Context: an optimization exercise on an open-source flow, tuned for small area. The choices shown serve that exercise and are no tape-out recipe. Function was checked by simulation only, so behaviour that the tests miss may differ from the original. Not every run is shown, and edits may drop behaviour that the tests do not exercise. Power figures rest on the tool's default switching activity, not on a simulated workload.

### config.mk
export PLATFORM = sky130hd
export DESIGN_NAME = klotski
export DESIGN_NICKNAME = klotski
export VERILOG_FILES = /design/flow/design.v
export SDC_FILE = /design/flow/constraint.sdc
export NUM_CORES = 4
export LEC_CHECK = 0
export ABC_AREA = 1
export CAP_MARGIN = 20
export CORE_MARGIN = 2
export CORE_UTILIZATION = 40
export SLEW_MARGIN = 20
### constraint.sdc
create_clock -name core_clock -period 15.0 [get_ports {clk}]
set_input_delay 3.0000 -clock core_clock [delete_from_list [all_inputs] [get_ports {clk}]]
set_output_delay 3.0000 -clock core_clock [all_outputs]
set_load 0.01 [all_outputs]
### design.v
`timescale 1ns / 1ps
module MUX2T1_5( input S,         
					input [4:0]D0,
					input [4:0]D1,
					output reg [4:0]Dout
    );
	 always @ * begin
		case(S)
			1'd0: Dout <= D0;
			1'd1: Dout <= D1;
			default: ;
		endcase
	end
endmodule
module init_rom(
    input  [2:0] mode,
    input  [4:0] a,
    output reg [4:0] d
);
    always @(*) begin
        d = 5'd0;
        case (mode)
        3'd0: case (a)
            5'd0: d = 5'd7;
            5'd1: d = 5'd1;
            5'd2: d = 5'd2;
            5'd3: d = 5'd9;
            5'd4: d = 5'd8;
            5'd5: d = 5'd3;
            5'd6: d = 5'd4;
            5'd7: d = 5'd10;
            5'd8: d = 5'd11;
            5'd9: d = 5'd5;
            5'd10: d = 5'd6;
            5'd11: d = 5'd13;
            5'd12: d = 5'd12;
            5'd13: d = 5'd15;
            5'd14: d = 5'd15;
            5'd15: d = 5'd14;
            5'd16: d = 5'd15;
            5'd17: d = 5'd0;
            5'd18: d = 5'd0;
            5'd19: d = 5'd15;
            default: d = 5'd0;
        endcase
        3'd1: case (a)
            5'd0: d = 5'd7;
            5'd1: d = 5'd1;
            5'd2: d = 5'd2;
            5'd3: d = 5'd9;
            5'd4: d = 5'd8;
            5'd5: d = 5'd3;
            5'd6: d = 5'd4;
            5'd7: d = 5'd10;
            5'd8: d = 5'd15;
            5'd9: d = 5'd5;
            5'd10: d = 5'd6;
            5'd11: d = 5'd15;
            5'd12: d = 5'd11;
            5'd13: d = 5'd15;
            5'd14: d = 5'd15;
            5'd15: d = 5'd13;
            5'd16: d = 5'd12;
            5'd17: d = 5'd0;
            5'd18: d = 5'd0;
            5'd19: d = 5'd14;
            default: d = 5'd0;
        endcase
        3'd2: case (a)
            5'd0: d = 5'd7;
            5'd1: d = 5'd1;
            5'd2: d = 5'd2;
            5'd3: d = 5'd9;
            5'd4: d = 5'd8;
            5'd5: d = 5'd3;
            5'd6: d = 5'd4;
            5'd7: d = 5'd10;
            5'd8: d = 5'd15;
            5'd9: d = 5'd15;
            5'd10: d = 5'd15;
            5'd11: d = 5'd15;
            5'd12: d = 5'd11;
            5'd13: d = 5'd5;
            5'd14: d = 5'd6;
            5'd15: d = 5'd13;
            5'd16: d = 5'd12;
            5'd17: d = 5'd0;
            5'd18: d = 5'd0;
            5'd19: d = 5'd14;
            default: d = 5'd0;
        endcase
        3'd3: case (a)
            5'd0: d = 5'd15;
            5'd1: d = 5'd1;
            5'd2: d = 5'd2;
            5'd3: d = 5'd15;
            5'd4: d = 5'd7;
            5'd5: d = 5'd3;
            5'd6: d = 5'd4;
            5'd7: d = 5'd9;
            5'd8: d = 5'd8;
            5'd9: d = 5'd5;
            5'd10: d = 5'd6;
            5'd11: d = 5'd10;
            5'd12: d = 5'd11;
            5'd13: d = 5'd15;
            5'd14: d = 5'd15;
            5'd15: d = 5'd13;
            5'd16: d = 5'd12;
            5'd17: d = 5'd0;
            5'd18: d = 5'd0;
            5'd19: d = 5'd14;
            default: d = 5'd0;
        endcase
        3'd4: case (a)
            5'd0: d = 5'd1;
            5'd1: d = 5'd2;
            5'd2: d = 5'd7;
            5'd3: d = 5'd9;
            5'd4: d = 5'd3;
            5'd5: d = 5'd4;
            5'd6: d = 5'd8;
            5'd7: d = 5'd10;
            5'd8: d = 5'd5;
            5'd9: d = 5'd6;
            5'd10: d = 5'd15;
            5'd11: d = 5'd15;
            5'd12: d = 5'd11;
            5'd13: d = 5'd13;
            5'd14: d = 5'd15;
            5'd15: d = 5'd15;
            5'd16: d = 5'd12;
            5'd17: d = 5'd14;
            5'd18: d = 5'd0;
            5'd19: d = 5'd0;
            default: d = 5'd0;
        endcase
        3'd5: case (a)
            5'd0: d = 5'd7;
            5'd1: d = 5'd1;
            5'd2: d = 5'd2;
            5'd3: d = 5'd9;
            5'd4: d = 5'd8;
            5'd5: d = 5'd3;
            5'd6: d = 5'd4;
            5'd7: d = 5'd10;
            5'd8: d = 5'd0;
            5'd9: d = 5'd11;
            5'd10: d = 5'd13;
            5'd11: d = 5'd0;
            5'd12: d = 5'd15;
            5'd13: d = 5'd12;
            5'd14: d = 5'd14;
            5'd15: d = 5'd15;
            5'd16: d = 5'd15;
            5'd17: d = 5'd5;
            5'd18: d = 5'd6;
            5'd19: d = 5'd15;
            default: d = 5'd0;
        endcase
        default: d = 5'd0;
        endcase
    end
endmodule
module board_ram(
    input            clk,
    input            clr,
    input            we,
    input      [4:0] a,
    input      [4:0] d,
    output     [4:0] spo
);
    reg [4:0] mem [0:31];
    integer i;
    always @(posedge clk) begin
        if (clr) begin
            for (i = 0; i < 32; i = i + 1) mem[i] <= 5'd0;
        end else if (we) begin
            mem[a] <= d;
        end
    end
    assign spo = mem[a];
endmodule
`timescale 1ns / 1ps
module control(	
						input clk,
						input [9:0]col,	 
						input [8:0]row,	 
						output reg [11:0]Dout,  
						output reg DisplayMux,	 
                  input test,			 
                  input [4:0]testnum,	 
						input [4:0]testnum2,	 
						output wire [15:0]DisplaySerial,	 
						output wire [31:0]testSerial1,	 
						output wire [4:0]testSerial2,		 
						input [4:0]RAMData,	 
						output wire [4:0]RAMaddr,  
						output reg [4:0]SyncAddr,  
						output reg RAMaddrEN,		 
						output reg [4:0]RAMwrite,  
						output reg RAMMux,			 
						output reg RAMMux2,			 
						input  [4:0]locout,	 
						output reg [4:0]RAMaddr2,  
						output reg [4:0]locin,  
						output reg RAMaddrEN2,  
						output reg RAMMux3,	 
						input rst,
						input [2:0]mode,
						input [11:0]Din,		 
						output wire [4:0]ROMmux,	 
						output reg [2:0]ROMmux2,	 
						output wire [12:0]ROMaddr,	 
						input [4:0]keyCode,		 
						input keyReady,			 
						output reg rdn			 
    );  
reg [2:0]x,y; 				 
wire [8:0]Addrx,Addry; 	 
reg [4:0]cnt;				 
reg Reseting;		 
reg [3:0]state;   
reg wasReady;				 
reg [2:0]direction;	 
reg move;			 
reg [4:0]step;				 
reg [4:0] locout_reg;	 
reg [11:0]counter;		 
reg judge;					 
reg status;					 
	assign testSerial1[31:29] = 3'b000;
	assign testSerial1[28:24] = step[4:0];
	assign testSerial1[23] = 1'b0;
	assign testSerial1[22:20] = direction[2:0];
	assign testSerial1[19:16] = state[3:0];
	assign testSerial1[15:13] = 3'b000;
	assign testSerial1[12:8] = locout_reg[4:0];
	assign testSerial1[7:5]= 3'b000;
	assign testSerial1[4:0] = RAMData[4:0];
	assign testSerial2[4] = RAMaddrEN;
	assign testSerial2[3] = RAMaddrEN2;
	assign testSerial2[2] = RAMMux;
	assign testSerial2[1] = RAMMux2;
	assign testSerial2[0] = DisplayMux;
   assign DisplaySerial[11:0] = counter[11:0];
   assign DisplaySerial[15:12] = state[3:0];
	always @ (posedge clk) begin
		if(!test) begin  
            if(rst) begin  
                cnt <= 5'd0;
                Reseting <= 1'b1;
                RAMMux <= 1'b1;			 
					 RAMMux2 <= 1'b0;     	 
					 RAMMux3 <= 1'b1;			 
                RAMaddrEN <= 1'b1;		 
					 RAMaddrEN2 <= 1'b1;		 
					 ROMmux2 <= mode;			 
                SyncAddr <= 5'd0;			 
					 locin <= 5'd0;				 
					 counter <= 12'd0;
                judge <= 1'd0;
                DisplayMux <= 1'd0;
                state <= 4'h6;
                direction <= 3'h0;
                move <= 1'd0;
                step <= 5'd0;
                wasReady <= 1'b0;
                rdn <= 1'b0;
                RAMaddr2 <= 5'd0;
                RAMwrite <= 5'd0;
            end
            else if(Reseting) begin	 
                cnt <= cnt + 1'd1;
                SyncAddr <= cnt;
                locin <= cnt;
                if(cnt == 5'd19) Reseting <= 1'd0;
            end
            else begin  
                    if(!judge)  begin
                        RAMMux <= 1'b0;
                        RAMMux2 <= 1'b0;
								RAMMux3 <= 1'b0;
								RAMaddrEN <= 1'b0;
								RAMaddrEN2 <= 1'b0;
                        if(RAMaddr == 5'd17)
									judge <= 1'd1; 
                    end
                    else begin
                        if(RAMData == 5'd3)
                            DisplayMux <= 1'd1;
                        else
                            DisplayMux <= 1'd0;
                        judge <= 1'd0;
                    end
					wasReady <= keyReady;
					rdn <= 0;
					if(move) begin	 
						if(step == 5'd0) begin
							RAMMux <= 1'b0;
							RAMMux2 <= 1'b0;
							RAMMux3 <= 1'b0;
							RAMaddrEN <= 1'b0;
							RAMaddrEN2 <= 1'b0;
							case(direction)
								3'd1: begin
										case(state)
											4'd0: RAMaddr2 <= 5'd1;
											4'd1: RAMaddr2 <= 5'd5;
											4'd2: RAMaddr2 <= 5'd7;
											4'd3: RAMaddr2 <= 5'd9;
											4'd4: RAMaddr2 <= 5'd11;
											4'd5: RAMaddr2 <= 5'd13;
											4'd6: RAMaddr2 <= 5'd15;
											4'd7: RAMaddr2 <= 5'd16;
											4'd8: RAMaddr2 <= 5'd17;
											4'd9: RAMaddr2 <= 5'd18;
											default : ;
										endcase
										end
								3'd2: begin
										case(state)
											4'd0: RAMaddr2 <= 5'd3;
											4'd1: RAMaddr2 <= 5'd5;
											4'd2: RAMaddr2 <= 5'd8;
											4'd3: RAMaddr2 <= 5'd10;
											4'd4: RAMaddr2 <= 5'd12;
											4'd5: RAMaddr2 <= 5'd14;
											4'd6: RAMaddr2 <= 5'd15;
											4'd7: RAMaddr2 <= 5'd16;
											4'd8: RAMaddr2 <= 5'd17;
											4'd9: RAMaddr2 <= 5'd18;
											default : ;
										endcase
										end
								3'd3: begin
										case(state)
											4'd0: RAMaddr2 <= 5'd1;
											4'd1:	RAMaddr2 <= 5'd5;
											4'd2: RAMaddr2 <= 5'd7;
											4'd3: RAMaddr2 <= 5'd9;
											4'd4: RAMaddr2 <= 5'd11;
											4'd5: RAMaddr2 <= 5'd13;
											4'd6: RAMaddr2 <= 5'd15;
											4'd7: RAMaddr2 <= 5'd16;
											4'd8: RAMaddr2 <= 5'd17;
											4'd9: RAMaddr2 <= 5'd18;
											default : ;
										endcase
										end
								3'd4: begin
										case(state)
											4'd0: RAMaddr2 <= 5'd2;
											4'd1:	RAMaddr2 <= 5'd6;
											4'd2: RAMaddr2 <= 5'd7;
											4'd3: RAMaddr2 <= 5'd9;
											4'd4: RAMaddr2 <= 5'd11;
											4'd5: RAMaddr2 <= 5'd13;
											4'd6: RAMaddr2 <= 5'd15;
											4'd7: RAMaddr2 <= 5'd16;
											4'd8: RAMaddr2 <= 5'd17;
											4'd9: RAMaddr2 <= 5'd18;
											default : ;
										endcase
										end
								default : ;
							endcase
							step <= step + 1;
						end  
						else if(step == 5'd1) begin
							RAMMux <= 1'b1;
							RAMMux2 <= 1'b0;
							RAMMux3 <= 1'b0;
							RAMaddrEN <= 1'b0;
							RAMaddrEN2 <= 1'b0;
							case(direction)
								3'd1: begin
											if(locout_reg/4 == 0 )
												move <= 1'd0;
											else begin
												SyncAddr <= locout_reg - 5'd4;
											end
										end
								3'd2: begin
											if(locout_reg/4 == 4 )
												move <= 1'd0;
											else begin
												SyncAddr <= locout_reg + 5'd4;
											end
										end
								3'd3: begin
											if(locout_reg%4 == 0 )
												move <= 1'd0;
											else begin
												SyncAddr <= locout_reg - 5'd1;
											end
										end
								3'd4: begin
											if(locout_reg%4 == 3 )
												move <= 1'd0;
											else begin
												SyncAddr <= locout_reg + 5'd1;
											end
										end
								default : ;
							endcase
							step <= step + 1;
						end  
						else if(step == 5'd2) begin
							RAMMux <= 1'b1;
							RAMMux2 <= 1'b0;
							RAMMux3 <= 1'b0;
							RAMaddrEN <= 1'b0;
							RAMaddrEN2 <= 1'b0;
							case(direction)
								3'd1: begin
											if(RAMData != 0 )
												move <= 1'd0;
											else begin
												case(state)
													4'd0: RAMaddr2 <= 5'd2;
													4'd1:	RAMaddr2 <= 5'd6;
													4'd2: ;
													4'd3: ;
													4'd4: ;
													4'd5: ;
													4'd6: ;
													4'd7: ;
													4'd8: ;
													4'd9: ;
													default : ;
												endcase
											end
										end
								3'd2: begin
											if(RAMData != 0 )
												move <= 1'd0;
											else begin
												case(state)
													4'd0: RAMaddr2 <= 5'd4;
													4'd1:	RAMaddr2 <= 5'd6;
													4'd2: ;
													4'd3: ;
													4'd4: ;
													4'd5: ;
													4'd6: ;
													4'd7: ;
													4'd8: ;
													4'd9: ;
													default : ;
												endcase
											end
										end
								3'd3: begin
											if(RAMData != 0 )
												move <= 1'd0;
											else begin
												case(state)
													4'd0: RAMaddr2 <= 5'd3;
													4'd1:	;
													4'd2: RAMaddr2 <= 5'd8;
													4'd3: RAMaddr2 <= 5'd10;
													4'd4: RAMaddr2 <= 5'd12;
													4'd5: RAMaddr2 <= 5'd14;
													4'd6: ;
													4'd7: ;
													4'd8: ;
													4'd9: ;
													default : ;
												endcase
											end
										end
								3'd4: begin
											if(RAMData != 0 )
												move <= 1'd0;
											else begin
												case(state)
													4'd0: RAMaddr2 <= 5'd4;
													4'd1:	;
													4'd2: RAMaddr2 <= 5'd8;
													4'd3: RAMaddr2 <= 5'd10;
													4'd4: RAMaddr2 <= 5'd12;
													4'd5: RAMaddr2 <= 5'd14;
													4'd6: ;
													4'd7: ;
													4'd8: ;
													4'd9: ;
													default : ;
												endcase
											end
										end
								default : ;
							endcase
							step <= step + 1;
						end  
						else if(step == 5'd3) begin
							RAMMux <= 1'b1;
							RAMMux2 <= 1'b0;
							RAMMux3 <= 1'b0;
							RAMaddrEN <= 1'b0;
							RAMaddrEN2 <= 1'b0;
							case(direction)
								3'd1: begin
											if(locout_reg/4 == 0 )
												move <= 1'd0;
											else begin
												SyncAddr <= locout_reg - 5'd4;
											end
										end
								3'd2: begin
											if(locout_reg/4 == 4 )
												move <= 1'd0;
											else begin
												SyncAddr <= locout_reg + 5'd4;
											end
										end
								3'd3: begin
											if(locout_reg%4 == 0 )
												move <= 1'd0;
											else begin
												SyncAddr <= locout_reg - 5'd1;
											end
										end
								3'd4: begin
											if(locout_reg%4 == 3 )
												move <= 1'd0;
											else begin
												SyncAddr <= locout_reg + 5'd1;
											end
										end
								default : ;
							endcase
							step <= step + 1;
						end  
						else if(step == 5'd4) begin
							RAMMux <= 1'b1;
							RAMMux2 <= 1'b1;
							RAMaddrEN <= 1'b1;
							RAMMux3 <= 1'b0;
							RAMaddrEN2 <= 1'b0;
							case(direction)
								3'd1: begin
											if(RAMData != 0 )
												move <= 1'd0;
											else begin
												case(state)
													4'd0: begin
																SyncAddr <= locout_reg;
																RAMwrite <= 5'd4;
																RAMaddr2 <= 5'd1;
															end
													4'd1: begin
																SyncAddr <= locout_reg;
																RAMwrite <= 5'd0;
																RAMaddr2 <= 5'd5;
															end
													4'd2: begin
																SyncAddr <= locout_reg;
																RAMwrite <= 5'd8;
																RAMaddr2 <= 5'd8;
															end
													4'd3: begin
																SyncAddr <= locout_reg;
																RAMwrite <= 5'd10;
																RAMaddr2 <= 5'd10;
															end
													4'd4: begin
																SyncAddr <= locout_reg;
																RAMwrite <= 5'd12;
																RAMaddr2 <= 5'd12;
															end
													4'd5: begin
																SyncAddr <= locout_reg;
																RAMwrite <= 5'd14;
																RAMaddr2 <= 5'd14;
															end
													4'd6: begin
																SyncAddr <= locout_reg;
																RAMwrite <= 5'd0;
																RAMaddr2 <= 5'd15;
															end
													4'd7: begin
																SyncAddr <= locout_reg;
																RAMwrite <= 5'd0;
																RAMaddr2 <= 5'd16;
															end
													4'd8: begin
																SyncAddr <= locout_reg;
																RAMwrite <= 5'd0;
																RAMaddr2 <= 5'd17;
															end
													4'd9: begin
																SyncAddr <= locout_reg;
																RAMwrite <= 5'd0;
																RAMaddr2 <= 5'd18;
															end
													default : ;
												endcase
											end
										end
								3'd2: begin
											if(RAMData != 0 )
												move <= 1'd0;
											else begin
												case(state)
													4'd0: begin
																SyncAddr <= locout_reg;
																RAMwrite <= 5'd2;
																RAMaddr2 <= 5'd3;
															end
													4'd1: begin
																SyncAddr <= locout_reg;
																RAMwrite <= 5'd0;
																RAMaddr2 <= 5'd5;
															end
													4'd2: begin
																SyncAddr <= locout_reg;
																RAMwrite <= 5'd7;
																RAMaddr2 <= 5'd7;
															end
													4'd3: begin
																SyncAddr <= locout_reg;
																RAMwrite <= 5'd9;
																RAMaddr2 <= 5'd9;
															end
													4'd4: begin
																SyncAddr <= locout_reg;
																RAMwrite <= 5'd11;
																RAMaddr2 <= 5'd11;
															end
													4'd5: begin
																SyncAddr <= locout_reg;
																RAMwrite <= 5'd13;
																RAMaddr2 <= 5'd13;
															end
													4'd6: begin
																SyncAddr <= locout_reg;
																RAMwrite <= 5'd0;
																RAMaddr2 <= 5'd15;
															end
													4'd7: begin
																SyncAddr <= locout_reg;
																RAMwrite <= 5'd0;
																RAMaddr2 <= 5'd16;
															end
													4'd8: begin
																SyncAddr <= locout_reg;
																RAMwrite <= 5'd0;
																RAMaddr2 <= 5'd17;
															end
													4'd9: begin
																SyncAddr <= locout_reg;
																RAMwrite <= 5'd0;
																RAMaddr2 <= 5'd18;
															end
													default : ;
												endcase
											end
										end
								3'd3: begin
											if(RAMData != 0 )
												move <= 1'd0;
											else begin
												case(state)
													4'd0: begin
																SyncAddr <= locout_reg;
																RAMwrite <= 5'd4;
																RAMaddr2 <= 5'd1;
															end
													4'd1: begin
																SyncAddr <= locout_reg;
																RAMwrite <= 5'd6;
																RAMaddr2 <= 5'd6;
															end
													4'd2: begin
																SyncAddr <= locout_reg;
																RAMwrite <= 5'd0;
																RAMaddr2 <= 5'd7;
															end
													4'd3: begin
																SyncAddr <= locout_reg;
																RAMwrite <= 5'd0;
																RAMaddr2 <= 5'd9;
															end
													4'd4: begin
																SyncAddr <= locout_reg;
																RAMwrite <= 5'd0;
																RAMaddr2 <= 5'd11;
															end
													4'd5: begin
																SyncAddr <= locout_reg;
																RAMwrite <= 5'd0;
																RAMaddr2 <= 5'd13;
															end
													4'd6: begin
																SyncAddr <= locout_reg;
																RAMwrite <= 5'd0;
																RAMaddr2 <= 5'd15;
															end
													4'd7: begin
																SyncAddr <= locout_reg;
																RAMwrite <= 5'd0;
																RAMaddr2 <= 5'd16;
															end
													4'd8: begin
																SyncAddr <= locout_reg;
																RAMwrite <= 5'd0;
																RAMaddr2 <= 5'd17;
															end
													4'd9: begin
																SyncAddr <= locout_reg;
																RAMwrite <= 5'd0;
																RAMaddr2 <= 5'd18;
															end
													default : ;
												endcase
											end
										end
								3'd4: begin
											if(RAMData != 0 )
												move <= 1'd0;
											else begin
												case(state)
													4'd0: begin
																SyncAddr <= locout_reg;
																RAMwrite <= 5'd3;
																RAMaddr2 <= 5'd2;
															end
													4'd1: begin
																SyncAddr <= locout_reg;
																RAMwrite <= 5'd5;
																RAMaddr2 <= 5'd5;
															end
													4'd2: begin
																SyncAddr <= locout_reg;
																RAMwrite <= 5'd0;
																RAMaddr2 <= 5'd7;
															end
													4'd3: begin
																SyncAddr <= locout_reg;
																RAMwrite <= 5'd0;
																RAMaddr2 <= 5'd9;
															end
													4'd4: begin
																SyncAddr <= locout_reg;
																RAMwrite <= 5'd0;
																RAMaddr2 <= 5'd11;
															end
													4'd5: begin
																SyncAddr <= locout_reg;
																RAMwrite <= 5'd0;
																RAMaddr2 <= 5'd13;
															end
													4'd6: begin
																SyncAddr <= locout_reg;
																RAMwrite <= 5'd0;
																RAMaddr2 <= 5'd15;
															end
													4'd7: begin
																SyncAddr <= locout_reg;
																RAMwrite <= 5'd0;
																RAMaddr2 <= 5'd16;
															end
													4'd8: begin
																SyncAddr <= locout_reg;
																RAMwrite <= 5'd0;
																RAMaddr2 <= 5'd17;
															end
													4'd9: begin
																SyncAddr <= locout_reg;
																RAMwrite <= 5'd0;
																RAMaddr2 <= 5'd18;
															end
													default : ;
												endcase
											end
										end
								default : ;
							endcase
							step <= step + 1;
						end  
						else if(step == 5'd5) begin	 
							RAMMux <= 1'b1;
							RAMMux2 <= 1'b1;
							RAMaddrEN <= 1'b1;
							RAMMux3 <= 1'b0;
							RAMaddrEN2 <= 1'b0;
							case(direction)
								3'd1: begin
											case(state)
												4'd0: begin
															SyncAddr <= locout_reg;
															RAMwrite <= 5'd3;
															RAMaddr2 <= 5'd4;
                                                            step <= step + 1;
														end
												4'd1: begin
															SyncAddr <= locout_reg;
															RAMwrite <= 5'd0;
															RAMaddr2 <= 5'd6;
                                                            step <= step + 1;
														end
												4'd2: begin
															SyncAddr <= locout_reg;
															RAMwrite <= 5'd0;
															RAMaddr2 <= 5'd7;
                                                            step <= step + 1;
														end
												4'd3: begin
															SyncAddr <= locout_reg;
															RAMwrite <= 5'd0;
															RAMaddr2 <= 5'd9;
                                                            step <= step + 1;
														end
												4'd4: begin
															SyncAddr <= locout_reg;
															RAMwrite <= 5'd0;
															RAMaddr2 <= 5'd11;
                                                            step <= step + 1;
														end
												4'd5: begin
															SyncAddr <= locout_reg;
															RAMwrite <= 5'd0;
															RAMaddr2 <= 5'd13;
                                                            step <= step + 1;
														end
												4'd6: begin
															SyncAddr <= locout_reg - 4;
															RAMwrite <= 5'd15;
															step <= 5'd10;
														end
												4'd7: begin
															SyncAddr <= locout_reg - 4;
															RAMwrite <= 5'd16;
															step <= 5'd10;
														end
												4'd8: begin
															SyncAddr <= locout_reg - 4;
															RAMwrite <= 5'd17;
															step <= 5'd10;
														end
												4'd9: begin
															SyncAddr <= locout_reg - 4;
															RAMwrite <= 5'd18;
															step <= 5'd10;
														end
												default : ;
											endcase
										end
								3'd2: begin
											case(state)
												4'd0: begin
															SyncAddr <= locout_reg;
															RAMwrite <= 5'd1;
															RAMaddr2 <= 5'd2;
                                                            step <= step + 1;
														end
												4'd1: begin
															SyncAddr <= locout_reg;
															RAMwrite <= 5'd0;
															RAMaddr2 <= 5'd6;
                                                            step <= step + 1;
														end
												4'd2: begin
															SyncAddr <= locout_reg;
															RAMwrite <= 5'd0;
															RAMaddr2 <= 5'd8;
                                                            step <= step + 1;
														end
												4'd3: begin
															SyncAddr <= locout_reg;
															RAMwrite <= 5'd0;
															RAMaddr2 <= 5'd10;
                                                            step <= step + 1;
														end
												4'd4: begin
															SyncAddr <= locout_reg;
															RAMwrite <= 5'd0;
															RAMaddr2 <= 5'd12;
                                                            step <= step + 1;
														end
												4'd5: begin
															SyncAddr <= locout_reg;
															RAMwrite <= 5'd0;
															RAMaddr2 <= 5'd14;
                                                            step <= step + 1;
														end
												4'd6: begin
															SyncAddr <= locout_reg + 4;
															RAMwrite <= 5'd15;
															step <= 5'd10;
														end
												4'd7: begin
															SyncAddr <= locout_reg + 4;
															RAMwrite <= 5'd16;
															step <= 5'd10;
														end
												4'd8: begin
															SyncAddr <= locout_reg + 4;
															RAMwrite <= 5'd17;
															step <= 5'd10;
														end
												4'd9: begin
															SyncAddr <= locout_reg + 4;
															RAMwrite <= 5'd18;
															step <= 5'd10;
														end
												default : ;
											endcase
										end
								3'd3: begin
											case(state)
												4'd0: begin
															SyncAddr <= locout_reg;
															RAMwrite <= 5'd2;
															RAMaddr2 <= 5'd4;
                                                            step <= step + 1;
														end
												4'd1: begin
															SyncAddr <= locout_reg;
															RAMwrite <= 5'd0;
															RAMaddr2 <= 5'd5;
                                                            step <= step + 1;
														end
												4'd2: begin
															SyncAddr <= locout_reg;
															RAMwrite <= 5'd0;
															RAMaddr2 <= 5'd8;
                                                            step <= step + 1;
														end
												4'd3: begin
															SyncAddr <= locout_reg;
															RAMwrite <= 5'd0;
															RAMaddr2 <= 5'd10;
                                                            step <= step + 1;
														end
												4'd4: begin
															SyncAddr <= locout_reg;
															RAMwrite <= 5'd0;
															RAMaddr2 <= 5'd12;
                                                            step <= step + 1;
														end
												4'd5: begin
															SyncAddr <= locout_reg;
															RAMwrite <= 5'd0;
															RAMaddr2 <= 5'd14;
                                                            step <= step + 1;
														end
												4'd6: begin
															SyncAddr <= locout_reg - 1;
															RAMwrite <= 5'd15;
															step <= 5'd10;
														end
												4'd7: begin
															SyncAddr <= locout_reg - 1;
															RAMwrite <= 5'd16;
															step <= 5'd10;
														end
												4'd8: begin
															SyncAddr <= locout_reg - 1;
															RAMwrite <= 5'd17;
															step <= 5'd10;
														end
												4'd9: begin
															SyncAddr <= locout_reg - 1;
															RAMwrite <= 5'd18;
															step <= 5'd10;
														end
												default : ;
											endcase
										end
								3'd4: begin
											case(state)
												4'd0: begin
															SyncAddr <= locout_reg;
															RAMwrite <= 5'd1;
															RAMaddr2 <= 5'd3;
                                                            step <= step + 1;
														end
												4'd1: begin
															SyncAddr <= locout_reg;
															RAMwrite <= 5'd0;
															RAMaddr2 <= 5'd6;
                                                            step <= step + 1;
														end
												4'd2: begin
															SyncAddr <= locout_reg;
															RAMwrite <= 5'd0;
															RAMaddr2 <= 5'd8;
                                                            step <= step + 1;
														end
												4'd3: begin
															SyncAddr <= locout_reg;
															RAMwrite <= 5'd0;
															RAMaddr2 <= 5'd10;
                                                            step <= step + 1;
														end
												4'd4: begin
															SyncAddr <= locout_reg;
															RAMwrite <= 5'd0;
															RAMaddr2 <= 5'd12;
                                                            step <= step + 1;
														end
												4'd5: begin
															SyncAddr <= locout_reg;
															RAMwrite <= 5'd0;
															RAMaddr2 <= 5'd14;
                                                            step <= step + 1;
														end
												4'd6: begin
															SyncAddr <= locout_reg + 1;
															RAMwrite <= 5'd15;
															step <= 5'd10;
														end
												4'd7: begin
															SyncAddr <= locout_reg + 1;
															RAMwrite <= 5'd16;
															step <= 5'd10;
														end
												4'd8: begin
															SyncAddr <= locout_reg + 1;
															RAMwrite <= 5'd17;
															step <= 5'd10;
														end
												4'd9: begin
															SyncAddr <= locout_reg + 1;
															RAMwrite <= 5'd18;
															step <= 5'd10;
														end
												default : ;
											endcase
										end
								default : ;
							endcase
						end  
						else if(step == 5'd6) begin  
							RAMMux <= 1'b1;
							RAMMux2 <= 1'b1;
							RAMaddrEN <= 1'b1;
							RAMMux3 <= 1'b0;
							RAMaddrEN2 <= 1'b0;
							case(direction)
								3'd1: begin
											case(state)
												4'd0: begin
															SyncAddr <= locout_reg;
															RAMwrite <= 5'd0;
															RAMaddr2 <= 5'd3;
                                                            step <= step + 1;
														end
												4'd1: begin
															SyncAddr <= locout_reg - 4;
															RAMwrite <= 5'd6;
															RAMaddr2 <= 5'd5;
                                                            step <= step + 1;
														end
												4'd2: begin
															SyncAddr <= locout_reg - 4;
															RAMwrite <= 5'd7;
															step <= 5'd10;
														end
												4'd3: begin
															SyncAddr <= locout_reg - 4;
															RAMwrite <= 5'd9;
															step <= 5'd10;
														end
												4'd4: begin
															SyncAddr <= locout_reg - 4;
															RAMwrite <= 5'd11;
															step <= 5'd10;
														end
												4'd5: begin
															SyncAddr <= locout_reg - 4;
															RAMwrite <= 5'd13;
															step <= 5'd10;
														end
												default: ;
											endcase
										end
								3'd2: begin
											case(state)
												4'd0: begin
															SyncAddr <= locout_reg;
															RAMwrite <= 5'd0;
															RAMaddr2 <= 5'd1;
                                                            step <= step + 1;
														end
												4'd1: begin
															SyncAddr <= locout_reg + 4;
															RAMwrite <= 5'd6;
															RAMaddr2 <= 5'd5;
                                                            step <= step + 1;
														end
												4'd2: begin
															SyncAddr <= locout_reg + 4;
															RAMwrite <= 5'd8;
															step <= 5'd10; 
														end
												4'd3: begin
															SyncAddr <= locout_reg + 4;
															RAMwrite <= 5'd10;
															step <= 5'd10; 
														end
												4'd4: begin
															SyncAddr <= locout_reg + 4;
															RAMwrite <= 5'd12;
															step <= 5'd10;
														end
												4'd5: begin
															SyncAddr <= locout_reg + 4;
															RAMwrite <= 5'd14;
															step <= 5'd10;
														end
												default: ;
											endcase
										end
								3'd3: begin
											case(state)
												4'd0: begin
															SyncAddr <= locout_reg;
															RAMwrite <= 5'd0;
															RAMaddr2 <= 5'd2;
                                                            step <= step + 1;
														end
												4'd1: begin
															SyncAddr <= locout_reg - 1;
															RAMwrite <= 5'd5;
															step <= 5'd10;
														end
												4'd2: begin
															SyncAddr <= locout_reg - 1;
															RAMwrite <= 5'd8;
															RAMaddr2 <= 5'd7; 
                                                            step <= step + 1;
														end
												4'd3: begin
															SyncAddr <= locout_reg - 1;
															RAMwrite <= 5'd10;
															RAMaddr2 <= 5'd9;
                                                            step <= step + 1;
														end
												4'd4: begin
															SyncAddr <= locout_reg - 1;
															RAMwrite <= 5'd12;
															RAMaddr2 <= 5'd11;
                                                            step <= step + 1;
														end
												4'd5: begin
															SyncAddr <= locout_reg - 1;
															RAMwrite <= 5'd14;
															RAMaddr2 <= 5'd13;
                                                            step <= step + 1;
														end
												default: ;
											endcase
										end
								3'd4: begin
											case(state)
												4'd0: begin
															SyncAddr <= locout_reg;
															RAMwrite <= 5'd0;
															RAMaddr2 <= 5'd1;
                                                            step <= step + 1;
														end
												4'd1: begin
															SyncAddr <= locout_reg + 1;
															RAMwrite <= 5'd6;
															step <= 5'd10;
														end
												4'd2: begin
															SyncAddr <= locout_reg + 1;
															RAMwrite <= 5'd8;
															RAMaddr2 <= 5'd7;
                                                            step <= step + 1;
														end
												4'd3: begin
															SyncAddr <= locout_reg + 1;
															RAMwrite <= 5'd10;
															RAMaddr2 <= 5'd9;
                                                            step <= step + 1;
														end
												4'd4: begin
															SyncAddr <= locout_reg + 1;
															RAMwrite <= 5'd12;
															RAMaddr2 <= 5'd11;
                                                            step <= step + 1;
														end
												4'd5: begin
															SyncAddr <= locout_reg + 1;
															RAMwrite <= 5'd14;
															RAMaddr2 <= 5'd13;
                                                            step <= step + 1;
														end
												default: ;
											endcase
										end
								default : ;
							endcase
						end  
						else if(step == 5'd7) begin  
							RAMMux <= 1'b1;
							RAMMux2 <= 1'b1;
							RAMaddrEN <= 1'b1;
							RAMMux3 <= 1'b0;
							RAMaddrEN2 <= 1'b0;
							case(direction)
								3'd1: begin
											case(state)
												4'd0: begin
															SyncAddr <= locout_reg;
															RAMwrite <= 5'd0;
															RAMaddr2 <= 5'd2;
                                                            step <= step + 1;
														end
												4'd1: begin
															SyncAddr <= locout_reg - 4;
															RAMwrite <= 5'd5;
															step <= 5'd10;
														end
												default: ;	
											endcase
										end
								3'd2: begin
											case(state)
												4'd0: begin
															SyncAddr <= locout_reg;
															RAMwrite <= 5'd0;
															RAMaddr2 <= 5'd4;
                                                            step <= step + 1;
														end
												4'd1: begin
															SyncAddr <= locout_reg + 4;
															RAMwrite <= 5'd5;
															step <= 5'd10;
														end
												default : ;
											endcase
										end
								3'd3: begin
											case(state)
												4'd0: begin
															SyncAddr <= locout_reg;
															RAMwrite <= 5'd0;
															RAMaddr2 <= 5'd3;
                                                            step <= step + 1;
														end
												4'd2: begin
															SyncAddr <= locout_reg - 1;
															RAMwrite <= 5'd7;
															step <= 5'd10;
														end
												4'd3: begin
															SyncAddr <= locout_reg - 1;
															RAMwrite <= 5'd9;
															step <= 5'd10;
														end
												4'd4: begin
															SyncAddr <= locout_reg - 1;
															RAMwrite <= 5'd11;
															step <= 5'd10;
														end
												4'd5: begin
															SyncAddr <= locout_reg - 1;
															RAMwrite <= 5'd13;
															step <= 5'd10;
														end
												default: ;
											endcase
										end
								3'd4: begin 
											case(state)
												4'd0: begin
															SyncAddr <= locout_reg;
															RAMwrite <= 5'd0;
															RAMaddr2 <= 5'd4;
                                                            step <= step + 1;
														end
												4'd2: begin
															SyncAddr <= locout_reg + 1;
															RAMwrite <= 5'd7;
															step <= 5'd10;
														end
												4'd3: begin
															SyncAddr <= locout_reg + 1;
															RAMwrite <= 5'd9;
															step <= 5'd10; 
														end
												4'd4: begin
															SyncAddr <= locout_reg + 1;
															RAMwrite <= 5'd11;
															step <= 5'd10;
														end
												4'd5: begin
															SyncAddr <= locout_reg + 1;
															RAMwrite <= 5'd13;
															step <= 5'd10;
														end
												default: ;
											endcase
										end
								default: ;
							endcase
						end 
						else if(step == 5'd8) begin  
							RAMMux <= 1'b1;
							RAMMux2 <= 1'b1;
							RAMaddrEN <= 1'b1;
							RAMMux3 <= 1'b0;
							RAMaddrEN2 <= 1'b0;
							case(direction)
								3'd1: begin
											SyncAddr <= locout_reg - 4;
											RAMwrite <= 5'd2;
											RAMaddr2 <= 5'd1;
										end
								3'd2: begin
											SyncAddr <= locout_reg + 4;
											RAMwrite <= 5'd4;
											RAMaddr2 <= 5'd3;
										end
								3'd3: begin
											SyncAddr <= locout_reg - 1;
											RAMwrite <= 5'd3;
											RAMaddr2 <= 5'd1;
										end
								3'd4: begin
											SyncAddr <= locout_reg + 1;
											RAMwrite <= 5'd4;
											RAMaddr2 <= 5'd2;
										end
								default : ;
							endcase
							step <= step + 1;
						end 
						else if(step == 5'd9) begin  
							RAMMux <= 1'b1;
							RAMMux2 <= 1'b1;
							RAMaddrEN <= 1'b1;
							RAMMux3 <= 1'b0;
							RAMaddrEN2 <= 1'b0;
							case(direction)
								3'd1: begin
											SyncAddr <= locout_reg - 4;
											RAMwrite <= 5'd1;
										end
								3'd2: begin
											SyncAddr <= locout_reg + 4;
											RAMwrite <= 5'd3;
										end
								3'd3: begin
											SyncAddr <= locout_reg - 1;
											RAMwrite <= 5'd1;
										end
								3'd4: begin
											SyncAddr <= locout_reg + 1;
											RAMwrite <= 5'd2;
										end
								default : ;
							endcase
							step <= step + 1;
						end 
						else if(step == 5'd10) begin
							RAMMux <= 1'b0;
							RAMMux2 <= 1'b0;
							RAMMux3 <= 1'b0;
							RAMaddrEN <= 1'b0;
							RAMaddrEN2 <= 1'b0;
							case(state)
								4'd0: RAMaddr2 <= 5'd1;
								4'd1: RAMaddr2 <= 5'd5;
								4'd2: RAMaddr2 <= 5'd7;
								4'd3: RAMaddr2 <= 5'd9;
								4'd4: RAMaddr2 <= 5'd11;
								4'd5: RAMaddr2 <= 5'd13;
								4'd6: RAMaddr2 <= 5'd15;
								4'd7: RAMaddr2 <= 5'd16;
								4'd8: RAMaddr2 <= 5'd17;
								4'd9: RAMaddr2 <= 5'd18;
								default: ;
							endcase
							step <= step + 1;
						end  
						else if(step == 5'd11) begin
							RAMMux <= 1'b0;
							RAMMux2 <= 1'b0;
							RAMMux3 <= 1'b0;
							RAMaddrEN <= 1'b0;
							RAMaddrEN2 <= 1'b1;
							case(direction)
								3'd1: locin <= locout_reg - 5'd4;
								3'd2: locin <= locout_reg + 5'd4;
								3'd3: locin <= locout_reg - 5'd1;
								3'd4: locin <= locout_reg + 5'd1;
								default : ;
							endcase
							step <= step + 1;
						end  
						else if(step == 5'd12) begin
							RAMMux <= 1'b0;
							RAMMux2 <= 1'b0;
							RAMMux3 <= 1'b0;
							RAMaddrEN <= 1'b0;
							RAMaddrEN2 <= 1'b0;
							case(state)
								4'd0:   begin
                                            RAMaddr2 <= 5'd2;
                                            step <= step + 1;
                                        end
								4'd1:   begin
                                            RAMaddr2 <= 5'd6;
                                            step <= step + 1;
                                        end
								4'd2:   begin
                                            RAMaddr2 <= 5'd8;
                                            step <= step + 1;
                                        end
								4'd3:   begin
                                            RAMaddr2 <= 5'd10;
                                            step <= step + 1;
                                        end
								4'd4:   begin
                                            RAMaddr2 <= 5'd12;
                                            step <= step + 1;
                                        end
								4'd5:   begin
                                            RAMaddr2 <= 5'd14;
                                            step <= step + 1;
                                        end
								4'd6: step <= 5'd17;
								4'd7: step <= 5'd17;
								4'd8: step <= 5'd17;
								4'd9: step <= 5'd17;
								default: ;
							endcase
						end  
						else if(step == 5'd13) begin
							RAMMux <= 1'b0;
							RAMMux2 <= 1'b0;
							RAMMux3 <= 1'b0;
							RAMaddrEN <= 1'b0;
							RAMaddrEN2 <= 1'b1;
							case(direction)
								3'd1: locin <= locout_reg - 5'd4;
								3'd2: locin <= locout_reg + 5'd4;
								3'd3: locin <= locout_reg - 5'd1;
								3'd4: locin <= locout_reg + 5'd1;
								default : ;
							endcase
							step <= step + 1;
						end  
						else if(step == 5'd14) begin
							RAMMux <= 1'b0;
							RAMMux2 <= 1'b0;
							RAMMux3 <= 1'b0;
							RAMaddrEN <= 1'b0;
							RAMaddrEN2 <= 1'b0;
							case(state)
								4'd0: begin RAMaddr2 <= 5'd3; step <= step + 1; end
								4'd1: step <= 5'd17;
								4'd2: step <= 5'd17;
								4'd3: step <= 5'd17;
								4'd4: step <= 5'd17;
								4'd5: step <= 5'd17;
								default: ;
							endcase
						end  
						else if(step == 5'd15) begin
							RAMMux <= 1'b0;
							RAMMux2 <= 1'b0;
							RAMMux3 <= 1'b0;
							RAMaddrEN <= 1'b0;
							RAMaddrEN2 <= 1'b1;
							case(direction)
								3'd1: locin <= locout_reg - 5'd4;
								3'd2: locin <= locout_reg + 5'd4;
								3'd3: locin <= locout_reg - 5'd1;
								3'd4: locin <= locout_reg + 5'd1;
								default : ;
							endcase
							step <= step + 1;
						end  
						else if(step == 5'd16) begin
							RAMMux <= 1'b0;
							RAMMux2 <= 1'b0;
							RAMMux3 <= 1'b0;
							RAMaddrEN <= 1'b0;
							RAMaddrEN2 <= 1'b0;
							RAMaddr2 <= 5'd4;
							step <= step + 1;
						end  
						else if(step == 5'd17) begin
							RAMMux <= 1'b0;
							RAMMux2 <= 1'b0;
							RAMMux3 <= 1'b0;
							RAMaddrEN <= 1'b0;
							if(state == 4'd0) begin
								RAMaddrEN2 <= 1'b1;
								case(direction)
									3'd1: locin <= locout_reg - 5'd4;
									3'd2: locin <= locout_reg + 5'd4;
									3'd3: locin <= locout_reg - 5'd1;
									3'd4: locin <= locout_reg + 5'd1;
									default : ;
								endcase;
							end
							move <= 1'd0;
							counter <= counter + 12'd1;
						end  
					end  
					else if(!wasReady && keyReady) begin 		 
						rdn <= 1;
						case(keyCode)
							5'hc: begin												 
									if(state == 4'd0)
										state <= 4'd9;
									else
										state <= state - 4'd1;
								end
							5'he: begin												 
									if(state == 4'd9)
										state <= 4'd0;
									else
										state <= state + 4'd1;
								end
							5'h5: begin 											 
									direction <= 3'h1;
									move <= 1'd1;
									step <= 5'd0;
								end
							5'hd: begin 											 
									direction <= 3'h2;
									move <= 1'd1;
									step <= 5'd0;
								end
							5'h8: begin												 
									direction <= 3'h3;
									move <= 1'd1;
									step <= 5'd0;
								end
							5'hA: begin 											 
									direction <= 3'h4;
									move <= 1'd1;
									step <= 5'd0;
								end
							default : ;
						endcase
					end  
                    else begin
                        RAMMux <= 1'b0;
								RAMMux2 <= 1'b0;
								RAMMux3 <= 1'b0;
								RAMaddrEN <= 1'b0;
								RAMaddrEN2 <= 1'b0;
                    end 
                end  
        end  
		else begin
         RAMaddrEN <= 1'b0;
			RAMaddrEN2 <= 1'b0;
         RAMMux <= 1'b1;
			RAMMux2 <= 1'b0;
			RAMMux3 <= 1'b0;
			SyncAddr <= testnum;
			RAMaddr2 <= testnum2;
		end  
	end  
	always @ (*) begin		 
		locout_reg[4:0] <= locout[4:0];
		status <= 1'd0;
		x <= 3'h0;
		y <= 3'h0;
		Dout <= 12'h000;
        case(state)
            4'd0: begin
                    if(RAMData == 5'd1 || RAMData == 5'd2 || RAMData == 5'd3 || RAMData == 5'd4)
                        status <= 1'd1;      
                    else
                        status <= 1'd0;
                  end
            4'd1: begin
                    if(RAMData == 5'd5 || RAMData == 5'd6)
                        status <= 1'd1;
                    else
                        status <= 1'd0;
                  end
            4'd2: begin
                    if(RAMData == 5'd7 || RAMData == 5'd8)
                        status <= 1'd1;
                    else
                        status <= 1'd0;
                  end
            4'd3: begin
                    if(RAMData == 5'd9 || RAMData == 5'd10)
                        status <= 1'd1;
                    else
                        status <= 1'd0;
                  end
            4'd4: begin
                    if(RAMData == 5'd11 || RAMData == 5'd12)
                        status <= 1'd1;
                    else
                        status <= 1'd0;
                  end
            4'd5: begin
                    if(RAMData == 5'd13 || RAMData == 5'd14)
                        status <= 1'd1;
                    else
                        status <= 1'd0;
                  end
            4'd6: begin
                    if(RAMData == 5'd15)
                        status <= 1'd1;
                    else
                        status <= 1'd0;
                  end
            4'd7: begin
                    if(RAMData == 5'd16)
                        status <= 1'd1;
                    else
                        status <= 1'd0;
                  end
            4'd8: begin
                    if(RAMData == 5'd17)
                        status <= 1'd1;
                    else
                        status <= 1'd0;
                  end
            4'd9: begin
                    if(RAMData == 5'd18)
                        status <= 1'd1;
                    else
                        status <= 1'd0;
                  end
            default: ;
        endcase
		if(!test) begin
			if(col < 496 && col >143 && row < 460 && row > 19) begin  
                if(col < 232) y <= 3'h0;
					else if(col < 320) y <= 3'h1;
						else if(col < 408) y <= 3'h2;
							else y <= 3'h3;
                if(row < 108) x <= 3'h0;
                    else if(row < 196) x <= 3'h1;
						else if(row < 284) x <= 3'h2;
							else if(row < 372) x <= 3'h3;
								else x <= 3'h4;		
				if(status) begin													 
                    Dout[3:0] <= 4'd15 - Din[3:0];						 
                    Dout[7:4] <= 4'd15 - Din[7:4];
                    Dout[11:8] <= 4'd15 - Din[11:8];
                end
                else																 
                    Dout <= Din;
			end
			else
				Dout <= 12'h000;
		end
	end
		assign Addrx = col - 8'd144 - y*88;									 
		assign Addry = row - 8'd20 - x*88;	
		assign RAMaddr = x*4 + y;
		assign ROMmux = RAMData;
		assign ROMaddr = Addrx + Addry*88;
endmodule
module klotski(
    input         clk,
    input         rst,
    input  [2:0]  mode,
    input  [4:0]  keyCode,
    input         keyReady,
    input  [9:0]  col,
    input  [8:0]  row,
    input  [11:0] Din,
    input         test,
    input  [4:0]  testnum,
    input  [4:0]  testnum2,
    output [11:0] Dout,
    output [4:0]  ROMmux,
    output [12:0] ROMaddr,
    output        DisplayMux,
    output        rdn,
    output [15:0] DisplaySerial,
    output [4:0]  cur_q,
    output [4:0]  loc_q
);
    wire [4:0] RAMData, RAMaddr, SyncAddr, RAMwrite, locout, RAMaddr2, locin;
    wire       RAMaddrEN, RAMMux, RAMMux2, RAMaddrEN2, RAMMux3;
    wire [2:0] ROMmux2;
    wire [31:0] testSerial1;
    wire [4:0]  testSerial2;
    wire [4:0] init_d, cur_a, cur_d, loc_a;
    control u_control(
        .clk(clk), .col(col), .row(row), .Dout(Dout), .DisplayMux(DisplayMux),
        .test(test), .testnum(testnum), .testnum2(testnum2),
        .DisplaySerial(DisplaySerial), .testSerial1(testSerial1), .testSerial2(testSerial2),
        .RAMData(RAMData), .RAMaddr(RAMaddr), .SyncAddr(SyncAddr), .RAMaddrEN(RAMaddrEN),
        .RAMwrite(RAMwrite), .RAMMux(RAMMux), .RAMMux2(RAMMux2),
        .locout(locout), .RAMaddr2(RAMaddr2), .locin(locin), .RAMaddrEN2(RAMaddrEN2),
        .RAMMux3(RAMMux3), .rst(rst), .mode(mode),
        .Din(Din), .ROMmux(ROMmux), .ROMmux2(ROMmux2), .ROMaddr(ROMaddr),
        .keyCode(keyCode), .keyReady(keyReady), .rdn(rdn)
    );
    init_rom u_init(.mode(ROMmux2), .a(SyncAddr), .d(init_d));
    MUX2T1_5 u_mux_cur_a(.S(RAMMux),  .D0(RAMaddr),  .D1(SyncAddr), .Dout(cur_a));
    MUX2T1_5 u_mux_cur_d(.S(RAMMux2), .D0(init_d),   .D1(RAMwrite), .Dout(cur_d));
    MUX2T1_5 u_mux_loc_a(.S(RAMMux3), .D0(RAMaddr2), .D1(cur_d),    .Dout(loc_a));
    board_ram u_current (.clk(clk), .clr(rst), .we(RAMaddrEN),  .a(cur_a), .d(cur_d), .spo(RAMData));
    board_ram u_location(.clk(clk), .clr(rst), .we(RAMaddrEN2), .a(loc_a), .d(locin), .spo(locout));
    assign cur_q = RAMData;
    assign loc_q = locout;
endmodule
### run.sh
#!/bin/bash
# synth_recipe.tcl (not shown) runs the flow's synth.tcl, then flattens the netlist and writes it again
# the make line also repeats each setting of config.mk as NAME=value (left out here)
make -C /OpenROAD-flow-scripts/flow DESIGN_CONFIG=/design/flow/config.mk WORK_HOME=/design/flow/orfs CLKGATE_MAP_FILE= SYNTH_SCRIPT=/design/flow/synth_recipe.tcl finish
Run 1, ports around the boundary:
Pins as bars across the die edge, other pins in gray.
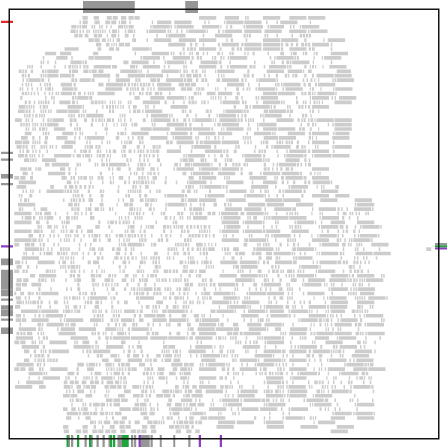
Key: green = `col` [pins 10, direction input, edge 9 bottom, 1 right]; purple = `loc_q` [pins 5, direction output, edge 3 bottom, 1 right, 1 left]; red = `clk` [pins 1, direction input, edge left]
All pins by edge: 42 top, 34 bottom, 32 left, 3 right.
port bufs: 108
chip height: 262 um

Run 1, met1 routing:
Supply wires on this layer in gray.
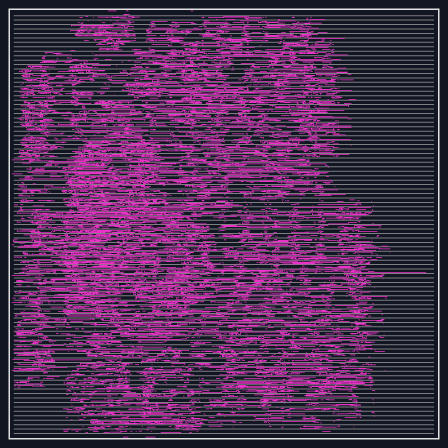
The longest straight run is 69.5 um. 3423 nets have wire on it. The layer holds 42% of the routed length.
DRT Wirelength: 84.1 mm
met1 Use GR: 32.5%
via count: 23800

Run 1, path with the least slack:
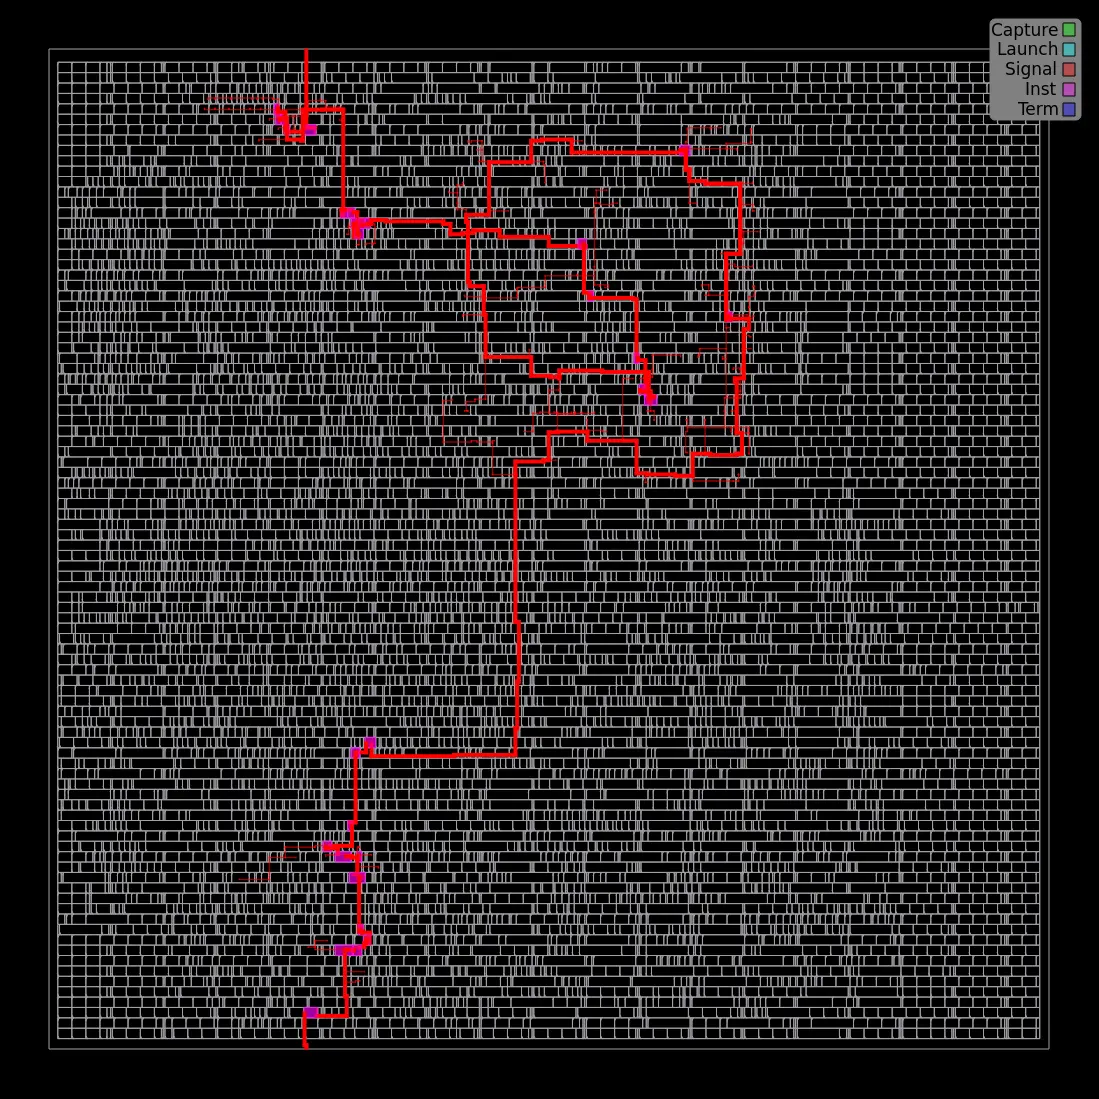
Layout Utilization: 45.2%
PnR worst setup slack: 2.82 ns
Setup TNS: 0 ns

Run 1, sequential cells colored by netlist name:
Scale bar: 100 um. Other sequential cells in the stronger gray, the rest of the logic in the fainter gray.
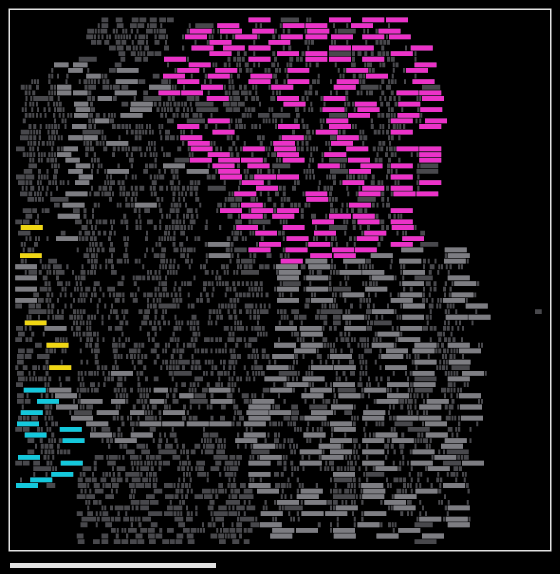
Key: yellow = `u_control.SyncAddr` [placed flops 5, where middle left]; magenta = `u_current.mem` [placed flops 160]; cyan = `u_control.counter` [placed flops 12, where lower left]
FF+latch area: 11900 um^2
power in sequential cells: 1.32 mW
Seq/total area: 40.0%

-- run 1: cell type report --
type / count / area share [%]
timing repair buffer: 150 / 4.68
clock buffer: 49 / 3.91
multi-input combinational: 2494 / 41.7
inverter: 365 / 4.64
tap: 864 / 3.64
sequential: 405 / 40.0
clock inverter: 34 / 1.46
-- run 1: worst max-delay path by stage --
stage / slack [ns] / end / cells after the start
2_1_floorplan: 4.36 / ROMaddr[12] / 27
3_3_place_gp: 2.98 / ROMaddr[12] / 28
3_5_place_dp: 2.89 / Dout[1] / 31
4_1_cts: 2.88 / Dout[1] / 31
5_1_grt: 2.13 / Dout[2] / 31
6_report: 2.82 / Dout[1] / 31
-- run 1: critical path, delay by kind of cell --
kind / cells / cell delay, ns
buf+inv: 7 / 2.61
simple gates: 19 / 2.22
compound gates: 4 / 1.04
fa+ha+maj: 1 / 0.20
-- run 1: per-stage QoR --
stage | worst slack [ns] | area [um^2]
floorplan | 4.36 | 26600
global placement | 2.98 | 28100
detailed placement | 2.89 | 28100
CTS | 2.88 | 29700
global route | 2.13 | 29700
finish | 2.82 | 29700
-- run 1: layer usage --
metal | vias up | track usage [%]
li1 | 11500 | -
met2 | 1061 | 39.6
met5 | - | 0
met3 | 213 | 3.84
met1 | 11000 | 32.5
met4 | 0 | 9.75
-- run 1: synthesized netlist by cell type (8+ instances only) --
library cell | n | area (um^2)
nand2_1 | 864 | 3240
nor2_1 | 571 | 2140
edfxtp_1 | 378 | 11400
inv_1 | 338 | 1270
nand3_1 | 309 | 1550
a21oi_1 | 118 | 591
o21ai_0 | 103 | 515
clkbuf_1 | 75 | 282
ha_1 | 73 | 913
nand4_1 | 64 | 400
nand3b_1 | 62 | 465
nor3_1 | 49 | 245
buf_4 | 48 | 360
o21ai_1 | 32 | 160
buf_2 | 31 | 155
dfxtp_1 | 27 | 541
nand2_2 | 24 | 150
o211ai_1 | 22 | 165
xor2_1 | 21 | 184
a31oi_1 | 19 | 119
xnor2_1 | 18 | 158
inv_2 | 15 | 56.3
buf_6 | 14 | 158
nor2_4 | 10 | 113
nor2_2 | 9 | 56.3
or2_2 | 9 | 56.3
clkinv_1 | 8 | 30.0
fa_1 | 8 | 160
o22ai_1 | 8 | 50.1
-- run 1: sequential cells by signal (all words and copies together), names as in the netlist, 3 cells and up, named ones only --
name and count:
u_control.direction 3, u_current.mem 160, u_control.step 5, u_control.counter 12, u_control.state 4, u_control.cnt 5
u_control.SyncAddr 5, u_control.locin 5, u_control.RAMaddr2 5, u_control.ROMmux2 3, u_control.RAMwrite 5, u_location.mem 160
-- run 1: kinds of logic after synthesis --
| kind of cell | Yosys count |
|---|---|
| and+or+nand+nor | 1996 |
| AOI/OAI and AO/OA | 378 |
| xor gates and xnor gates | 39 |
| DFF | 405 |
| buffers and inverters | 537 |
| adders and majority gates | 81 |
-- run 1: power groups by stage --
| stage | Clock [mW] | Combinational [mW] | Sequential (mW) |
|---|---|---|---|
| 3_5_place_dp | 0 | 1.20 | 1.34 |
| 5_1_grt | 1.27 | 1.34 | 1.32 |
| 2_1_floorplan | 0 | 0.811 | 1.33 |
| 3_3_place_gp | 0 | 1.20 | 1.34 |
| 6_report | 1.21 | 1.22 | 1.32 |
| 4_1_cts | 1.22 | 1.21 | 1.32 |
==> summary.md, run 1 <==
| Metric | Value |
|---|---|
| Leak | `12.6 nW` |
| Initial Util | `40.5%` |
| Total Power | `3.74 mW` |
| Seq/Total Area, Yosys | `44.7%` |
| Status | `no timing/DRC/antenna violations` |
| TritonCTS clock tree | `built` |
| Fmax | `82.1 MHz` |
| Relative slew slack | `28.6%` |
| Vias per cell | `5.47` |
| Post-route ant nets | `0` |
| RD Place Congestion | `1.03` |
| Combinational share of power | `32.5%` |
| Overflow left after global routing | `0` |
| Async set-reset flop share out of synthesis | `0%` |
| Routed wl met3 | `6.71 mm` |
| Register bit total from synthesis | `405` |
| Slew @ Worst Pin | `1.06 ns` |
| Worst Setup Start Kind | `input pin` |
| Largest net degree at the start of global routing | `93` |
| Tot GR Track Use | `24.3%` |
| Hold Fails Final Rpt | `0` |
| Layout area overhead | `11.8%` |
| Crit-path slowest cell | `a21oi_1` |
| Worst vdd ir | `0.176 mV` |
| Post-Synthesis Net Count | `3570` |
| Row count | `94` |
| Syn Inst Count | `3436` |
| Num CTS Buffers | `45` |
| Most used cell, CP | `nand2_1` |
| Resized Gates After CTS | `0` |
| Hold Path Origin | `u_control.RAMaddrEN2$_SDFFE_PP0N_` |
| Share of post-route cells with drive strength above 1 | `6.15%` |
| # setup viols final | `0` |
| Post-Synth Simple-Gate Area | `32.6%` |
| Multi-input logic area | `12400 um^2` |
| DR top layer | `met4` |
| Post-Place Cells | `4278` |
| Net switching power | `1.28 mW` |
| Ys flop type | `edfxtp_1` |
| Compound-cell area share of the yosys netlist | `8.42%` |
| ANT cells | `0` |
| Final min period | `12.18 ns` |
| M1 WL | `35.0 mm` |
| CP Capture Type | `primary output` |
| Non-filler cells, final | `4361` |
| DIE AREA | `68600 um^2` |
| Pins Over Slew Limit | `0` |
| Hold worst-path end | `u_control.RAMaddrEN2$_SDFFE_PP0N_` |
| R2R Path Start | `u_control.RAMMux2$_SDFFE_PN0N_` |
| Netlist Area Pre-Place | `26600 um^2` |
| Routed wl met2 | `38.9 mm` |
| Crit path required time | `12.00 ns` |
| Most frequent cells in the layout | `863 x nand2_1, 571 x nor2_1, 378 x edfxtp_1, 336 x inv_1, 309 x nand3_1` |
| # DRC | `0` |
| Worst setup startpoint | `row[1]` |
| Number of global-route vias before repair | `22800` |
| Die width | `262 um` |
| Seq pwr share | `35.3%` |
| H-tree levels | `2` |
| CP peak stage delay | `0.71 ns` |
| Most common cell after layout, fill and taps aside | `nand2_1` |
| First-pass GRT wire length | `130 mm` |
| Area share of xor/xnor cells in the synthesized design | `1.28%` |
| I/O pin cnt | `111` |
| Cts hold-fix bufs | `0` |
| Yosys warnings | `4` |
| DP HPWL | `58.3 mm` |
| 1st-iter DRT viols | `2370` |
| Syn_area_per_cell | `7.74 um^2` |
| Max_cap viols | `0` |
Run 1, layout detail:
Window x 111 to 151, y 59 to 99 um. Cells in gray, sequential cells in the stronger gray; small squares are vias.
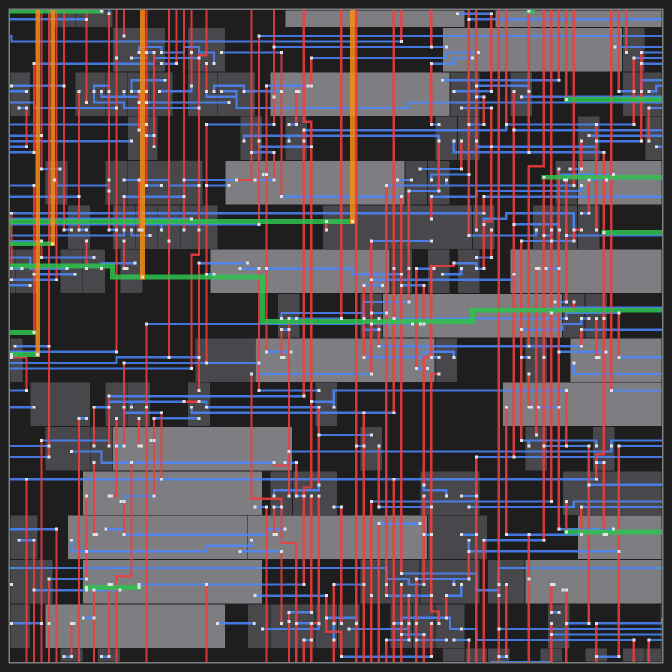

## Run 2: files that changed since run 1, shown whole
==> design.v <==
module MUX2T1_5(input S, input [4:0] D0, input [4:0] D1, output [4:0] Dout);
    assign Dout = S ? D1 : D0;
endmodule
module init_rom(
    input  [2:0] mode,
    input  [4:0] a,
    output reg [4:0] d
);
    always @(*) begin
        d = 5'd0;
        case (mode)
        3'd0: case (a)
            5'd0: d = 5'd7;
            5'd1: d = 5'd1;
            5'd2: d = 5'd2;
            5'd3: d = 5'd9;
            5'd4: d = 5'd8;
            5'd5: d = 5'd3;
            5'd6: d = 5'd4;
            5'd7: d = 5'd10;
            5'd8: d = 5'd11;
            5'd9: d = 5'd5;
            5'd10: d = 5'd6;
            5'd11: d = 5'd13;
            5'd12: d = 5'd12;
            5'd13: d = 5'd15;
            5'd14: d = 5'd15;
            5'd15: d = 5'd14;
            5'd16: d = 5'd15;
            5'd17: d = 5'd0;
            5'd18: d = 5'd0;
            5'd19: d = 5'd15;
            default: d = 5'd0;
        endcase
        3'd1: case (a)
            5'd0: d = 5'd7;
            5'd1: d = 5'd1;
            5'd2: d = 5'd2;
            5'd3: d = 5'd9;
            5'd4: d = 5'd8;
            5'd5: d = 5'd3;
            5'd6: d = 5'd4;
            5'd7: d = 5'd10;
            5'd8: d = 5'd15;
            5'd9: d = 5'd5;
            5'd10: d = 5'd6;
            5'd11: d = 5'd15;
            5'd12: d = 5'd11;
            5'd13: d = 5'd15;
            5'd14: d = 5'd15;
            5'd15: d = 5'd13;
            5'd16: d = 5'd12;
            5'd17: d = 5'd0;
            5'd18: d = 5'd0;
            5'd19: d = 5'd14;
            default: d = 5'd0;
        endcase
        3'd2: case (a)
            5'd0: d = 5'd7;
            5'd1: d = 5'd1;
            5'd2: d = 5'd2;
            5'd3: d = 5'd9;
            5'd4: d = 5'd8;
            5'd5: d = 5'd3;
            5'd6: d = 5'd4;
            5'd7: d = 5'd10;
            5'd8: d = 5'd15;
            5'd9: d = 5'd15;
            5'd10: d = 5'd15;
            5'd11: d = 5'd15;
            5'd12: d = 5'd11;
            5'd13: d = 5'd5;
            5'd14: d = 5'd6;
            5'd15: d = 5'd13;
            5'd16: d = 5'd12;
            5'd17: d = 5'd0;
            5'd18: d = 5'd0;
            5'd19: d = 5'd14;
            default: d = 5'd0;
        endcase
        3'd3: case (a)
            5'd0: d = 5'd15;
            5'd1: d = 5'd1;
            5'd2: d = 5'd2;
            5'd3: d = 5'd15;
            5'd4: d = 5'd7;
            5'd5: d = 5'd3;
            5'd6: d = 5'd4;
            5'd7: d = 5'd9;
            5'd8: d = 5'd8;
            5'd9: d = 5'd5;
            5'd10: d = 5'd6;
            5'd11: d = 5'd10;
            5'd12: d = 5'd11;
            5'd13: d = 5'd15;
            5'd14: d = 5'd15;
            5'd15: d = 5'd13;
            5'd16: d = 5'd12;
            5'd17: d = 5'd0;
            5'd18: d = 5'd0;
            5'd19: d = 5'd14;
            default: d = 5'd0;
        endcase
        3'd4: case (a)
            5'd0: d = 5'd1;
            5'd1: d = 5'd2;
            5'd2: d = 5'd7;
            5'd3: d = 5'd9;
            5'd4: d = 5'd3;
            5'd5: d = 5'd4;
            5'd6: d = 5'd8;
            5'd7: d = 5'd10;
            5'd8: d = 5'd5;
            5'd9: d = 5'd6;
            5'd10: d = 5'd15;
            5'd11: d = 5'd15;
            5'd12: d = 5'd11;
            5'd13: d = 5'd13;
            5'd14: d = 5'd15;
            5'd15: d = 5'd15;
            5'd16: d = 5'd12;
            5'd17: d = 5'd14;
            5'd18: d = 5'd0;
            5'd19: d = 5'd0;
            default: d = 5'd0;
        endcase
        3'd5: case (a)
            5'd0: d = 5'd7;
            5'd1: d = 5'd1;
            5'd2: d = 5'd2;
            5'd3: d = 5'd9;
            5'd4: d = 5'd8;
            5'd5: d = 5'd3;
            5'd6: d = 5'd4;
            5'd7: d = 5'd10;
            5'd8: d = 5'd0;
            5'd9: d = 5'd11;
            5'd10: d = 5'd13;
            5'd11: d = 5'd0;
            5'd12: d = 5'd15;
            5'd13: d = 5'd12;
            5'd14: d = 5'd14;
            5'd15: d = 5'd15;
            5'd16: d = 5'd15;
            5'd17: d = 5'd5;
            5'd18: d = 5'd6;
            5'd19: d = 5'd15;
            default: d = 5'd0;
        endcase
        default: d = 5'd0;
        endcase
    end
endmodule
module board_ram(
    input            clk,
    input            clr,
    input            we,
    input      [4:0] a,
    input      [4:0] d,
    output     [4:0] spo
);
    wire [31:0] sel = 32'd1 << a;
    wire [4:0]  wd  = d & {5{~clr}};
    reg  [4:0]  mem [0:31];
    reg  [4:0]  rd;
    integer i;
    always @(posedge clk)
        for (i = 0; i < 32; i = i + 1)
            if (clr | (we & sel[i])) mem[i] <= wd;
    always @(*) begin
        rd = 5'd0;
        for (i = 0; i < 32; i = i + 1)
            rd = rd | (mem[i] & {5{sel[i]}});
    end
    assign spo = rd;
endmodule
module control(
    input             clk,
    input             rst,
    input       [2:0] mode,
    input       [9:0] col,
    input       [8:0] row,
    input      [11:0] Din,
    input             test,
    input       [4:0] testnum,
    input       [4:0] testnum2,
    input       [4:0] keyCode,
    input             keyReady,
    input       [4:0] RAMData,    
    input       [4:0] locout,     
    output reg [11:0] Dout,
    output reg        DisplayMux,
    output     [15:0] DisplaySerial,
    output            rdn_o,
    output      [4:0] RAMaddr,    
    output reg  [4:0] SyncAddr,
    output reg  [4:0] RAMwrite,
    output reg  [4:0] RAMaddr2,
    output reg  [4:0] locin,
    output reg  [2:0] ROMmux2,
    output            RAMMux_o,   
    output            RAMMux2_o,  
    output            RAMMux3_o,  
    output            RAMaddrEN_o,
    output            RAMaddrEN2_o,
    output     [12:0] ROMaddr
);
    localparam [4:0] IDLE = 5'd31;
    reg  [4:0]  cnt;
    reg  [3:0]  state;
    reg  [1:0]  dir;        
    reg  [4:0]  step;       
    reg  [11:0] counter;
    reg         judge, wasReady, rdn;
    reg         RAMMux, RAMMux2, RAMaddrEN2;
    wire Reseting = (cnt != 5'd20);
    wire moving   = (step != IDLE);
    assign rdn_o        = rdn;
    assign RAMMux_o     = RAMMux;
    assign RAMMux2_o    = RAMMux2;
    assign RAMMux3_o    = RAMMux & RAMaddrEN2;
    assign RAMaddrEN_o  = RAMMux & (RAMMux2 | RAMaddrEN2);
    assign RAMaddrEN2_o = RAMaddrEN2;
    assign DisplaySerial = {state, counter};
    wire [4:0] L = locout;
    reg  [4:0] off;
    reg        blocked;
    always @(*) begin
        case (dir)
            2'd0: begin off = 5'd28; blocked = (L[4:2] == 3'd0); end
            2'd1: begin off = 5'd4;  blocked = (L[4:2] == 3'd4); end
            2'd2: begin off = 5'd31; blocked = (L[1:0] == 2'd0); end
            default: begin off = 5'd1; blocked = (L[1:0] == 2'd3); end
        endcase
    end
    wire [4:0] Lo    = L + off;
    wire       empty = (RAMData == 5'd0);
    function [4:0] first_cell(input [1:0] d, input [3:0] s);
        begin
            case (s)
                4'd0: first_cell = (d == 2'd1) ? 5'd3 : (d == 2'd3) ? 5'd2 : 5'd1;
                4'd1: first_cell = (d == 2'd3) ? 5'd6 : 5'd5;
                4'd2, 4'd3, 4'd4, 4'd5:
                      first_cell = {s[2:0], 1'b0} + ((d == 2'd1) ? 5'd4 : 5'd3);
                default: first_cell = {1'b0, s} + 5'd9;
            endcase
        end
    endfunction
    reg       a2_set;
    reg [4:0] a2_val;
    always @(*) begin
        a2_set = 1'b0; a2_val = 5'd0;
        case (dir)
            2'd0: case (state)
                4'd0: begin a2_set = 1'b1; a2_val = 5'd2; end
                4'd1: begin a2_set = 1'b1; a2_val = 5'd6; end
                default: ;
            endcase
            2'd1: case (state)
                4'd0: begin a2_set = 1'b1; a2_val = 5'd4; end
                4'd1: begin a2_set = 1'b1; a2_val = 5'd6; end
                default: ;
            endcase
            default: case (state)
                4'd0: begin a2_set = 1'b1; a2_val = dir[0] ? 5'd4 : 5'd3; end
                4'd2, 4'd3, 4'd4, 4'd5: begin a2_set = 1'b1; a2_val = {state[2:0], 1'b0} + 5'd4; end
                default: ;
            endcase
        endcase
    end
    reg       w_lo, w_aset, w_j10;
    reg [4:0] w_val, w_a;
    always @(*) begin
        w_lo = 1'b0; w_aset = 1'b0; w_j10 = 1'b0; w_val = 5'd0; w_a = 5'd0;
        case (step)
        5'd4: begin
            w_aset = 1'b1;
            case (state)
                4'd0: case (dir)
                        2'd0: begin w_val = 5'd4; w_a = 5'd1; end
                        2'd1: begin w_val = 5'd2; w_a = 5'd3; end
                        2'd2: begin w_val = 5'd4; w_a = 5'd1; end
                        default: begin w_val = 5'd3; w_a = 5'd2; end
                      endcase
                4'd1: case (dir)
                        2'd2: begin w_val = 5'd6; w_a = 5'd6; end
                        2'd3: begin w_val = 5'd5; w_a = 5'd5; end
                        default: begin w_val = 5'd0; w_a = 5'd5; end
                      endcase
                4'd2, 4'd3, 4'd4, 4'd5: begin
                        w_a = {state[2:0], 1'b0} + ((dir == 2'd0) ? 5'd4 : 5'd3);
                        w_val = dir[1] ? 5'd0 : w_a;
                      end
                default: begin w_val = 5'd0; w_a = {1'b0, state} + 5'd9; end
            endcase
        end
        5'd5: begin
            if (state >= 4'd6) begin
                w_lo = 1'b1; w_j10 = 1'b1; w_val = {1'b0, state} + 5'd9;
            end else begin
                w_aset = 1'b1;
                case (state)
                    4'd0: case (dir)
                            2'd0: begin w_val = 5'd3; w_a = 5'd4; end
                            2'd1: begin w_val = 5'd1; w_a = 5'd2; end
                            2'd2: begin w_val = 5'd2; w_a = 5'd4; end
                            default: begin w_val = 5'd1; w_a = 5'd3; end
                          endcase
                    4'd1: w_a = (dir == 2'd2) ? 5'd5 : 5'd6;
                    default: w_a = {state[2:0], 1'b0} + ((dir == 2'd0) ? 5'd3 : 5'd4);
                endcase
            end
        end
        5'd6: begin
            case (state)
                4'd0: begin w_aset = 1'b1; w_a = (dir == 2'd0) ? 5'd3 : (dir == 2'd2) ? 5'd2 : 5'd1; end
                4'd1: begin
                        w_lo = 1'b1;
                        if (dir[1]) begin w_j10 = 1'b1; w_val = dir[0] ? 5'd6 : 5'd5; end
                        else begin w_aset = 1'b1; w_val = 5'd6; w_a = 5'd5; end
                      end
                default: begin
                        w_lo = 1'b1;
                        w_val = {state[2:0], 1'b0} + ((dir == 2'd0) ? 5'd3 : 5'd4);
                        if (dir[1]) begin w_aset = 1'b1; w_a = {state[2:0], 1'b0} + 5'd3; end
                        else w_j10 = 1'b1;
                      end
            endcase
        end
        5'd7: begin
            case (state)
                4'd0: begin w_aset = 1'b1; w_a = (dir == 2'd0) ? 5'd2 : (dir == 2'd2) ? 5'd3 : 5'd4; end
                4'd1: begin w_lo = 1'b1; w_j10 = 1'b1; w_val = 5'd5; end
                default: begin w_lo = 1'b1; w_j10 = 1'b1; w_val = {state[2:0], 1'b0} + 5'd3; end
            endcase
        end
        5'd8: begin
            w_lo = 1'b1; w_aset = 1'b1;
            case (dir)
                2'd0: begin w_val = 5'd2; w_a = 5'd1; end
                2'd1: begin w_val = 5'd4; w_a = 5'd3; end
                2'd2: begin w_val = 5'd3; w_a = 5'd1; end
                default: begin w_val = 5'd4; w_a = 5'd2; end
            endcase
        end
        default: begin  
            w_lo = 1'b1;
            case (dir)
                2'd0: w_val = 5'd1;
                2'd1: w_val = 5'd3;
                2'd2: w_val = 5'd1;
                default: w_val = 5'd2;
            endcase
        end
        endcase
    end
    wire inboard = !test && col < 10'd496 && col > 10'd143 && row < 9'd460 && row > 9'd19;
    wire [1:0] y = !inboard ? 2'd0 : (col < 10'd232) ? 2'd0 : (col < 10'd320) ? 2'd1 : (col < 10'd408) ? 2'd2 : 2'd3;
    wire [2:0] x = !inboard ? 3'd0 : (row < 9'd108) ? 3'd0 : (row < 9'd196) ? 3'd1 : (row < 9'd284) ? 3'd2 : (row < 9'd372) ? 3'd3 : 3'd4;
    assign RAMaddr = {x, 2'b00} + {3'b000, y};
    wire [8:0] Addrx = col - 10'd144 - y * 10'd88;
    wire [8:0] Addry = row - 9'd20 - x * 9'd88;
    assign ROMaddr = {4'd0, Addrx} + {4'd0, Addry} * 13'd88;
    reg status;
    always @(*) begin
        case (state)
            4'd0: status = (RAMData == 5'd1 || RAMData == 5'd2 || RAMData == 5'd3 || RAMData == 5'd4);
            4'd1, 4'd2, 4'd3, 4'd4, 4'd5:
                  status = (RAMData == {state, 1'b0} + 5'd3) || (RAMData == {state, 1'b0} + 5'd4);
            4'd6, 4'd7, 4'd8, 4'd9:
                  status = (RAMData == {1'b0, state} + 5'd9);
            default: status = 1'b0;
        endcase
        Dout = inboard ? (Din ^ {12{status}}) : 12'd0;
    end
    always @(posedge clk) begin
        if (!test) begin
            if (rst) begin
                cnt <= 5'd0;
                RAMMux <= 1'b1; RAMMux2 <= 1'b0; RAMaddrEN2 <= 1'b1;
                ROMmux2 <= mode;
                SyncAddr <= 5'd0;
                locin <= 5'd0;
                counter <= 12'd0;
                judge <= 1'b0;
                DisplayMux <= 1'b0;
                state <= 4'd6;
                dir <= 2'd0;
                step <= IDLE;
                wasReady <= 1'b0;
                rdn <= 1'b0;
                RAMaddr2 <= 5'd0;
                RAMwrite <= 5'd0;
            end else if (Reseting) begin
                cnt <= cnt + 5'd1;
                SyncAddr <= cnt;
                locin <= cnt;
            end else begin
                if (!judge) begin
                    RAMMux <= 1'b0; RAMMux2 <= 1'b0; RAMaddrEN2 <= 1'b0;
                    if (RAMaddr == 5'd17) judge <= 1'b1;
                end else begin
                    DisplayMux <= (RAMData == 5'd3);
                    judge <= 1'b0;
                end
                wasReady <= keyReady;
                rdn <= 1'b0;
                if (moving) begin
                    RAMMux  <= (step >= 5'd1 && step <= 5'd9);
                    RAMMux2 <= (step >= 5'd4 && step <= 5'd9);
                    RAMaddrEN2 <= (step == 5'd11 || step == 5'd13 || step == 5'd15 ||
                                   (step == 5'd17 && state == 4'd0));
                    step <= step + 5'd1;
                    case (step)
                        5'd0: RAMaddr2 <= first_cell(dir, state);
                        5'd1, 5'd3: begin
                            if (blocked) step <= IDLE;
                            else SyncAddr <= Lo;
                        end
                        5'd2: begin
                            if (!empty) step <= IDLE;
                            else if (a2_set) RAMaddr2 <= a2_val;
                        end
                        5'd4, 5'd5, 5'd6, 5'd7, 5'd8, 5'd9: begin
                            if (step == 5'd4 && !empty) step <= IDLE;
                            else begin
                                SyncAddr <= w_lo ? Lo : L;
                                RAMwrite <= w_val;
                                if (w_aset) RAMaddr2 <= w_a;
                                if (w_j10) step <= 5'd10;
                            end
                        end
                        5'd10: RAMaddr2 <= first_cell(2'd0, state);
                        5'd11, 5'd13, 5'd15: locin <= Lo;
                        5'd12: begin
                            if (state >= 4'd6) step <= 5'd17;
                            else RAMaddr2 <= (state == 4'd0) ? 5'd2 : (state == 4'd1) ? 5'd6 : {state[2:0], 1'b0} + 5'd4;
                        end
                        5'd14: begin
                            if (state != 4'd0) step <= 5'd17;
                            else RAMaddr2 <= 5'd3;
                        end
                        5'd16: RAMaddr2 <= 5'd4;
                        default: begin  
                            if (state == 4'd0) locin <= Lo;
                            step <= IDLE;
                            counter <= counter + 12'd1;
                        end
                    endcase
                end else if (!wasReady && keyReady) begin
                    rdn <= 1'b1;
                    case (keyCode)
                        5'hc: state <= (state == 4'd0) ? 4'd9 : state - 4'd1;
                        5'he: state <= (state == 4'd9) ? 4'd0 : state + 4'd1;
                        5'h5: begin dir <= 2'd0; step <= 5'd0; end
                        5'hd: begin dir <= 2'd1; step <= 5'd0; end
                        5'h8: begin dir <= 2'd2; step <= 5'd0; end
                        5'ha: begin dir <= 2'd3; step <= 5'd0; end
                        default: ;
                    endcase
                end else begin
                    RAMMux <= 1'b0; RAMMux2 <= 1'b0; RAMaddrEN2 <= 1'b0;
                end
            end
        end else begin
            RAMMux <= 1'b1; RAMMux2 <= 1'b0; RAMaddrEN2 <= 1'b0;
            SyncAddr <= testnum;
            RAMaddr2 <= testnum2;
        end
    end
endmodule
module klotski(
    input         clk,
    input         rst,
    input  [2:0]  mode,
    input  [4:0]  keyCode,
    input         keyReady,
    input  [9:0]  col,
    input  [8:0]  row,
    input  [11:0] Din,
    input         test,
    input  [4:0]  testnum,
    input  [4:0]  testnum2,
    output [11:0] Dout,
    output [4:0]  ROMmux,
    output [12:0] ROMaddr,
    output        DisplayMux,
    output        rdn,
    output [15:0] DisplaySerial,
    output [4:0]  cur_q,
    output [4:0]  loc_q
);
    wire [4:0] RAMData, RAMaddr, SyncAddr, RAMwrite, locout, RAMaddr2, locin;
    wire       RAMaddrEN, RAMMux, RAMMux2, RAMaddrEN2, RAMMux3;
    wire [2:0] ROMmux2;
    wire [4:0] init_d, cur_a, cur_d, loc_a;
    control u_control(
        .clk(clk), .rst(rst), .mode(mode), .col(col), .row(row), .Din(Din),
        .test(test), .testnum(testnum), .testnum2(testnum2),
        .keyCode(keyCode), .keyReady(keyReady),
        .RAMData(RAMData), .locout(locout),
        .Dout(Dout), .DisplayMux(DisplayMux), .DisplaySerial(DisplaySerial), .rdn_o(rdn),
        .RAMaddr(RAMaddr), .SyncAddr(SyncAddr), .RAMwrite(RAMwrite), .RAMaddr2(RAMaddr2),
        .locin(locin), .ROMmux2(ROMmux2),
        .RAMMux_o(RAMMux), .RAMMux2_o(RAMMux2), .RAMMux3_o(RAMMux3),
        .RAMaddrEN_o(RAMaddrEN), .RAMaddrEN2_o(RAMaddrEN2),
        .ROMaddr(ROMaddr)
    );
    init_rom u_init(.mode(ROMmux2), .a(SyncAddr), .d(init_d));
    MUX2T1_5 u_mux_cur_a(.S(RAMMux),  .D0(RAMaddr),  .D1(SyncAddr), .Dout(cur_a));
    MUX2T1_5 u_mux_cur_d(.S(RAMMux2), .D0(init_d),   .D1(RAMwrite), .Dout(cur_d));
    MUX2T1_5 u_mux_loc_a(.S(RAMMux3), .D0(RAMaddr2), .D1(cur_d),    .Dout(loc_a));
    board_ram u_current (.clk(clk), .clr(rst), .we(RAMaddrEN),  .a(cur_a), .d(cur_d), .spo(RAMData));
    board_ram u_location(.clk(clk), .clr(rst), .we(RAMaddrEN2), .a(loc_a), .d(locin), .spo(locout));
    assign ROMmux = RAMData;
    assign cur_q  = RAMData;
    assign loc_q  = locout;
endmodule
==> config.mk <==
export PLATFORM = sky130hd
export DESIGN_NAME = klotski
export DESIGN_NICKNAME = klotski
export VERILOG_FILES = /design/flow/design.v
export SDC_FILE = /design/flow/constraint.sdc
export NUM_CORES = 4
export LEC_CHECK = 0
export ABC_AREA = 1
export CAP_MARGIN = 0
export CORE_MARGIN = 2
export CORE_UTILIZATION = 60
export SLEW_MARGIN = 0
Run 2, layout detail:
Window x 81 to 121, y 40 to 80 um. Cells in gray, sequential cells in the stronger gray; small squares are vias.
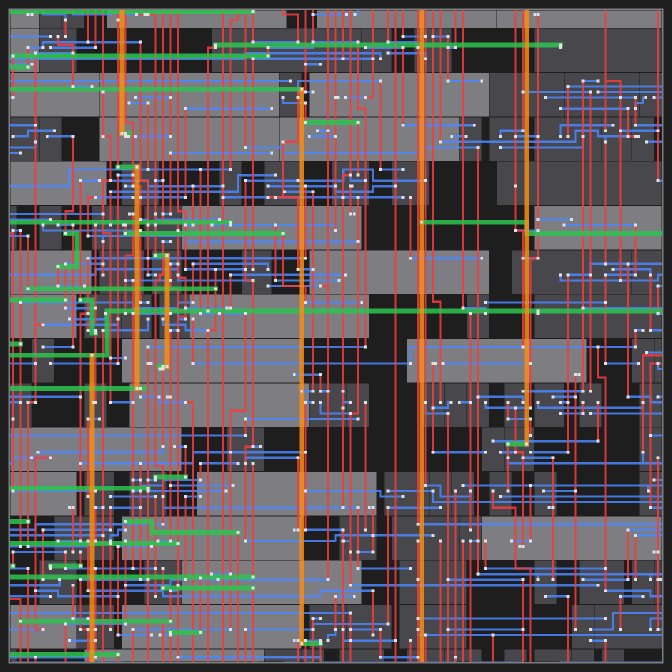
Key: orange = M4; red = M2; green = M3; blue = M1
Netlist names of flops here include `u_current.mem` (15), `u_control.SyncAddr` (3). 96 logic cells have their middle in the window. Most frequent: edfxtp_1 (18), nand4_1 (17), nand2_1 (16). Sequential cells in the window: 18.

Run 2, ports around the boundary:
Pins as bars across the die edge, other pins in gray.
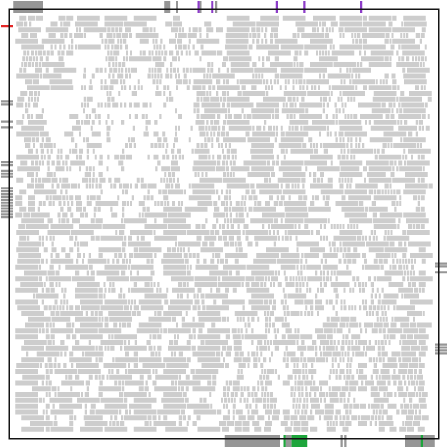
Key: purple = `loc_q` [pins 5, direction output, edge top]; green = `col` [pins 10, direction input, edge bottom]; red = `clk` [pins 1, direction input, edge left]
All pins by edge: 57 bottom, 26 top, 21 left, 7 right.
die width: 201 um
chip height: 201 um

==> run 2 against run 1 <==
Compared with the run above:
- largest cell class is now sequential cells
- clock power is 12% lower
- non-clock buffer count is 14 lower
- first-iteration DRC count is 13% lower
- final cell count is 26% lower
- hold slack worse by 0.020 ns
- flip-flop and latch count is 5 lower
- combinational power is 21% lower
- global-route usage is 8.5 points higher
- critical path type unchanged
- sequential share of layout area is 5.2 points higher
- setup slack worse by 0.091 ns
==> summary.md, run 2 <==
| Metric | Value |
|---|---|
| Status | `no timing/DRC/antenna violations` |
| Overflow left after global routing | `0 (unchanged)` |
| I/O pin cnt | `111 (unchanged)` |
| Via count | `19600 (-18%)` |
| CP Capture Type | `primary output` |
| Max_cap viols | `0 (unchanged)` |
| DP HPWL | `44.7 mm (-23%)` |
| Initial Util | `60.5% (+20 points)` |
| Register bit total from synthesis | `400 (-1.2%)` |
| ANT cells | `0 (unchanged)` |
| Leak | `11.1 nW (-12%)` |
| Resized Gates After CTS | `0 (unchanged)` |
| First-pass GRT wire length | `105 mm (-19%)` |
| Syn Inst Count | `2616 (-24%)` |
| Final Cell Area | `26000 um^2 (-13%)` |
| Async set-reset flop share out of synthesis | `0% (unchanged)` |
| Cts hold-fix bufs | `0 (unchanged)` |
| Number of global-route vias before repair | `19000 (-17%)` |
| Pins Over Slew Limit | `0 (unchanged)` |
| Critical Path Sink | `ROMaddr[12]` |
| Fmax | `81.5 MHz (-0.75%)` |
| Area share of xor/xnor cells in the synthesized design | `1.88% (+0.60 points)` |
| RD Place Congestion | `0.948 (-8.3%)` |
| Seq/Total Area, Yosys | `50.5% (+5.8 points)` |
| H-tree levels | `2 (unchanged)` |
| TritonCTS clock tree | `built` |
| Post-Place Setup Slack | `2.75 ns (-0.137 ns)` |
| Crit path required time | `12.00 ns (about the same)` |
| Post-route ant nets | `0 (unchanged)` |
| Tot GR Track Use | `32.9% (+8.5 points)` |
| Largest net degree at the start of global routing | `76 (-18%)` |
| DP Area | `24600 um^2 (-12%)` |
| # DRC | `0 (unchanged)` |
| Yosys warnings | `4 (unchanged)` |
| Hold Fails Final Rpt | `0 (unchanged)` |
| Vias per cell | `6.11 (+12%)` |
| Post-Synth Simple-Gate Area | `26.6% (-6.0 points)` |
| Layout area overhead | `11.7% (about the same)` |
| R2R Path Start | `u_control.ROMmux2[2]$_DFFE_PP_` |
| Netlist Area Pre-Place | `23300 um^2 (-12%)` |
| Most common cell after layout, fill and taps aside | `nand2_1` |
| Count leader, synth | `nand2_1` |
| Top Registers | `u_current.mem x160, u_location.mem x160, u_control.counter x12` |
| Slew @ Worst Pin | `1.17 ns (+0.108 ns)` |
| Area contributors post-synth | `edfxtp_1 48%, nand2_1 9.5%, nand4_1 6.8%` |
| DIE AREA | `40400 um^2 (-41%)` |
| Num CTS Buffers | `42 (-6.7%)` |
| Share of post-route cells with drive strength above 1 | `7.12% (+0.97 points)` |
| Largest area contributor in the netlist | `edfxtp_1` |
| # setup viols final | `0 (unchanged)` |
| Port bufs | `108 (unchanged)` |
Run 2, path with the least slack:
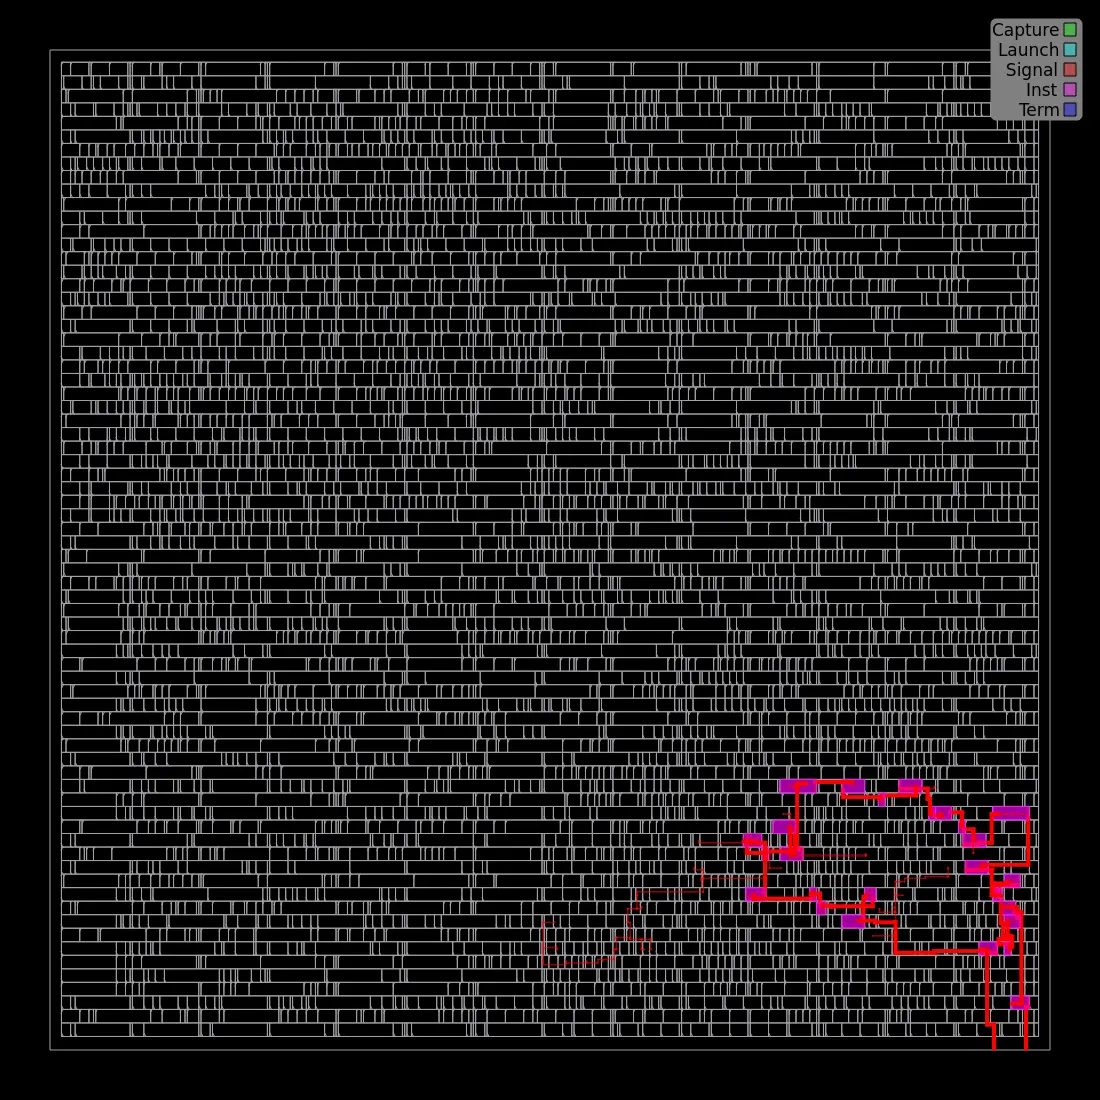
Layout Utilization: 67.6%
Final min period: 12.27 ns
non-filler cells, final: 3214
PnR worst setup slack: 2.73 ns

## run 2: cell types whose count changed in the layout (fill, tap and decap cells not counted), sizes merged, moves of 9 or more
cell and change:
nor2 -280, o31ai +20, a21oi -29, nand3 -185
ha +18, nand4 +188, nor3 -31, inv -89
nand2 -281, xor2 +14, buf -14, clkinv -9
nand3b -61, o211ai -15
## run 2: logic make-up after synthesis
family,after synthesis
AO/OA/AOI/OAI,317
buffers and inverters,398
AND/OR/NAND/NOR,1348
adder cells (fa/ha/maj),103
flip-flops,400
XOR/XNOR,50
## run 2: layout make-up
class / instances / area (um^2) / area share [%]
inverters: 267 / 1000 / 3.86
well taps: 518 / 648 / 2.49
clock inverters: 28 / 312 / 1.20
multi-input cells: 1818 / 9940 / 38.2
clock buffers: 47 / 1070 / 4.11
flip-flops and latches: 400 / 11800 / 45.2
repair buffers: 136 / 1290 / 4.94
## run 2: through the flow
stage / total power, mW / utilization [%]
after global routing: 3.53 / 67.6
after floorplan: 1.97 / -
after detailed placement: 2.34 / 64.0
final: 3.38 / 67.6
after global placement: 2.31 / 64.0
after CTS: 3.38 / 67.6
## run 2: worst min-delay path by stage
stage                                startpoint                         endpoint  slack [ns]  cells past startpoint
2_1_floorplan    u_control.RAMMux2$_SDFFE_PN0P_   u_control.RAMMux2$_SDFFE_PN0P_        0.48                      2
3_3_place_gp   u_control.locin[0]$_SDFFCE_PP0P_  u_location.mem[17][0]$_DFFE_PP_        0.56                      2
3_5_place_dp   u_control.locin[0]$_SDFFCE_PP0P_   u_location.mem[5][0]$_DFFE_PP_        0.58                      2
4_1_cts        u_control.locin[0]$_SDFFCE_PP0P_  u_location.mem[17][0]$_DFFE_PP_        0.60                      2
5_1_grt        u_control.locin[0]$_SDFFCE_PP0P_  u_location.mem[17][0]$_DFFE_PP_        0.65                      2
6_report       u_control.locin[0]$_SDFFCE_PP0P_  u_location.mem[17][0]$_DFFE_PP_        0.60                      2
## run 2: where the power goes
| group | switching (mW) | leakage [nW] | total, mW | internal, mW |
|---|---|---|---|---|
| logic | 0.578 | 6.37 | 0.959 | 0.381 |
| registers | 0.0326 | 4.03 | 1.36 | 1.33 |
| clock network | 0.438 | 0.663 | 1.06 | 0.618 |
| total | 1.05 | 11.1 | 3.38 | 2.33 |
## run 2: metal layers
| layer | global-route usage, % | wire (um) | vias up |
|---|---|---|---|
| li1 | - | - | 9209 |
| met1 | 46.6 | 27700 | 9271 |
| met2 | 51.8 | 30600 | 1011 |
| met3 | 5.36 | 6040 | 137 |
| met4 | 11.3 | 2090 | 0 |
| met5 | 0 | 0 | - |
## run 2: critical path, stage by stage
cell and delay [ns]:
clkdlybuf4s50_1 0.68, ha_1 0.21, nand4_1 0.13, nand3_1 0.11, nand2_1 0.10, nor2_4 0.34
nand3_2 0.16, inv_1 0.15, ha_1 0.17, ha_1 0.18, fa_1 0.43, ha_1 0.29
inv_1 0.04, ha_1 0.31, inv_1 0.07, xor2_1 0.20, inv_1 0.11, ha_1 0.32
fa_1 0.50, ha_1 0.35, a21oi_1 0.19, xnor2_1 0.19, nand2_1 0.11, xnor2_1 0.18
xor2_1 0.19, clkdlybuf4s50_1 0.56
Run 2, met1 routing:
Supply wires on this layer in gray.
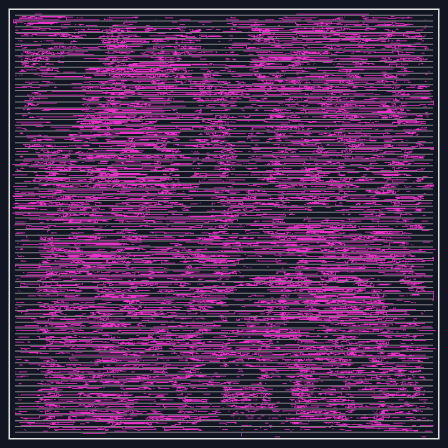

==> run 2 -> run 3 <==
--- a/config.mk
+++ b/config.mk
@@ -10,3 +10,5 @@
 export CORE_MARGIN = 2
 export CORE_UTILIZATION = 60
+export CTS_CLUSTER_DIAMETER = 60
+export CTS_CLUSTER_SIZE = 30
 export SLEW_MARGIN = 0
Run 3, met1 routing:
Supply wires on this layer in gray.
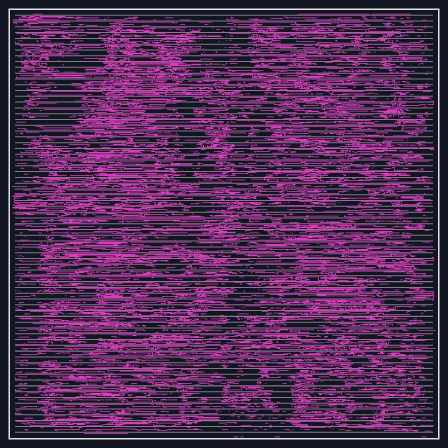
The wires run mostly horizontal. The longest straight run is 80.0 um. The layer carries 27.7 mm of wire. The layer holds 42% of the routed length. 2645 nets have wire on it.
DRT Wirelength: 66.0 mm
met1 Use GR: 46.2%

Run 3, layout detail:
Window x 81 to 121, y 40 to 80 um. Cells in gray, sequential cells in the stronger gray; small squares are vias.
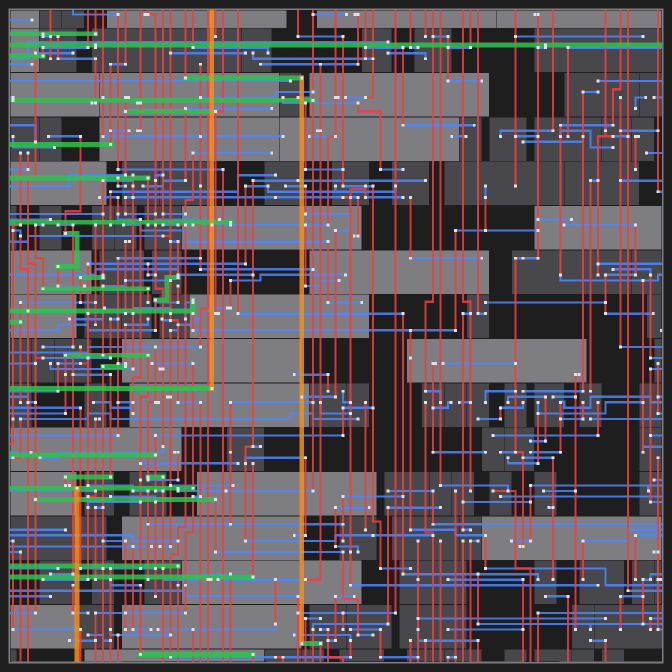
Key: orange = M4; blue = M1; green = M3; red = M2
Most frequent: edfxtp_1 (18), nand4_1 (17), nand2_1 (16). Sequential cells in the window: 18. Netlist names of flops here include `u_current.mem` (15), `u_control.SyncAddr` (3). 96 logic cells have their middle in the window.

==> run 3 against run 2 <==
Compared with the run above:
- setup slack is essentially flat
- highest routed layer unchanged
- utilization shrank 1.1 points
- critical path depth is the same
- fmax barely moved
- combinational power about the same
- non-clock buffer count stayed put
- largest cell class unchanged
- sequential share of layout area rose by 0.72 points
- still clean
==> summary.md, run 3 <==
| Metric | Value |
|---|---|
| Status | `no timing/DRC/antenna violations` |
| Net switching power | `1.05 mW (-0.14%)` |
| Pins Over Slew Limit | `0 (unchanged)` |
| Multi-input logic area | `9940 um^2 (unchanged)` |
| Period utilization | `81.8%` |
| CP arrival | `9.27 ns` |
| # DRC | `0 (unchanged)` |
| Leak | `10.9 nW (-1.8%)` |
| Resized Gates After CTS | `0 (unchanged)` |
| Cell area power density | `123 nW/um^2` |
| Crit path required time | `12.00 ns (about the same)` |
| Syn Inst Count | `2616 (unchanged)` |
| Worst skew pair latency | `0.62 ns` |
| Syn_area_per_cell | `8.90 um^2` |
| Worst Setup Start Kind | `input pin` |
| Number of post-CTS setup repair buffers | `0` |
| Seq/Total Area, Yosys | `50.5% (unchanged)` |
| Initial antenna violation count | `0` |
| I/O pin cnt | `111 (unchanged)` |
| Share of post-route cells with drive strength above 1 | `6.81% (-0.31 points)` |
| Combinational share of power | `30.5% (+2.1 points)` |
| Core box area | `38500 um^2` |
| Seq pwr share | `43.3% (+3.0 points)` |
| Tot GR Track Use | `32.5% (-0.42 points)` |
| Area contributors post-synth | `edfxtp_1 48%, nand2_1 9.5%, nand4_1 6.8%` |
| Fin Hold WS | `0.582 ns` |
| Max_cap viols | `0 (unchanged)` |
| Layout Nets | `2807` |
| Fmax | `81.5 MHz (about the same)` |
| FILL cells | `3093` |
| Average wire per standard cell | `20.7 um` |
| Yosys cell types | `59` |
| Root Driver | `clkbuf_16` |
| Num CTS Buffers | `28 (-33%)` |
| Top cell type's share of synthesized area | `48.4%` |
| Slew @ Worst Pin | `1.12 ns (-0.0493 ns)` |
| Worst setup path class | `input pin to primary output` |
| Worst vdd ir | `0.137 mV` |
| 1st-iter DRT viols | `2295` |
| Count leader, synth | `nand2_1` |
| Hold Path Origin | `u_control.locin[0]$_SDFFCE_PP0P_` |
| Worst hold path type | `flop to flop` |
| Number of synthesized flops with an enable pin | `375` |
| Most frequent cells in the layout | `589 x nand2_1, 375 x edfxtp_1, 272 x nor2_1, 252 x nand4_1, 246 x inv_1` |
| RSZ-0062 raised after global routing | `no` |
| Relative slew slack | `24.4%` |
| Switch share | `33.4% (+2.3 points)` |
| Port bufs | `108 (unchanged)` |
| TritonCTS clock tree | `built` |
| Post-synth top cells | `589 x nand2_1, 375 x edfxtp_1, 282 x nor2_1` |
| Pre-antenna DRT Iters | `5` |
| DIE AREA | `40400 um^2 (unchanged)` |
| Most common cell after layout, fill and taps aside | `nand2_1` |
| Clock skew | `0.0283 ns` |
| Largest net degree at the start of global routing | `76 (unchanged)` |
| CP Capture Type | `primary output` |
| Hold Fails Final Rpt | `0 (unchanged)` |
| ANT cells | `0 (unchanged)` |
| Ys flop type | `edfxtp_1` |
| Clock sink count | `400` |
| Routed wl met2 | `30.7 mm (+0.41%)` |
| Layout area overhead | `9.96%` |
| Setup TNS | `0 ns` |
| DR top layer | `met4` |
| R2R Path Start | `u_control.ROMmux2[2]$_DFFE_PP_` |
| Die width | `201 um (unchanged)` |
| Vias per cell | `6.12 (+0.14%)` |
| Netlist Area Pre-Place | `23300 um^2 (unchanged)` |
| Async set-reset flop share out of synthesis | `0% (unchanged)` |
| FF+latch area | `11800 um^2 (unchanged)` |
| Total Power | `3.14 mW (-7.0%)` |
| Initial Util | `60.5% (unchanged)` |
| Number of global-route vias before repair | `18900 (-0.51%)` |
| Post-route ant nets | `0 (unchanged)` |
| Worst-path clk slew | `0.09 ns` |
| DP HPWL | `44.7 mm (unchanged)` |
| Post-Synthesis Net Count | `2772` |
| Yosys warnings | `4 (unchanged)` |
| Top Registers | `u_current.mem x160, u_location.mem x160, u_control.counter x12` |
| Largest area contributor in the netlist | `edfxtp_1` |
| H-tree levels | `1 (-1)` |
| RD Place Congestion | `0.948 (unchanged)` |
| Overflow left after global routing | `0 (unchanged)` |
| # setup viols final | `0 (unchanged)` |
| Row count | `72` |
| Worst-path fanout max | `16` |
| Via count | `19500 (-0.58%)` |
| First-pass GRT wire length | `104 mm (-0.53%)` |
| M1 WL | `27.7 mm (+0.12%)` |
| Clk pwr share | `26.2% (-5.1 points)` |
| Routed wl met3 | `5.79 mm (-4.1%)` |
| Chip height | `201 um (unchanged)` |
| Post-Place Cells | `3139` |
| Worst setup startpoint | `row[1]` |
| Register bit total from synthesis | `400 (unchanged)` |
| Clk buf depth | `3` |
| Cts hold-fix bufs | `0 (unchanged)` |
| Internal | `2.09 mW (-10%)` |
Run 3, path with the least slack:
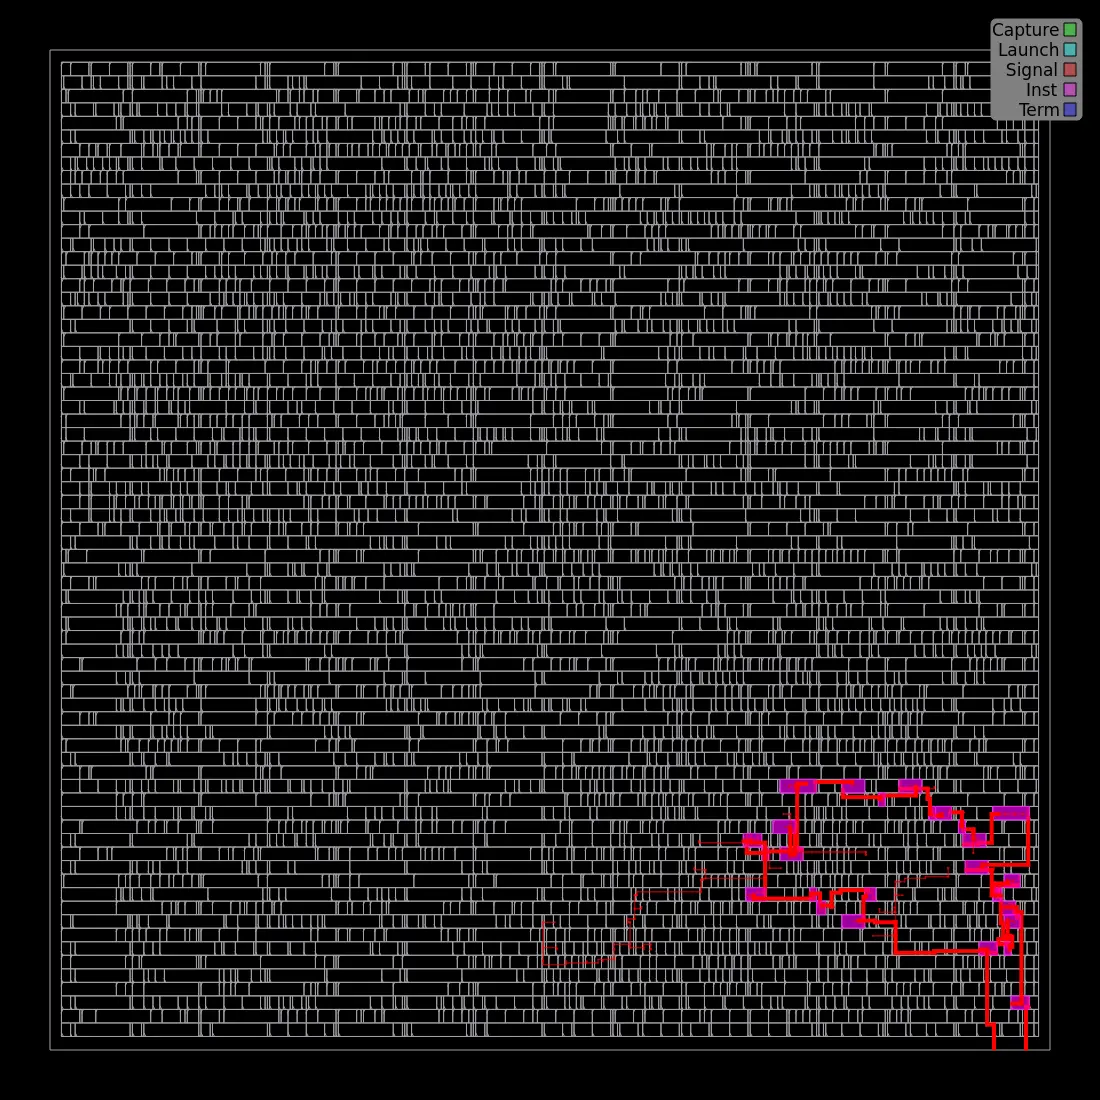
Final min period: 12.27 ns
non-filler cells, final: 3191
Layout Utilization: 66.6%

==> run 3: changes by cell type in the layout (fill, tap and decap cells not counted), sizes merged <==
| cell | before | now |
|---|---|---|
| bufinv | 6 | 1 |
| clkbuf | 47 | 28 |
| clkinv | 20 | 12 |
| clkinvlp | 3 | 2 |
| inv | 266 | 276 |
==> run 3: per-layer routing <==
metal | up-vias | global-route usage (%)
li1 | 9172 | -
met1 | 9270 | 46.2
met2 | 957 | 52.3
met3 | 116 | 4.46
met4 | 0 | 9.63
met5 | - | 0
==> run 3: final cells by class <==
| type | instances | area share, % |
|---|---|---|
| Sequential cell | 400 | 45.9 |
| Multi-Input combinational cell | 1818 | 38.8 |
| Timing Repair Buffer | 136 | 5.02 |
| Inverter | 267 | 3.92 |
| Clock buffer | 28 | 2.74 |
| Tap cell | 518 | 2.53 |
| Clock inverter | 24 | 1.06 |
==> run 3: worst max-delay path, cell delays in order <==
cell and delay, ns:
clkdlybuf4s50_1 0.68, ha_1 0.21, nand4_1 0.13, nand3_1 0.12
nand2_1 0.10, nor2_4 0.34, nand3_2 0.16, inv_1 0.15
ha_1 0.17, ha_1 0.18, fa_1 0.43, ha_1 0.29
inv_1 0.04, ha_1 0.31, inv_1 0.07, xor2_1 0.20
inv_1 0.11, ha_1 0.32, fa_1 0.50, ha_1 0.35
a21oi_1 0.19, xnor2_1 0.19, nand2_1 0.11, xnor2_1 0.18
xor2_1 0.19, clkdlybuf4s50_1 0.56
==> run 3: worst paths after layout <==
| check | cells after the start | slack [ns] | end |
|---|---|---|---|
| max | 26 | 2.73 | ROMaddr[12] |
| min | 2 | 0.58 | u_location.mem[17][0]$_DFFE_PP_ |
| max reg2reg | 35 | 8.75 | flop |
| min reg2reg | 2 | 0.58 | u_location.mem[17][0]$_DFFE_PP_ |
==> run 3: logic make-up after synthesis <==
group / count (synthesis) / share of synthesized area (%)
buffers and inverters: 398 / 7.14
and+or+nand+nor: 1348 / 26.6
AOI/OAI and AO/OA: 317 / 7.96
adders and majority gates: 103 / 5.92
xor gates and xnor gates: 50 / 1.88
DFF: 400 / 50.5
==> run 3: through the flow <==
step | worst slack (ns) | instance area, um^2
after detailed placement | 2.75 | 24600
after global routing | 2.28 | 25600
after CTS | 2.72 | 25600
final | 2.73 | 25600
after floorplan | 4.38 | 23300
after global placement | 2.86 | 24600
==> run 3: power groups by stage <==
| stage | Sequential (mW) | Clock, mW | Combinational (mW) |
|---|---|---|---|
| 4_1_cts | 1.36 | 0.825 | 0.958 |
| 3_3_place_gp | 1.38 | 0 | 0.932 |
| 3_5_place_dp | 1.38 | 0 | 0.952 |
| 2_1_floorplan | 1.37 | 0 | 0.602 |
| 6_report | 1.36 | 0.821 | 0.959 |
| 5_1_grt | 1.37 | 0.862 | 1.06 |
Run 3, ports around the boundary:
Pins as bars across the die edge, other pins in gray.
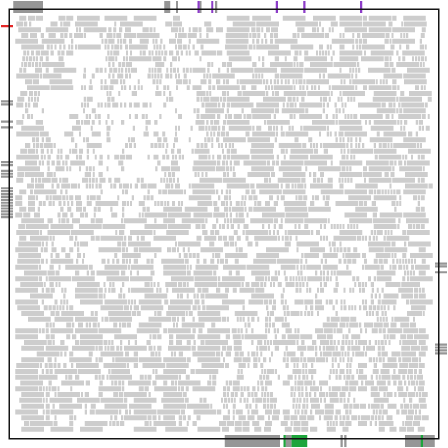

==> run 3 -> run 4 <==
--- a/config.mk
+++ b/config.mk
@@ -7,8 +7,6 @@
 export LEC_CHECK = 0
 export ABC_AREA = 1
-export CAP_MARGIN = 0
+export CAP_MARGIN = 20
 export CORE_MARGIN = 2
-export CORE_UTILIZATION = 60
-export CTS_CLUSTER_DIAMETER = 60
-export CTS_CLUSTER_SIZE = 30
-export SLEW_MARGIN = 0
+export CORE_UTILIZATION = 40
+export SLEW_MARGIN = 20
Run 4, ports around the boundary:
Pins as bars across the die edge, other pins in gray.
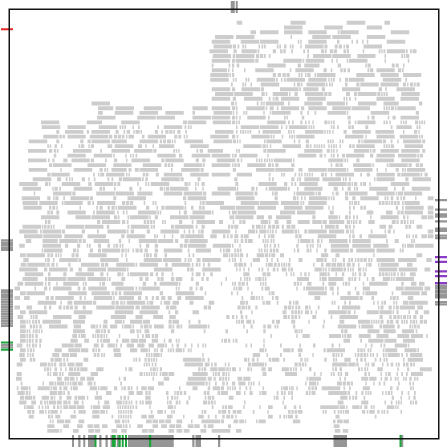
Key: red = `clk` [pins 1, direction input, edge left]; green = `col` [pins 10, direction input, edge 8 bottom, 2 left]; purple = `loc_q` [pins 5, direction output, edge right]
All pins by edge: 60 bottom, 26 left, 22 right, 3 top.
chip height: 245 um
die width: 245 um

Run 4, met1 routing:
Supply wires on this layer in gray.
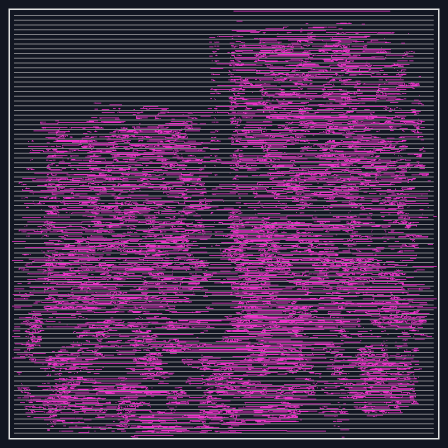
The layer holds 43% of the routed length. 2644 nets have wire on it. The longest straight run is 102 um. The wires run mostly horizontal. The layer carries 31.0 mm of wire.
via count: 19500
DRT Wirelength: 72.2 mm
met1 Use GR: 31.9%

Run 4, path with the least slack:
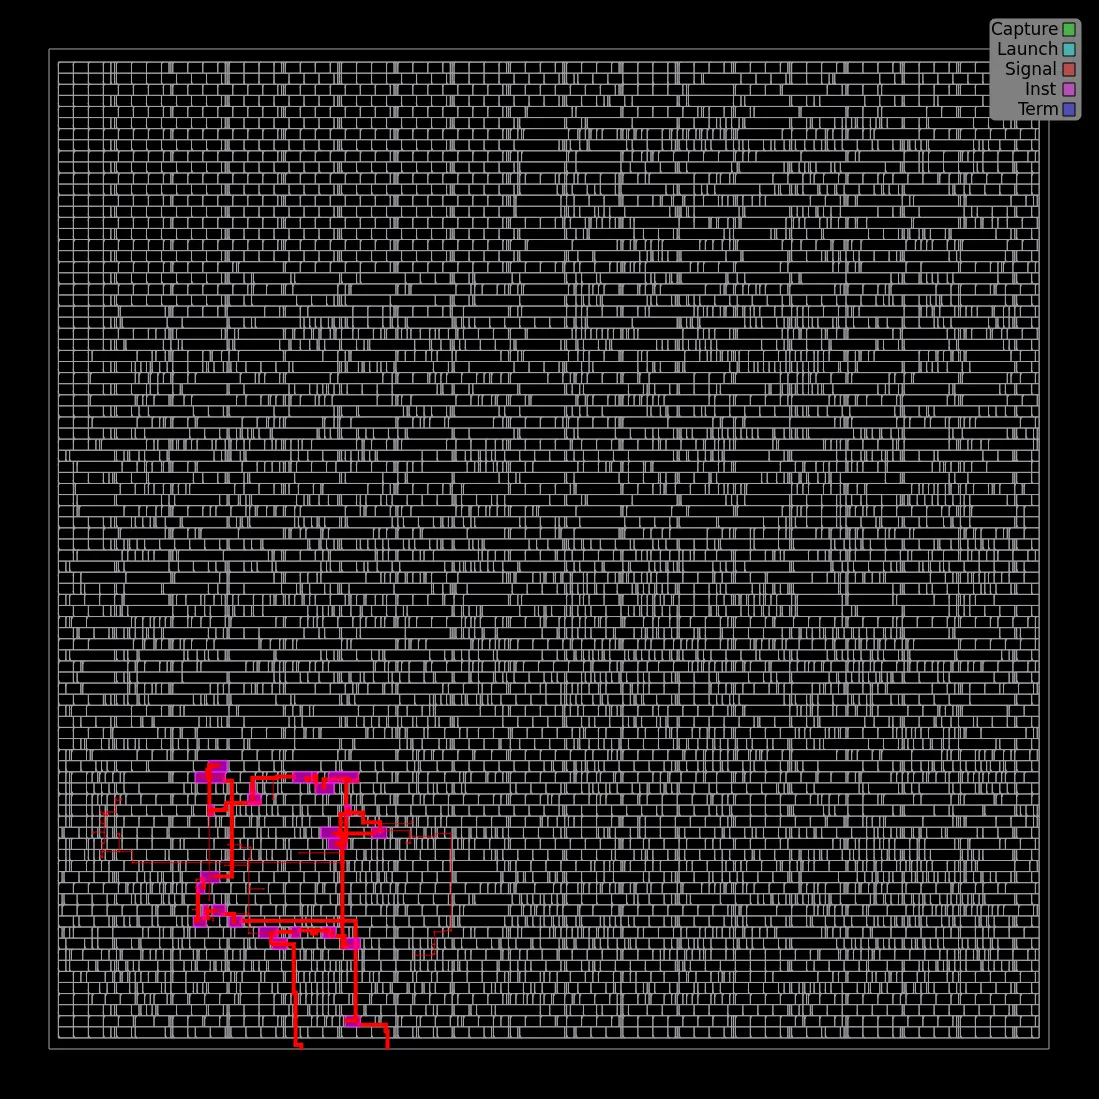
Final min period: 12.42 ns
non-filler cells, final: 3468
PnR worst setup slack: 2.58 ns
Layout Utilization: 45.8%

==> run 4 against run 3 <==
Compared with the run above:
- synthesized area stayed put
- routed wire length rose by 9.3%
- still clean on timing, DRC and antenna
- via count is 0.11% lower
- sequential share of layout area shrank 1.3 points
==> summary.md, run 4 <==
| Metric | Value |
|---|---|
| Status | `no timing/DRC/antenna violations` |
| Num CTS Buffers | `46 (+64%)` |
| Average wire per standard cell | `20.8 um (+0.58%)` |
| TritonCTS clock tree | `built` |
| ANT cells | `0 (unchanged)` |
| Yosys cell types | `59 (unchanged)` |
| Number of cells on the worst reg-to-reg path | `32 (-8.6%)` |
| Cts hold-fix bufs | `0 (unchanged)` |
| Slew @ Worst Pin | `1.05 ns (-0.0773 ns)` |
| Number of global-route vias before repair | `18700 (-0.87%)` |
| Row count | `88 (+22%)` |
| Count leader, synth | `nand2_1` |
| Crit path required time | `12.00 ns (about the same)` |
| Clock sink count | `400 (unchanged)` |
| Register bit total from synthesis | `400 (unchanged)` |
| I/O pin cnt | `111 (unchanged)` |
| Vias per cell | `5.62 (-8.1%)` |
| Clk buf depth | `3 (unchanged)` |
| Multi-input logic area | `9950 um^2 (+0.15%)` |
| Worst vdd ir | `0.181 mV (+32%)` |
| Seq/Total Area, Yosys | `50.5% (unchanged)` |
| CP Capture Type | `primary output` |
| Most frequent cells in the layout | `589 x nand2_1, 375 x edfxtp_1, 271 x nor2_1, 252 x nand4_1, 246 x inv_1` |
| Largest area contributor in the netlist | `edfxtp_1` |
| H-tree levels | `2 (+1)` |
| Relative slew slack | `28.4% (+4.0 points)` |
| Worst-path clk slew | `0.05 ns (-0.04 ns)` |
| Worst Setup Start Kind | `input pin` |
| Leak | `11.1 nW (+2.1%)` |
| Share of post-route cells with drive strength above 1 | `7.25% (+0.44 points)` |
| Number of synthesized flops with an enable pin | `375 (unchanged)` |
| Post-Place Cells | `3384 (+7.8%)` |
| Top cell type's share of synthesized area | `48.4% (unchanged)` |
| Port bufs | `108 (unchanged)` |
| FF+latch area | `11800 um^2 (unchanged)` |
| First-pass GRT wire length | `110 mm (+5.7%)` |
| Async set-reset flop share out of synthesis | `0% (unchanged)` |
| Resized Gates After CTS | `0 (unchanged)` |
| Layout area overhead | `13.3%` |
| Setup TNS | `0 ns (unchanged)` |
| Overflow left after global routing | `0 (unchanged)` |
| Worst hold path type | `flop to flop` |
| Final Cell Area | `26400 um^2 (+3.0%)` |
| DP HPWL | `49.7 mm (+11%)` |
| Initial Util | `40.4% (-20 points)` |
| Post-synth top cells | `589 x nand2_1, 375 x edfxtp_1, 282 x nor2_1` |
| Most common cell after layout, fill and taps aside | `nand2_1` |
| Fmax | `80.5 MHz (-1.2%)` |
| RSZ-0062 raised after global routing | `no` |
| Worst setup startpoint | `row[1]` |
| Initial antenna violation count | `0 (unchanged)` |
| Period utilization | `82.8% (+0.98 points)` |
| Worst skew pair latency | `0.60 ns (-0.02 ns)` |
| Cell area power density | `130 nW/um^2 (+6.1%)` |
| Clock skew | `0.0247 ns (-0.00358 ns)` |
| Ys flop type | `edfxtp_1` |
| Tot GR Track Use | `23.7% (-8.8 points)` |
| Yosys warnings | `4 (unchanged)` |
| Pre-antenna DRT Iters | `8 (+3)` |
| Netlist Area Pre-Place | `23300 um^2 (unchanged)` |
| Core box area | `57600 um^2 (+50%)` |
| DP Area | `24900 um^2 (+1.3%)` |
| R2R Path Start | `u_control.RAMMux$_SDFFE_PN1P_` |
| Largest net degree at the start of global routing | `77 (+1.3%)` |
| Number of post-CTS setup repair buffers | `0 (unchanged)` |
| RD Place Congestion | `0.889 (-6.2%)` |
| Layout Nets | `2823 (+0.57%)` |
| Max_cap viols | `0 (unchanged)` |
| Pins Over Slew Limit | `0 (unchanged)` |
| DIE AREA | `60200 um^2 (+49%)` |
| FILL cells | `5553 (+80%)` |
| Root Driver | `clkbuf_16` |
| CP arrival | `9.42 ns (+0.15 ns)` |
| R2R setup slack | `8.76 ns (about the same)` |
| Hold Fails Final Rpt | `0 (unchanged)` |
| # DRC | `0 (unchanged)` |
| Critical Path Sink | `ROMaddr[12]` |
| Top Registers | `u_current.mem x160, u_location.mem x160, u_control.counter x12` |
| Post-route ant nets | `0 (unchanged)` |
| Worst-path fanout max | `16 (unchanged)` |
| # setup viols final | `0 (unchanged)` |
| Worst setup path class | `input pin to primary output` |
| 1st-iter DRT viols | `1963 (-14%)` |
| Area contributors post-synth | `edfxtp_1 48%, nand2_1 9.5%, nand4_1 6.8%` |
| Syn Inst Count | `2616 (unchanged)` |
| Post-Synthesis Net Count | `2772 (unchanged)` |
| Syn_area_per_cell | `8.90 um^2 (unchanged)` |
==> run 4: cell counts after synthesis <==
Identical to the previous run, type by type.
==> run 4: where the power goes <==
| part | leakage [nW] | total [mW] | internal [mW] | switching, mW |
|---|---|---|---|---|
| clock | 0.704 | 1.08 | 0.616 | 0.462 |
| combinational | 6.36 | 0.993 | 0.381 | 0.611 |
| sequential | 4.03 | 1.36 | 1.33 | 0.0340 |
==> run 4: worst min path at each step <==
stage                                    from                              to  slack (ns)  depth (start not counted)
6_report       u_control.RAMMux2$_SDFFE_PN0P_  u_control.RAMMux2$_SDFFE_PN0P_        0.62                          2
3_3_place_gp   u_control.RAMMux2$_SDFFE_PN0P_  u_control.RAMMux2$_SDFFE_PN0P_        0.59                          2
4_1_cts        u_control.RAMMux2$_SDFFE_PN0P_  u_control.RAMMux2$_SDFFE_PN0P_        0.62                          2
5_1_grt        u_control.cnt[0]$_SDFFCE_PP0P_  u_control.cnt[0]$_SDFFCE_PP0P_        0.66                          1
3_5_place_dp   u_control.RAMMux2$_SDFFE_PN0P_  u_control.RAMMux2$_SDFFE_PN0P_        0.61                          2
2_1_floorplan  u_control.RAMMux2$_SDFFE_PN0P_  u_control.RAMMux2$_SDFFE_PN0P_        0.48                          2
==> run 4: cell families (layout without fill, tap and decap cells) <==
logic type / count (synthesis) / after routing / share of synthesized area [%]
xor gates and xnor gates: 50 / 50 / 1.88
adders and majority gates: 103 / 103 / 5.92
buffers and inverters: 398 / 485 / 7.14
AOI/OAI and AO/OA: 317 / 317 / 7.96
DFF: 400 / 400 / 50.5
and+or+nand+nor: 1348 / 1348 / 26.6
==> run 4: worst max-delay path, cell delays in order <==
cell,delay [ns]
clkdlybuf4s50_1,0.65
ha_1,0.20
nand4_1,0.12
nand3_1,0.11
nand2_1,0.09
nor2_4,0.40
nand3_2,0.16
inv_1,0.15
ha_1,0.16
ha_1,0.19
fa_1,0.43
ha_1,0.28
inv_1,0.04
ha_1,0.32
inv_1,0.08
xor2_1,0.22
inv_1,0.14
ha_1,0.31
fa_1,0.51
ha_1,0.36
a21oi_1,0.20
xnor2_1,0.17
nand2_1,0.09
xnor2_1,0.18
xor2_1,0.25
clkdlybuf4s50_1,0.59
==> run 4: area by class of cell <==
cell class                 count  area share (%)
clock inverter                23           0.626
sequential                   400            44.6
timing repair buffer         134            4.82
multi-input combinational   1818            37.7
tap                          765            3.63
clock buffer                  61            4.81
inverter                     267            3.81
==> run 4: through the flow <==
stage / hold slack, ns / total power, mW / setup slack, ns
final: 0.625 / 3.43 / 2.58
after global routing: 0.663 / 3.58 / 2.22
after CTS: 0.621 / 3.45 / 2.57
after detailed placement: 0.612 / 2.38 / 2.58
after global placement: 0.594 / 2.37 / 2.66
after floorplan: 0.479 / 1.97 / 4.38
==> run 4: metal layers <==
metal | routed length, um | GRT usage [%]
met2 | 34200 | 39.3
met5 | 0 | 0
met4 | 2060 | 7.46
met3 | 5000 | 3.34
met1 | 31000 | 31.9
Run 4, layout detail:
Window x 103 to 143, y 54 to 94 um. Cells in gray, sequential cells in the stronger gray; small squares are vias.
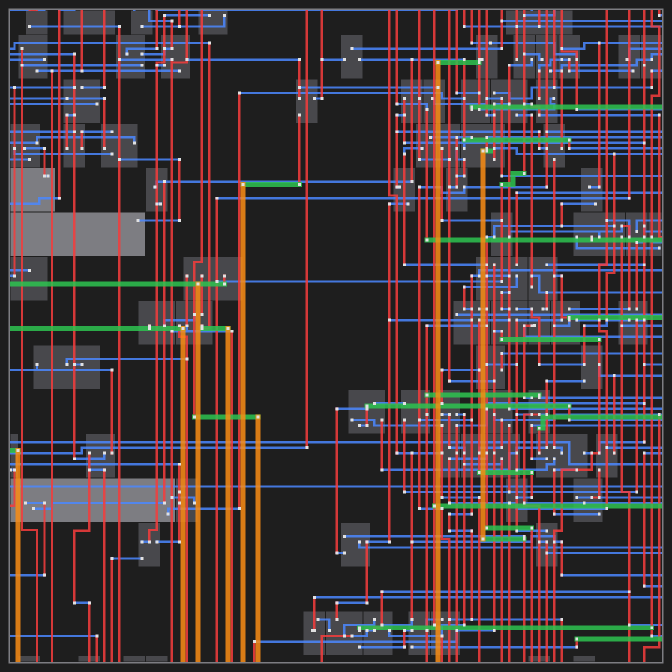

==> run 4 -> run 5 <==
==> flow/run.sh (new file) <==
#!/bin/bash
# Own layout flow: the standard synthesis, then the combinational logic
# re-mapped by ABC for area (flip-flops untouched), then the standard
# floorplan-to-finish flow on the re-mapped netlist.
set -euo pipefail
W=$(pwd)
RES=$W/orfs/results/${FLOW_PLATFORM}/klotski/base
LIB=$FLOW_HOME/platforms/${FLOW_PLATFORM}/lib/sky130_fd_sc_hd__tt_025C_1v80.lib

bash standard.sh synth > $W/synth.log 2>&1
cp $RES/1_2_yosys.v $W/standard_synth.v

REMAP_LIB=$LIB REMAP_IN=$W/standard_synth.v REMAP_TOP=$FLOW_TOP \
REMAP_SCRIPT=$W/flow/area.abc REMAP_STAT=$W/remap_stat.txt REMAP_OUT=$W/remapped.v \
    yosys -c $W/flow/remap.tcl > $W/remap.log 2>&1

cp $W/remapped.v $RES/1_2_yosys.v
rm -f $RES/1_synth.odb $RES/1_synth.sdc
bash standard.sh finish > $W/layout.log 2>&1
==> flow/area.abc (new file) <==
strash
dch -f
map -a
strash
dch -f
map -a
topo
==> flow/remap.tcl (new file) <==
# Re-map the combinational logic of the standard synthesis netlist for area.
# The flip-flops and tie cells keep their cell types and instance names.
yosys -import
set lib     $::env(REMAP_LIB)
set netlist $::env(REMAP_IN)
set top     $::env(REMAP_TOP)
set script  $::env(REMAP_SCRIPT)

# cells ABC must not use: the platform's don't-use cells (lpflow_*, probes)
set dont_use {}
set fh [open $lib r]
while {[gets $fh line] >= 0} {
    if {[regexp {^\s*cell\s*\(\s*"?(sky130_fd_sc_hd__(lpflow_|probe)[A-Za-z0-9_]*)"?\s*\)} $line -> name]} {
        lappend dont_use -dont_use $name
    }
}
close $fh

read_liberty -ignore_miss_func $lib
# sequential, tie and multi-output cells stay as they are
foreach c {sky130_fd_sc_hd__edfxtp_1 sky130_fd_sc_hd__dfxtp_1 sky130_fd_sc_hd__conb_1} {
    blackbox $c
}
read_verilog $netlist
hierarchy -top $top
flatten
hierarchy -top $top
opt_clean -purge
abc -liberty $lib -script $script {*}$dont_use
opt_clean -purge
read_liberty -lib -overwrite $lib
hilomap -singleton -hicell sky130_fd_sc_hd__conb_1 HI -locell sky130_fd_sc_hd__conb_1 LO
splitnets
opt_clean -purge
yosys rename -enumerate -pattern remap_%
insbuf -buf sky130_fd_sc_hd__buf_4 A X
check -assert
tee -o $::env(REMAP_STAT) stat -liberty $lib
write_verilog -noattr -nohex -nodec $::env(REMAP_OUT)
==> standard.sh (new file) <==
#!/bin/bash
# synth_recipe.tcl (not shown) runs the flow's synth.tcl, then flattens the netlist and writes it again
# the make line also repeats each setting of config.mk as NAME=value (left out here)
make -C /OpenROAD-flow-scripts/flow DESIGN_CONFIG=/design/flow/config.mk WORK_HOME=/design/flow/orfs CLKGATE_MAP_FILE= SYNTH_SCRIPT=/design/flow/synth_recipe.tcl "${@:-finish}"
removed: run.sh
Run 5, layout detail:
Window x 92 to 132, y 47 to 87 um. Cells in gray, sequential cells in the stronger gray; small squares are vias.
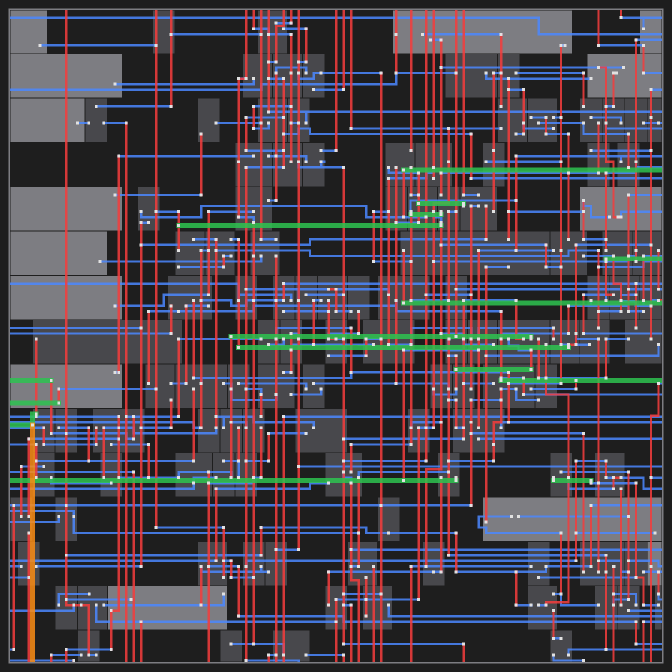
Key: orange = M4; red = M2; green = M3; blue = M1
Netlist names of flops here include `u_control.RAMwrite` (4). Sequential cells in the window: 8. 117 logic cells have their middle in the window. Most frequent: nand2_1 (31), clkinv_1 (16), o21ai_0 (13).

Run 5, path with the least slack:
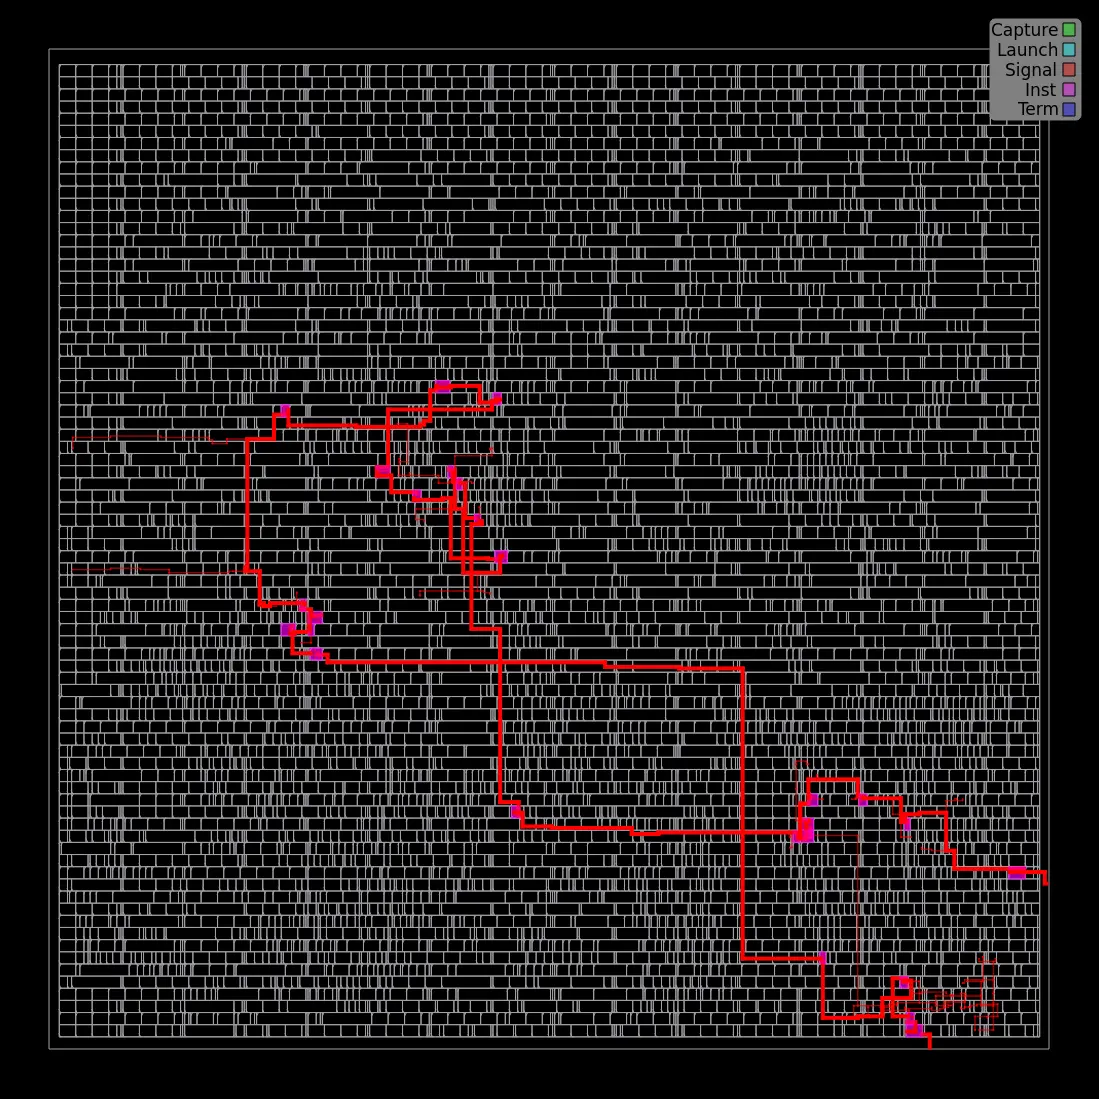
PnR worst setup slack: 1.61 ns
Final min period: 13.39 ns
Layout Utilization: 47.1%

==> run 5 against run 4 <==
Compared with the run above:
- clock skew is 0.0084 ns lower
- synthesized cell count is 26% lower
- utilization up 1.3 points
- non-clock buffer count down 12
- combinational power decreased by 45%
- hold slack got worse by 0.091 ns
==> summary.md, run 5 <==
| Metric | Value |
|---|---|
| Initial Util | `40.5% (about the same)` |
| Final Cell Area | `22500 um^2 (-15%)` |
| Worst vdd ir | `0.0758 mV (-58%)` |
| Slew @ Worst Pin | `1.02 ns (-0.0298 ns)` |
| Pre-antenna DRT Iters | `6 (-2)` |
| Layout Nets | `2127 (-25%)` |
| Root Driver | `clkbuf_16` |
| I/O pin cnt | `111 (unchanged)` |
| Worst setup startpoint | `row[2]` |
| Clk buf depth | `3 (unchanged)` |
| Syn Inst Count | `1932 (-26%)` |
| RSZ-0062 raised after global routing | `no` |
| 1st-iter DRT viols | `1677 (-15%)` |
| Fin Hold WS | `0.534 ns (-0.0907 ns)` |
| Top Registers | `u_current.mem x160, u_location.mem x160, u_control.counter x12` |
| RD Place Congestion | `0.952 (+7.1%)` |
| CP arrival | `10.39 ns (+0.97 ns)` |
| Die width | `224 um (-8.8%)` |
| Worst-path fanout max | `24 (+8)` |
| Max_cap viols | `0 (unchanged)` |
| Switch share | `28.0% (-4.2 points)` |
| Post-Synthesis Net Count | `1985 (-28%)` |
| FILL cells | `4484 (-19%)` |
| Row count | `80 (-9.1%)` |
| Layout area overhead | `16.3%` |
| Critical Path Sink | `Dout[3]` |
| Crit path required time | `12.00 ns (about the same)` |
| Clock sink count | `400 (unchanged)` |
| Period utilization | `89.3% (+6.5 points)` |
| Num CTS Buffers | `42 (-8.7%)` |
| Worst Setup Start Kind | `input pin` |
| CP Capture Type | `primary output` |
| Share of post-route cells with drive strength above 1 | `6.98% (-0.27 points)` |
| Cell area power density | `130 nW/um^2 (about the same)` |
| ANT cells | `0 (unchanged)` |
| Chip height | `224 um (-8.8%)` |
| Core box area | `47700 um^2 (-17%)` |
| Netlist Area Pre-Place | `19300 um^2 (-17%)` |
| Syn_area_per_cell | `10.0 um^2 (+12%)` |
| R2R Path Start | `u_control.RAMMux$_SDFFE_PN1P_` |
| Post-route ant nets | `0 (unchanged)` |
| Status | `no timing/DRC/antenna violations` |
| # setup viols final | `0 (unchanged)` |
| TritonCTS clock tree | `built` |
| Largest net degree at the start of global routing | `70 (-9.1%)` |
| Worst hold path type | `flop to flop` |
| Fmax | `74.7 MHz (-7.3%)` |
| Most frequent cells in the layout | `375 x edfxtp_1, 345 x nand2_1, 318 x nor2_1, 217 x clkinv_1, 119 x o21ai_0` |
| Number of cells on the worst reg-to-reg path | `24 (-25%)` |
| DP Area | `21100 um^2 (-15%)` |
| # DRC | `0 (unchanged)` |
| Cts hold-fix bufs | `0 (unchanged)` |
| Leak | `8.01 nW (-28%)` |
| Average wire per standard cell | `21.8 um (+4.6%)` |
| Resized Gates After CTS | `0 (unchanged)` |
| Post-Place Setup Slack | `1.77 ns (-0.808 ns)` |
| Pins Over Slew Limit | `0 (unchanged)` |
| Worst-path clk slew | `0.06 ns (about the same)` |
| Internal | `2.11 mW (-9.4%)` |
| Vias per cell | `5.70 (+1.4%)` |
| Clk pwr share | `35.0% (+3.6 points)` |
| Number of post-CTS setup repair buffers | `0 (unchanged)` |
| Most common cell after layout, fill and taps aside | `edfxtp_1` |
| First-pass GRT wire length | `89.6 mm (-19%)` |
| Clock skew | `0.0163 ns (-0.00840 ns)` |
| Combinational share of power | `18.5% (-10 points)` |
| Yosys warnings | `4 (unchanged)` |
| Setup TNS | `0 ns (unchanged)` |
| Tot GR Track Use | `23.5% (-0.20 points)` |
| Seq pwr share | `46.5% (+6.8 points)` |
| Port bufs | `104 (-3.7%)` |
Run 5, met1 routing:
Supply wires on this layer in gray.
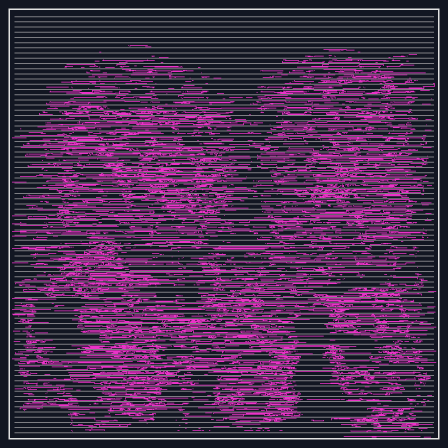
The layer carries 26.1 mm of wire. 2026 nets have wire on it. The layer holds 44% of the routed length. The wires run mostly horizontal.
met1 Use GR: 33.3%
DRT Wirelength: 59.2 mm
via count: 15500

==> run 5: per-stage QoR <==
stage	std cells	utilization (%)
after global routing	2720	47.1
after CTS	2720	47.1
after detailed placement	2645	44.3
after global placement	2645	44.3
after floorplan	1932	-
final	2720	47.1
==> run 5: area by class of cell <==
cell class | instances | area (um^2) | share of cell area [%]
flip-flops and latches | 400 | 11800 | 52.3
multi-input cells | 1297 | 6650 | 29.6
repair buffers | 122 | 1170 | 5.21
clock buffers | 51 | 1120 | 4.96
inverters | 211 | 792 | 3.52
well taps | 615 | 769 | 3.42
clock inverters | 24 | 224 | 0.996
==> run 5: power by group through the flow <==
stage	registers (mW)	logic [mW]	clock network (mW)
after CTS	1.36	0.544	1.04
after detailed placement	1.38	0.542	0
after global placement	1.38	0.538	0
after floorplan	1.37	0.313	0
final	1.36	0.543	1.02
after global routing	1.37	0.592	1.08
==> run 5: worst min-delay path by stage <==
| stage | startpoint | endpoint | slack (ns) | cells past startpoint |
|---|---|---|---|---|
| detailed placement | u_control.RAMMux$_SDFFE_PN1P_ | u_control.RAMMux$_SDFFE_PN1P_ | 0.52 | 2 |
| global placement | u_control.RAMMux$_SDFFE_PN1P_ | u_control.RAMMux$_SDFFE_PN1P_ | 0.52 | 2 |
| CTS | u_control.RAMMux$_SDFFE_PN1P_ | u_control.RAMMux$_SDFFE_PN1P_ | 0.53 | 2 |
| floorplan | u_control.RAMMux$_SDFFE_PN1P_ | u_control.RAMMux$_SDFFE_PN1P_ | 0.49 | 2 |
| global route | u_control.RAMMux$_SDFFE_PN1P_ | u_control.RAMMux$_SDFFE_PN1P_ | 0.56 | 2 |
| finish | u_control.RAMMux$_SDFFE_PN1P_ | u_control.RAMMux$_SDFFE_PN1P_ | 0.53 | 2 |
==> run 5: worst max-delay path, cell delays in order <==
cell             delay [ns]
clkdlybuf4s50_1        0.63
clkinv_1               0.19
a21oi_1                0.24
nor4_1                 0.09
a2111oi_0              0.30
nand2_1                0.18
clkinv_1               0.25
nand2_1                0.19
o21ai_0                0.53
nor2_1                 0.15
nand2_1                0.20
nor2_1                 0.18
a22oi_1                0.27
nand3_1                0.13
a221oi_1               0.42
nand3_1                0.16
a221oi_1               0.42
nand3_1                0.46
nor2_1                 0.30
xor2_1                 0.18
nor2_1                 0.06
a311oi_1               0.27
buf_4                  0.21
clkinv_1               0.44
o21ai_0                0.38
a21oi_1                0.07
clkdlybuf4s50_1        0.49
==> run 5: layer usage <==
| metal | track usage (%) | vias to the layer above | part of all wire, % |
|---|---|---|---|
| li1 | - | 7257 | - |
| met1 | 33.3 | 7424 | 44 |
| met2 | 37.4 | 719 | 46 |
| met3 | 3.75 | 104 | 7.5 |
| met4 | 6.49 | 0 | 2.3 |
| met5 | 0 | - | 0 |
Run 5, ports around the boundary:
Pins as bars across the die edge, other pins in gray.
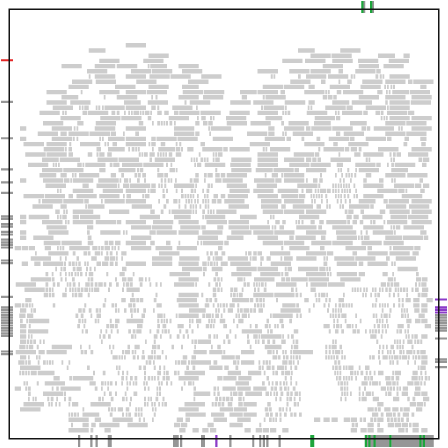

==> run 5 -> run 6 <==
--- a/design.v
+++ b/design.v
@@ -160,18 +160,24 @@
     output     [4:0] spo
 );
-    wire [31:0] sel = 32'd1 << a;
-    wire [4:0]  wd  = d & {5{~clr}};
-    reg  [4:0]  mem [0:31];
-    reg  [4:0]  rd;
-    integer i;
+    wire [3:0] hi = 4'd1 << a[4:3];
+    wire [7:0] lo = 8'd1 << a[2:0];
+    wire [3:0] hiw = (hi & {4{we}}) | {4{clr}};
+    wire [7:0] low = lo | {8{clr}};
+    wire [4:0] wd  = d & {5{~clr}};
+    reg  [159:0] q;
+    integer i, j, k;
     always @(posedge clk)
         for (i = 0; i < 32; i = i + 1)
-            if (clr | (we & sel[i])) mem[i] <= wd;
+            if (hiw[i / 8] & low[i % 8]) q[i*5 +: 5] <= wd;
+    reg [4:0] g, r;
     always @(*) begin
-        rd = 5'd0;
-        for (i = 0; i < 32; i = i + 1)
-            rd = rd | (mem[i] & {5{sel[i]}});
+        r = 5'd0;
+        for (j = 0; j < 4; j = j + 1) begin
+            g = 5'd0;
+            for (k = 0; k < 8; k = k + 1) g = g | (q[(8*j+k)*5 +: 5] & {5{lo[k]}});
+            r = r | (g & {5{hi[j]}});
+        end
     end
-    assign spo = rd;
+    assign spo = r;
 endmodule
 module control(
@@ -358,8 +364,16 @@
     wire [1:0] y = !inboard ? 2'd0 : (col < 10'd232) ? 2'd0 : (col < 10'd320) ? 2'd1 : (col < 10'd408) ? 2'd2 : 2'd3;
     wire [2:0] x = !inboard ? 3'd0 : (row < 9'd108) ? 3'd0 : (row < 9'd196) ? 3'd1 : (row < 9'd284) ? 3'd2 : (row < 9'd372) ? 3'd3 : 3'd4;
-    assign RAMaddr = {x, 2'b00} + {3'b000, y};
-    wire [8:0] Addrx = col - 10'd144 - y * 10'd88;
-    wire [8:0] Addry = row - 9'd20 - x * 9'd88;
-    assign ROMaddr = {4'd0, Addrx} + {4'd0, Addry} * 13'd88;
+    assign RAMaddr = {x, y};
+    wire m = (col[8:0] < 9'd144);
+    wire k = (row < 9'd20);
+    reg [9:0] C;
+    always @(*) begin
+        case ({x, y})
+            5'd0:    C = {k, 2'b00, m, 6'd0} + 10'd786;
+            default: C = 10'd786 + {x, 3'b000} * 10'd7 - {8'd0, y} * 10'd11;
+        endcase
+    end
+    wire [9:0] rsum = {4'd0, col[8:3]} + {1'b0, row} + {row, 1'b0} + {row[6:0], 3'b000} + C;
+    assign ROMaddr = {rsum, col[2:0]};
     reg status;
     always @(*) begin
==> flow/area.abc (replaced) <==
strash
dch -f
amap
strash
dch -f
amap
topo
--- a/config.mk
+++ b/config.mk
@@ -7,6 +7,6 @@
 export LEC_CHECK = 0
 export ABC_AREA = 1
-export CAP_MARGIN = 20
+export CAP_MARGIN = 0
 export CORE_MARGIN = 2
-export CORE_UTILIZATION = 40
-export SLEW_MARGIN = 20
+export CORE_UTILIZATION = 60
+export SLEW_MARGIN = 0
Run 6, ports around the boundary:
Pins as bars across the die edge, other pins in gray.
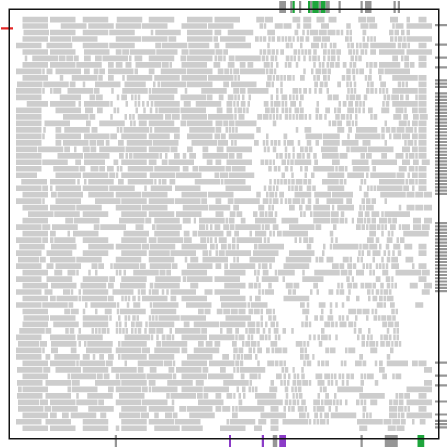
Key: red = `clk` [pins 1, direction input, edge left]; green = `col` [pins 10, direction input, edge 7 top, 3 bottom]; purple = `loc_q` [pins 5, direction output, edge bottom]
All pins by edge: 69 right, 23 top, 18 bottom, 1 left.
port bufs: 104
chip height: 179 um

Run 6, layout detail:
Window x 70 to 110, y 34 to 74 um. Cells in gray, sequential cells in the stronger gray; small squares are vias.
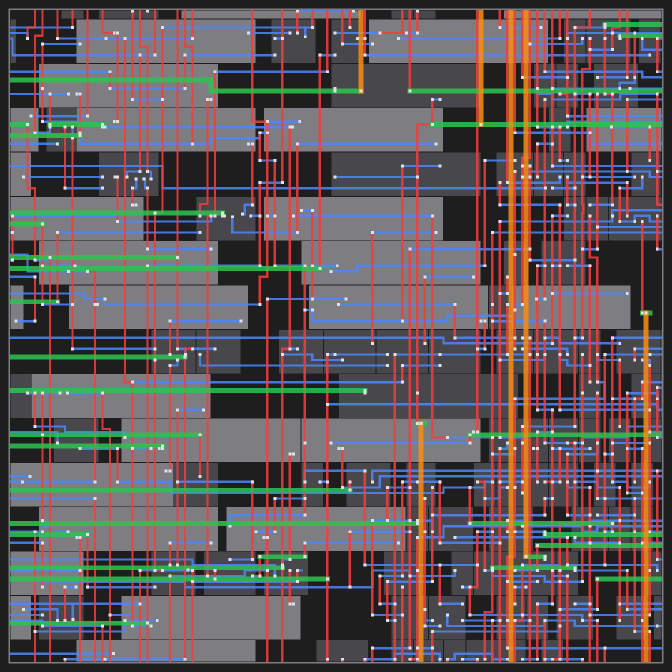
Key: red = M2; orange = M4; blue = M1; green = M3
Most frequent: edfxtp_1 (19), nor2_1 (14), clkinv_1 (9). Sequential cells in the window: 21. 100 logic cells have their middle in the window. Netlist names of flops here include `u_location.q` (13), `u_control.locin` (4), `u_control.RAMaddr2` (2).

==> run 6 against run 5 <==
Compared with the run above:
- still clean on timing, DRC and antenna
- first-iteration DRC count is 27% higher
- flip-flop and latch count is the same
- utilization grew 23 points
- cell area down 4.8%
- clock skew up 0.0023 ns
- global-route usage up 8.0 points
- non-clock buffer count rose by 22
- routed wire length fell by 12%
==> summary.md, run 6 <==
| Metric | Value |
|---|---|
| FILL cells | `2208 (-51%)` |
| I/O pin cnt | `111 (unchanged)` |
| RSZ-0062 raised after global routing | `no` |
| TritonCTS clock tree | `built` |
| DP HPWL | `35.3 mm` |
| Post-Place Cells | `2178 (-18%)` |
| Core box area | `30400 um^2 (-36%)` |
| Root Driver | `clkbuf_16` |
| Hold Fails Final Rpt | `0` |
| Via count | `15200 (-2.3%)` |
| Layout Nets | `1878 (-12%)` |
| Worst skew pair latency | `0.54 ns` |
| Die width | `179 um (-20%)` |
| Most frequent cells in the layout | `375 x edfxtp_1, 360 x nor2_1, 138 x clkinv_1, 103 x clkdlybuf4s50_1, 103 x nand2_1` |
| RD Place Congestion | `0.993 (+4.3%)` |
| Largest net degree at the start of global routing | `43 (-39%)` |
| Layout area overhead | `15.9%` |
| FF+latch area | `11800 um^2 (unchanged)` |
| Most used cell, CP | `clkinv_1` |
| Tot GR Track Use | `31.5% (+8.0 points)` |
| Top Registers | `u_current.q x160, u_location.q x160, u_control.counter x12` |
| First-pass GRT wire length | `79.7 mm (-11%)` |
| Netlist Area Pre-Place | `18500 um^2 (-4.4%)` |
| Cell area power density | `131 nW/um^2 (+0.66%)` |
| Total Power | `2.80 mW` |
| ANT cells | `0 (unchanged)` |
| CP arrival | `11.31 ns (+0.92 ns)` |
| Share of post-route cells with drive strength above 1 | `5.93% (-1.1 points)` |
| Net switching power | `0.770 mW` |
| H-tree levels | `2` |
| Final min period | `14.31 ns (+0.917 ns)` |
| Setup TNS | `0 ns (unchanged)` |
| Worst setup path class | `input pin to primary output` |
| Multi-input logic area | `6080 um^2 (-8.5%)` |
| Row count | `64 (-20%)` |
| Crit-path slowest cell | `or4_1` |
| Vias per cell | `6.74 (+18%)` |
| Fmax | `69.9 MHz (-6.4%)` |
| CP peak stage delay | `0.69 ns (+0.06 ns)` |
| Crit-path cells | `clkdlybuf4s50_1, clkinv_1, a21oi_1, nor3_1, or3_1, or4_1, nor3_1, clkinv_1, o22ai_1, or2_0, nor2_1, buf_4, and2_0, a2111oi_0, a21oi_1, nor4_1, buf_4, clkinv_1, o22ai_1, o41ai_1, a222oi_1, clkinv_1, a211oi_1, clkdlybuf4s50_1` |
| Overflow left after global routing | `0` |
| Syn Inst Count | `1663 (-14%)` |
| # DRC | `0 (unchanged)` |
| Crit path required time | `12.00 ns (about the same)` |
| Max_cap viols | `0 (unchanged)` |
| Post-Synthesis Net Count | `1716 (-14%)` |
| Syn_area_per_cell | `11.1 um^2 (+11%)` |
| 1st-iter DRT viols | `2125 (+27%)` |
| Worst-path clk slew | `0.06 ns (about the same)` |
| Fin Hold WS | `0.603 ns (+0.0694 ns)` |
| Average wire per standard cell | `23.1 um (+6.0%)` |
| CP Capture Type | `primary output` |
| DIE AREA | `32200 um^2` |
| Leak | `7.11 nW (-11%)` |
| Clk buf depth | `3 (unchanged)` |
| Pins Over Slew Limit | `0 (unchanged)` |
| Clk pwr share | `33.6% (-1.4 points)` |
| Pre-antenna DRT Iters | `9 (+3)` |
| Worst hold path type | `flop to flop` |
| Worst Setup Start Kind | `input pin` |
| Non-filler cells, final | `2250 (-17%)` |
| Initial Util | `60.7% (+20 points)` |
| Most common cell after layout, fill and taps aside | `edfxtp_1` |
| Switch share | `27.4% (-0.56 points)` |
| DP Area | `20100 um^2 (-4.7%)` |
| Seq pwr share | `48.6% (+2.1 points)` |
| Clock sink count | `400 (unchanged)` |
| Final Cell Area | `21400 um^2 (-4.8%)` |
| # setup viols final | `0 (unchanged)` |
| Relative slew slack | `14.6%` |
| Worst-path fanout max | `24 (unchanged)` |
| DRT Wirelength | `51.9 mm (-12%)` |
| Internal | `2.03 mW (-3.4%)` |
| Yosys warnings | `3 (-1)` |
| Worst vdd ir | `0.143 mV (+88%)` |
| Clock skew | `0.0186 ns (+0.00231 ns)` |
| Period utilization | `95.4% (+6.1 points)` |
| Post-route ant nets | `0 (unchanged)` |
| Status | `no timing/DRC/antenna violations` |
| Combinational share of power | `17.8% (-0.7 points)` |
| Slew @ Worst Pin | `1.28 ns (+0.264 ns)` |
| Number of post-CTS setup repair buffers | `0 (unchanged)` |
| Num CTS Buffers | `40 (-4.8%)` |
Run 6, sequential cells colored by netlist name:
Scale bar: 50 um. Other sequential cells in the stronger gray, the rest of the logic in the fainter gray.
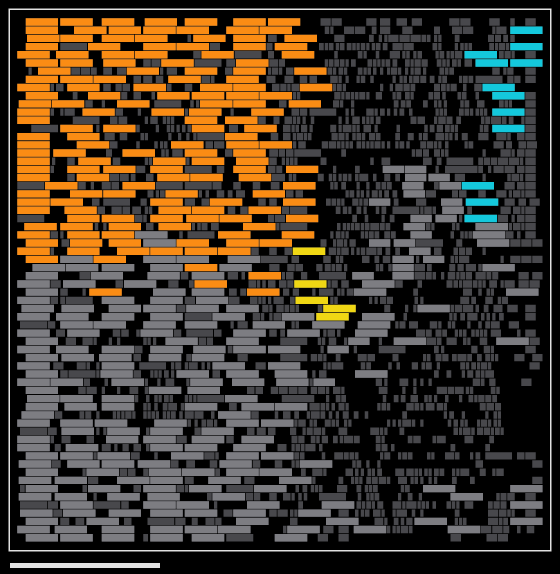
Key: cyan = `u_control.counter` [placed flops 12, where upper right]; orange = `u_current.q` [placed flops 160]; yellow = `u_control.SyncAddr` [placed flops 5, where center]
Seq/total area: 55.0%
power in sequential cells: 1.36 mW

-- run 6: metal layers --
layer,routed length [um],track usage [%]
met5,0,0
met4,1570,10.3
met3,5420,5.19
met2,24200,50.2
met1,20800,44.6
-- run 6: power groups by stage --
stage	combinational (mW)	clock, mW	sequential [mW]
final	0.501	0.941	1.36
after global placement	0.480	0	1.38
after global routing	0.539	0.993	1.37
after detailed placement	0.489	0	1.39
after CTS	0.491	0.953	1.36
after floorplan	0.288	0	1.37
-- run 6: through the flow --
| step | setup slack (ns) | utilization, % |
|---|---|---|
| after global placement | 1.12 | 66.2 |
| after CTS | 0.636 | 70.3 |
| after floorplan | 3.35 | - |
| after global routing | 0.220 | 70.3 |
| final | 0.694 | 70.3 |
| after detailed placement | 0.666 | 66.2 |
-- run 6: layout make-up --
cell class / instances / area share (%)
well taps: 396 / 2.32
repair buffers: 144 / 6.23
flip-flops and latches: 400 / 55.0
inverters: 130 / 2.28
clock inverters: 22 / 0.807
multi-input cells: 1109 / 28.4
clock buffers: 49 / 4.98
-- run 6: worst max-delay path: cells and delay by family --
family          cells  cell delay [ns]
compound gates      8             2.57
buf+inv             8             2.96
simple gates        8             2.75
-- run 6: path summary, 6_finish.rpt --
path / from / to / slack [ns] / cells after the start
max: row[4] / Dout[11] / 0.69 / 24
min: u_control.cnt[0]$_SDFFCE_PP0P_ / u_control.cnt[0]$_SDFFCE_PP0P_ / 0.60 / 1
max reg2reg: u_control.ROMmux2[1]$_DFFE_PP_ / flop / 7.47 / 28
min reg2reg: u_control.cnt[0]$_SDFFCE_PP0P_ / u_control.cnt[0]$_SDFFCE_PP0P_ / 0.60 / 1
-- run 6: repair_timing --
action	CTS	global route
endpoints found under the setup margin	0	3
hold buffers	0	0
resized for setup	0	1
Run 6, path with the least slack:
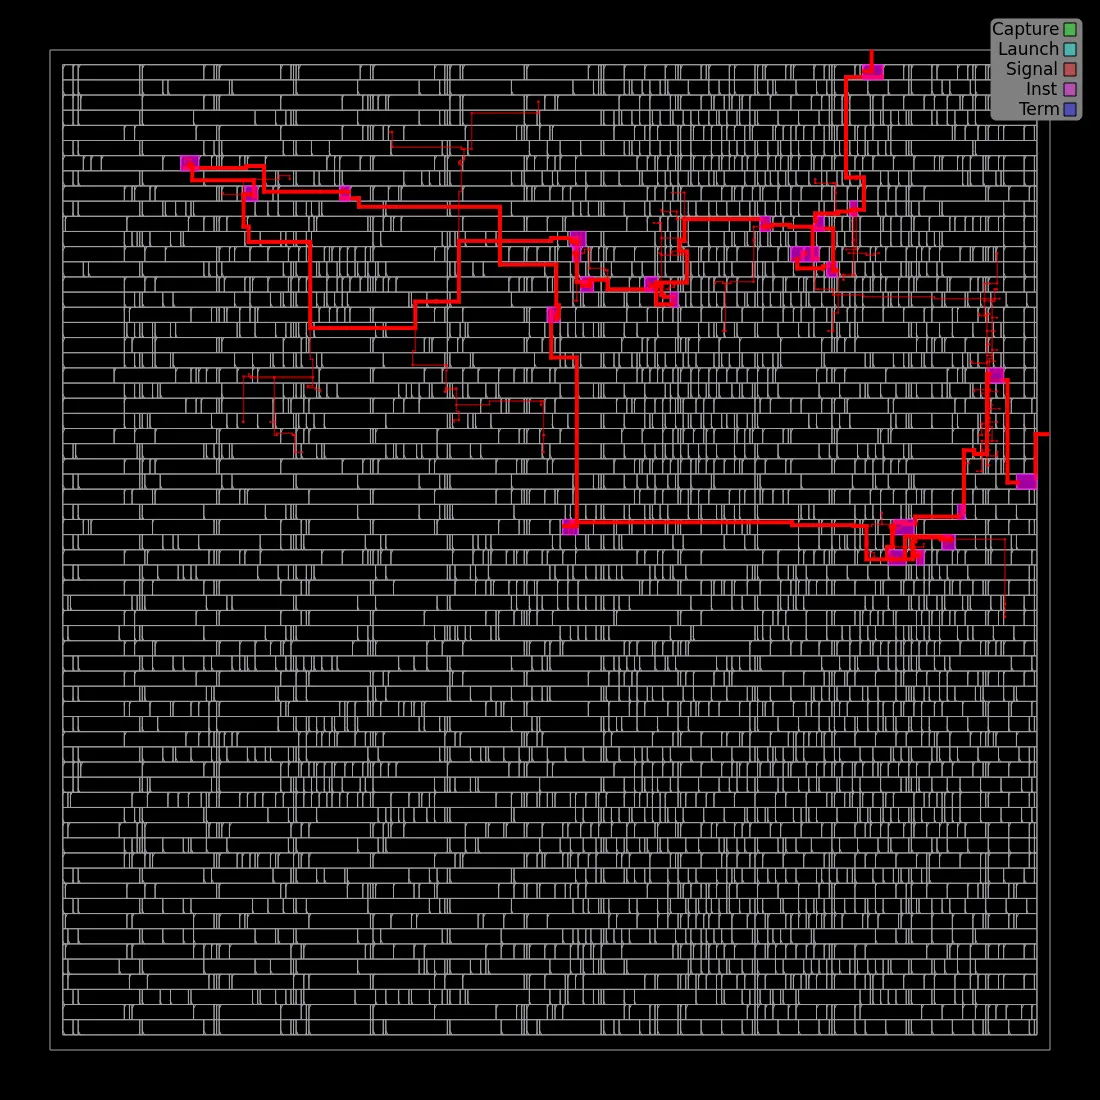

==> run 6 -> run 7 <==
--- a/design.v
+++ b/design.v
@@ -2,152 +2,265 @@
     assign Dout = S ? D1 : D0;
 endmodule
-module init_rom(
-    input  [2:0] mode,
-    input  [4:0] a,
-    output reg [4:0] d
-);
+module init_rom(input [2:0] mode, input [4:0] a, output reg [4:0] d);
     always @(*) begin
-        d = 5'd0;
-        case (mode)
-        3'd0: case (a)
-            5'd0: d = 5'd7;
-            5'd1: d = 5'd1;
-            5'd2: d = 5'd2;
-            5'd3: d = 5'd9;
-            5'd4: d = 5'd8;
-            5'd5: d = 5'd3;
-            5'd6: d = 5'd4;
-            5'd7: d = 5'd10;
-            5'd8: d = 5'd11;
-            5'd9: d = 5'd5;
-            5'd10: d = 5'd6;
-            5'd11: d = 5'd13;
-            5'd12: d = 5'd12;
-            5'd13: d = 5'd15;
-            5'd14: d = 5'd15;
-            5'd15: d = 5'd14;
-            5'd16: d = 5'd15;
-            5'd17: d = 5'd0;
-            5'd18: d = 5'd0;
-            5'd19: d = 5'd15;
-            default: d = 5'd0;
-        endcase
-        3'd1: case (a)
-            5'd0: d = 5'd7;
-            5'd1: d = 5'd1;
-            5'd2: d = 5'd2;
-            5'd3: d = 5'd9;
-            5'd4: d = 5'd8;
-            5'd5: d = 5'd3;
-            5'd6: d = 5'd4;
-            5'd7: d = 5'd10;
-            5'd8: d = 5'd15;
-            5'd9: d = 5'd5;
-            5'd10: d = 5'd6;
-            5'd11: d = 5'd15;
-            5'd12: d = 5'd11;
-            5'd13: d = 5'd15;
-            5'd14: d = 5'd15;
-            5'd15: d = 5'd13;
-            5'd16: d = 5'd12;
-            5'd17: d = 5'd0;
-            5'd18: d = 5'd0;
-            5'd19: d = 5'd14;
-            default: d = 5'd0;
-        endcase
-        3'd2: case (a)
-            5'd0: d = 5'd7;
-            5'd1: d = 5'd1;
-            5'd2: d = 5'd2;
-            5'd3: d = 5'd9;
-            5'd4: d = 5'd8;
-            5'd5: d = 5'd3;
-            5'd6: d = 5'd4;
-            5'd7: d = 5'd10;
-            5'd8: d = 5'd15;
-            5'd9: d = 5'd15;
-            5'd10: d = 5'd15;
-            5'd11: d = 5'd15;
-            5'd12: d = 5'd11;
-            5'd13: d = 5'd5;
-            5'd14: d = 5'd6;
-            5'd15: d = 5'd13;
-            5'd16: d = 5'd12;
-            5'd17: d = 5'd0;
-            5'd18: d = 5'd0;
-            5'd19: d = 5'd14;
-            default: d = 5'd0;
-        endcase
-        3'd3: case (a)
-            5'd0: d = 5'd15;
-            5'd1: d = 5'd1;
-            5'd2: d = 5'd2;
-            5'd3: d = 5'd15;
-            5'd4: d = 5'd7;
-            5'd5: d = 5'd3;
-            5'd6: d = 5'd4;
-            5'd7: d = 5'd9;
-            5'd8: d = 5'd8;
-            5'd9: d = 5'd5;
-            5'd10: d = 5'd6;
-            5'd11: d = 5'd10;
-            5'd12: d = 5'd11;
-            5'd13: d = 5'd15;
-            5'd14: d = 5'd15;
-            5'd15: d = 5'd13;
-            5'd16: d = 5'd12;
-            5'd17: d = 5'd0;
-            5'd18: d = 5'd0;
-            5'd19: d = 5'd14;
-            default: d = 5'd0;
-        endcase
-        3'd4: case (a)
-            5'd0: d = 5'd1;
-            5'd1: d = 5'd2;
-            5'd2: d = 5'd7;
-            5'd3: d = 5'd9;
-            5'd4: d = 5'd3;
-            5'd5: d = 5'd4;
-            5'd6: d = 5'd8;
-            5'd7: d = 5'd10;
-            5'd8: d = 5'd5;
-            5'd9: d = 5'd6;
-            5'd10: d = 5'd15;
-            5'd11: d = 5'd15;
-            5'd12: d = 5'd11;
-            5'd13: d = 5'd13;
-            5'd14: d = 5'd15;
-            5'd15: d = 5'd15;
-            5'd16: d = 5'd12;
-            5'd17: d = 5'd14;
-            5'd18: d = 5'd0;
-            5'd19: d = 5'd0;
+        case ({mode, a})
+            8'd0: d = 5'd7;
+            8'd1: d = 5'd1;
+            8'd2: d = 5'd2;
+            8'd3: d = 5'd9;
+            8'd4: d = 5'd8;
+            8'd5: d = 5'd3;
+            8'd6: d = 5'd4;
+            8'd7: d = 5'd10;
+            8'd8: d = 5'd11;
+            8'd9: d = 5'd5;
+            8'd10: d = 5'd6;
+            8'd11: d = 5'd13;
+            8'd12: d = 5'd12;
+            8'd13: d = 5'd15;
+            8'd14: d = 5'd15;
+            8'd15: d = 5'd14;
+            8'd16: d = 5'd15;
+            8'd17: d = 5'd0;
+            8'd18: d = 5'd0;
+            8'd19: d = 5'd15;
+            8'd20: d = 5'd8;
+            8'd21: d = 5'd3;
+            8'd22: d = 5'd4;
+            8'd23: d = 5'd10;
+            8'd24: d = 5'd11;
+            8'd25: d = 5'd5;
+            8'd26: d = 5'd6;
+            8'd27: d = 5'd13;
+            8'd28: d = 5'd12;
+            8'd29: d = 5'd15;
+            8'd30: d = 5'd15;
+            8'd31: d = 5'd14;
+            8'd32: d = 5'd7;
+            8'd33: d = 5'd1;
+            8'd34: d = 5'd2;
+            8'd35: d = 5'd9;
+            8'd36: d = 5'd8;
+            8'd37: d = 5'd3;
+            8'd38: d = 5'd4;
+            8'd39: d = 5'd10;
+            8'd40: d = 5'd15;
+            8'd41: d = 5'd5;
+            8'd42: d = 5'd6;
+            8'd43: d = 5'd15;
+            8'd44: d = 5'd11;
+            8'd45: d = 5'd15;
+            8'd46: d = 5'd15;
+            8'd47: d = 5'd13;
+            8'd48: d = 5'd12;
+            8'd49: d = 5'd0;
+            8'd50: d = 5'd0;
+            8'd51: d = 5'd14;
+            8'd52: d = 5'd8;
+            8'd53: d = 5'd3;
+            8'd54: d = 5'd4;
+            8'd55: d = 5'd10;
+            8'd56: d = 5'd15;
+            8'd57: d = 5'd5;
+            8'd58: d = 5'd6;
+            8'd59: d = 5'd15;
+            8'd60: d = 5'd11;
+            8'd61: d = 5'd15;
+            8'd62: d = 5'd15;
+            8'd63: d = 5'd13;
+            8'd64: d = 5'd7;
+            8'd65: d = 5'd1;
+            8'd66: d = 5'd2;
+            8'd67: d = 5'd9;
+            8'd68: d = 5'd8;
+            8'd69: d = 5'd3;
+            8'd70: d = 5'd4;
+            8'd71: d = 5'd10;
+            8'd72: d = 5'd15;
+            8'd73: d = 5'd15;
+            8'd74: d = 5'd15;
+            8'd75: d = 5'd15;
+            8'd76: d = 5'd11;
+            8'd77: d = 5'd5;
+            8'd78: d = 5'd6;
+            8'd79: d = 5'd13;
+            8'd80: d = 5'd12;
+            8'd81: d = 5'd0;
+            8'd82: d = 5'd0;
+            8'd83: d = 5'd14;
+            8'd84: d = 5'd8;
+            8'd85: d = 5'd3;
+            8'd86: d = 5'd4;
+            8'd87: d = 5'd10;
+            8'd88: d = 5'd15;
+            8'd89: d = 5'd15;
+            8'd90: d = 5'd15;
+            8'd91: d = 5'd15;
+            8'd92: d = 5'd11;
+            8'd93: d = 5'd5;
+            8'd94: d = 5'd6;
+            8'd95: d = 5'd13;
+            8'd96: d = 5'd15;
+            8'd97: d = 5'd1;
+            8'd98: d = 5'd2;
+            8'd99: d = 5'd15;
+            8'd100: d = 5'd7;
+            8'd101: d = 5'd3;
+            8'd102: d = 5'd4;
+            8'd103: d = 5'd9;
+            8'd104: d = 5'd8;
+            8'd105: d = 5'd5;
+            8'd106: d = 5'd6;
+            8'd107: d = 5'd10;
+            8'd108: d = 5'd11;
+            8'd109: d = 5'd15;
+            8'd110: d = 5'd15;
+            8'd111: d = 5'd13;
+            8'd112: d = 5'd12;
+            8'd113: d = 5'd0;
+            8'd114: d = 5'd0;
+            8'd115: d = 5'd14;
+            8'd116: d = 5'd7;
+            8'd117: d = 5'd3;
+            8'd118: d = 5'd4;
+            8'd119: d = 5'd9;
+            8'd120: d = 5'd8;
+            8'd121: d = 5'd5;
+            8'd122: d = 5'd6;
+            8'd123: d = 5'd10;
+            8'd124: d = 5'd11;
+            8'd125: d = 5'd15;
+            8'd126: d = 5'd15;
+            8'd127: d = 5'd13;
+            8'd128: d = 5'd1;
+            8'd129: d = 5'd2;
+            8'd130: d = 5'd7;
+            8'd131: d = 5'd9;
+            8'd132: d = 5'd3;
+            8'd133: d = 5'd4;
+            8'd134: d = 5'd8;
+            8'd135: d = 5'd10;
+            8'd136: d = 5'd5;
+            8'd137: d = 5'd6;
+            8'd138: d = 5'd15;
+            8'd139: d = 5'd15;
+            8'd140: d = 5'd11;
+            8'd141: d = 5'd13;
+            8'd142: d = 5'd15;
+            8'd143: d = 5'd15;
+            8'd144: d = 5'd12;
+            8'd145: d = 5'd14;
+            8'd146: d = 5'd0;
+            8'd147: d = 5'd0;
+            8'd148: d = 5'd3;
+            8'd149: d = 5'd4;
+            8'd150: d = 5'd8;
+            8'd151: d = 5'd10;
+            8'd152: d = 5'd5;
+            8'd153: d = 5'd6;
+            8'd154: d = 5'd15;
+            8'd155: d = 5'd15;
+            8'd156: d = 5'd11;
+            8'd157: d = 5'd13;
+            8'd158: d = 5'd15;
+            8'd159: d = 5'd15;
+            8'd160: d = 5'd7;
+            8'd161: d = 5'd1;
+            8'd162: d = 5'd2;
+            8'd163: d = 5'd9;
+            8'd164: d = 5'd8;
+            8'd165: d = 5'd3;
+            8'd166: d = 5'd4;
+            8'd167: d = 5'd10;
+            8'd168: d = 5'd0;
+            8'd169: d = 5'd11;
+            8'd170: d = 5'd13;
+            8'd171: d = 5'd0;
+            8'd172: d = 5'd15;
+            8'd173: d = 5'd12;
+            8'd174: d = 5'd14;
+            8'd175: d = 5'd15;
+            8'd176: d = 5'd15;
+            8'd177: d = 5'd5;
+            8'd178: d = 5'd6;
+            8'd179: d = 5'd15;
+            8'd180: d = 5'd8;
+            8'd181: d = 5'd3;
+            8'd182: d = 5'd4;
+            8'd183: d = 5'd10;
+            8'd184: d = 5'd0;
+            8'd185: d = 5'd11;
+            8'd186: d = 5'd13;
+            8'd187: d = 5'd0;
+            8'd188: d = 5'd15;
+            8'd189: d = 5'd12;
+            8'd190: d = 5'd14;
+            8'd191: d = 5'd15;
+            8'd192: d = 5'd0;
+            8'd193: d = 5'd0;
+            8'd194: d = 5'd0;
+            8'd195: d = 5'd0;
+            8'd196: d = 5'd0;
+            8'd197: d = 5'd0;
+            8'd198: d = 5'd0;
+            8'd199: d = 5'd0;
+            8'd200: d = 5'd0;
+            8'd201: d = 5'd0;
+            8'd202: d = 5'd0;
+            8'd203: d = 5'd0;
+            8'd204: d = 5'd0;
+            8'd205: d = 5'd0;
+            8'd206: d = 5'd0;
+            8'd207: d = 5'd0;
+            8'd208: d = 5'd0;
+            8'd209: d = 5'd0;
+            8'd210: d = 5'd0;
+            8'd211: d = 5'd0;
+            8'd212: d = 5'd0;
+            8'd213: d = 5'd0;
+            8'd214: d = 5'd0;
+            8'd215: d = 5'd0;
+            8'd216: d = 5'd0;
+            8'd217: d = 5'd0;
+            8'd218: d = 5'd0;
+            8'd219: d = 5'd0;
+            8'd220: d = 5'd0;
+            8'd221: d = 5'd0;
+            8'd222: d = 5'd0;
+            8'd223: d = 5'd0;
+            8'd224: d = 5'd0;
+            8'd225: d = 5'd0;
+            8'd226: d = 5'd0;
+            8'd227: d = 5'd0;
+            8'd228: d = 5'd0;
+            8'd229: d = 5'd0;
+            8'd230: d = 5'd0;
+            8'd231: d = 5'd0;
+            8'd232: d = 5'd0;
+            8'd233: d = 5'd0;
+            8'd234: d = 5'd0;
+            8'd235: d = 5'd0;
+            8'd236: d = 5'd0;
+            8'd237: d = 5'd0;
+            8'd238: d = 5'd0;
+            8'd239: d = 5'd0;
+            8'd240: d = 5'd0;
+            8'd241: d = 5'd0;
+            8'd242: d = 5'd0;
+            8'd243: d = 5'd0;
+            8'd244: d = 5'd0;
+            8'd245: d = 5'd0;
+            8'd246: d = 5'd0;
+            8'd247: d = 5'd0;
+            8'd248: d = 5'd0;
+            8'd249: d = 5'd0;
+            8'd250: d = 5'd0;
+            8'd251: d = 5'd0;
+            8'd252: d = 5'd0;
+            8'd253: d = 5'd0;
+            8'd254: d = 5'd0;
+            8'd255: d = 5'd0;
             default: d = 5'd0;
         endcase
-        3'd5: case (a)
-            5'd0: d = 5'd7;
-            5'd1: d = 5'd1;
-            5'd2: d = 5'd2;
-            5'd3: d = 5'd9;
-            5'd4: d = 5'd8;
-            5'd5: d = 5'd3;
-            5'd6: d = 5'd4;
-            5'd7: d = 5'd10;
-            5'd8: d = 5'd0;
-            5'd9: d = 5'd11;
-            5'd10: d = 5'd13;
-            5'd11: d = 5'd0;
-            5'd12: d = 5'd15;
-            5'd13: d = 5'd12;
-            5'd14: d = 5'd14;
-            5'd15: d = 5'd15;
-            5'd16: d = 5'd15;
-            5'd17: d = 5'd5;
-            5'd18: d = 5'd6;
-            5'd19: d = 5'd15;
-            default: d = 5'd0;
-        endcase
-        default: d = 5'd0;
-        endcase
     end
 endmodule
@@ -213,5 +326,6 @@
 );
     localparam [4:0] IDLE = 5'd31;
-    reg  [4:0]  cnt;
+    reg         Reseting;   
+    reg         first;      
     reg  [3:0]  state;
     reg  [1:0]  dir;        
@@ -220,5 +334,4 @@
     reg         judge, wasReady, rdn;
     reg         RAMMux, RAMMux2, RAMaddrEN2;
-    wire Reseting = (cnt != 5'd20);
     wire moving   = (step != IDLE);
     assign rdn_o        = rdn;
@@ -391,5 +504,6 @@
         if (!test) begin
             if (rst) begin
-                cnt <= 5'd0;
+                Reseting <= 1'b1;
+                first <= 1'b1;
                 RAMMux <= 1'b1; RAMMux2 <= 1'b0; RAMaddrEN2 <= 1'b1;
                 ROMmux2 <= mode;
@@ -407,7 +521,8 @@
                 RAMwrite <= 5'd0;
             end else if (Reseting) begin
-                cnt <= cnt + 5'd1;
-                SyncAddr <= cnt;
-                locin <= cnt;
+                first <= 1'b0;
+                SyncAddr <= locin + {4'd0, ~first};
+                locin <= locin + {4'd0, ~first};
+                if (!first && locin == 5'd18) Reseting <= 1'b0;
             end else begin
                 if (!judge) begin
==> flow/run.sh (replaced) <==
#!/bin/bash
# Own layout flow: the standard synthesis, then the combinational logic
# re-mapped by ABC for area (flip-flops keep their cells and names), then
# the standard floorplan-to-finish flow on the re-mapped netlist, with
# the port buffers made of the smallest buffer cell.
set -euo pipefail
W=$(pwd)
RES=$W/orfs/results/${FLOW_PLATFORM}/klotski/base
LIB=$FLOW_HOME/platforms/${FLOW_PLATFORM}/lib/sky130_fd_sc_hd__tt_025C_1v80.lib

bash standard.sh synth > $W/synth.log 2>&1
cp $RES/1_2_yosys.v $W/standard_synth.v

# two ABC scripts; keep the smaller result
for s in amap deep; do
    REMAP_LIB=$LIB REMAP_IN=$W/standard_synth.v REMAP_TOP=$FLOW_TOP \
    REMAP_SCRIPT=$W/flow/$s.abc REMAP_STAT=$W/remap_$s.txt REMAP_OUT=$W/remapped_$s.v \
        yosys -c $W/flow/remap.tcl > $W/remap_$s.log 2>&1 &
done
wait
area() { awk '/Chip area/ {print $NF}' $1; }
best=amap
if awk -v a=$(area $W/remap_deep.txt) -v b=$(area $W/remap_amap.txt) 'BEGIN{exit !(a < b)}'; then best=deep; fi
echo "remap: amap $(area $W/remap_amap.txt) deep $(area $W/remap_deep.txt) -> $best" > $W/remap_choice.txt
cp $W/remapped_$best.v $RES/1_2_yosys.v
rm -f $RES/1_synth.odb $RES/1_synth.sdc
BUFFER_PORTS_ARGS="-buffer_cell sky130_fd_sc_hd__buf_1" bash standard.sh finish > $W/layout.log 2>&1
==> flow/amap.abc (new file) <==
strash
dch -f
amap
strash
dch -f
amap
topo
==> flow/deep.abc (new file) <==
strash
&get -n
&deepsyn -T 150
&put
dch -f
amap
strash
dch -f
amap
topo
--- a/config.mk
+++ b/config.mk
@@ -10,3 +10,5 @@
 export CORE_MARGIN = 2
 export CORE_UTILIZATION = 60
+export CTS_CLUSTER_DIAMETER = 60
+export CTS_CLUSTER_SIZE = 30
 export SLEW_MARGIN = 0
removed: flow/area.abc
Run 7, path with the least slack:
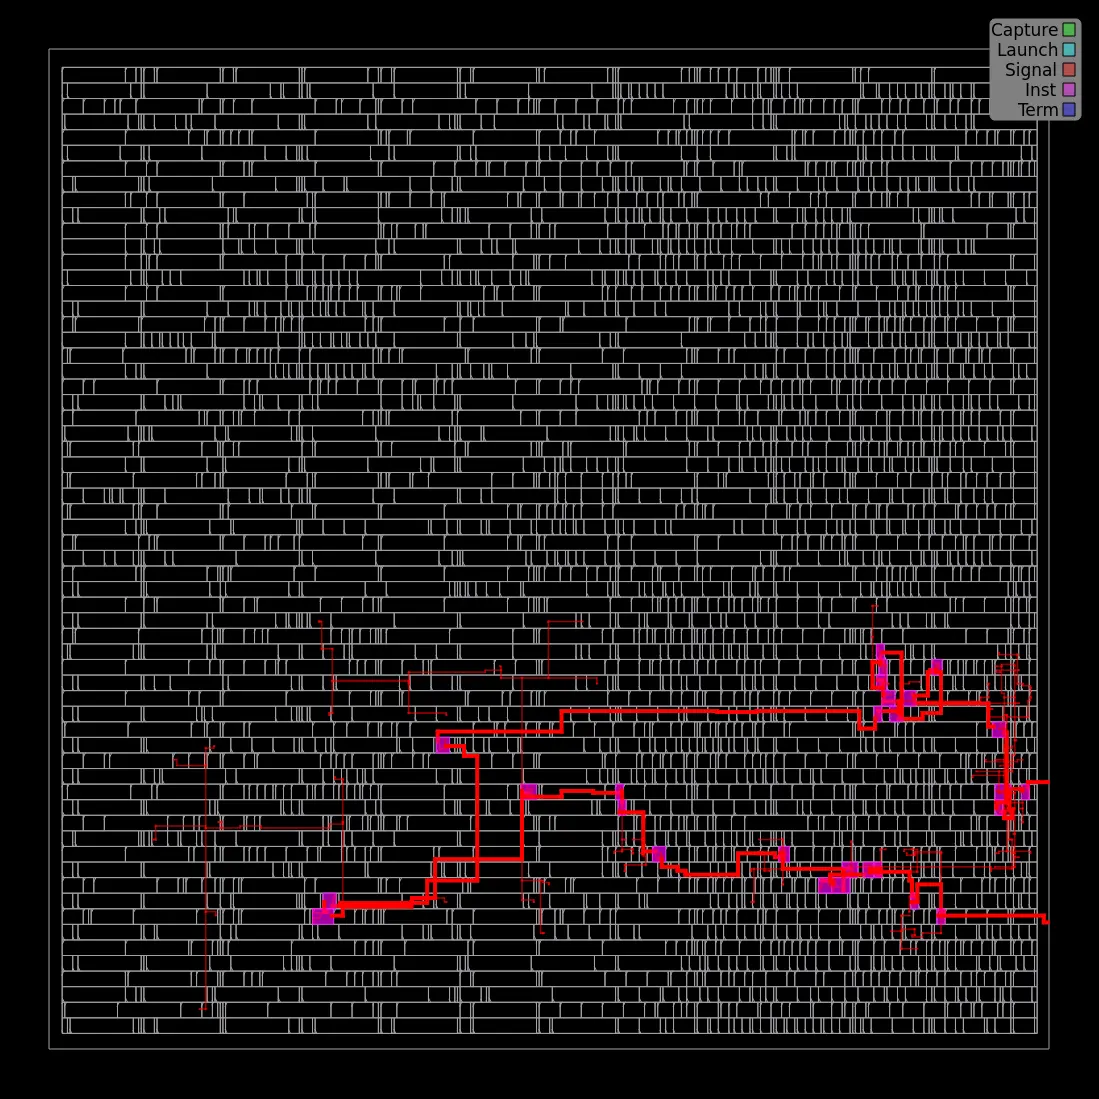
Layout Utilization: 67.8%
Final min period: 13.34 ns

Run 7, layout detail:
Window x 67 to 107, y 32 to 72 um. Cells in gray, sequential cells in the stronger gray; small squares are vias.
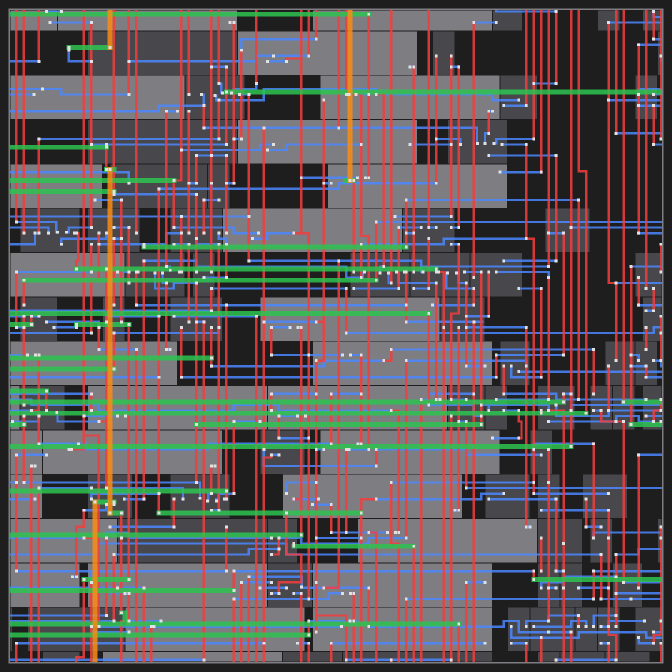
Key: blue = M1; orange = M4; green = M3; red = M2
Sequential cells in the window: 22. Netlist names of flops here include `u_current.q` (22). Most frequent: edfxtp_1 (22), nor2_1 (9), a222oi_1 (7). 78 logic cells have their middle in the window.

Run 7, sequential cells colored by netlist name:
Scale bar: 50 um. Other sequential cells in the stronger gray, the rest of the logic in the fainter gray.
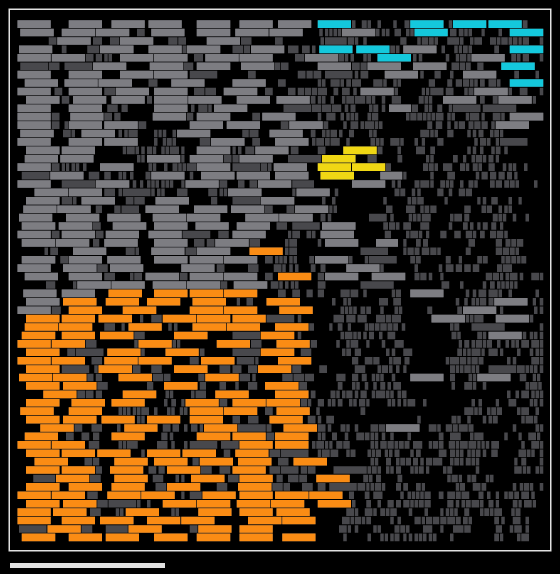
Key: orange = `u_current.q` [placed flops 160]; yellow = `u_control.SyncAddr` [placed flops 5]; cyan = `u_control.counter` [placed flops 12, where upper right]
Another 198 sequential cells are not colored.
FF+latch area: 11200 um^2
Seq/total area: 57.7%
power in sequential cells: 1.30 mW

==> run 7 against run 6 <==
Compared with the run above:
- synthesized area fell by 5.5%
- sequential power is 4% lower
- utilization shrank 2.5 points
- critical path depth is 3 higher
- power shrank 6.7%
- die area is 5.4% lower
- clock power is 12% lower
- via count down 7.9%
- hold slack got worse by 0.023 ns
- flip-flop and latch count is 25 lower
- final cell count shrank 7.7%
- fmax rose by 7.3%
- largest cell class unchanged
- largest power group unchanged
==> summary.md, run 7 <==
| Metric | Value |
|---|---|
| Row count | `62 (-3.1%)` |
| Non-filler cells, final | `2077 (-7.7%)` |
| Core box area | `28700 um^2 (-5.7%)` |
| Clock skew | `0.0371 ns (+0.0185 ns)` |
| Post-route ant nets | `0 (unchanged)` |
| Num CTS Buffers | `27 (-33%)` |
| Layout area overhead | `11.5%` |
| Most used cell, CP | `clkinv_1` |
| Setup TNS | `0 ns (unchanged)` |
| CP Capture Type | `primary output` |
| Most frequent cells in the layout | `372 x edfxtp_1, 301 x nor2_1, 130 x clkinv_1, 113 x nand2_1, 103 x buf_1` |
| Yosys warnings | `3 (unchanged)` |
| DP HPWL | `33.0 mm (-6.7%)` |
| Overflow left after global routing | `0 (unchanged)` |
| # DRC | `0 (unchanged)` |
| Routed wl met2 | `21.9 mm (-9.3%)` |
| Share of post-route cells with drive strength above 1 | `5.08% (-0.85 points)` |
| Net switching power | `0.814 mW (+5.8%)` |
| Netlist Area Pre-Place | `17500 um^2 (-5.5%)` |
| Top Registers | `u_current.q x160, u_location.q x160, u_control.counter x12` |
| Routed wl met3 | `5.10 mm (-6.0%)` |
| Post-Synthesis Net Count | `1590 (-7.3%)` |
| Crit path required time | `12.00 ns (about the same)` |
| RD Place Congestion | `1.01 (+2.2%)` |
| Crit-path slowest cell | `nor4_1` |
| CP peak stage delay | `0.84 ns (+0.15 ns)` |
| Worst setup path class | `input pin to primary output` |
| TritonCTS clock tree | `built` |
| Clk pwr share | `31.7% (-1.9 points)` |
| FILL cells | `2138 (-3.2%)` |
| Cts hold-fix bufs | `0 (unchanged)` |
| Tot GR Track Use | `31.0% (-0.46 points)` |
| Initial antenna violation count | `1` |
| Fmax | `75.0 MHz (+7.3%)` |
| Worst hold path type | `flop to flop` |
| Clock sink count | `375 (-6.3%)` |
| Worst-path fanout max | `18 (-25%)` |
| DRT Wirelength | `47.9 mm (-7.8%)` |
| Clk buf depth | `3 (unchanged)` |
| Root Driver | `clkbuf_16` |
| Largest net degree at the start of global routing | `56 (+30%)` |
| Syn Inst Count | `1537 (-7.6%)` |
| Combinational share of power | `18.4% (+0.6 points)` |
| Die width | `175 um (-2.7%)` |
| Hold Fails Final Rpt | `0 (unchanged)` |
| M1 WL | `19.3 mm (-7.0%)` |
| RSZ-0062 raised after global routing | `no` |
| Syn_area_per_cell | `11.4 um^2 (+2.3%)` |
| Number of post-CTS setup repair buffers | `0 (unchanged)` |
| Worst vdd ir | `0.189 mV (+32%)` |
| Worst Setup Start Kind | `input pin` |
| Initial Util | `60.8% (+0.12 points)` |
| Post-Place Cells | `2029 (-6.8%)` |
| Status | `no timing/DRC/antenna violations` |
| Resized Gates After CTS | `0 (unchanged)` |
| Cell area power density | `134 nW/um^2 (+2.6%)` |
| Vias per cell | `6.72 (-0.26%)` |
| DIE AREA | `30500 um^2 (-5.4%)` |
| Number of global-route vias before repair | `13100` |
| Slew @ Worst Pin | `1.32 ns (+0.0401 ns)` |
| Pre-antenna DRT Iters | `8 (-1)` |
| Average wire per standard cell | `23.0 um (-0.14%)` |
| Via count | `14000 (-7.9%)` |
| ANT cells | `0 (unchanged)` |
| Max_cap viols | `0 (unchanged)` |
| Seq pwr share | `49.9% (+1.3 points)` |
| # setup viols final | `0 (unchanged)` |
| H-tree levels | `1 (-1)` |
| First-pass GRT wire length | `73.4 mm (-7.9%)` |
| Port bufs | `104 (unchanged)` |
| Relative slew slack | `11.8% (-2.8 points)` |
| Most common cell after layout, fill and taps aside | `edfxtp_1` |
| I/O pin cnt | `111 (unchanged)` |
| Multi-input logic area | `5600 um^2 (-8.0%)` |
| Total Power | `2.62 mW (-6.7%)` |
| Switch share | `31.1% (+3.7 points)` |
| Chip height | `175 um (-2.7%)` |
| DR top layer | `met5` |
| Internal | `1.80 mW (-11%)` |
| Layout Nets | `1727 (-8.0%)` |
| Worst-path clk slew | `0.08 ns (+0.02 ns)` |
| CP arrival | `10.34 ns (-0.97 ns)` |
| Leak | `6.31 nW (-11%)` |
| Pins Over Slew Limit | `0 (unchanged)` |
| Period utilization | `88.9% (-6.5 points)` |
| 1st-iter DRT viols | `1805 (-15%)` |
| Worst skew pair latency | `0.58 ns (+0.04 ns)` |
| R2R setup slack | `6.75 ns (-0.72 ns)` |
==> run 7: worst max-delay path: cells and delay by family <==
| family | cells | cell delay (ns) |
|---|---|---|
| simple gates | 11 | 3.36 |
| buf+inv | 8 | 1.76 |
| compound gates | 8 | 2.20 |
==> run 7: power groups by stage <==
stage	combinational [mW]	clock, mW	sequential (mW)
floorplan	0.310	0	1.31
global placement	0.463	0	1.33
detailed placement	0.471	0	1.33
CTS	0.474	0.842	1.30
global route	0.527	0.873	1.31
finish	0.482	0.830	1.30
==> run 7: final timing paths <==
path | endpoint | from | cells after the start
max | Dout[4] | row[4] | 27
min | u_control.judge$_SDFFCE_PN0P_ | u_control.judge$_SDFFCE_PN0P_ | 1
max reg2reg | u_control.SyncAddr[2]$_DFFE_PP_ | u_control.SyncAddr[0]$_DFFE_PP_ | 27
min reg2reg | u_control.judge$_SDFFCE_PN0P_ | u_control.judge$_SDFFCE_PN0P_ | 1
==> run 7: stage by stage <==
step,setup WS (ns),cell area (um^2),hold slack (ns),util [%]
2_1_floorplan,3.20,17500,0.499,-
3_3_place_gp,2.46,18400,0.593,64.1
3_5_place_dp,1.99,18400,0.569,64.1
4_1_cts,1.99,19500,0.581,67.8
5_1_grt,1.07,19500,0.600,67.8
6_report,1.66,19500,0.580,67.8
==> run 7: per-layer routing <==
metal | up-vias | GRT usage [%]
met5 | - | 0
met1 | 6690 | 44.8
met2 | 905 | 48.6
li1 | 6259 | -
met3 | 98 | 4.64
met4 | 2 | 11.1
==> run 7: cell type report <==
class	count	share of cell area (%)
Sequential cell	375	57.7
Multi-Input combinational cell	1010	28.8
Clock buffer	27	3.47
Timing Repair Buffer	132	3.09
Inverter	128	2.47
Tap cell	384	2.47
Clock inverter	21	2.01
Run 7, ports around the boundary:
Pins as bars across the die edge, other pins in gray.
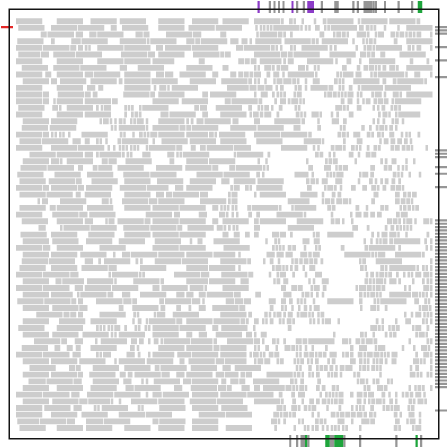

==> run 7 -> run 8 <==
--- a/flow/run.sh
+++ b/flow/run.sh
@@ -25,3 +25,5 @@
 cp $W/remapped_$best.v $RES/1_2_yosys.v
 rm -f $RES/1_synth.odb $RES/1_synth.sdc
+# clock tree: sink clustering as set in config.mk, without dummy balancing loads
+export CTS_ARGS='-sink_clustering_enable -repair_clock_nets -sink_clustering_size 30 -sink_clustering_max_diameter 60 -dont_use_dummy_load'
 BUFFER_PORTS_ARGS="-buffer_cell sky130_fd_sc_hd__buf_1" bash standard.sh finish > $W/layout.log 2>&1
Run 8, ports around the boundary:
Pins as bars across the die edge, other pins in gray.
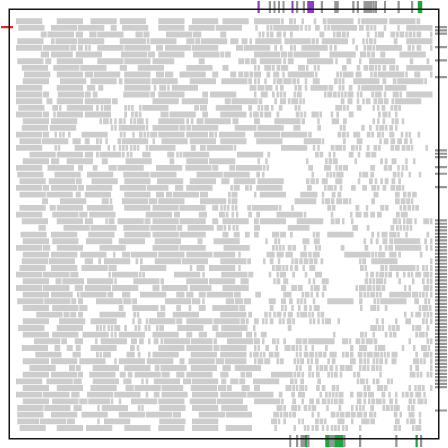
Key: red = `clk` [pins 1, direction input, edge left]; green = `col` [pins 10, direction input, edge 8 bottom, 2 top]; purple = `loc_q` [pins 5, direction output, edge top]
chip height: 175 um
die width: 175 um

Run 8, path with the least slack:
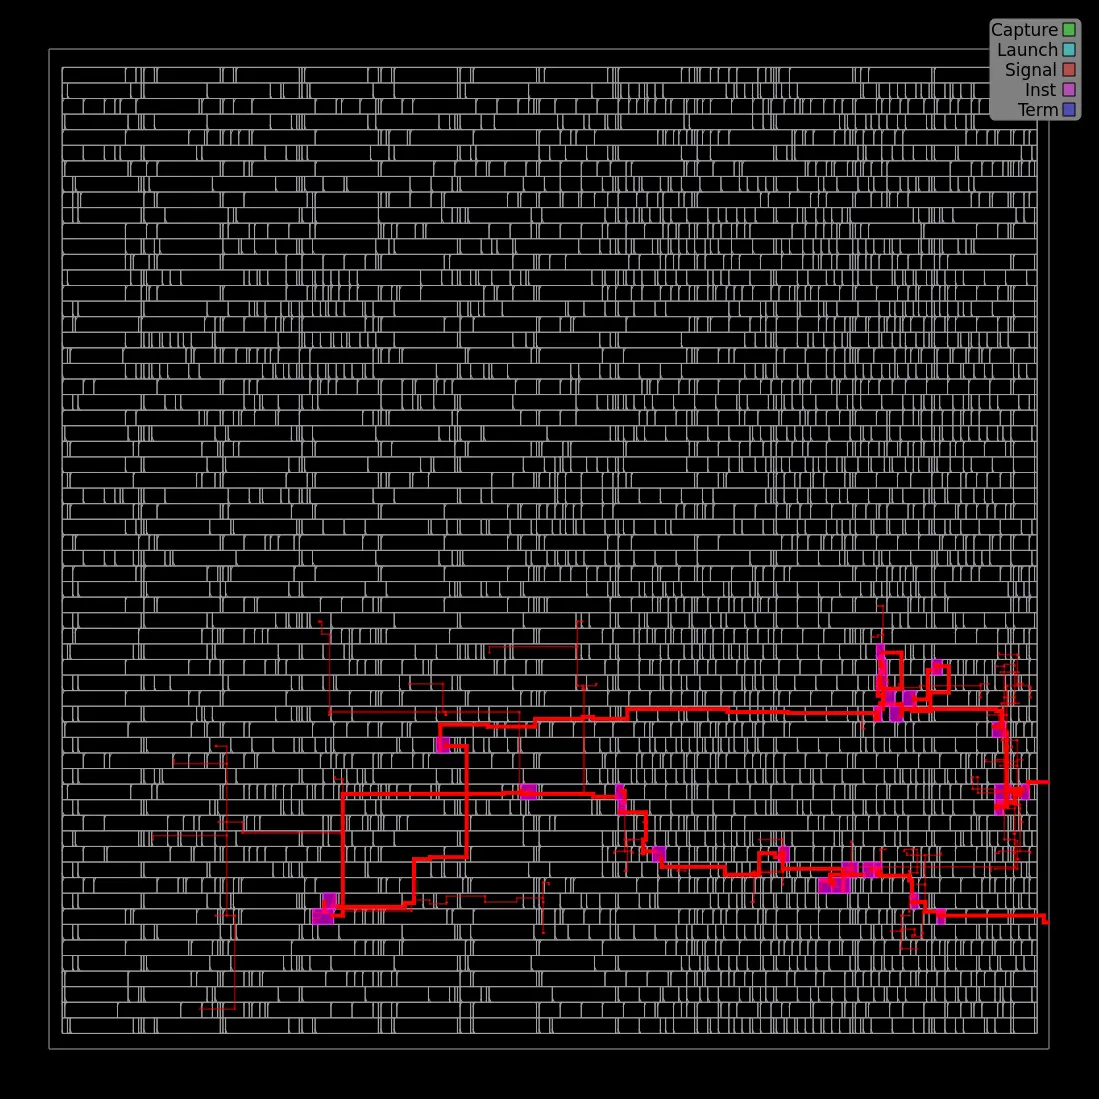
PnR worst setup slack: 1.70 ns
Layout Utilization: 66.4%

Run 8, layout detail:
Window x 67 to 107, y 32 to 72 um. Cells in gray, sequential cells in the stronger gray; small squares are vias.
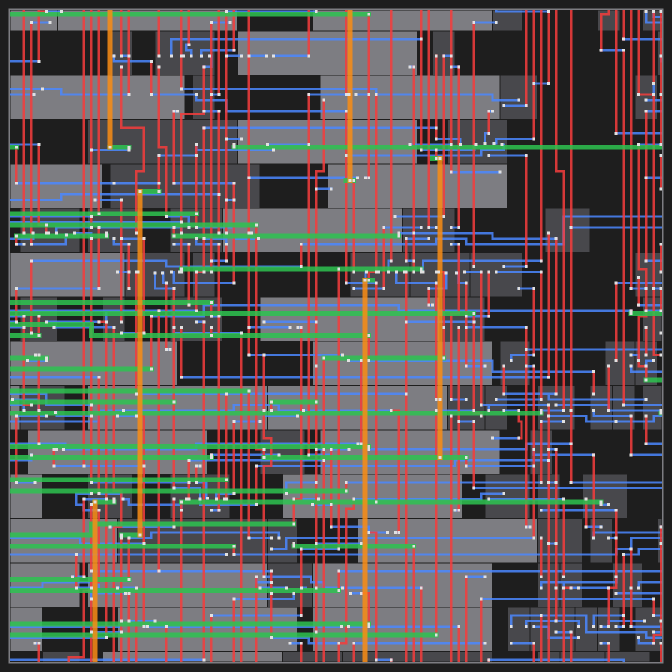
Key: red = M2; green = M3; blue = M1; orange = M4
Sequential cells in the window: 22. Netlist names of flops here include `u_current.q` (22). 77 logic cells have their middle in the window. Most frequent: edfxtp_1 (22), nor2_1 (9).

==> run 8 against run 7 <==
Compared with the run above:
- still clean
- register-to-register slack gained 0.02 ns
- first-iteration DRC count is 1.2% higher
- clock skew increased by 0.025 ns
- via count down 0.92%
- power down 7.4%
==> summary.md, run 8 <==
| Metric | Value |
|---|---|
| Crit path required time | `12.00 ns (about the same)` |
| Routed wl met3 | `5.45 mm (+6.8%)` |
| R2R Path Start | `u_control.SyncAddr[0]$_DFFE_PP_` |
| RSZ-0062 raised after global routing | `no` |
| I/O pin cnt | `111 (unchanged)` |
| Top Registers | `u_current.q x160, u_location.q x160, u_control.counter x12` |
| Most frequent cells in the layout | `372 x edfxtp_1, 301 x nor2_1, 128 x clkinv_1, 113 x nand2_1, 103 x buf_1` |
| Setup TNS | `0 ns (unchanged)` |
| Hold worst-path end | `u_control.judge$_SDFFCE_PN0P_` |
| # DRC | `0 (unchanged)` |
| Number of global-route vias before repair | `13100 (-0.21%)` |
| Fmax | `75.2 MHz (+0.25%)` |
| DIE AREA | `30500 um^2 (unchanged)` |
| Clk buf depth | `3 (unchanged)` |
| DP HPWL | `33.0 mm (unchanged)` |
| CP peak stage delay | `0.82 ns (-0.02 ns)` |
| Number of cells on the worst reg-to-reg path | `27 (unchanged)` |
| Initial antenna violation count | `1 (unchanged)` |
| Yosys warnings | `3 (unchanged)` |
| Most common cell after layout, fill and taps aside | `edfxtp_1` |
| Pre-antenna DRT Iters | `8 (unchanged)` |
| 1st-iter DRT viols | `1827 (+1.2%)` |
| Largest net degree at the start of global routing | `56 (unchanged)` |
| Number of post-CTS setup repair buffers | `0 (unchanged)` |
| Worst skew pair latency | `0.57 ns (about the same)` |
| CP Capture Type | `primary output` |
| Syn_area_per_cell | `11.4 um^2 (unchanged)` |
| Final min period | `13.30 ns (-0.0334 ns)` |
| Resized Gates After CTS | `0 (unchanged)` |
| Layout Nets | `1727 (unchanged)` |
| Worst vdd ir | `0.149 mV (-21%)` |
| Max_cap viols | `0 (unchanged)` |
| Via count | `13800 (-0.92%)` |
| Netlist Area Pre-Place | `17500 um^2 (unchanged)` |
| Layout area overhead | `9.22%` |
| Tot GR Track Use | `30.9% (-0.16 points)` |
| RD Place Congestion | `1.01 (unchanged)` |
| Share of post-route cells with drive strength above 1 | `4.01% (-1.1 points)` |
| Overflow left after global routing | `0 (unchanged)` |
| Initial Util | `60.8% (unchanged)` |
| Cts hold-fix bufs | `0 (unchanged)` |
| Worst-path clk slew | `0.04 ns (-0.04 ns)` |
| M1 WL | `19.0 mm (-1.5%)` |
| Total Power | `2.42 mW (-7.4%)` |
| Cell area power density | `127 nW/um^2 (-5.5%)` |
| Syn Inst Count | `1537 (unchanged)` |
| Port bufs | `104 (unchanged)` |
| Core box area | `28700 um^2 (unchanged)` |
| Post-route ant nets | `0 (unchanged)` |
| CP arrival | `10.30 ns (-0.04 ns)` |
| Root Driver | `clkbuf_16` |
| Hold Path Origin | `u_control.judge$_SDFFCE_PN0P_` |
| Worst hold path type | `flop to flop` |
| Worst Hold Depth | `1 (unchanged)` |
| Most used cell, CP | `clkinv_1` |
| Vias per cell | `6.72 (about the same)` |
| Routed wl met2 | `21.8 mm (-0.48%)` |
| R2R setup slack | `6.77 ns (+0.02 ns)` |
| Num CTS Buffers | `27 (unchanged)` |
| DRT Wirelength | `47.8 mm (about the same)` |
| Clock sink count | `375 (unchanged)` |
| First-pass GRT wire length | `73.0 mm (-0.57%)` |
| Post-Synthesis Net Count | `1590 (unchanged)` |
| Clock skew | `0.0619 ns (+0.0248 ns)` |
| Average wire per standard cell | `23.3 um (+0.99%)` |
| ANT cells | `0 (unchanged)` |
| Number of buffers and inverters on the critical path | `8 (unchanged)` |
| Crit-path slowest cell | `nor4_1` |
| Pins Over Slew Limit | `0 (unchanged)` |
| Reg-to-reg endpoint | `u_control.SyncAddr[2]$_DFFE_PP_` |
| H-tree levels | `1 (unchanged)` |
| Row count | `62 (unchanged)` |
| Top delay family on crit path | `simple AND/OR/NAND/NOR gates` |
| Relative slew slack | `13.7% (+1.9 points)` |
| Period utilization | `88.7% (-0.22 points)` |
| Worst setup path class | `input pin to primary output` |
| Worst Setup Start Kind | `input pin` |
| Slew @ Worst Pin | `1.29 ns (-0.0266 ns)` |
| # setup viols final | `0 (unchanged)` |
| Status | `no timing/DRC/antenna violations` |
| Worst-path fanout max | `18 (unchanged)` |
| Leak | `6.14 nW (-2.7%)` |
| FILL cells | `2216 (+3.6%)` |
| TritonCTS clock tree | `built` |
| DR top layer | `met5` |
| Hold Fails Final Rpt | `0 (unchanged)` |
[run 8: worst max-delay path by stage]
stage                       from        to  depth (start not counted)
final                     row[4]   Dout[4]                         27
after global routing      row[4]  Dout[11]                         31
after CTS                 row[4]   Dout[7]                         27
after detailed placement  row[4]   Dout[7]                         27
after global placement    row[4]   Dout[3]                         27
after floorplan           row[4]   Dout[0]                         25
[run 8: report_power, final]
group          leakage [nW]  total [mW]  internal [mW]  switching, mW
Sequential             3.66        1.31           1.27         0.0353
Combinational          2.15       0.482          0.138          0.345
Clock                 0.333       0.634          0.316          0.318
Total                  6.14        2.42           1.72          0.699
[run 8: metrics by stage]
stage               area (um^2)  hold WS, ns  util [%]  cells  setup WS (ns)
finish                    19100        0.575      66.4   2056           1.70
global route              19100        0.594      66.4   2056           1.06
CTS                       19100        0.576      66.4   2056           1.99
detailed placement        18400        0.569      64.1   2029           1.99
global placement          18400        0.593      64.1   2029           2.46
floorplan                 17500        0.499         -   1537           3.20
[run 8: worst reg2reg max path, stage by stage (launching register included)]
cell	delay, ns
edfxtp_1	0.57
clkinv_1	0.33
nor2_1	0.43
clkinv_1	0.28
o211ai_1	0.30
a21oi_1	0.13
nor2_1	0.15
a221oi_1	0.10
a211oi_1	0.56
a21oi_1	0.22
nand2_1	0.15
nor2_1	0.05
buf_4	0.24
a22oi_1	0.29
nand3_1	0.16
a221oi_1	0.31
o22ai_1	0.13
a221oi_1	0.68
clkinv_1	0.29
nor2_1	0.18
o22ai_1	0.11
nand2_1	0.18
clkinv_1	0.10
nor3_1	0.24
o22ai_1	0.16
o21ai_0	0.32
o32ai_1	0.16
o311ai_0	1.00
[run 8: cell type report]
class | count | area [um^2] | share of cell area [%]
flip-flops and latches | 375 | 11200 | 58.9
multi-input cells | 1010 | 5600 | 29.3
inverters | 128 | 480 | 2.52
repair buffers | 132 | 602 | 3.16
well taps | 384 | 480 | 2.52
clock buffers | 27 | 676 | 3.54
[run 8: routing by layer]
metal  vias to the layer above  track usage [%]
met5                         -                0
met4                         2             11.1
met3                        97             4.70
met2                       917             48.3
met1                      6563             44.5
li1                       6247                -
Run 8, met1 routing:
Supply wires on this layer in gray.
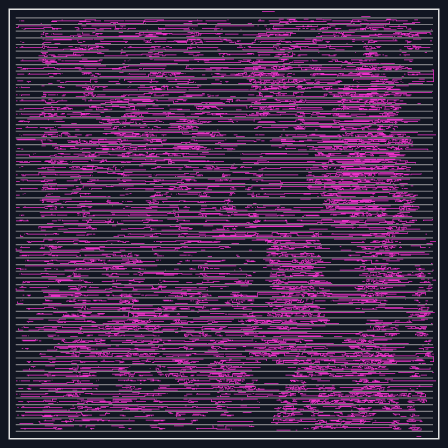

==> run 8 -> run 9 <==
--- a/flow/run.sh
+++ b/flow/run.sh
@@ -26,4 +26,4 @@
 rm -f $RES/1_synth.odb $RES/1_synth.sdc
 # clock tree: sink clustering as set in config.mk, without dummy balancing loads
-export CTS_ARGS='-sink_clustering_enable -repair_clock_nets -sink_clustering_size 30 -sink_clustering_max_diameter 60 -dont_use_dummy_load'
+export CTS_ARGS='-sink_clustering_enable -repair_clock_nets -sink_clustering_size 20 -sink_clustering_max_diameter 50 -dont_use_dummy_load -buf_list {sky130_fd_sc_hd__clkbuf_8 sky130_fd_sc_hd__clkbuf_16}'
 BUFFER_PORTS_ARGS="-buffer_cell sky130_fd_sc_hd__buf_1" bash standard.sh finish > $W/layout.log 2>&1
Run 9, met1 routing:
Supply wires on this layer in gray.
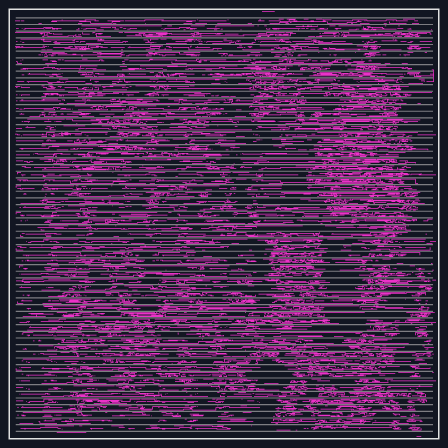
The layer carries 19300 um of wire. 1629 nets have wire on it. The layer holds 40% of the routed length.
met1 Use GR: 44.7%
DRT Wirelength: 47.8 mm
via count: 13900

Run 9, sequential cells colored by netlist name:
Scale bar: 50 um. Other sequential cells in the stronger gray, the rest of the logic in the fainter gray.
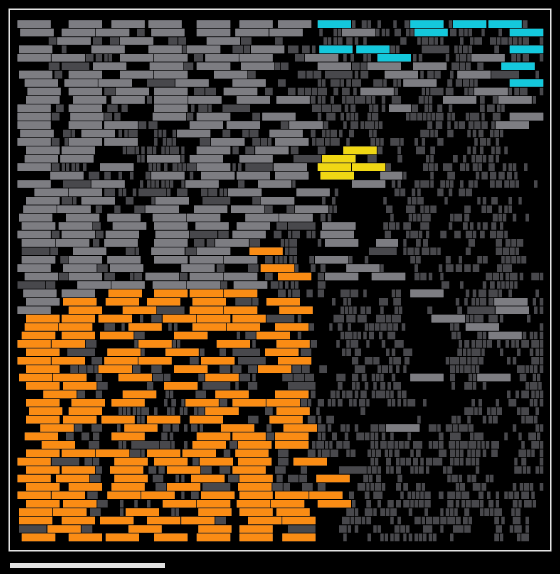
Key: cyan = `u_control.counter` [placed flops 12, where upper right]; yellow = `u_control.SyncAddr` [placed flops 5]; orange = `u_current.q` [placed flops 160]
Layout Utilization: 66.7%
Seq/total area: 58.6%
power in sequential cells: 1.31 mW

==> run 9 against run 8 <==
Compared with the run above:
- power increased by 1.7%
- clock-buffer cell count rose by 3
- first-iteration DRC count rose by 14%
- die area stayed put
- routed wire length about the same
- critical path type unchanged
- critical endpoint is now Dout[7]
==> summary.md, run 9 <==
| Metric | Value |
|---|---|
| Status | `no timing/DRC/antenna violations` |
| Root Driver | `clkbuf_16` |
| R2R Path Start | `u_control.SyncAddr[0]$_DFFE_PP_` |
| I/O pin cnt | `111 (unchanged)` |
| Clock sink count | `375 (unchanged)` |
| Post-route ant nets | `0 (unchanged)` |
| Port bufs | `104 (unchanged)` |
| Leak | `6.18 nW (+0.72%)` |
| Most common cell after layout, fill and taps aside | `edfxtp_1` |
| Worst-path fanout max | `18 (unchanged)` |
| Core box area | `28700 um^2 (unchanged)` |
| Hold Path Origin | `u_control.judge$_SDFFCE_PN0P_` |
| # setup viols final | `0 (unchanged)` |
| Post-Place Setup Slack | `1.99 ns (unchanged)` |
| Overflow left after global routing | `0 (unchanged)` |
| ANT cells | `0 (unchanged)` |
| Relative slew slack | `11.8% (-1.8 points)` |
| Syn Inst Count | `1537 (unchanged)` |
| RSZ-0062 raised after global routing | `no` |
| Routed wl met3 | `5.04 mm (-7.4%)` |
| Share of post-route cells with drive strength above 1 | `4.24% (+0.23 points)` |
| Layout area overhead | `9.73%` |
| Largest net degree at the start of global routing | `56 (unchanged)` |
| Crit-path slowest cell | `nor4_1` |
| Worst vdd ir | `0.129 mV (-14%)` |
| Row count | `62 (unchanged)` |
| Num CTS Buffers | `30 (+11%)` |
| DP HPWL | `33.0 mm (unchanged)` |
| Syn_area_per_cell | `11.4 um^2 (unchanged)` |
| Number of global-route vias before repair | `13100 (+0.0076%)` |
| Initial Util | `60.8% (unchanged)` |
| RD Place Congestion | `1.01 (unchanged)` |
| Netlist Area Pre-Place | `17500 um^2 (unchanged)` |
| Post-Synthesis Net Count | `1590 (unchanged)` |
| Worst setup path class | `input pin to primary output` |
| Hold worst-path end | `u_control.judge$_SDFFCE_PN0P_` |
| R2R setup slack | `6.69 ns (-0.08 ns)` |
| Routed wl met2 | `21.8 mm (-0.14%)` |
| CP arrival | `10.24 ns (-0.06 ns)` |
| Die width | `175 um (unchanged)` |
Run 9, path with the least slack:
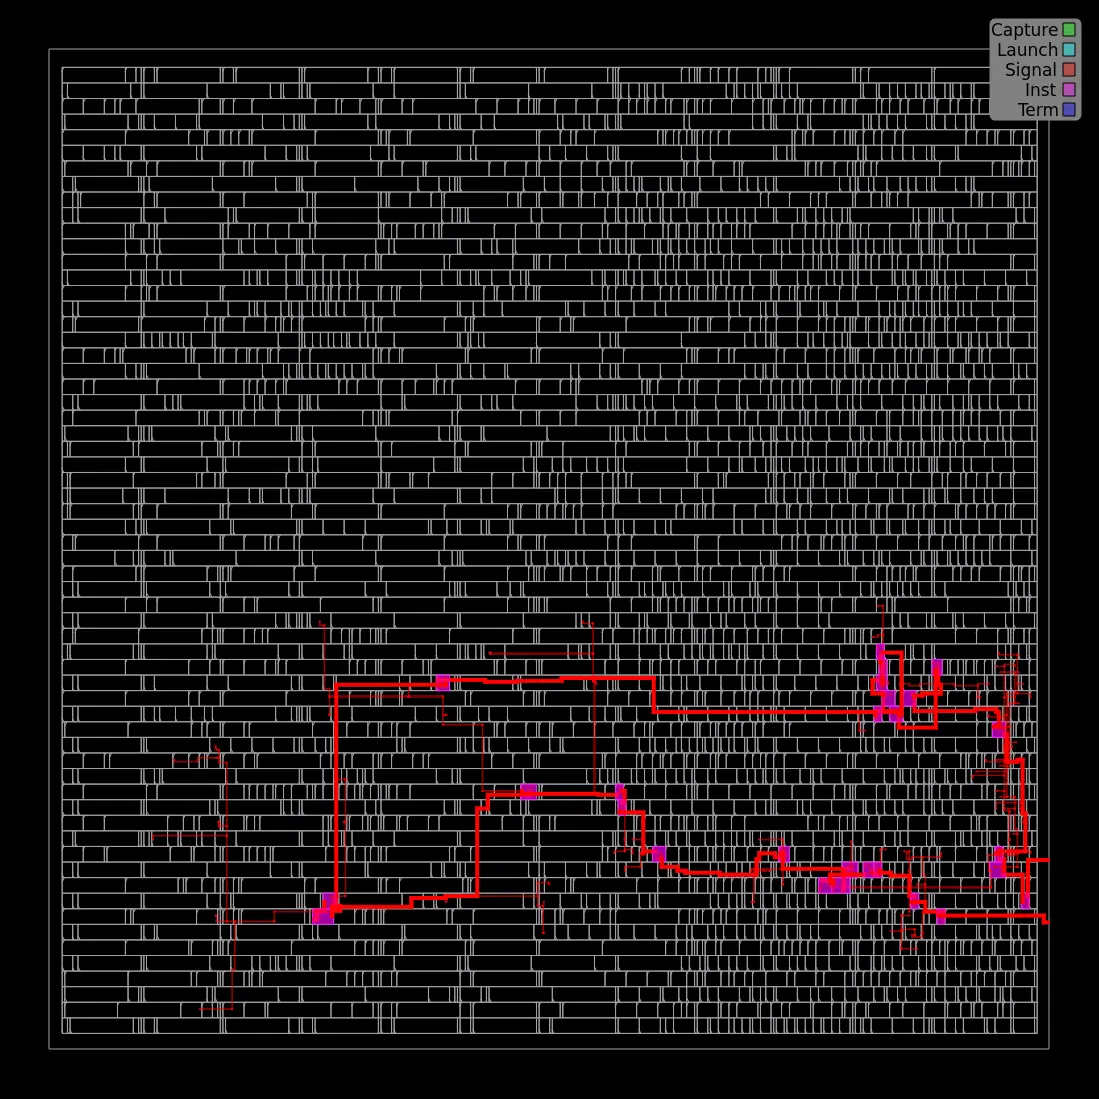
PnR worst setup slack: 1.76 ns
Final min period: 13.24 ns
non-filler cells, final: 2060

run 9: worst max path at each step:
stage,to,from,slack [ns]
floorplan,Dout[0],row[4],3.20
global placement,Dout[3],row[4],2.46
detailed placement,Dout[7],row[4],1.99
CTS,Dout[7],row[4],1.95
global route,Dout[11],row[4],1.01
finish,Dout[7],row[4],1.76
run 9: where the power goes:
part / switching (mW) / internal [mW]
Clock: 0.325 / 0.349
Sequential: 0.0351 / 1.27
Combinational: 0.345 / 0.138
Total: 0.705 / 1.76
run 9: per-stage QoR:
stage	util (%)	power, mW	hold slack [ns]	instances	area [um^2]
after floorplan	-	1.62	0.499	1537	17500
after global placement	64.1	1.79	0.593	2029	18400
after detailed placement	64.1	1.80	0.569	2029	18400
after CTS	66.7	2.46	0.575	2059	19100
after global routing	66.7	2.55	0.594	2060	19200
final	66.7	2.46	0.574	2060	19200
run 9: layout make-up:
class / instances / area [um^2]
multi-input combinational: 1010 / 5600
inverter: 128 / 480
tap: 384 / 480
fill: 2188 / 9550
clock buffer: 30 / 751
sequential: 375 / 11200
timing repair buffer: 133 / 617
run 9: metal layers:
metal | vias up | global-route usage [%]
met4 | 0 | 11.8
met5 | - | 0
met3 | 106 | 4.48
li1 | 6252 | -
met2 | 895 | 48.1
met1 | 6639 | 44.7
run 9: worst max-delay path, delay by kind of cell:
family / cells / cell delay, ns
AOI/OAI and AO/OA: 8 / 2.19
buffers and inverters: 8 / 1.74
and+or+nand+nor: 11 / 3.28
Run 9, ports around the boundary:
Pins as bars across the die edge, other pins in gray.
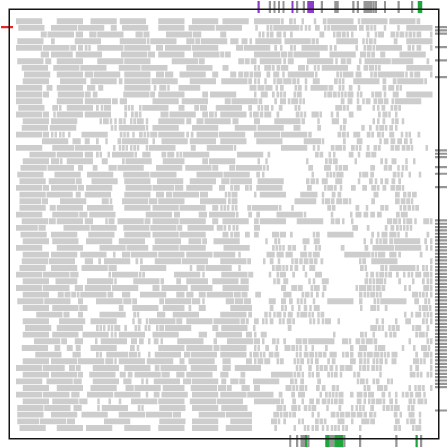

==> run 9 -> run 10 <==
--- a/flow/run.sh
+++ b/flow/run.sh
@@ -26,4 +26,4 @@
 rm -f $RES/1_synth.odb $RES/1_synth.sdc
 # clock tree: sink clustering as set in config.mk, without dummy balancing loads
-export CTS_ARGS='-sink_clustering_enable -repair_clock_nets -sink_clustering_size 20 -sink_clustering_max_diameter 50 -dont_use_dummy_load -buf_list {sky130_fd_sc_hd__clkbuf_8 sky130_fd_sc_hd__clkbuf_16}'
+export CTS_ARGS='-sink_clustering_enable -repair_clock_nets -sink_clustering_size 16 -sink_clustering_max_diameter 40 -dont_use_dummy_load -buf_list {sky130_fd_sc_hd__clkbuf_8}'
 BUFFER_PORTS_ARGS="-buffer_cell sky130_fd_sc_hd__buf_1" bash standard.sh finish > $W/layout.log 2>&1
Run 10, ports around the boundary:
Pins as bars across the die edge, other pins in gray.
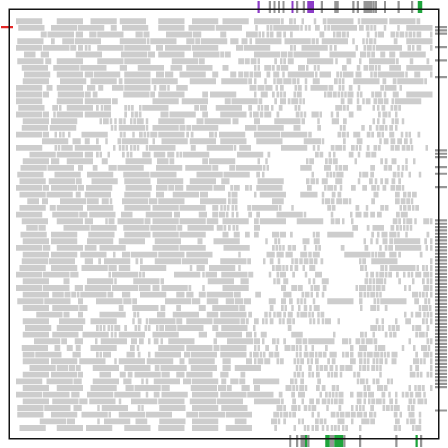
Key: green = `col` [pins 10, direction input, edge 8 bottom, 2 top]; red = `clk` [pins 1, direction input, edge left]; purple = `loc_q` [pins 5, direction output, edge top]
All pins by edge: 64 right, 27 top, 19 bottom, 1 left.

Run 10, sequential cells colored by netlist name:
Scale bar: 50 um. Other sequential cells in the stronger gray, the rest of the logic in the fainter gray.
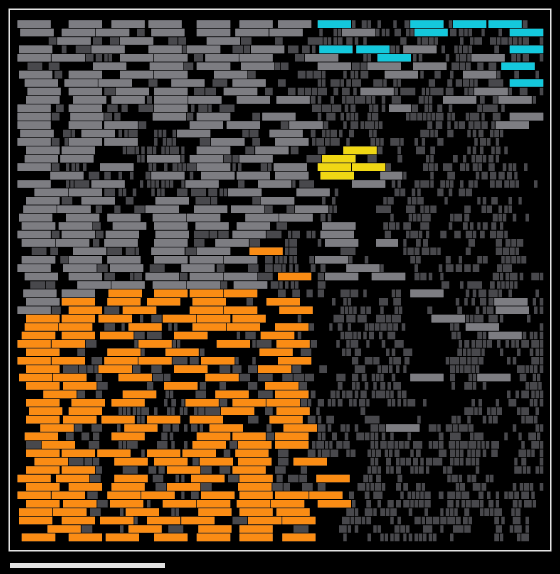
Key: cyan = `u_control.counter` [placed flops 12, where upper right]; orange = `u_current.q` [placed flops 160]; yellow = `u_control.SyncAddr` [placed flops 5]
Another 198 sequential cells are not colored.
power in sequential cells: 1.30 mW
Seq/total area: 59.3%
Layout Utilization: 65.9%

==> run 10 against run 9 <==
Compared with the run above:
- critical path depth stayed put
- still clean on timing, DRC and antenna
- critical path type unchanged
- largest cell class unchanged
- synthesized area stayed put
- via count is 0.14% higher
- hold slack better by 0.0011 ns
- setup slack worse by 0.068 ns
- highest routed layer is now met5
==> summary.md, run 10 <==
| Metric | Value |
|---|---|
| I/O pin cnt | `111 (unchanged)` |
| Max_cap viols | `0` |
| Worst vdd ir | `0.0992 mV (-23%)` |
| # setup viols final | `0 (unchanged)` |
| Internal | `1.64 mW (-6.8%)` |
| Worst setup path class | `input pin to primary output` |
| Leak | `6.09 nW (-1.6%)` |
| First-pass GRT wire length | `73.0 mm` |
| Clk buf depth | `3` |
| Largest net degree at the start of global routing | `56 (unchanged)` |
| Worst hold path type | `flop to flop` |
| Combinational share of power | `20.7% (+1.1 points)` |
| Share of post-route cells with drive strength above 1 | `4.69% (+0.45 points)` |
| Status | `no timing/DRC/antenna violations` |
| CP arrival | `10.31 ns (+0.07 ns)` |
| Via count | `13900 (+0.14%)` |
| TritonCTS clock tree | `built` |
| Tot GR Track Use | `30.9%` |
| Clock skew | `0.0717 ns` |
| CP peak stage delay | `0.86 ns` |
| Die width | `175 um (unchanged)` |
| DIE AREA | `30500 um^2` |
| Relative slew slack | `10.8% (-1.0 points)` |
| Worst-path fanout max | `18 (unchanged)` |
| Seq pwr share | `55.9% (+2.9 points)` |
| Fin Hold WS | `0.575 ns (+0.00112 ns)` |
| Resized Gates After CTS | `0` |
| Overflow left after global routing | `0 (unchanged)` |
| Worst Setup Start Kind | `input pin` |
| Final Cell Area | `18900 um^2 (-1.2%)` |
| Switch share | `29.7% (+1.1 points)` |
| Average wire per standard cell | `23.0 um` |
| 1st-iter DRT viols | `2046` |
| Net switching power | `0.693 mW (-1.7%)` |
| Worst-path clk slew | `0.04 ns` |
| Vias per cell | `6.73` |
| Number of global-route vias before repair | `13100 (-0.14%)` |
| Cts hold-fix bufs | `0` |
| Clk pwr share | `23.4% (-4.0 points)` |
| Crit path required time | `12.00 ns` |
| Worst skew pair latency | `0.57 ns` |
| Clock sink count | `375 (unchanged)` |
| Root Driver | `clkbuf_8` |
| # DRC | `0` |
| Most common cell after layout, fill and taps aside | `edfxtp_1` |
| Initial Util | `60.8% (unchanged)` |
| Yosys warnings | `3` |
| Period utilization | `88.8%` |
| Layout area overhead | `8.42%` |
| Number of post-CTS setup repair buffers | `0` |
| Post-route ant nets | `0 (unchanged)` |
| Crit-path slowest cell | `nor4_1` |
| Most used cell, CP | `clkinv_1` |
| Syn Inst Count | `1537 (unchanged)` |
| Slew @ Worst Pin | `1.33 ns` |
| Most frequent cells in the layout | `372 x edfxtp_1, 301 x nor2_1, 128 x clkinv_1, 113 x nand2_1, 103 x buf_1` |
| Post-Synthesis Net Count | `1590 (unchanged)` |
| DP Area | `18400 um^2 (unchanged)` |
| Syn_area_per_cell | `11.4 um^2 (unchanged)` |
| Pins Over Slew Limit | `0` |
| ANT cells | `0 (unchanged)` |
| Chip height | `175 um` |
| Hold Fails Final Rpt | `0` |
| DP HPWL | `33.0 mm (unchanged)` |
| Core box area | `28700 um^2 (unchanged)` |
| Cell area power density | `123 nW/um^2` |
| Number of buffers and inverters on the critical path | `8 (unchanged)` |
| RD Place Congestion | `1.01 (unchanged)` |
| RSZ-0062 raised after global routing | `no` |
| Top delay family on crit path | `simple AND/OR/NAND/NOR gates` |
| Netlist Area Pre-Place | `17500 um^2 (unchanged)` |
| Port bufs | `104 (unchanged)` |
| FILL cells | `2243 (+2.5%)` |
| Setup TNS | `0 ns` |
| Initial antenna violation count | `1` |
| Total Power | `2.33 mW (-5.3%)` |
| Post-Place Cells | `2029 (unchanged)` |
| Pre-antenna DRT Iters | `6` |
| Row count | `62 (unchanged)` |
| H-tree levels | `2` |
| Layout Nets | `1739` |
| DRT Wirelength | `47.6 mm (-0.37%)` |
| Num CTS Buffers | `39 (+30%)` |
| CP Capture Type | `primary output` |
| Fmax | `75.1 MHz` |
| Top Registers | `u_current.q x160, u_location.q x160, u_control.counter x12` |
Run 10, path with the least slack:
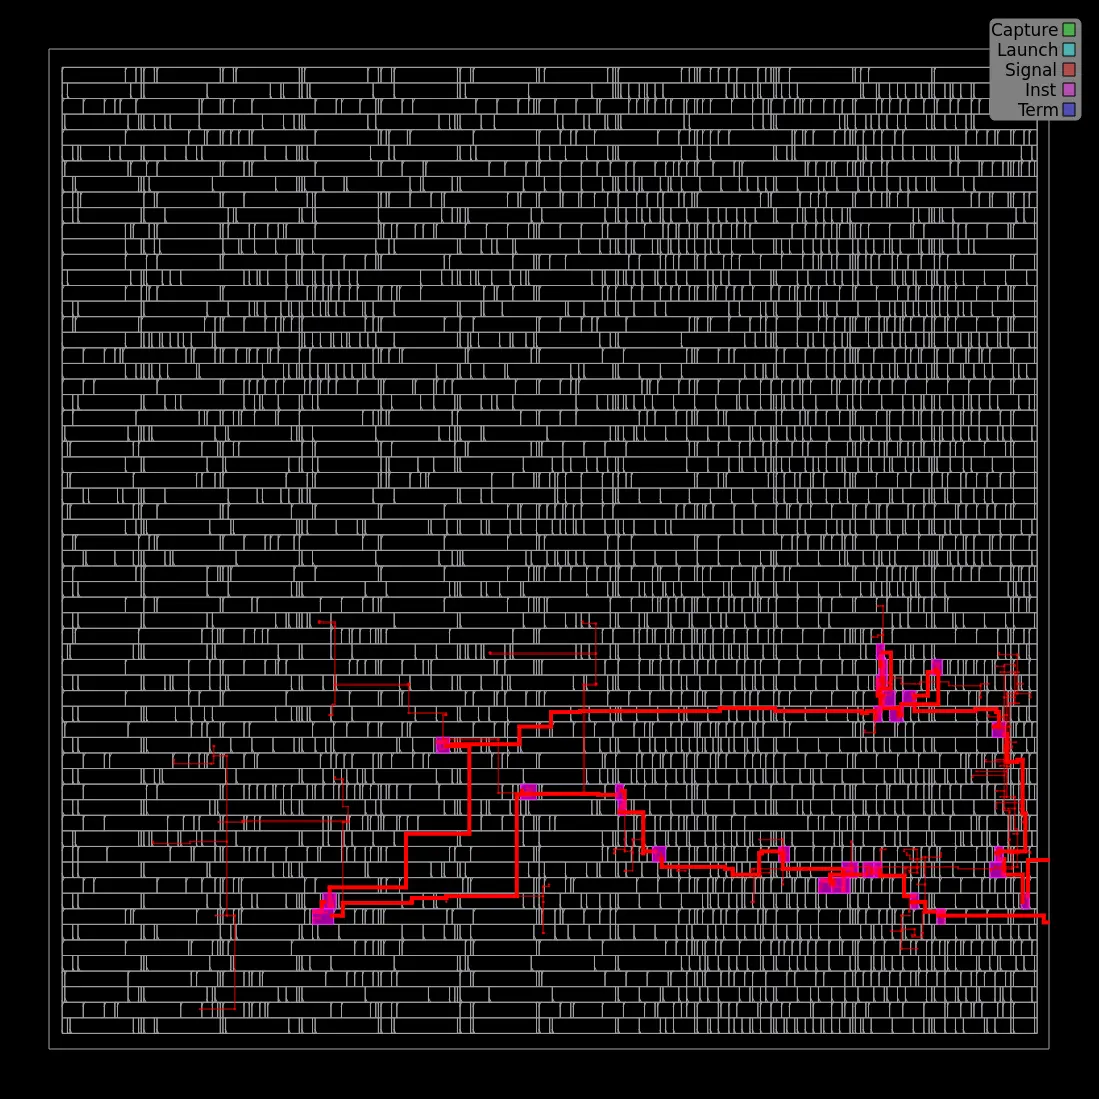
non-filler cells, final: 2068
Final min period: 13.31 ns
PnR worst setup slack: 1.69 ns

run 10: cell types whose count changed in the layout (fill, tap and decap cells not counted), sizes merged:
| cell | change |
|---|---|
| clkbuf | +9 |
| buf | -1 |
run 10: power by group through the flow:
stage | Sequential (mW) | Clock, mW | Combinational [mW]
global placement | 1.33 | 0 | 0.463
global route | 1.31 | 0.585 | 0.527
detailed placement | 1.33 | 0 | 0.471
floorplan | 1.31 | 0 | 0.310
finish | 1.30 | 0.546 | 0.482
CTS | 1.30 | 0.552 | 0.473
run 10: metrics by stage:
step	worst slack (ns)	util [%]
2_1_floorplan	3.20	-
3_3_place_gp	2.46	64.1
3_5_place_dp	1.99	64.1
4_1_cts	1.98	65.9
5_1_grt	1.05	65.9
6_report	1.69	65.9
run 10: layer usage:
layer | part of all wire [%] | vias up | track usage [%]
li1 | - | 6261 | -
met1 | 41 | 6626 | 44.9
met2 | 45 | 896 | 47.9
met3 | 10 | 126 | 4.40
met4 | 3.6 | 2 | 11.9
met5 | 0.027 | - | 0
run 10: layout make-up:
cell class                 instances  area [um^2]  area share, %
clock buffer                      39          537           2.84
sequential                       375        11200           59.3
timing repair buffer             132          602           3.18
multi-input combinational       1010         5600           29.6
tap                              384          480           2.54
inverter                         128          480           2.54
run 10: worst paths after layout:
kind                                         from                              end  slack [ns]  cells past startpoint
hold / removal      u_control.judge$_SDFFCE_PN0P_    u_control.judge$_SDFFCE_PN0P_        0.58                      1
setup / recovery                           row[4]                          Dout[7]        1.69                     27
setup reg to reg  u_control.SyncAddr[0]$_DFFE_PP_  u_control.SyncAddr[1]$_DFFE_PP_        6.76                     27
hold reg to reg     u_control.judge$_SDFFCE_PN0P_    u_control.judge$_SDFFCE_PN0P_        0.58                      1
run 10: worst reg2reg max path, delay by kind of cell (launching register included):
kind,cells,cell delay [ns]
flip-flops,1,0.57
AO/OA/AOI/OAI,14,4.56
AND/OR/NAND/NOR,7,1.38
buffers and inverters,6,1.36
Run 10, layout detail:
Window x 67 to 107, y 32 to 72 um. Cells in gray, sequential cells in the stronger gray; small squares are vias.
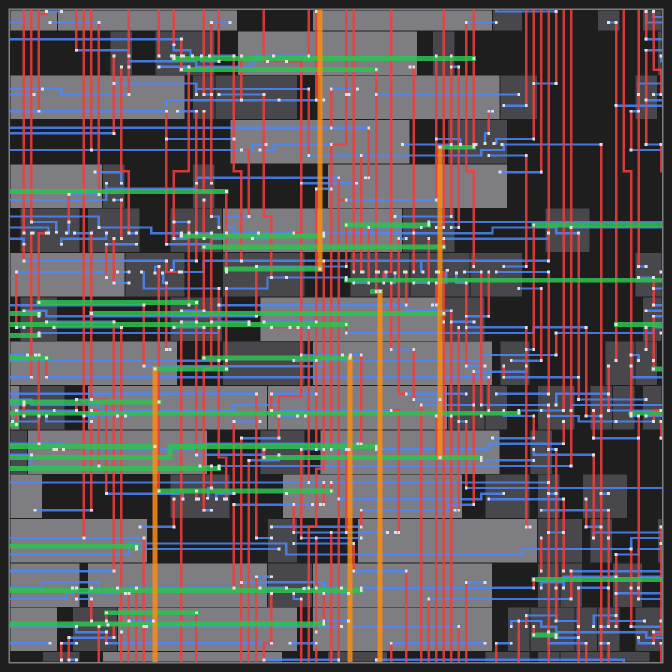

==> run 10 -> run 11 <==
--- a/flow/remap.tcl
+++ b/flow/remap.tcl
@@ -26,4 +26,6 @@
 flatten
 hierarchy -top $top
+# the wires flattening made for the old cells' pins get private names
+yosys rename -hide w:_*_.*
 opt_clean -purge
 abc -liberty $lib -script $script {*}$dont_use
@@ -34,5 +36,5 @@
 opt_clean -purge
 yosys rename -enumerate -pattern remap_%
-insbuf -buf sky130_fd_sc_hd__buf_4 A X
+insbuf -buf sky130_fd_sc_hd__buf_1 A X
 check -assert
 tee -o $::env(REMAP_STAT) stat -liberty $lib
--- a/config.mk
+++ b/config.mk
@@ -9,6 +9,4 @@
 export CAP_MARGIN = 0
 export CORE_MARGIN = 2
-export CORE_UTILIZATION = 60
-export CTS_CLUSTER_DIAMETER = 60
-export CTS_CLUSTER_SIZE = 30
+export CORE_UTILIZATION = 70
 export SLEW_MARGIN = 0
Run 11, layout detail:
Window x 61 to 101, y 28 to 68 um. Cells in gray, sequential cells in the stronger gray; small squares are vias.
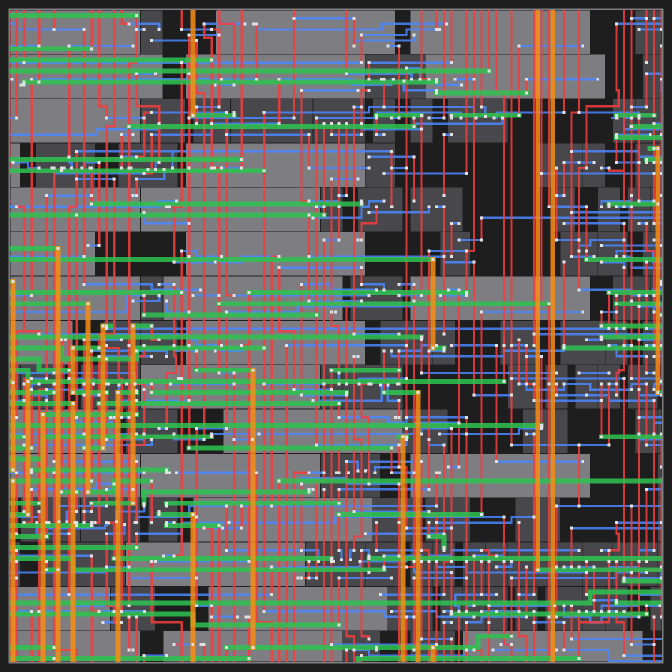
Key: red = M2; green = M3; blue = M1; orange = M4
Most frequent: edfxtp_1 (28), nor2_1 (14). 108 logic cells have their middle in the window. Sequential cells in the window: 28. Netlist names of flops here include `u_current.q` (28).

Run 11, met1 routing:
Supply wires on this layer in gray.
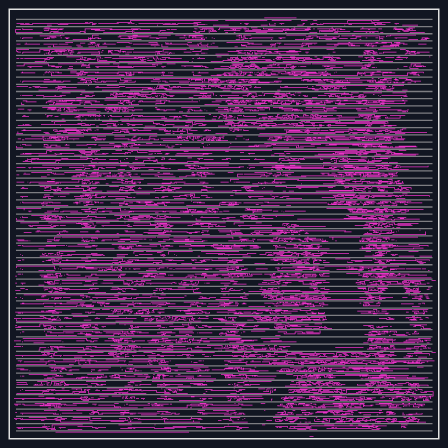
The longest straight run is 50.1 um. The wires run mostly horizontal. The layer holds 34% of the routed length. The layer carries 17400 um of wire. 1613 nets have wire on it.
DRT Wirelength: 51.8 mm
met1 Use GR: 52.7%
via count: 14900

Run 11, ports around the boundary:
Pins as bars across the die edge, other pins in gray.
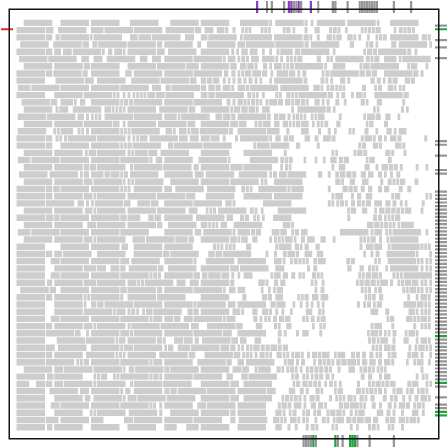
Key: purple = `loc_q` [pins 5, direction output, edge top]; red = `clk` [pins 1, direction input, edge left]; green = `col` [pins 10, direction input, edge 5 right, 5 bottom]
All pins by edge: 70 right, 25 top, 15 bottom, 1 left.
die width: 161 um
chip height: 161 um

==> run 11 against run 10 <==
Compared with the run above:
- still clean
- routed wire length grew 8.7%
- non-clock buffer count is 5 lower
- synthesized area decreased by 0.82%
- final cell count down 3.2%
- first-iteration DRC count rose by 48%
- cell area fell by 0.74%
- sequential share of layout area up 0.44 points
- flip-flop and latch count did not move
- critical endpoint is now Dout[5]
- largest cell class unchanged
==> summary.md, run 11 <==
| Metric | Value |
|---|---|
| Clk buf depth | `3 (unchanged)` |
| Layout area overhead | `8.51% (about the same)` |
| R2R Path Start | `u_control.SyncAddr[0]$_DFFE_PP_` |
| ANT cells | `0 (unchanged)` |
| Number of post-CTS setup repair buffers | `0 (unchanged)` |
| TritonCTS clock tree | `built` |
| Top delay family on crit path | `simple AND/OR/NAND/NOR gates` |
| CP arrival | `10.38 ns (+0.07 ns)` |
| Most common cell after layout, fill and taps aside | `edfxtp_1` |
| Initial antenna violation count | `0 (-1)` |
| Root Driver | `clkbuf_8` |
| Num CTS Buffers | `37 (-5.1%)` |
| Overflow left after global routing | `0 (unchanged)` |
| Number of global-route vias before repair | `14000 (+7.4%)` |
| Worst skew pair latency | `0.59 ns (+0.02 ns)` |
| 1st-iter DRT viols | `3032 (+48%)` |
| Hold Fails Final Rpt | `0 (unchanged)` |
| Non-filler cells, final | `2001 (-3.2%)` |
| Post-route ant nets | `0 (unchanged)` |
| Netlist Area Pre-Place | `17300 um^2 (-0.82%)` |
| Port bufs | `104 (unchanged)` |
| RD Place Congestion | `1.00 (-1.5%)` |
| Slew @ Worst Pin | `1.36 ns (+0.0357 ns)` |
| Syn Inst Count | `1523 (-0.91%)` |
| First-pass GRT wire length | `79.1 mm (+8.4%)` |
| Cts hold-fix bufs | `0 (unchanged)` |
| Resized Gates After CTS | `0 (unchanged)` |
| Number of buffers and inverters on the critical path | `6 (-2)` |
| Core box area | `24300 um^2 (-15%)` |
| Layout Nets | `1732 (-0.40%)` |
| Worst hold path type | `flop to flop` |
| RSZ-0062 raised after global routing | `no` |
| Cell area power density | `125 nW/um^2 (+1.3%)` |
| Worst Setup Start Kind | `input pin` |
| Largest net degree at the start of global routing | `57 (+1.8%)` |
| DIE AREA | `26000 um^2 (-15%)` |
| Final min period | `13.38 ns (+0.0626 ns)` |
| Crit-path cells | `buf_1, clkinv_1, nor2_1, nor3_1, nor4_1, o221ai_1, nor3_1, o22ai_1, clkinv_1, nor2_1, buf_4, a222oi_1, a31oi_1, nor4_1, clkinv_1, nor2_1, a21oi_1, a31oi_1, nor3_1, a31oi_1, nor2b_1, nand2_1, o31ai_1, buf_1` |
| Tot GR Track Use | `39.7% (+8.8 points)` |
| Worst vdd ir | `0.122 mV (+22%)` |
| Setup TNS | `0 ns (unchanged)` |
| Worst setup path class | `input pin to primary output` |
| Relative slew slack | `8.40% (-2.4 points)` |
| Worst setup startpoint | `row[4]` |
| Worst-path fanout max | `21 (+3)` |
| Period utilization | `89.2% (+0.42 points)` |
| Critical Path Sink | `Dout[5]` |
| # DRC | `0 (unchanged)` |
| R2R setup slack | `6.31 ns (-0.45 ns)` |
| Critical Path Stages | `24 (-11%)` |
| H-tree levels | `2 (unchanged)` |
| Number of cells on the worst reg-to-reg path | `27 (unchanged)` |
| Post-Synthesis Net Count | `1576 (-0.88%)` |
| Row count | `57 (-8.1%)` |
| Clock sink count | `375 (unchanged)` |
| Most frequent cells in the layout | `372 x edfxtp_1, 301 x nor2_1, 128 x clkinv_1, 113 x nand2_1, 103 x buf_1` |
| Top Registers | `u_current.q x160, u_location.q x160, u_control.counter x12` |
| Clock skew | `0.106 ns (+0.0342 ns)` |
| Vias per cell | `7.45 (+11%)` |
| Layout Utilization | `77.2% (+11 points)` |
| Initial Util | `71.2% (+10 points)` |
| Post-Place Cells | `1964 (-3.2%)` |
| Reg-to-reg endpoint | `u_control.SyncAddr[2]$_DFFE_PP_` |
| Share of post-route cells with drive strength above 1 | `4.29% (-0.40 points)` |
| Syn_area_per_cell | `11.4 um^2 (about the same)` |
| CP peak stage delay | `1.16 ns (+0.30 ns)` |
| Leak | `6.05 nW (-0.66%)` |
| Status | `no timing/DRC/antenna violations` |
| Crit-path slowest cell | `nor4_1` |
| Pre-antenna DRT Iters | `12 (+6)` |
| CP Capture Type | `primary output` |
| Fmax | `74.8 MHz (-0.47%)` |
| Pins Over Slew Limit | `0 (unchanged)` |
| Max_cap viols | `0 (unchanged)` |
| Average wire per standard cell | `25.9 um (+12%)` |
| Worst-path clk slew | `0.06 ns (+0.02 ns)` |
| DP HPWL | `34.4 mm (+4.2%)` |
| Yosys warnings | `3 (unchanged)` |
| Crit path required time | `12.00 ns (about the same)` |
| # setup viols final | `0 (unchanged)` |
| I/O pin cnt | `111 (unchanged)` |
-- run 11: layout make-up --
type,instances,area [um^2]
inverter,128,480
clock buffer,37,509
multi-input combinational,1010,5600
fill,1448,5530
timing repair buffer,127,564
tap,324,405
sequential,375,11200
-- run 11: how the worst min path moves through the flow --
stage | start | to | slack (ns) | cells past startpoint
after floorplan | u_control.RAMaddrEN2$_SDFFE_PP0P_ | u_control.RAMaddrEN2$_SDFFE_PP0P_ | 0.50 | 2
after CTS | u_control.counter[11]$_SDFFCE_PP0P_ | u_control.counter[11]$_SDFFCE_PP0P_ | 0.62 | 1
final | u_control.RAMMux2$_SDFFE_PP0P_ | u_control.RAMMux2$_SDFFE_PP0P_ | 0.62 | 2
after global routing | u_control.RAMMux2$_SDFFE_PP0P_ | u_control.RAMMux2$_SDFFE_PP0P_ | 0.66 | 2
after global placement | u_control.counter[0]$_SDFFCE_PP0P_ | u_control.counter[0]$_SDFFCE_PP0P_ | 0.59 | 1
after detailed placement | u_control.counter[11]$_SDFFCE_PP0P_ | u_control.counter[11]$_SDFFCE_PP0P_ | 0.61 | 1
-- run 11: power breakdown --
part / switching (mW) / leakage [nW] / internal, mW
logic: 0.361 / 2.12 / 0.137
clock network: 0.313 / 0.266 / 0.220
registers: 0.0420 / 3.66 / 1.27
total: 0.716 / 6.05 / 1.63
-- run 11: worst register-to-register path: stages, from the launching register on --
cell and delay (ns):
edfxtp_1 0.59, clkinv_1 0.34, nor2_1 0.39, clkinv_1 0.28, o211ai_1 0.30, a21oi_1 0.12, nor2_1 0.15, a31oi_1 0.07
a221oi_1 0.68, a21oi_1 0.31, clkinv_1 0.16, nor2_1 0.06, buf_4 0.23, a22oi_1 0.26, nand3_1 0.14, a221oi_1 0.31
o22ai_1 0.20, a221oi_1 0.78, clkinv_1 0.34, nor2_1 0.20, o22ai_1 0.12, nand2_1 0.20, clkinv_1 0.11, nor3_1 0.26
o22ai_1 0.18, o21ai_0 0.36, o32ai_1 0.14, o311ai_0 1.01
-- run 11: metrics by stage --
stage	hold WS (ns)	worst slack [ns]	power, mW	cell area, um^2
global placement	0.592	2.62	1.78	18300
CTS	0.615	1.97	2.32	18800
finish	0.617	1.62	2.34	18800
detailed placement	0.605	2.01	1.80	18300
floorplan	0.499	3.20	1.62	17300
global route	0.663	1.02	2.41	18800
-- run 11: layer usage --
layer	share of wire, %	global-route usage [%]	vias up
met1	34	52.7	6796
li1	-	-	6237
met2	46	62.8	1590
met4	5.6	18.9	0
met3	15	9.53	292
met5	0	0	-
Run 11, path with the least slack:
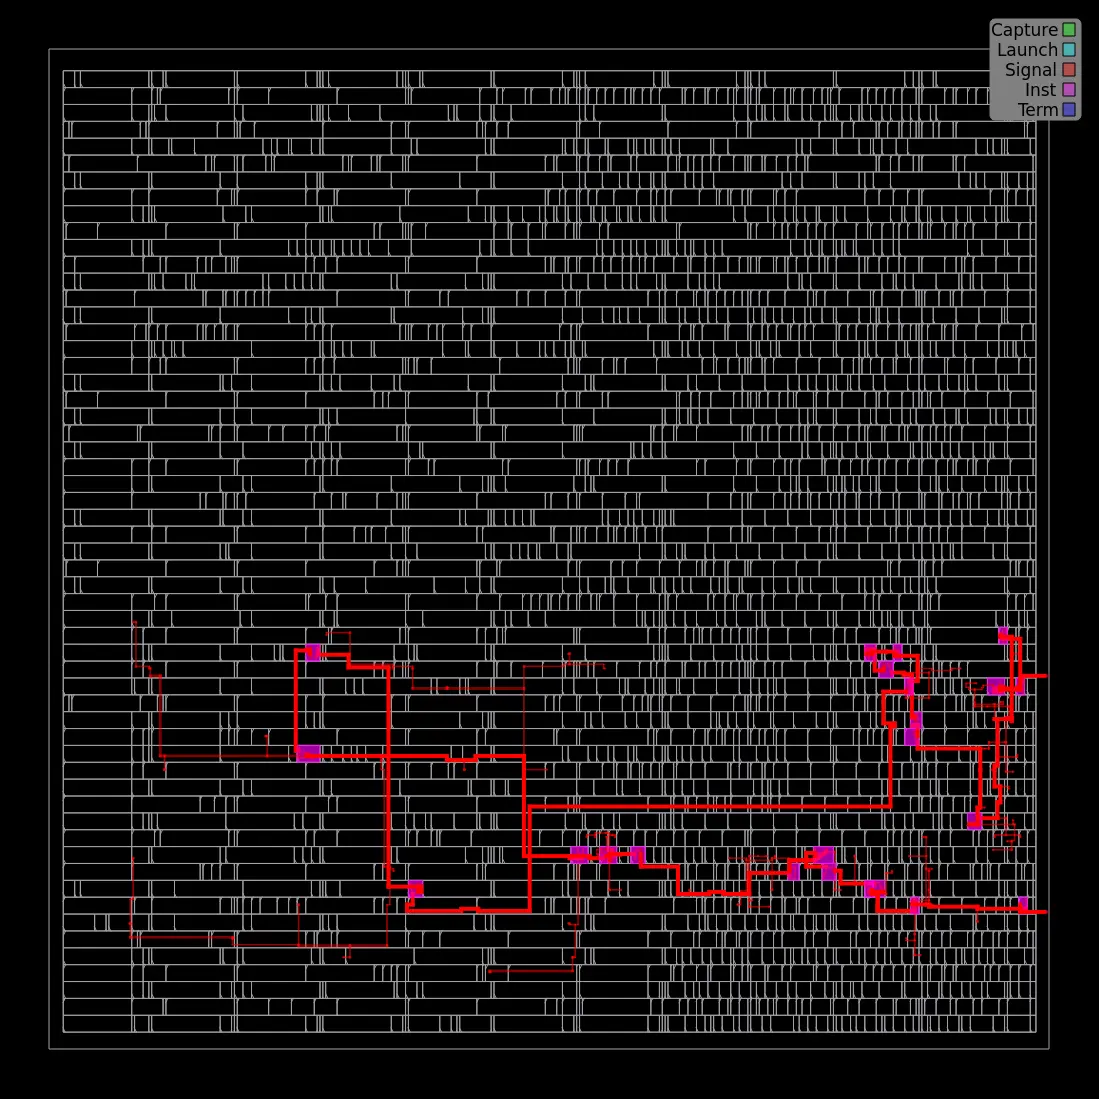

==> run 11 -> run 12 <==
--- a/flow/run.sh
+++ b/flow/run.sh
@@ -26,4 +26,4 @@
 rm -f $RES/1_synth.odb $RES/1_synth.sdc
 # clock tree: sink clustering as set in config.mk, without dummy balancing loads
-export CTS_ARGS='-sink_clustering_enable -repair_clock_nets -sink_clustering_size 16 -sink_clustering_max_diameter 40 -dont_use_dummy_load -buf_list {sky130_fd_sc_hd__clkbuf_8}'
+export CTS_ARGS='-sink_clustering_enable -repair_clock_nets -sink_clustering_size 10 -sink_clustering_max_diameter 30 -dont_use_dummy_load -buf_list {sky130_fd_sc_hd__clkbuf_4 sky130_fd_sc_hd__clkbuf_8}'
 BUFFER_PORTS_ARGS="-buffer_cell sky130_fd_sc_hd__buf_1" bash standard.sh finish > $W/layout.log 2>&1
--- a/config.mk
+++ b/config.mk
@@ -9,4 +9,4 @@
 export CAP_MARGIN = 0
 export CORE_MARGIN = 2
-export CORE_UTILIZATION = 70
+export CORE_UTILIZATION = 60
 export SLEW_MARGIN = 0
Run 12, path with the least slack:
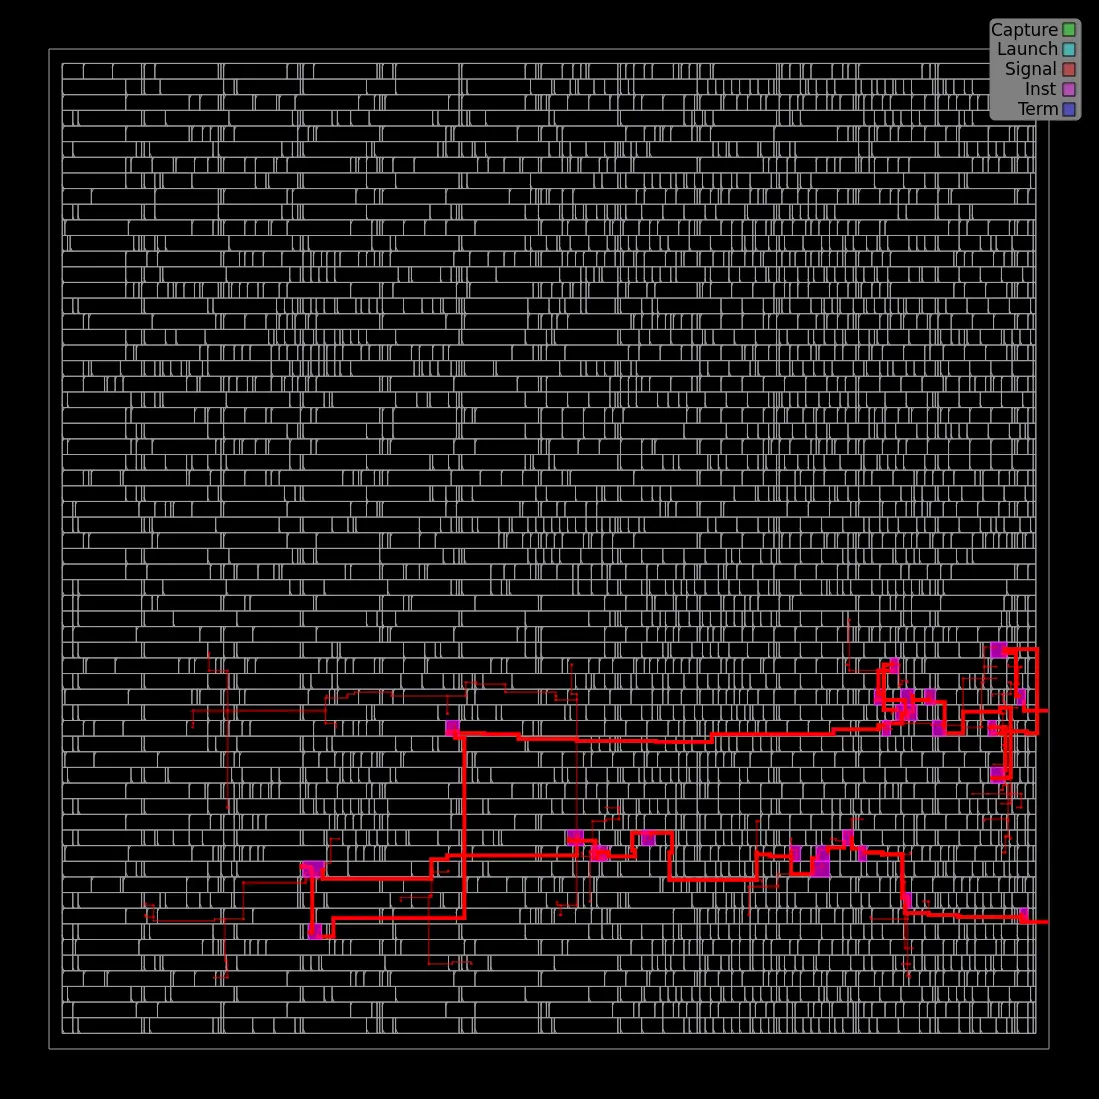
Final min period: 13.13 ns
PnR worst setup slack: 1.87 ns
Layout Utilization: 67.3%

Run 12, layout detail:
Window x 67 to 107, y 32 to 72 um. Cells in gray, sequential cells in the stronger gray; small squares are vias.
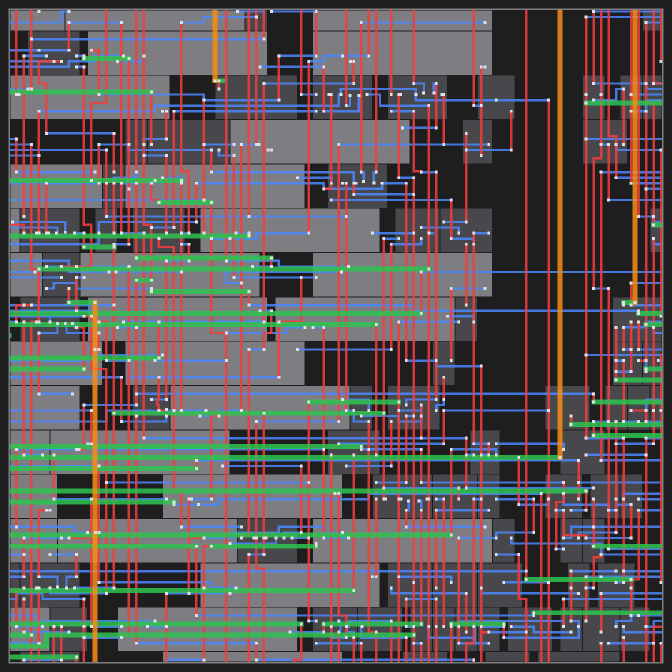
Key: orange = M4; red = M2; blue = M1; green = M3
Sequential cells in the window: 20. 81 logic cells have their middle in the window. Netlist names of flops here include `u_current.q` (20). Most frequent: edfxtp_1 (20), nor2_1 (10).

==> run 12 against run 11 <==
Compared with the run above:
- utilization fell by 9.9 points
- clock-buffer cell count rose by 23
- fmax rose by 1.9%
- critical path depth rose by 2
==> summary.md, run 12 <==
| Metric | Value |
|---|---|
| Status | `no timing/DRC/antenna violations` |
| Worst vdd ir | `0.123 mV (+1.6%)` |
| Switch share | `29.1% (-1.5 points)` |
| # setup viols final | `0 (unchanged)` |
| Vias per cell | `6.79 (-8.8%)` |
| Resized Gates After CTS | `0 (unchanged)` |
| Crit-path slowest cell | `a31oi_1` |
| Worst hold path type | `flop to flop` |
| Share of post-route cells with drive strength above 1 | `5.87% (+1.6 points)` |
| RD Place Congestion | `0.984 (-1.6%)` |
| DIE AREA | `30200 um^2 (+16%)` |
| Post-route ant nets | `0 (unchanged)` |
| Max_cap viols | `0 (unchanged)` |
| Top Registers | `u_current.q x160, u_location.q x160, u_control.counter x12` |
| Reg-to-reg endpoint | `u_control.SyncAddr[2]$_DFFE_PP_` |
| Internal | `1.76 mW (+8.1%)` |
| CP arrival | `10.13 ns (-0.25 ns)` |
| Net switching power | `0.721 mW (+0.64%)` |
| Setup TNS | `0 ns (unchanged)` |
| DP HPWL | `33.3 mm (-3.0%)` |
| Slew @ Worst Pin | `1.33 ns (-0.0322 ns)` |
| Combinational share of power | `19.6% (-1.6 points)` |
| FILL cells | `2084 (+44%)` |
| Crit path required time | `12.00 ns (about the same)` |
| Syn_area_per_cell | `11.4 um^2 (unchanged)` |
| Worst skew pair latency | `0.64 ns (+0.05 ns)` |
| Root Driver | `clkbuf_8` |
| Tot GR Track Use | `31.9% (-7.8 points)` |
| Initial Util | `60.6% (-11 points)` |
| ANT cells | `0 (unchanged)` |
| Clock sink count | `375 (unchanged)` |
| Cell area power density | `129 nW/um^2 (+3.5%)` |
| Syn Inst Count | `1523 (unchanged)` |
| I/O pin cnt | `111 (unchanged)` |
| 1st-iter DRT viols | `2384 (-21%)` |
| Num CTS Buffers | `60 (+62%)` |
| Worst setup path class | `input pin to primary output` |
| Hold worst-path end | `u_control.counter[11]$_SDFFCE_PP0P_` |
| Netlist Area Pre-Place | `17300 um^2 (unchanged)` |
| Clk buf depth | `3 (unchanged)` |
| Pins Over Slew Limit | `0 (unchanged)` |
| Most common cell after layout, fill and taps aside | `edfxtp_1` |
| RSZ-0062 raised after global routing | `no` |
| Largest net degree at the start of global routing | `64 (+12%)` |
| Row count | `62 (+8.8%)` |
| Worst Setup Start Kind | `input pin` |
| Hold Fails Final Rpt | `0 (unchanged)` |
| R2R Path Start | `u_control.SyncAddr[0]$_DFFE_PP_` |
| R2R setup slack | `6.70 ns (+0.39 ns)` |
| Port bufs | `104 (unchanged)` |
| Period utilization | `87.5% (-1.7 points)` |
| Clk pwr share | `27.6% (+4.9 points)` |
| Core box area | `28500 um^2 (+17%)` |
| Chip height | `174 um (+7.8%)` |
| Pre-antenna DRT Iters | `7 (-5)` |
| Leak | `6.24 nW (+3.2%)` |
| Average wire per standard cell | `23.3 um (-10%)` |
| Post-Synthesis Net Count | `1576 (unchanged)` |
| Worst Hold Depth | `1 (-1)` |
| Number of global-route vias before repair | `13400 (-4.6%)` |
| H-tree levels | `2 (unchanged)` |
| Post-Place Setup Slack | `2.17 ns (+0.159 ns)` |
| Most frequent cells in the layout | `372 x edfxtp_1, 301 x nor2_1, 128 x clkinv_1, 113 x nand2_1, 103 x buf_1` |
| First-pass GRT wire length | `74.6 mm (-5.6%)` |
| Total Power | `2.48 mW (+5.8%)` |
| Worst-path clk slew | `0.04 ns (-0.02 ns)` |
| Yosys warnings | `3 (unchanged)` |
| CP Capture Type | `primary output` |
| Worst-path fanout max | `21 (unchanged)` |
| Seq pwr share | `52.8% (-3.2 points)` |
| Relative slew slack | `11.3% (+2.9 points)` |
| Fmax | `76.2 MHz (+1.9%)` |
| Cts hold-fix bufs | `0 (unchanged)` |
| Number of cells on the worst reg-to-reg path | `27 (unchanged)` |
| Layout Nets | `1760 (+1.6%)` |
| CP peak stage delay | `0.77 ns (-0.39 ns)` |
| Clock skew | `0.117 ns (+0.0112 ns)` |
| Layout area overhead | `11.0%` |
| TritonCTS clock tree | `built` |
| Die width | `174 um (+7.8%)` |
| Overflow left after global routing | `0 (unchanged)` |
Run 12, met1 routing:
Supply wires on this layer in gray.
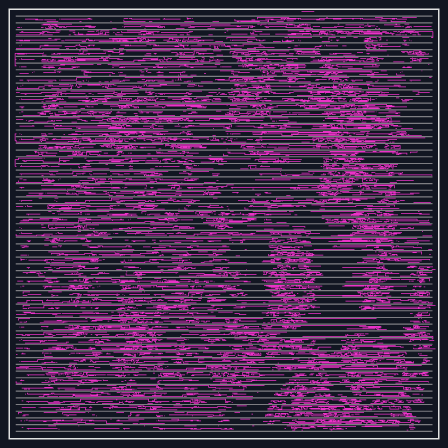
The layer holds 39% of the routed length. The longest straight run is 59.3 um. 1657 nets have wire on it.
DRT Wirelength: 48.6 mm
via count: 14200
met1 Use GR: 44.0%

## run 12: worst max path at each step
stage / from / to / slack, ns
2_1_floorplan: row[4] / Dout[0] / 3.20
3_3_place_gp: row[4] / Dout[8] / 2.59
3_5_place_dp: row[4] / Dout[4] / 2.17
4_1_cts: row[4] / Dout[4] / 2.16
5_1_grt: row[4] / Dout[4] / 1.04
6_report: row[4] / Dout[4] / 1.87
## run 12: worst max-delay path: cells and delay by family
kind / cells / cell delay [ns]
AND/OR/NAND/NOR: 11 / 3.26
AO/OA/AOI/OAI: 8 / 2.36
buffers and inverters: 7 / 1.49
## run 12: cell type report
cell class | count | area, um^2 | share of cell area, %
clock buffers | 60 | 826 | 4.30
flip-flops and latches | 375 | 11200 | 58.4
multi-input cells | 1010 | 5600 | 29.1
repair buffers | 132 | 602 | 3.13
well taps | 384 | 480 | 2.50
inverters | 128 | 480 | 2.50
## run 12: layer usage
layer	vias to the layer above	share of wire, %	track usage, %
li1	6317	-	-
met3	161	11	6.14
met2	1012	46	50.4
met5	-	0	0
met4	0	4.0	12.8
met1	6704	39	44.0
## run 12: metrics by stage
step           hold WS [ns]  std cells  utilization [%]  cell area (um^2)
6_report              0.607       2089             67.3             19200
5_1_grt               0.661       2089             67.3             19200
4_1_cts               0.620       2089             67.3             19200
3_5_place_dp          0.611       2029             64.4             18400
3_3_place_gp          0.592       2029             64.4             18400
2_1_floorplan         0.499       1523                -             17300
## run 12: power groups by stage
stage / logic, mW / registers (mW) / clock network [mW]
finish: 0.485 / 1.31 / 0.685
global route: 0.527 / 1.32 / 0.741
CTS: 0.474 / 1.31 / 0.694
detailed placement: 0.472 / 1.33 / 0
global placement: 0.465 / 1.33 / 0
floorplan: 0.302 / 1.31 / 0
Run 12, ports around the boundary:
Pins as bars across the die edge, other pins in gray.
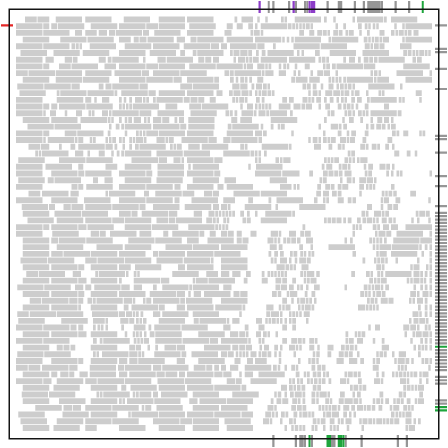

==> run 12 -> run 13 <==
--- a/design.v
+++ b/design.v
@@ -355,123 +355,134 @@
     wire [4:0] Lo    = L + off;
     wire       empty = (RAMData == 5'd0);
-    function [4:0] first_cell(input [1:0] d, input [3:0] s);
+    localparam [1:0] BIG = 2'd0, HOR = 2'd1, VER = 2'd2, SMALL = 2'd3;
+    wire [1:0] cls = (state == 4'd0) ? BIG : (state == 4'd1) ? HOR :
+                     (state <= 4'd5) ? VER : SMALL;
+    function [4:0] piece_id(input [1:0] c, input [3:0] s, input [1:0] i);
         begin
-            case (s)
-                4'd0: first_cell = (d == 2'd1) ? 5'd3 : (d == 2'd3) ? 5'd2 : 5'd1;
-                4'd1: first_cell = (d == 2'd3) ? 5'd6 : 5'd5;
-                4'd2, 4'd3, 4'd4, 4'd5:
-                      first_cell = {s[2:0], 1'b0} + ((d == 2'd1) ? 5'd4 : 5'd3);
-                default: first_cell = {1'b0, s} + 5'd9;
+            case (c)
+                BIG:     piece_id = {3'd0, i} + 5'd1;
+                HOR:     piece_id = {4'd0, i[0]} + 5'd5;
+                VER:     piece_id = {s, 1'b0} + {4'd0, i[0]} + 5'd3;
+                default: piece_id = {1'b0, s} + 5'd9;
             endcase
         end
     endfunction
-    reg       a2_set;
-    reg [4:0] a2_val;
+    reg       a_set, w_zero, w_lo, w_j10;
+    reg [1:0] a_idx, w_idx;
     always @(*) begin
-        a2_set = 1'b0; a2_val = 5'd0;
-        case (dir)
-            2'd0: case (state)
-                4'd0: begin a2_set = 1'b1; a2_val = 5'd2; end
-                4'd1: begin a2_set = 1'b1; a2_val = 5'd6; end
-                default: ;
-            endcase
-            2'd1: case (state)
-                4'd0: begin a2_set = 1'b1; a2_val = 5'd4; end
-                4'd1: begin a2_set = 1'b1; a2_val = 5'd6; end
-                default: ;
+        a_set = 1'b0; a_idx = 2'd0; w_zero = 1'b1; w_idx = 2'd0; w_lo = 1'b0; w_j10 = 1'b0;
+        case (step)
+        5'd0: begin
+            a_set = 1'b1;
+            case (cls)
+                BIG:     a_idx = (dir == 2'd1) ? 2'd2 : (dir == 2'd3) ? 2'd1 : 2'd0;
+                HOR:     a_idx = (dir == 2'd3) ? 2'd1 : 2'd0;
+                VER:     a_idx = (dir == 2'd1) ? 2'd1 : 2'd0;
+                default: a_idx = 2'd0;
             endcase
-            default: case (state)
-                4'd0: begin a2_set = 1'b1; a2_val = dir[0] ? 5'd4 : 5'd3; end
-                4'd2, 4'd3, 4'd4, 4'd5: begin a2_set = 1'b1; a2_val = {state[2:0], 1'b0} + 5'd4; end
+        end
+        5'd2: begin
+            case (cls)
+                BIG:     begin a_set = 1'b1; a_idx = (dir == 2'd0) ? 2'd1 : (dir == 2'd2) ? 2'd2 : 2'd3; end
+                HOR:     begin a_set = !dir[1]; a_idx = 2'd1; end
+                VER:     begin a_set = dir[1]; a_idx = 2'd1; end
                 default: ;
             endcase
-        endcase
-    end
-    reg       w_lo, w_aset, w_j10;
-    reg [4:0] w_val, w_a;
-    always @(*) begin
-        w_lo = 1'b0; w_aset = 1'b0; w_j10 = 1'b0; w_val = 5'd0; w_a = 5'd0;
-        case (step)
+        end
         5'd4: begin
-            w_aset = 1'b1;
-            case (state)
-                4'd0: case (dir)
-                        2'd0: begin w_val = 5'd4; w_a = 5'd1; end
-                        2'd1: begin w_val = 5'd2; w_a = 5'd3; end
-                        2'd2: begin w_val = 5'd4; w_a = 5'd1; end
-                        default: begin w_val = 5'd3; w_a = 5'd2; end
-                      endcase
-                4'd1: case (dir)
-                        2'd2: begin w_val = 5'd6; w_a = 5'd6; end
-                        2'd3: begin w_val = 5'd5; w_a = 5'd5; end
-                        default: begin w_val = 5'd0; w_a = 5'd5; end
-                      endcase
-                4'd2, 4'd3, 4'd4, 4'd5: begin
-                        w_a = {state[2:0], 1'b0} + ((dir == 2'd0) ? 5'd4 : 5'd3);
-                        w_val = dir[1] ? 5'd0 : w_a;
-                      end
-                default: begin w_val = 5'd0; w_a = {1'b0, state} + 5'd9; end
+            a_set = 1'b1;
+            case (cls)
+                BIG: begin
+                    w_zero = 1'b0;
+                    case (dir)
+                        2'd0: begin w_idx = 2'd3; a_idx = 2'd0; end
+                        2'd1: begin w_idx = 2'd1; a_idx = 2'd2; end
+                        2'd2: begin w_idx = 2'd3; a_idx = 2'd0; end
+                        default: begin w_idx = 2'd2; a_idx = 2'd1; end
+                    endcase
+                end
+                HOR: begin
+                    w_zero = !dir[1];
+                    w_idx = {1'b0, ~dir[0]};
+                    a_idx = {1'b0, dir == 2'd2};
+                end
+                VER: begin
+                    w_zero = dir[1];
+                    w_idx = {1'b0, dir == 2'd0};
+                    a_idx = {1'b0, dir == 2'd0};
+                end
+                default: ;
             endcase
         end
         5'd5: begin
-            if (state >= 4'd6) begin
-                w_lo = 1'b1; w_j10 = 1'b1; w_val = {1'b0, state} + 5'd9;
+            if (cls == SMALL) begin
+                w_lo = 1'b1; w_j10 = 1'b1; w_zero = 1'b0;
             end else begin
-                w_aset = 1'b1;
-                case (state)
-                    4'd0: case (dir)
-                            2'd0: begin w_val = 5'd3; w_a = 5'd4; end
-                            2'd1: begin w_val = 5'd1; w_a = 5'd2; end
-                            2'd2: begin w_val = 5'd2; w_a = 5'd4; end
-                            default: begin w_val = 5'd1; w_a = 5'd3; end
-                          endcase
-                    4'd1: w_a = (dir == 2'd2) ? 5'd5 : 5'd6;
-                    default: w_a = {state[2:0], 1'b0} + ((dir == 2'd0) ? 5'd3 : 5'd4);
+                a_set = 1'b1;
+                case (cls)
+                    BIG: begin
+                        w_zero = 1'b0;
+                        case (dir)
+                            2'd0: begin w_idx = 2'd2; a_idx = 2'd3; end
+                            2'd1: begin w_idx = 2'd0; a_idx = 2'd1; end
+                            2'd2: begin w_idx = 2'd1; a_idx = 2'd3; end
+                            default: begin w_idx = 2'd0; a_idx = 2'd2; end
+                        endcase
+                    end
+                    HOR:     a_idx = {1'b0, dir != 2'd2};
+                    default: a_idx = {1'b0, dir != 2'd0};
                 endcase
             end
         end
         5'd6: begin
-            case (state)
-                4'd0: begin w_aset = 1'b1; w_a = (dir == 2'd0) ? 5'd3 : (dir == 2'd2) ? 5'd2 : 5'd1; end
-                4'd1: begin
-                        w_lo = 1'b1;
-                        if (dir[1]) begin w_j10 = 1'b1; w_val = dir[0] ? 5'd6 : 5'd5; end
-                        else begin w_aset = 1'b1; w_val = 5'd6; w_a = 5'd5; end
-                      end
+            case (cls)
+                BIG: begin
+                    a_set = 1'b1;
+                    a_idx = (dir == 2'd0) ? 2'd2 : (dir == 2'd2) ? 2'd1 : 2'd0;
+                end
+                HOR: begin
+                    w_lo = 1'b1; w_zero = 1'b0;
+                    w_idx = {1'b0, dir != 2'd2};
+                    if (dir[1]) w_j10 = 1'b1;
+                    else a_set = 1'b1;
+                end
                 default: begin
-                        w_lo = 1'b1;
-                        w_val = {state[2:0], 1'b0} + ((dir == 2'd0) ? 5'd3 : 5'd4);
-                        if (dir[1]) begin w_aset = 1'b1; w_a = {state[2:0], 1'b0} + 5'd3; end
-                        else w_j10 = 1'b1;
-                      end
+                    w_lo = 1'b1; w_zero = 1'b0;
+                    w_idx = {1'b0, dir != 2'd0};
+                    if (dir[1]) a_set = 1'b1;
+                    else w_j10 = 1'b1;
+                end
             endcase
         end
         5'd7: begin
-            case (state)
-                4'd0: begin w_aset = 1'b1; w_a = (dir == 2'd0) ? 5'd2 : (dir == 2'd2) ? 5'd3 : 5'd4; end
-                4'd1: begin w_lo = 1'b1; w_j10 = 1'b1; w_val = 5'd5; end
-                default: begin w_lo = 1'b1; w_j10 = 1'b1; w_val = {state[2:0], 1'b0} + 5'd3; end
-            endcase
+            if (cls == BIG) begin
+                a_set = 1'b1;
+                a_idx = (dir == 2'd0) ? 2'd1 : (dir == 2'd2) ? 2'd2 : 2'd3;
+            end else begin
+                w_lo = 1'b1; w_zero = 1'b0; w_j10 = 1'b1;
+            end
         end
         5'd8: begin
-            w_lo = 1'b1; w_aset = 1'b1;
-            case (dir)
-                2'd0: begin w_val = 5'd2; w_a = 5'd1; end
-                2'd1: begin w_val = 5'd4; w_a = 5'd3; end
-                2'd2: begin w_val = 5'd3; w_a = 5'd1; end
-                default: begin w_val = 5'd4; w_a = 5'd2; end
-            endcase
-        end
-        default: begin  
-            w_lo = 1'b1;
+            w_lo = 1'b1; w_zero = 1'b0; a_set = 1'b1;
             case (dir)
-                2'd0: w_val = 5'd1;
-                2'd1: w_val = 5'd3;
-                2'd2: w_val = 5'd1;
-                default: w_val = 5'd2;
+                2'd0: begin w_idx = 2'd1; a_idx = 2'd0; end
+                2'd1: begin w_idx = 2'd3; a_idx = 2'd2; end
+                2'd2: begin w_idx = 2'd2; a_idx = 2'd0; end
+                default: begin w_idx = 2'd3; a_idx = 2'd1; end
             endcase
         end
+        5'd9: begin
+            w_lo = 1'b1; w_zero = 1'b0;
+            w_idx = (dir == 2'd1) ? 2'd2 : (dir == 2'd3) ? 2'd1 : 2'd0;
+        end
+        5'd10: a_set = 1'b1;
+        5'd12: begin a_set = (cls != SMALL); a_idx = 2'd1; end
+        5'd14: begin a_set = (cls == BIG); a_idx = 2'd2; end
+        5'd16: begin a_set = 1'b1; a_idx = 2'd3; end
+        default: ;
         endcase
     end
+    wire [4:0] a_id = piece_id(cls, state, a_idx);
+    wire [4:0] w_id = w_zero ? 5'd0 : piece_id(cls, state, w_idx);
     wire inboard = !test && col < 10'd496 && col > 10'd143 && row < 9'd460 && row > 9'd19;
     wire [1:0] y = !inboard ? 2'd0 : (col < 10'd232) ? 2'd0 : (col < 10'd320) ? 2'd1 : (col < 10'd408) ? 2'd2 : 2'd3;
@@ -489,13 +500,12 @@
     wire [9:0] rsum = {4'd0, col[8:3]} + {1'b0, row} + {row, 1'b0} + {row[6:0], 3'b000} + C;
     assign ROMaddr = {rsum, col[2:0]};
+    wire [4:0] rel = RAMData - piece_id(cls, state, 2'd0);
     reg status;
     always @(*) begin
-        case (state)
-            4'd0: status = (RAMData == 5'd1 || RAMData == 5'd2 || RAMData == 5'd3 || RAMData == 5'd4);
-            4'd1, 4'd2, 4'd3, 4'd4, 4'd5:
-                  status = (RAMData == {state, 1'b0} + 5'd3) || (RAMData == {state, 1'b0} + 5'd4);
-            4'd6, 4'd7, 4'd8, 4'd9:
-                  status = (RAMData == {1'b0, state} + 5'd9);
-            default: status = 1'b0;
+        case (cls)
+            BIG:     status = (rel[4:2] == 3'd0);
+            HOR:     status = (rel[4:1] == 4'd0);
+            VER:     status = (rel[4:1] == 4'd0);
+            default: status = (rel == 5'd0);
         endcase
         Dout = inboard ? (Din ^ {12{status}}) : 12'd0;
@@ -542,5 +552,4 @@
                     step <= step + 5'd1;
                     case (step)
-                        5'd0: RAMaddr2 <= first_cell(dir, state);
                         5'd1, 5'd3: begin
                             if (blocked) step <= IDLE;
@@ -549,5 +558,5 @@
                         5'd2: begin
                             if (!empty) step <= IDLE;
-                            else if (a2_set) RAMaddr2 <= a2_val;
+                            else if (a_set) RAMaddr2 <= a_id;
                         end
                         5'd4, 5'd5, 5'd6, 5'd7, 5'd8, 5'd9: begin
@@ -555,25 +564,20 @@
                             else begin
                                 SyncAddr <= w_lo ? Lo : L;
-                                RAMwrite <= w_val;
-                                if (w_aset) RAMaddr2 <= w_a;
+                                RAMwrite <= w_id;
+                                if (a_set) RAMaddr2 <= a_id;
                                 if (w_j10) step <= 5'd10;
                             end
                         end
-                        5'd10: RAMaddr2 <= first_cell(2'd0, state);
                         5'd11, 5'd13, 5'd15: locin <= Lo;
-                        5'd12: begin
-                            if (state >= 4'd6) step <= 5'd17;
-                            else RAMaddr2 <= (state == 4'd0) ? 5'd2 : (state == 4'd1) ? 5'd6 : {state[2:0], 1'b0} + 5'd4;
-                        end
-                        5'd14: begin
-                            if (state != 4'd0) step <= 5'd17;
-                            else RAMaddr2 <= 5'd3;
+                        5'd12, 5'd14: begin
+                            if (a_set) RAMaddr2 <= a_id;
+                            else step <= 5'd17;
                         end
-                        5'd16: RAMaddr2 <= 5'd4;
-                        default: begin  
+                        5'd17: begin
                             if (state == 4'd0) locin <= Lo;
                             step <= IDLE;
                             counter <= counter + 12'd1;
                         end
+                        default: if (a_set) RAMaddr2 <= a_id;  
                     endcase
                 end else if (!wasReady && keyReady) begin
--- a/flow/run.sh
+++ b/flow/run.sh
@@ -26,4 +26,4 @@
 rm -f $RES/1_synth.odb $RES/1_synth.sdc
 # clock tree: sink clustering as set in config.mk, without dummy balancing loads
-export CTS_ARGS='-sink_clustering_enable -repair_clock_nets -sink_clustering_size 10 -sink_clustering_max_diameter 30 -dont_use_dummy_load -buf_list {sky130_fd_sc_hd__clkbuf_4 sky130_fd_sc_hd__clkbuf_8}'
+export CTS_ARGS='-sink_clustering_enable -repair_clock_nets -sink_clustering_size 16 -sink_clustering_max_diameter 40 -dont_use_dummy_load -buf_list {sky130_fd_sc_hd__clkbuf_8}'
 BUFFER_PORTS_ARGS="-buffer_cell sky130_fd_sc_hd__buf_1" bash standard.sh finish > $W/layout.log 2>&1
==> flow/amap.abc (replaced) <==
strash
dch -f
amap
strash
dch -f
amap
strash
dch -f
amap
strash
dch -f
amap
strash
dch -f
amap
strash
dch -f
amap
topo
==> flow/deep.abc (replaced) <==
strash
&get -n
&deepsyn -T 150
&put
dch -f
amap
strash
dch -f
amap
strash
dch -f
amap
strash
dch -f
amap
strash
dch -f
amap
topo
--- a/config.mk
+++ b/config.mk
@@ -9,4 +9,4 @@
 export CAP_MARGIN = 0
 export CORE_MARGIN = 2
-export CORE_UTILIZATION = 60
+export CORE_UTILIZATION = 70
 export SLEW_MARGIN = 0
Run 13, ports around the boundary:
Pins as bars across the die edge, other pins in gray.
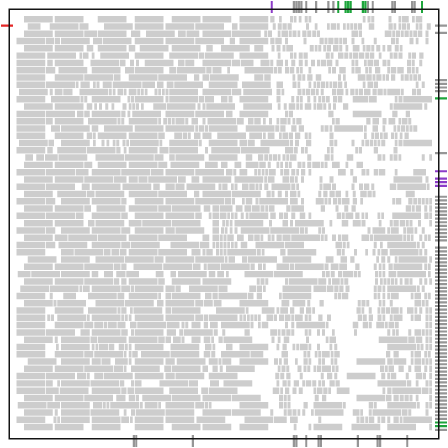
Key: red = `clk` [pins 1, direction input, edge left]; purple = `loc_q` [pins 5, direction output, edge 4 right, 1 top]; green = `col` [pins 10, direction input, edge 7 top, 3 right]
All pins by edge: 76 right, 22 top, 12 bottom, 1 left.
die width: 160 um
chip height: 160 um

Run 13, layout detail:
Window x 60 to 100, y 28 to 68 um. Cells in gray, sequential cells in the stronger gray; small squares are vias.
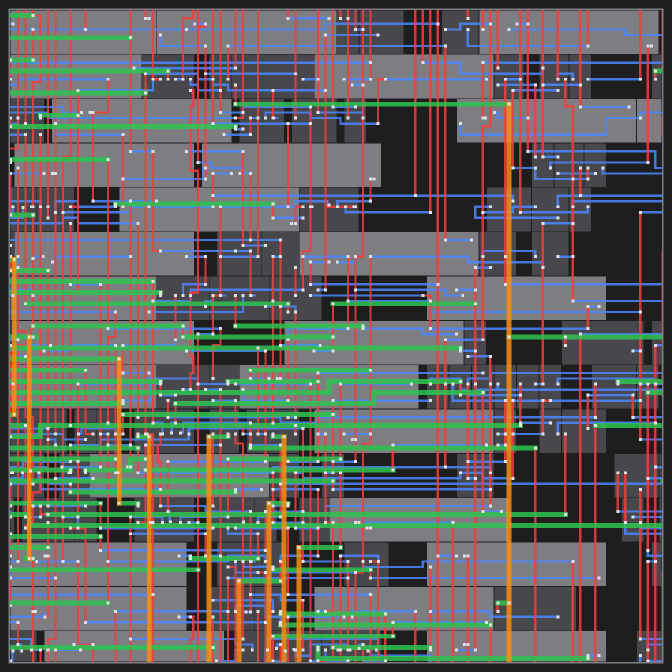
Key: orange = M4; green = M3; red = M2; blue = M1
99 logic cells have their middle in the window. Most frequent: edfxtp_1 (27), nor2_1 (15), a21oi_1 (7). Netlist names of flops here include `u_current.q` (25), `u_control.RAMaddr2` (2). Sequential cells in the window: 27.

Run 13, sequential cells colored by netlist name:
Scale bar: 50 um. Other sequential cells in the stronger gray, the rest of the logic in the fainter gray.
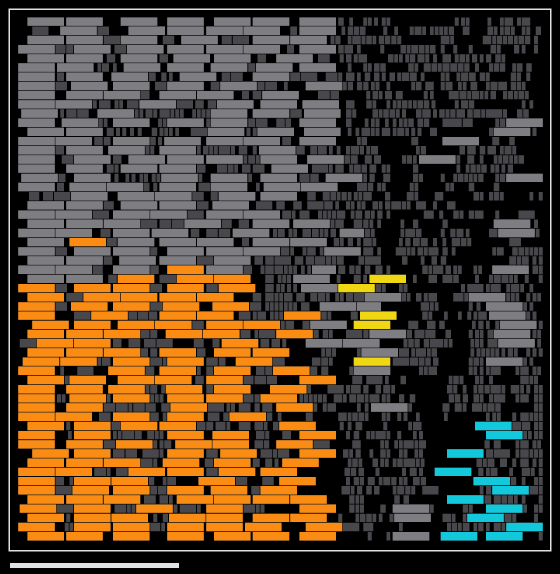
Key: orange = `u_current.q` [placed flops 160]; yellow = `u_control.SyncAddr` [placed flops 5]; cyan = `u_control.counter` [placed flops 12, where lower right]
Another 198 sequential cells are not colored.
Seq/total area: 60.5%
Layout Utilization: 77.0%

==> run 13 against run 12 <==
Compared with the run above:
- flip-flop and latch count stayed put
- global-route usage grew 4.4 points
- routed wire length shrank 4.0%
- critical path depth fell by 2
- clock power decreased by 21%
- register-to-register slack better by 0.40 ns
- largest cell class unchanged
==> summary.md, run 13 <==
| Metric | Value |
|---|---|
| Number of buffers and inverters on the critical path | `7 (unchanged)` |
| Clock skew | `0.103 ns (-0.0144 ns)` |
| Worst hold path type | `flop to flop` |
| Status | `no timing/DRC/antenna violations` |
| RSZ-0062 raised after global routing | `no` |
| Final Cell Area | `18600 um^2 (-3.4%)` |
| Critical Path Stages | `24 (-7.7%)` |
[run 13: power by group]
part	switching, mW	leakage, nW	internal, mW
Clock	0.311	0.280	0.231
Combinational	0.329	2.11	0.133
Sequential	0.0377	3.65	1.26
[run 13: final cells by class]
type                       count  area [um^2]  area share [%]
sequential                   375        11200            60.5
multi-input combinational    981         5350            28.8
timing repair buffer         135          624            3.36
clock buffer                  39          537            2.89
inverter                     112          420            2.26
tap                          324          405            2.18
[run 13: metal layers]
metal	share of wire, %	up-vias	GRT usage, %
li1	-	6081	-
met1	36	6385	50.7
met2	45	1245	56.8
met3	14	181	8.52
met4	3.9	0	13.1
met5	0	-	0

Setup slack of run 13, layout unchanged: 2.300 ns with ideal ports, 2.274 ns with driving cells assumed (clock clkbuf_16, inputs buf_2), 2.274 ns with port delays also shifted by the 0.577 ns mid clock arrival.
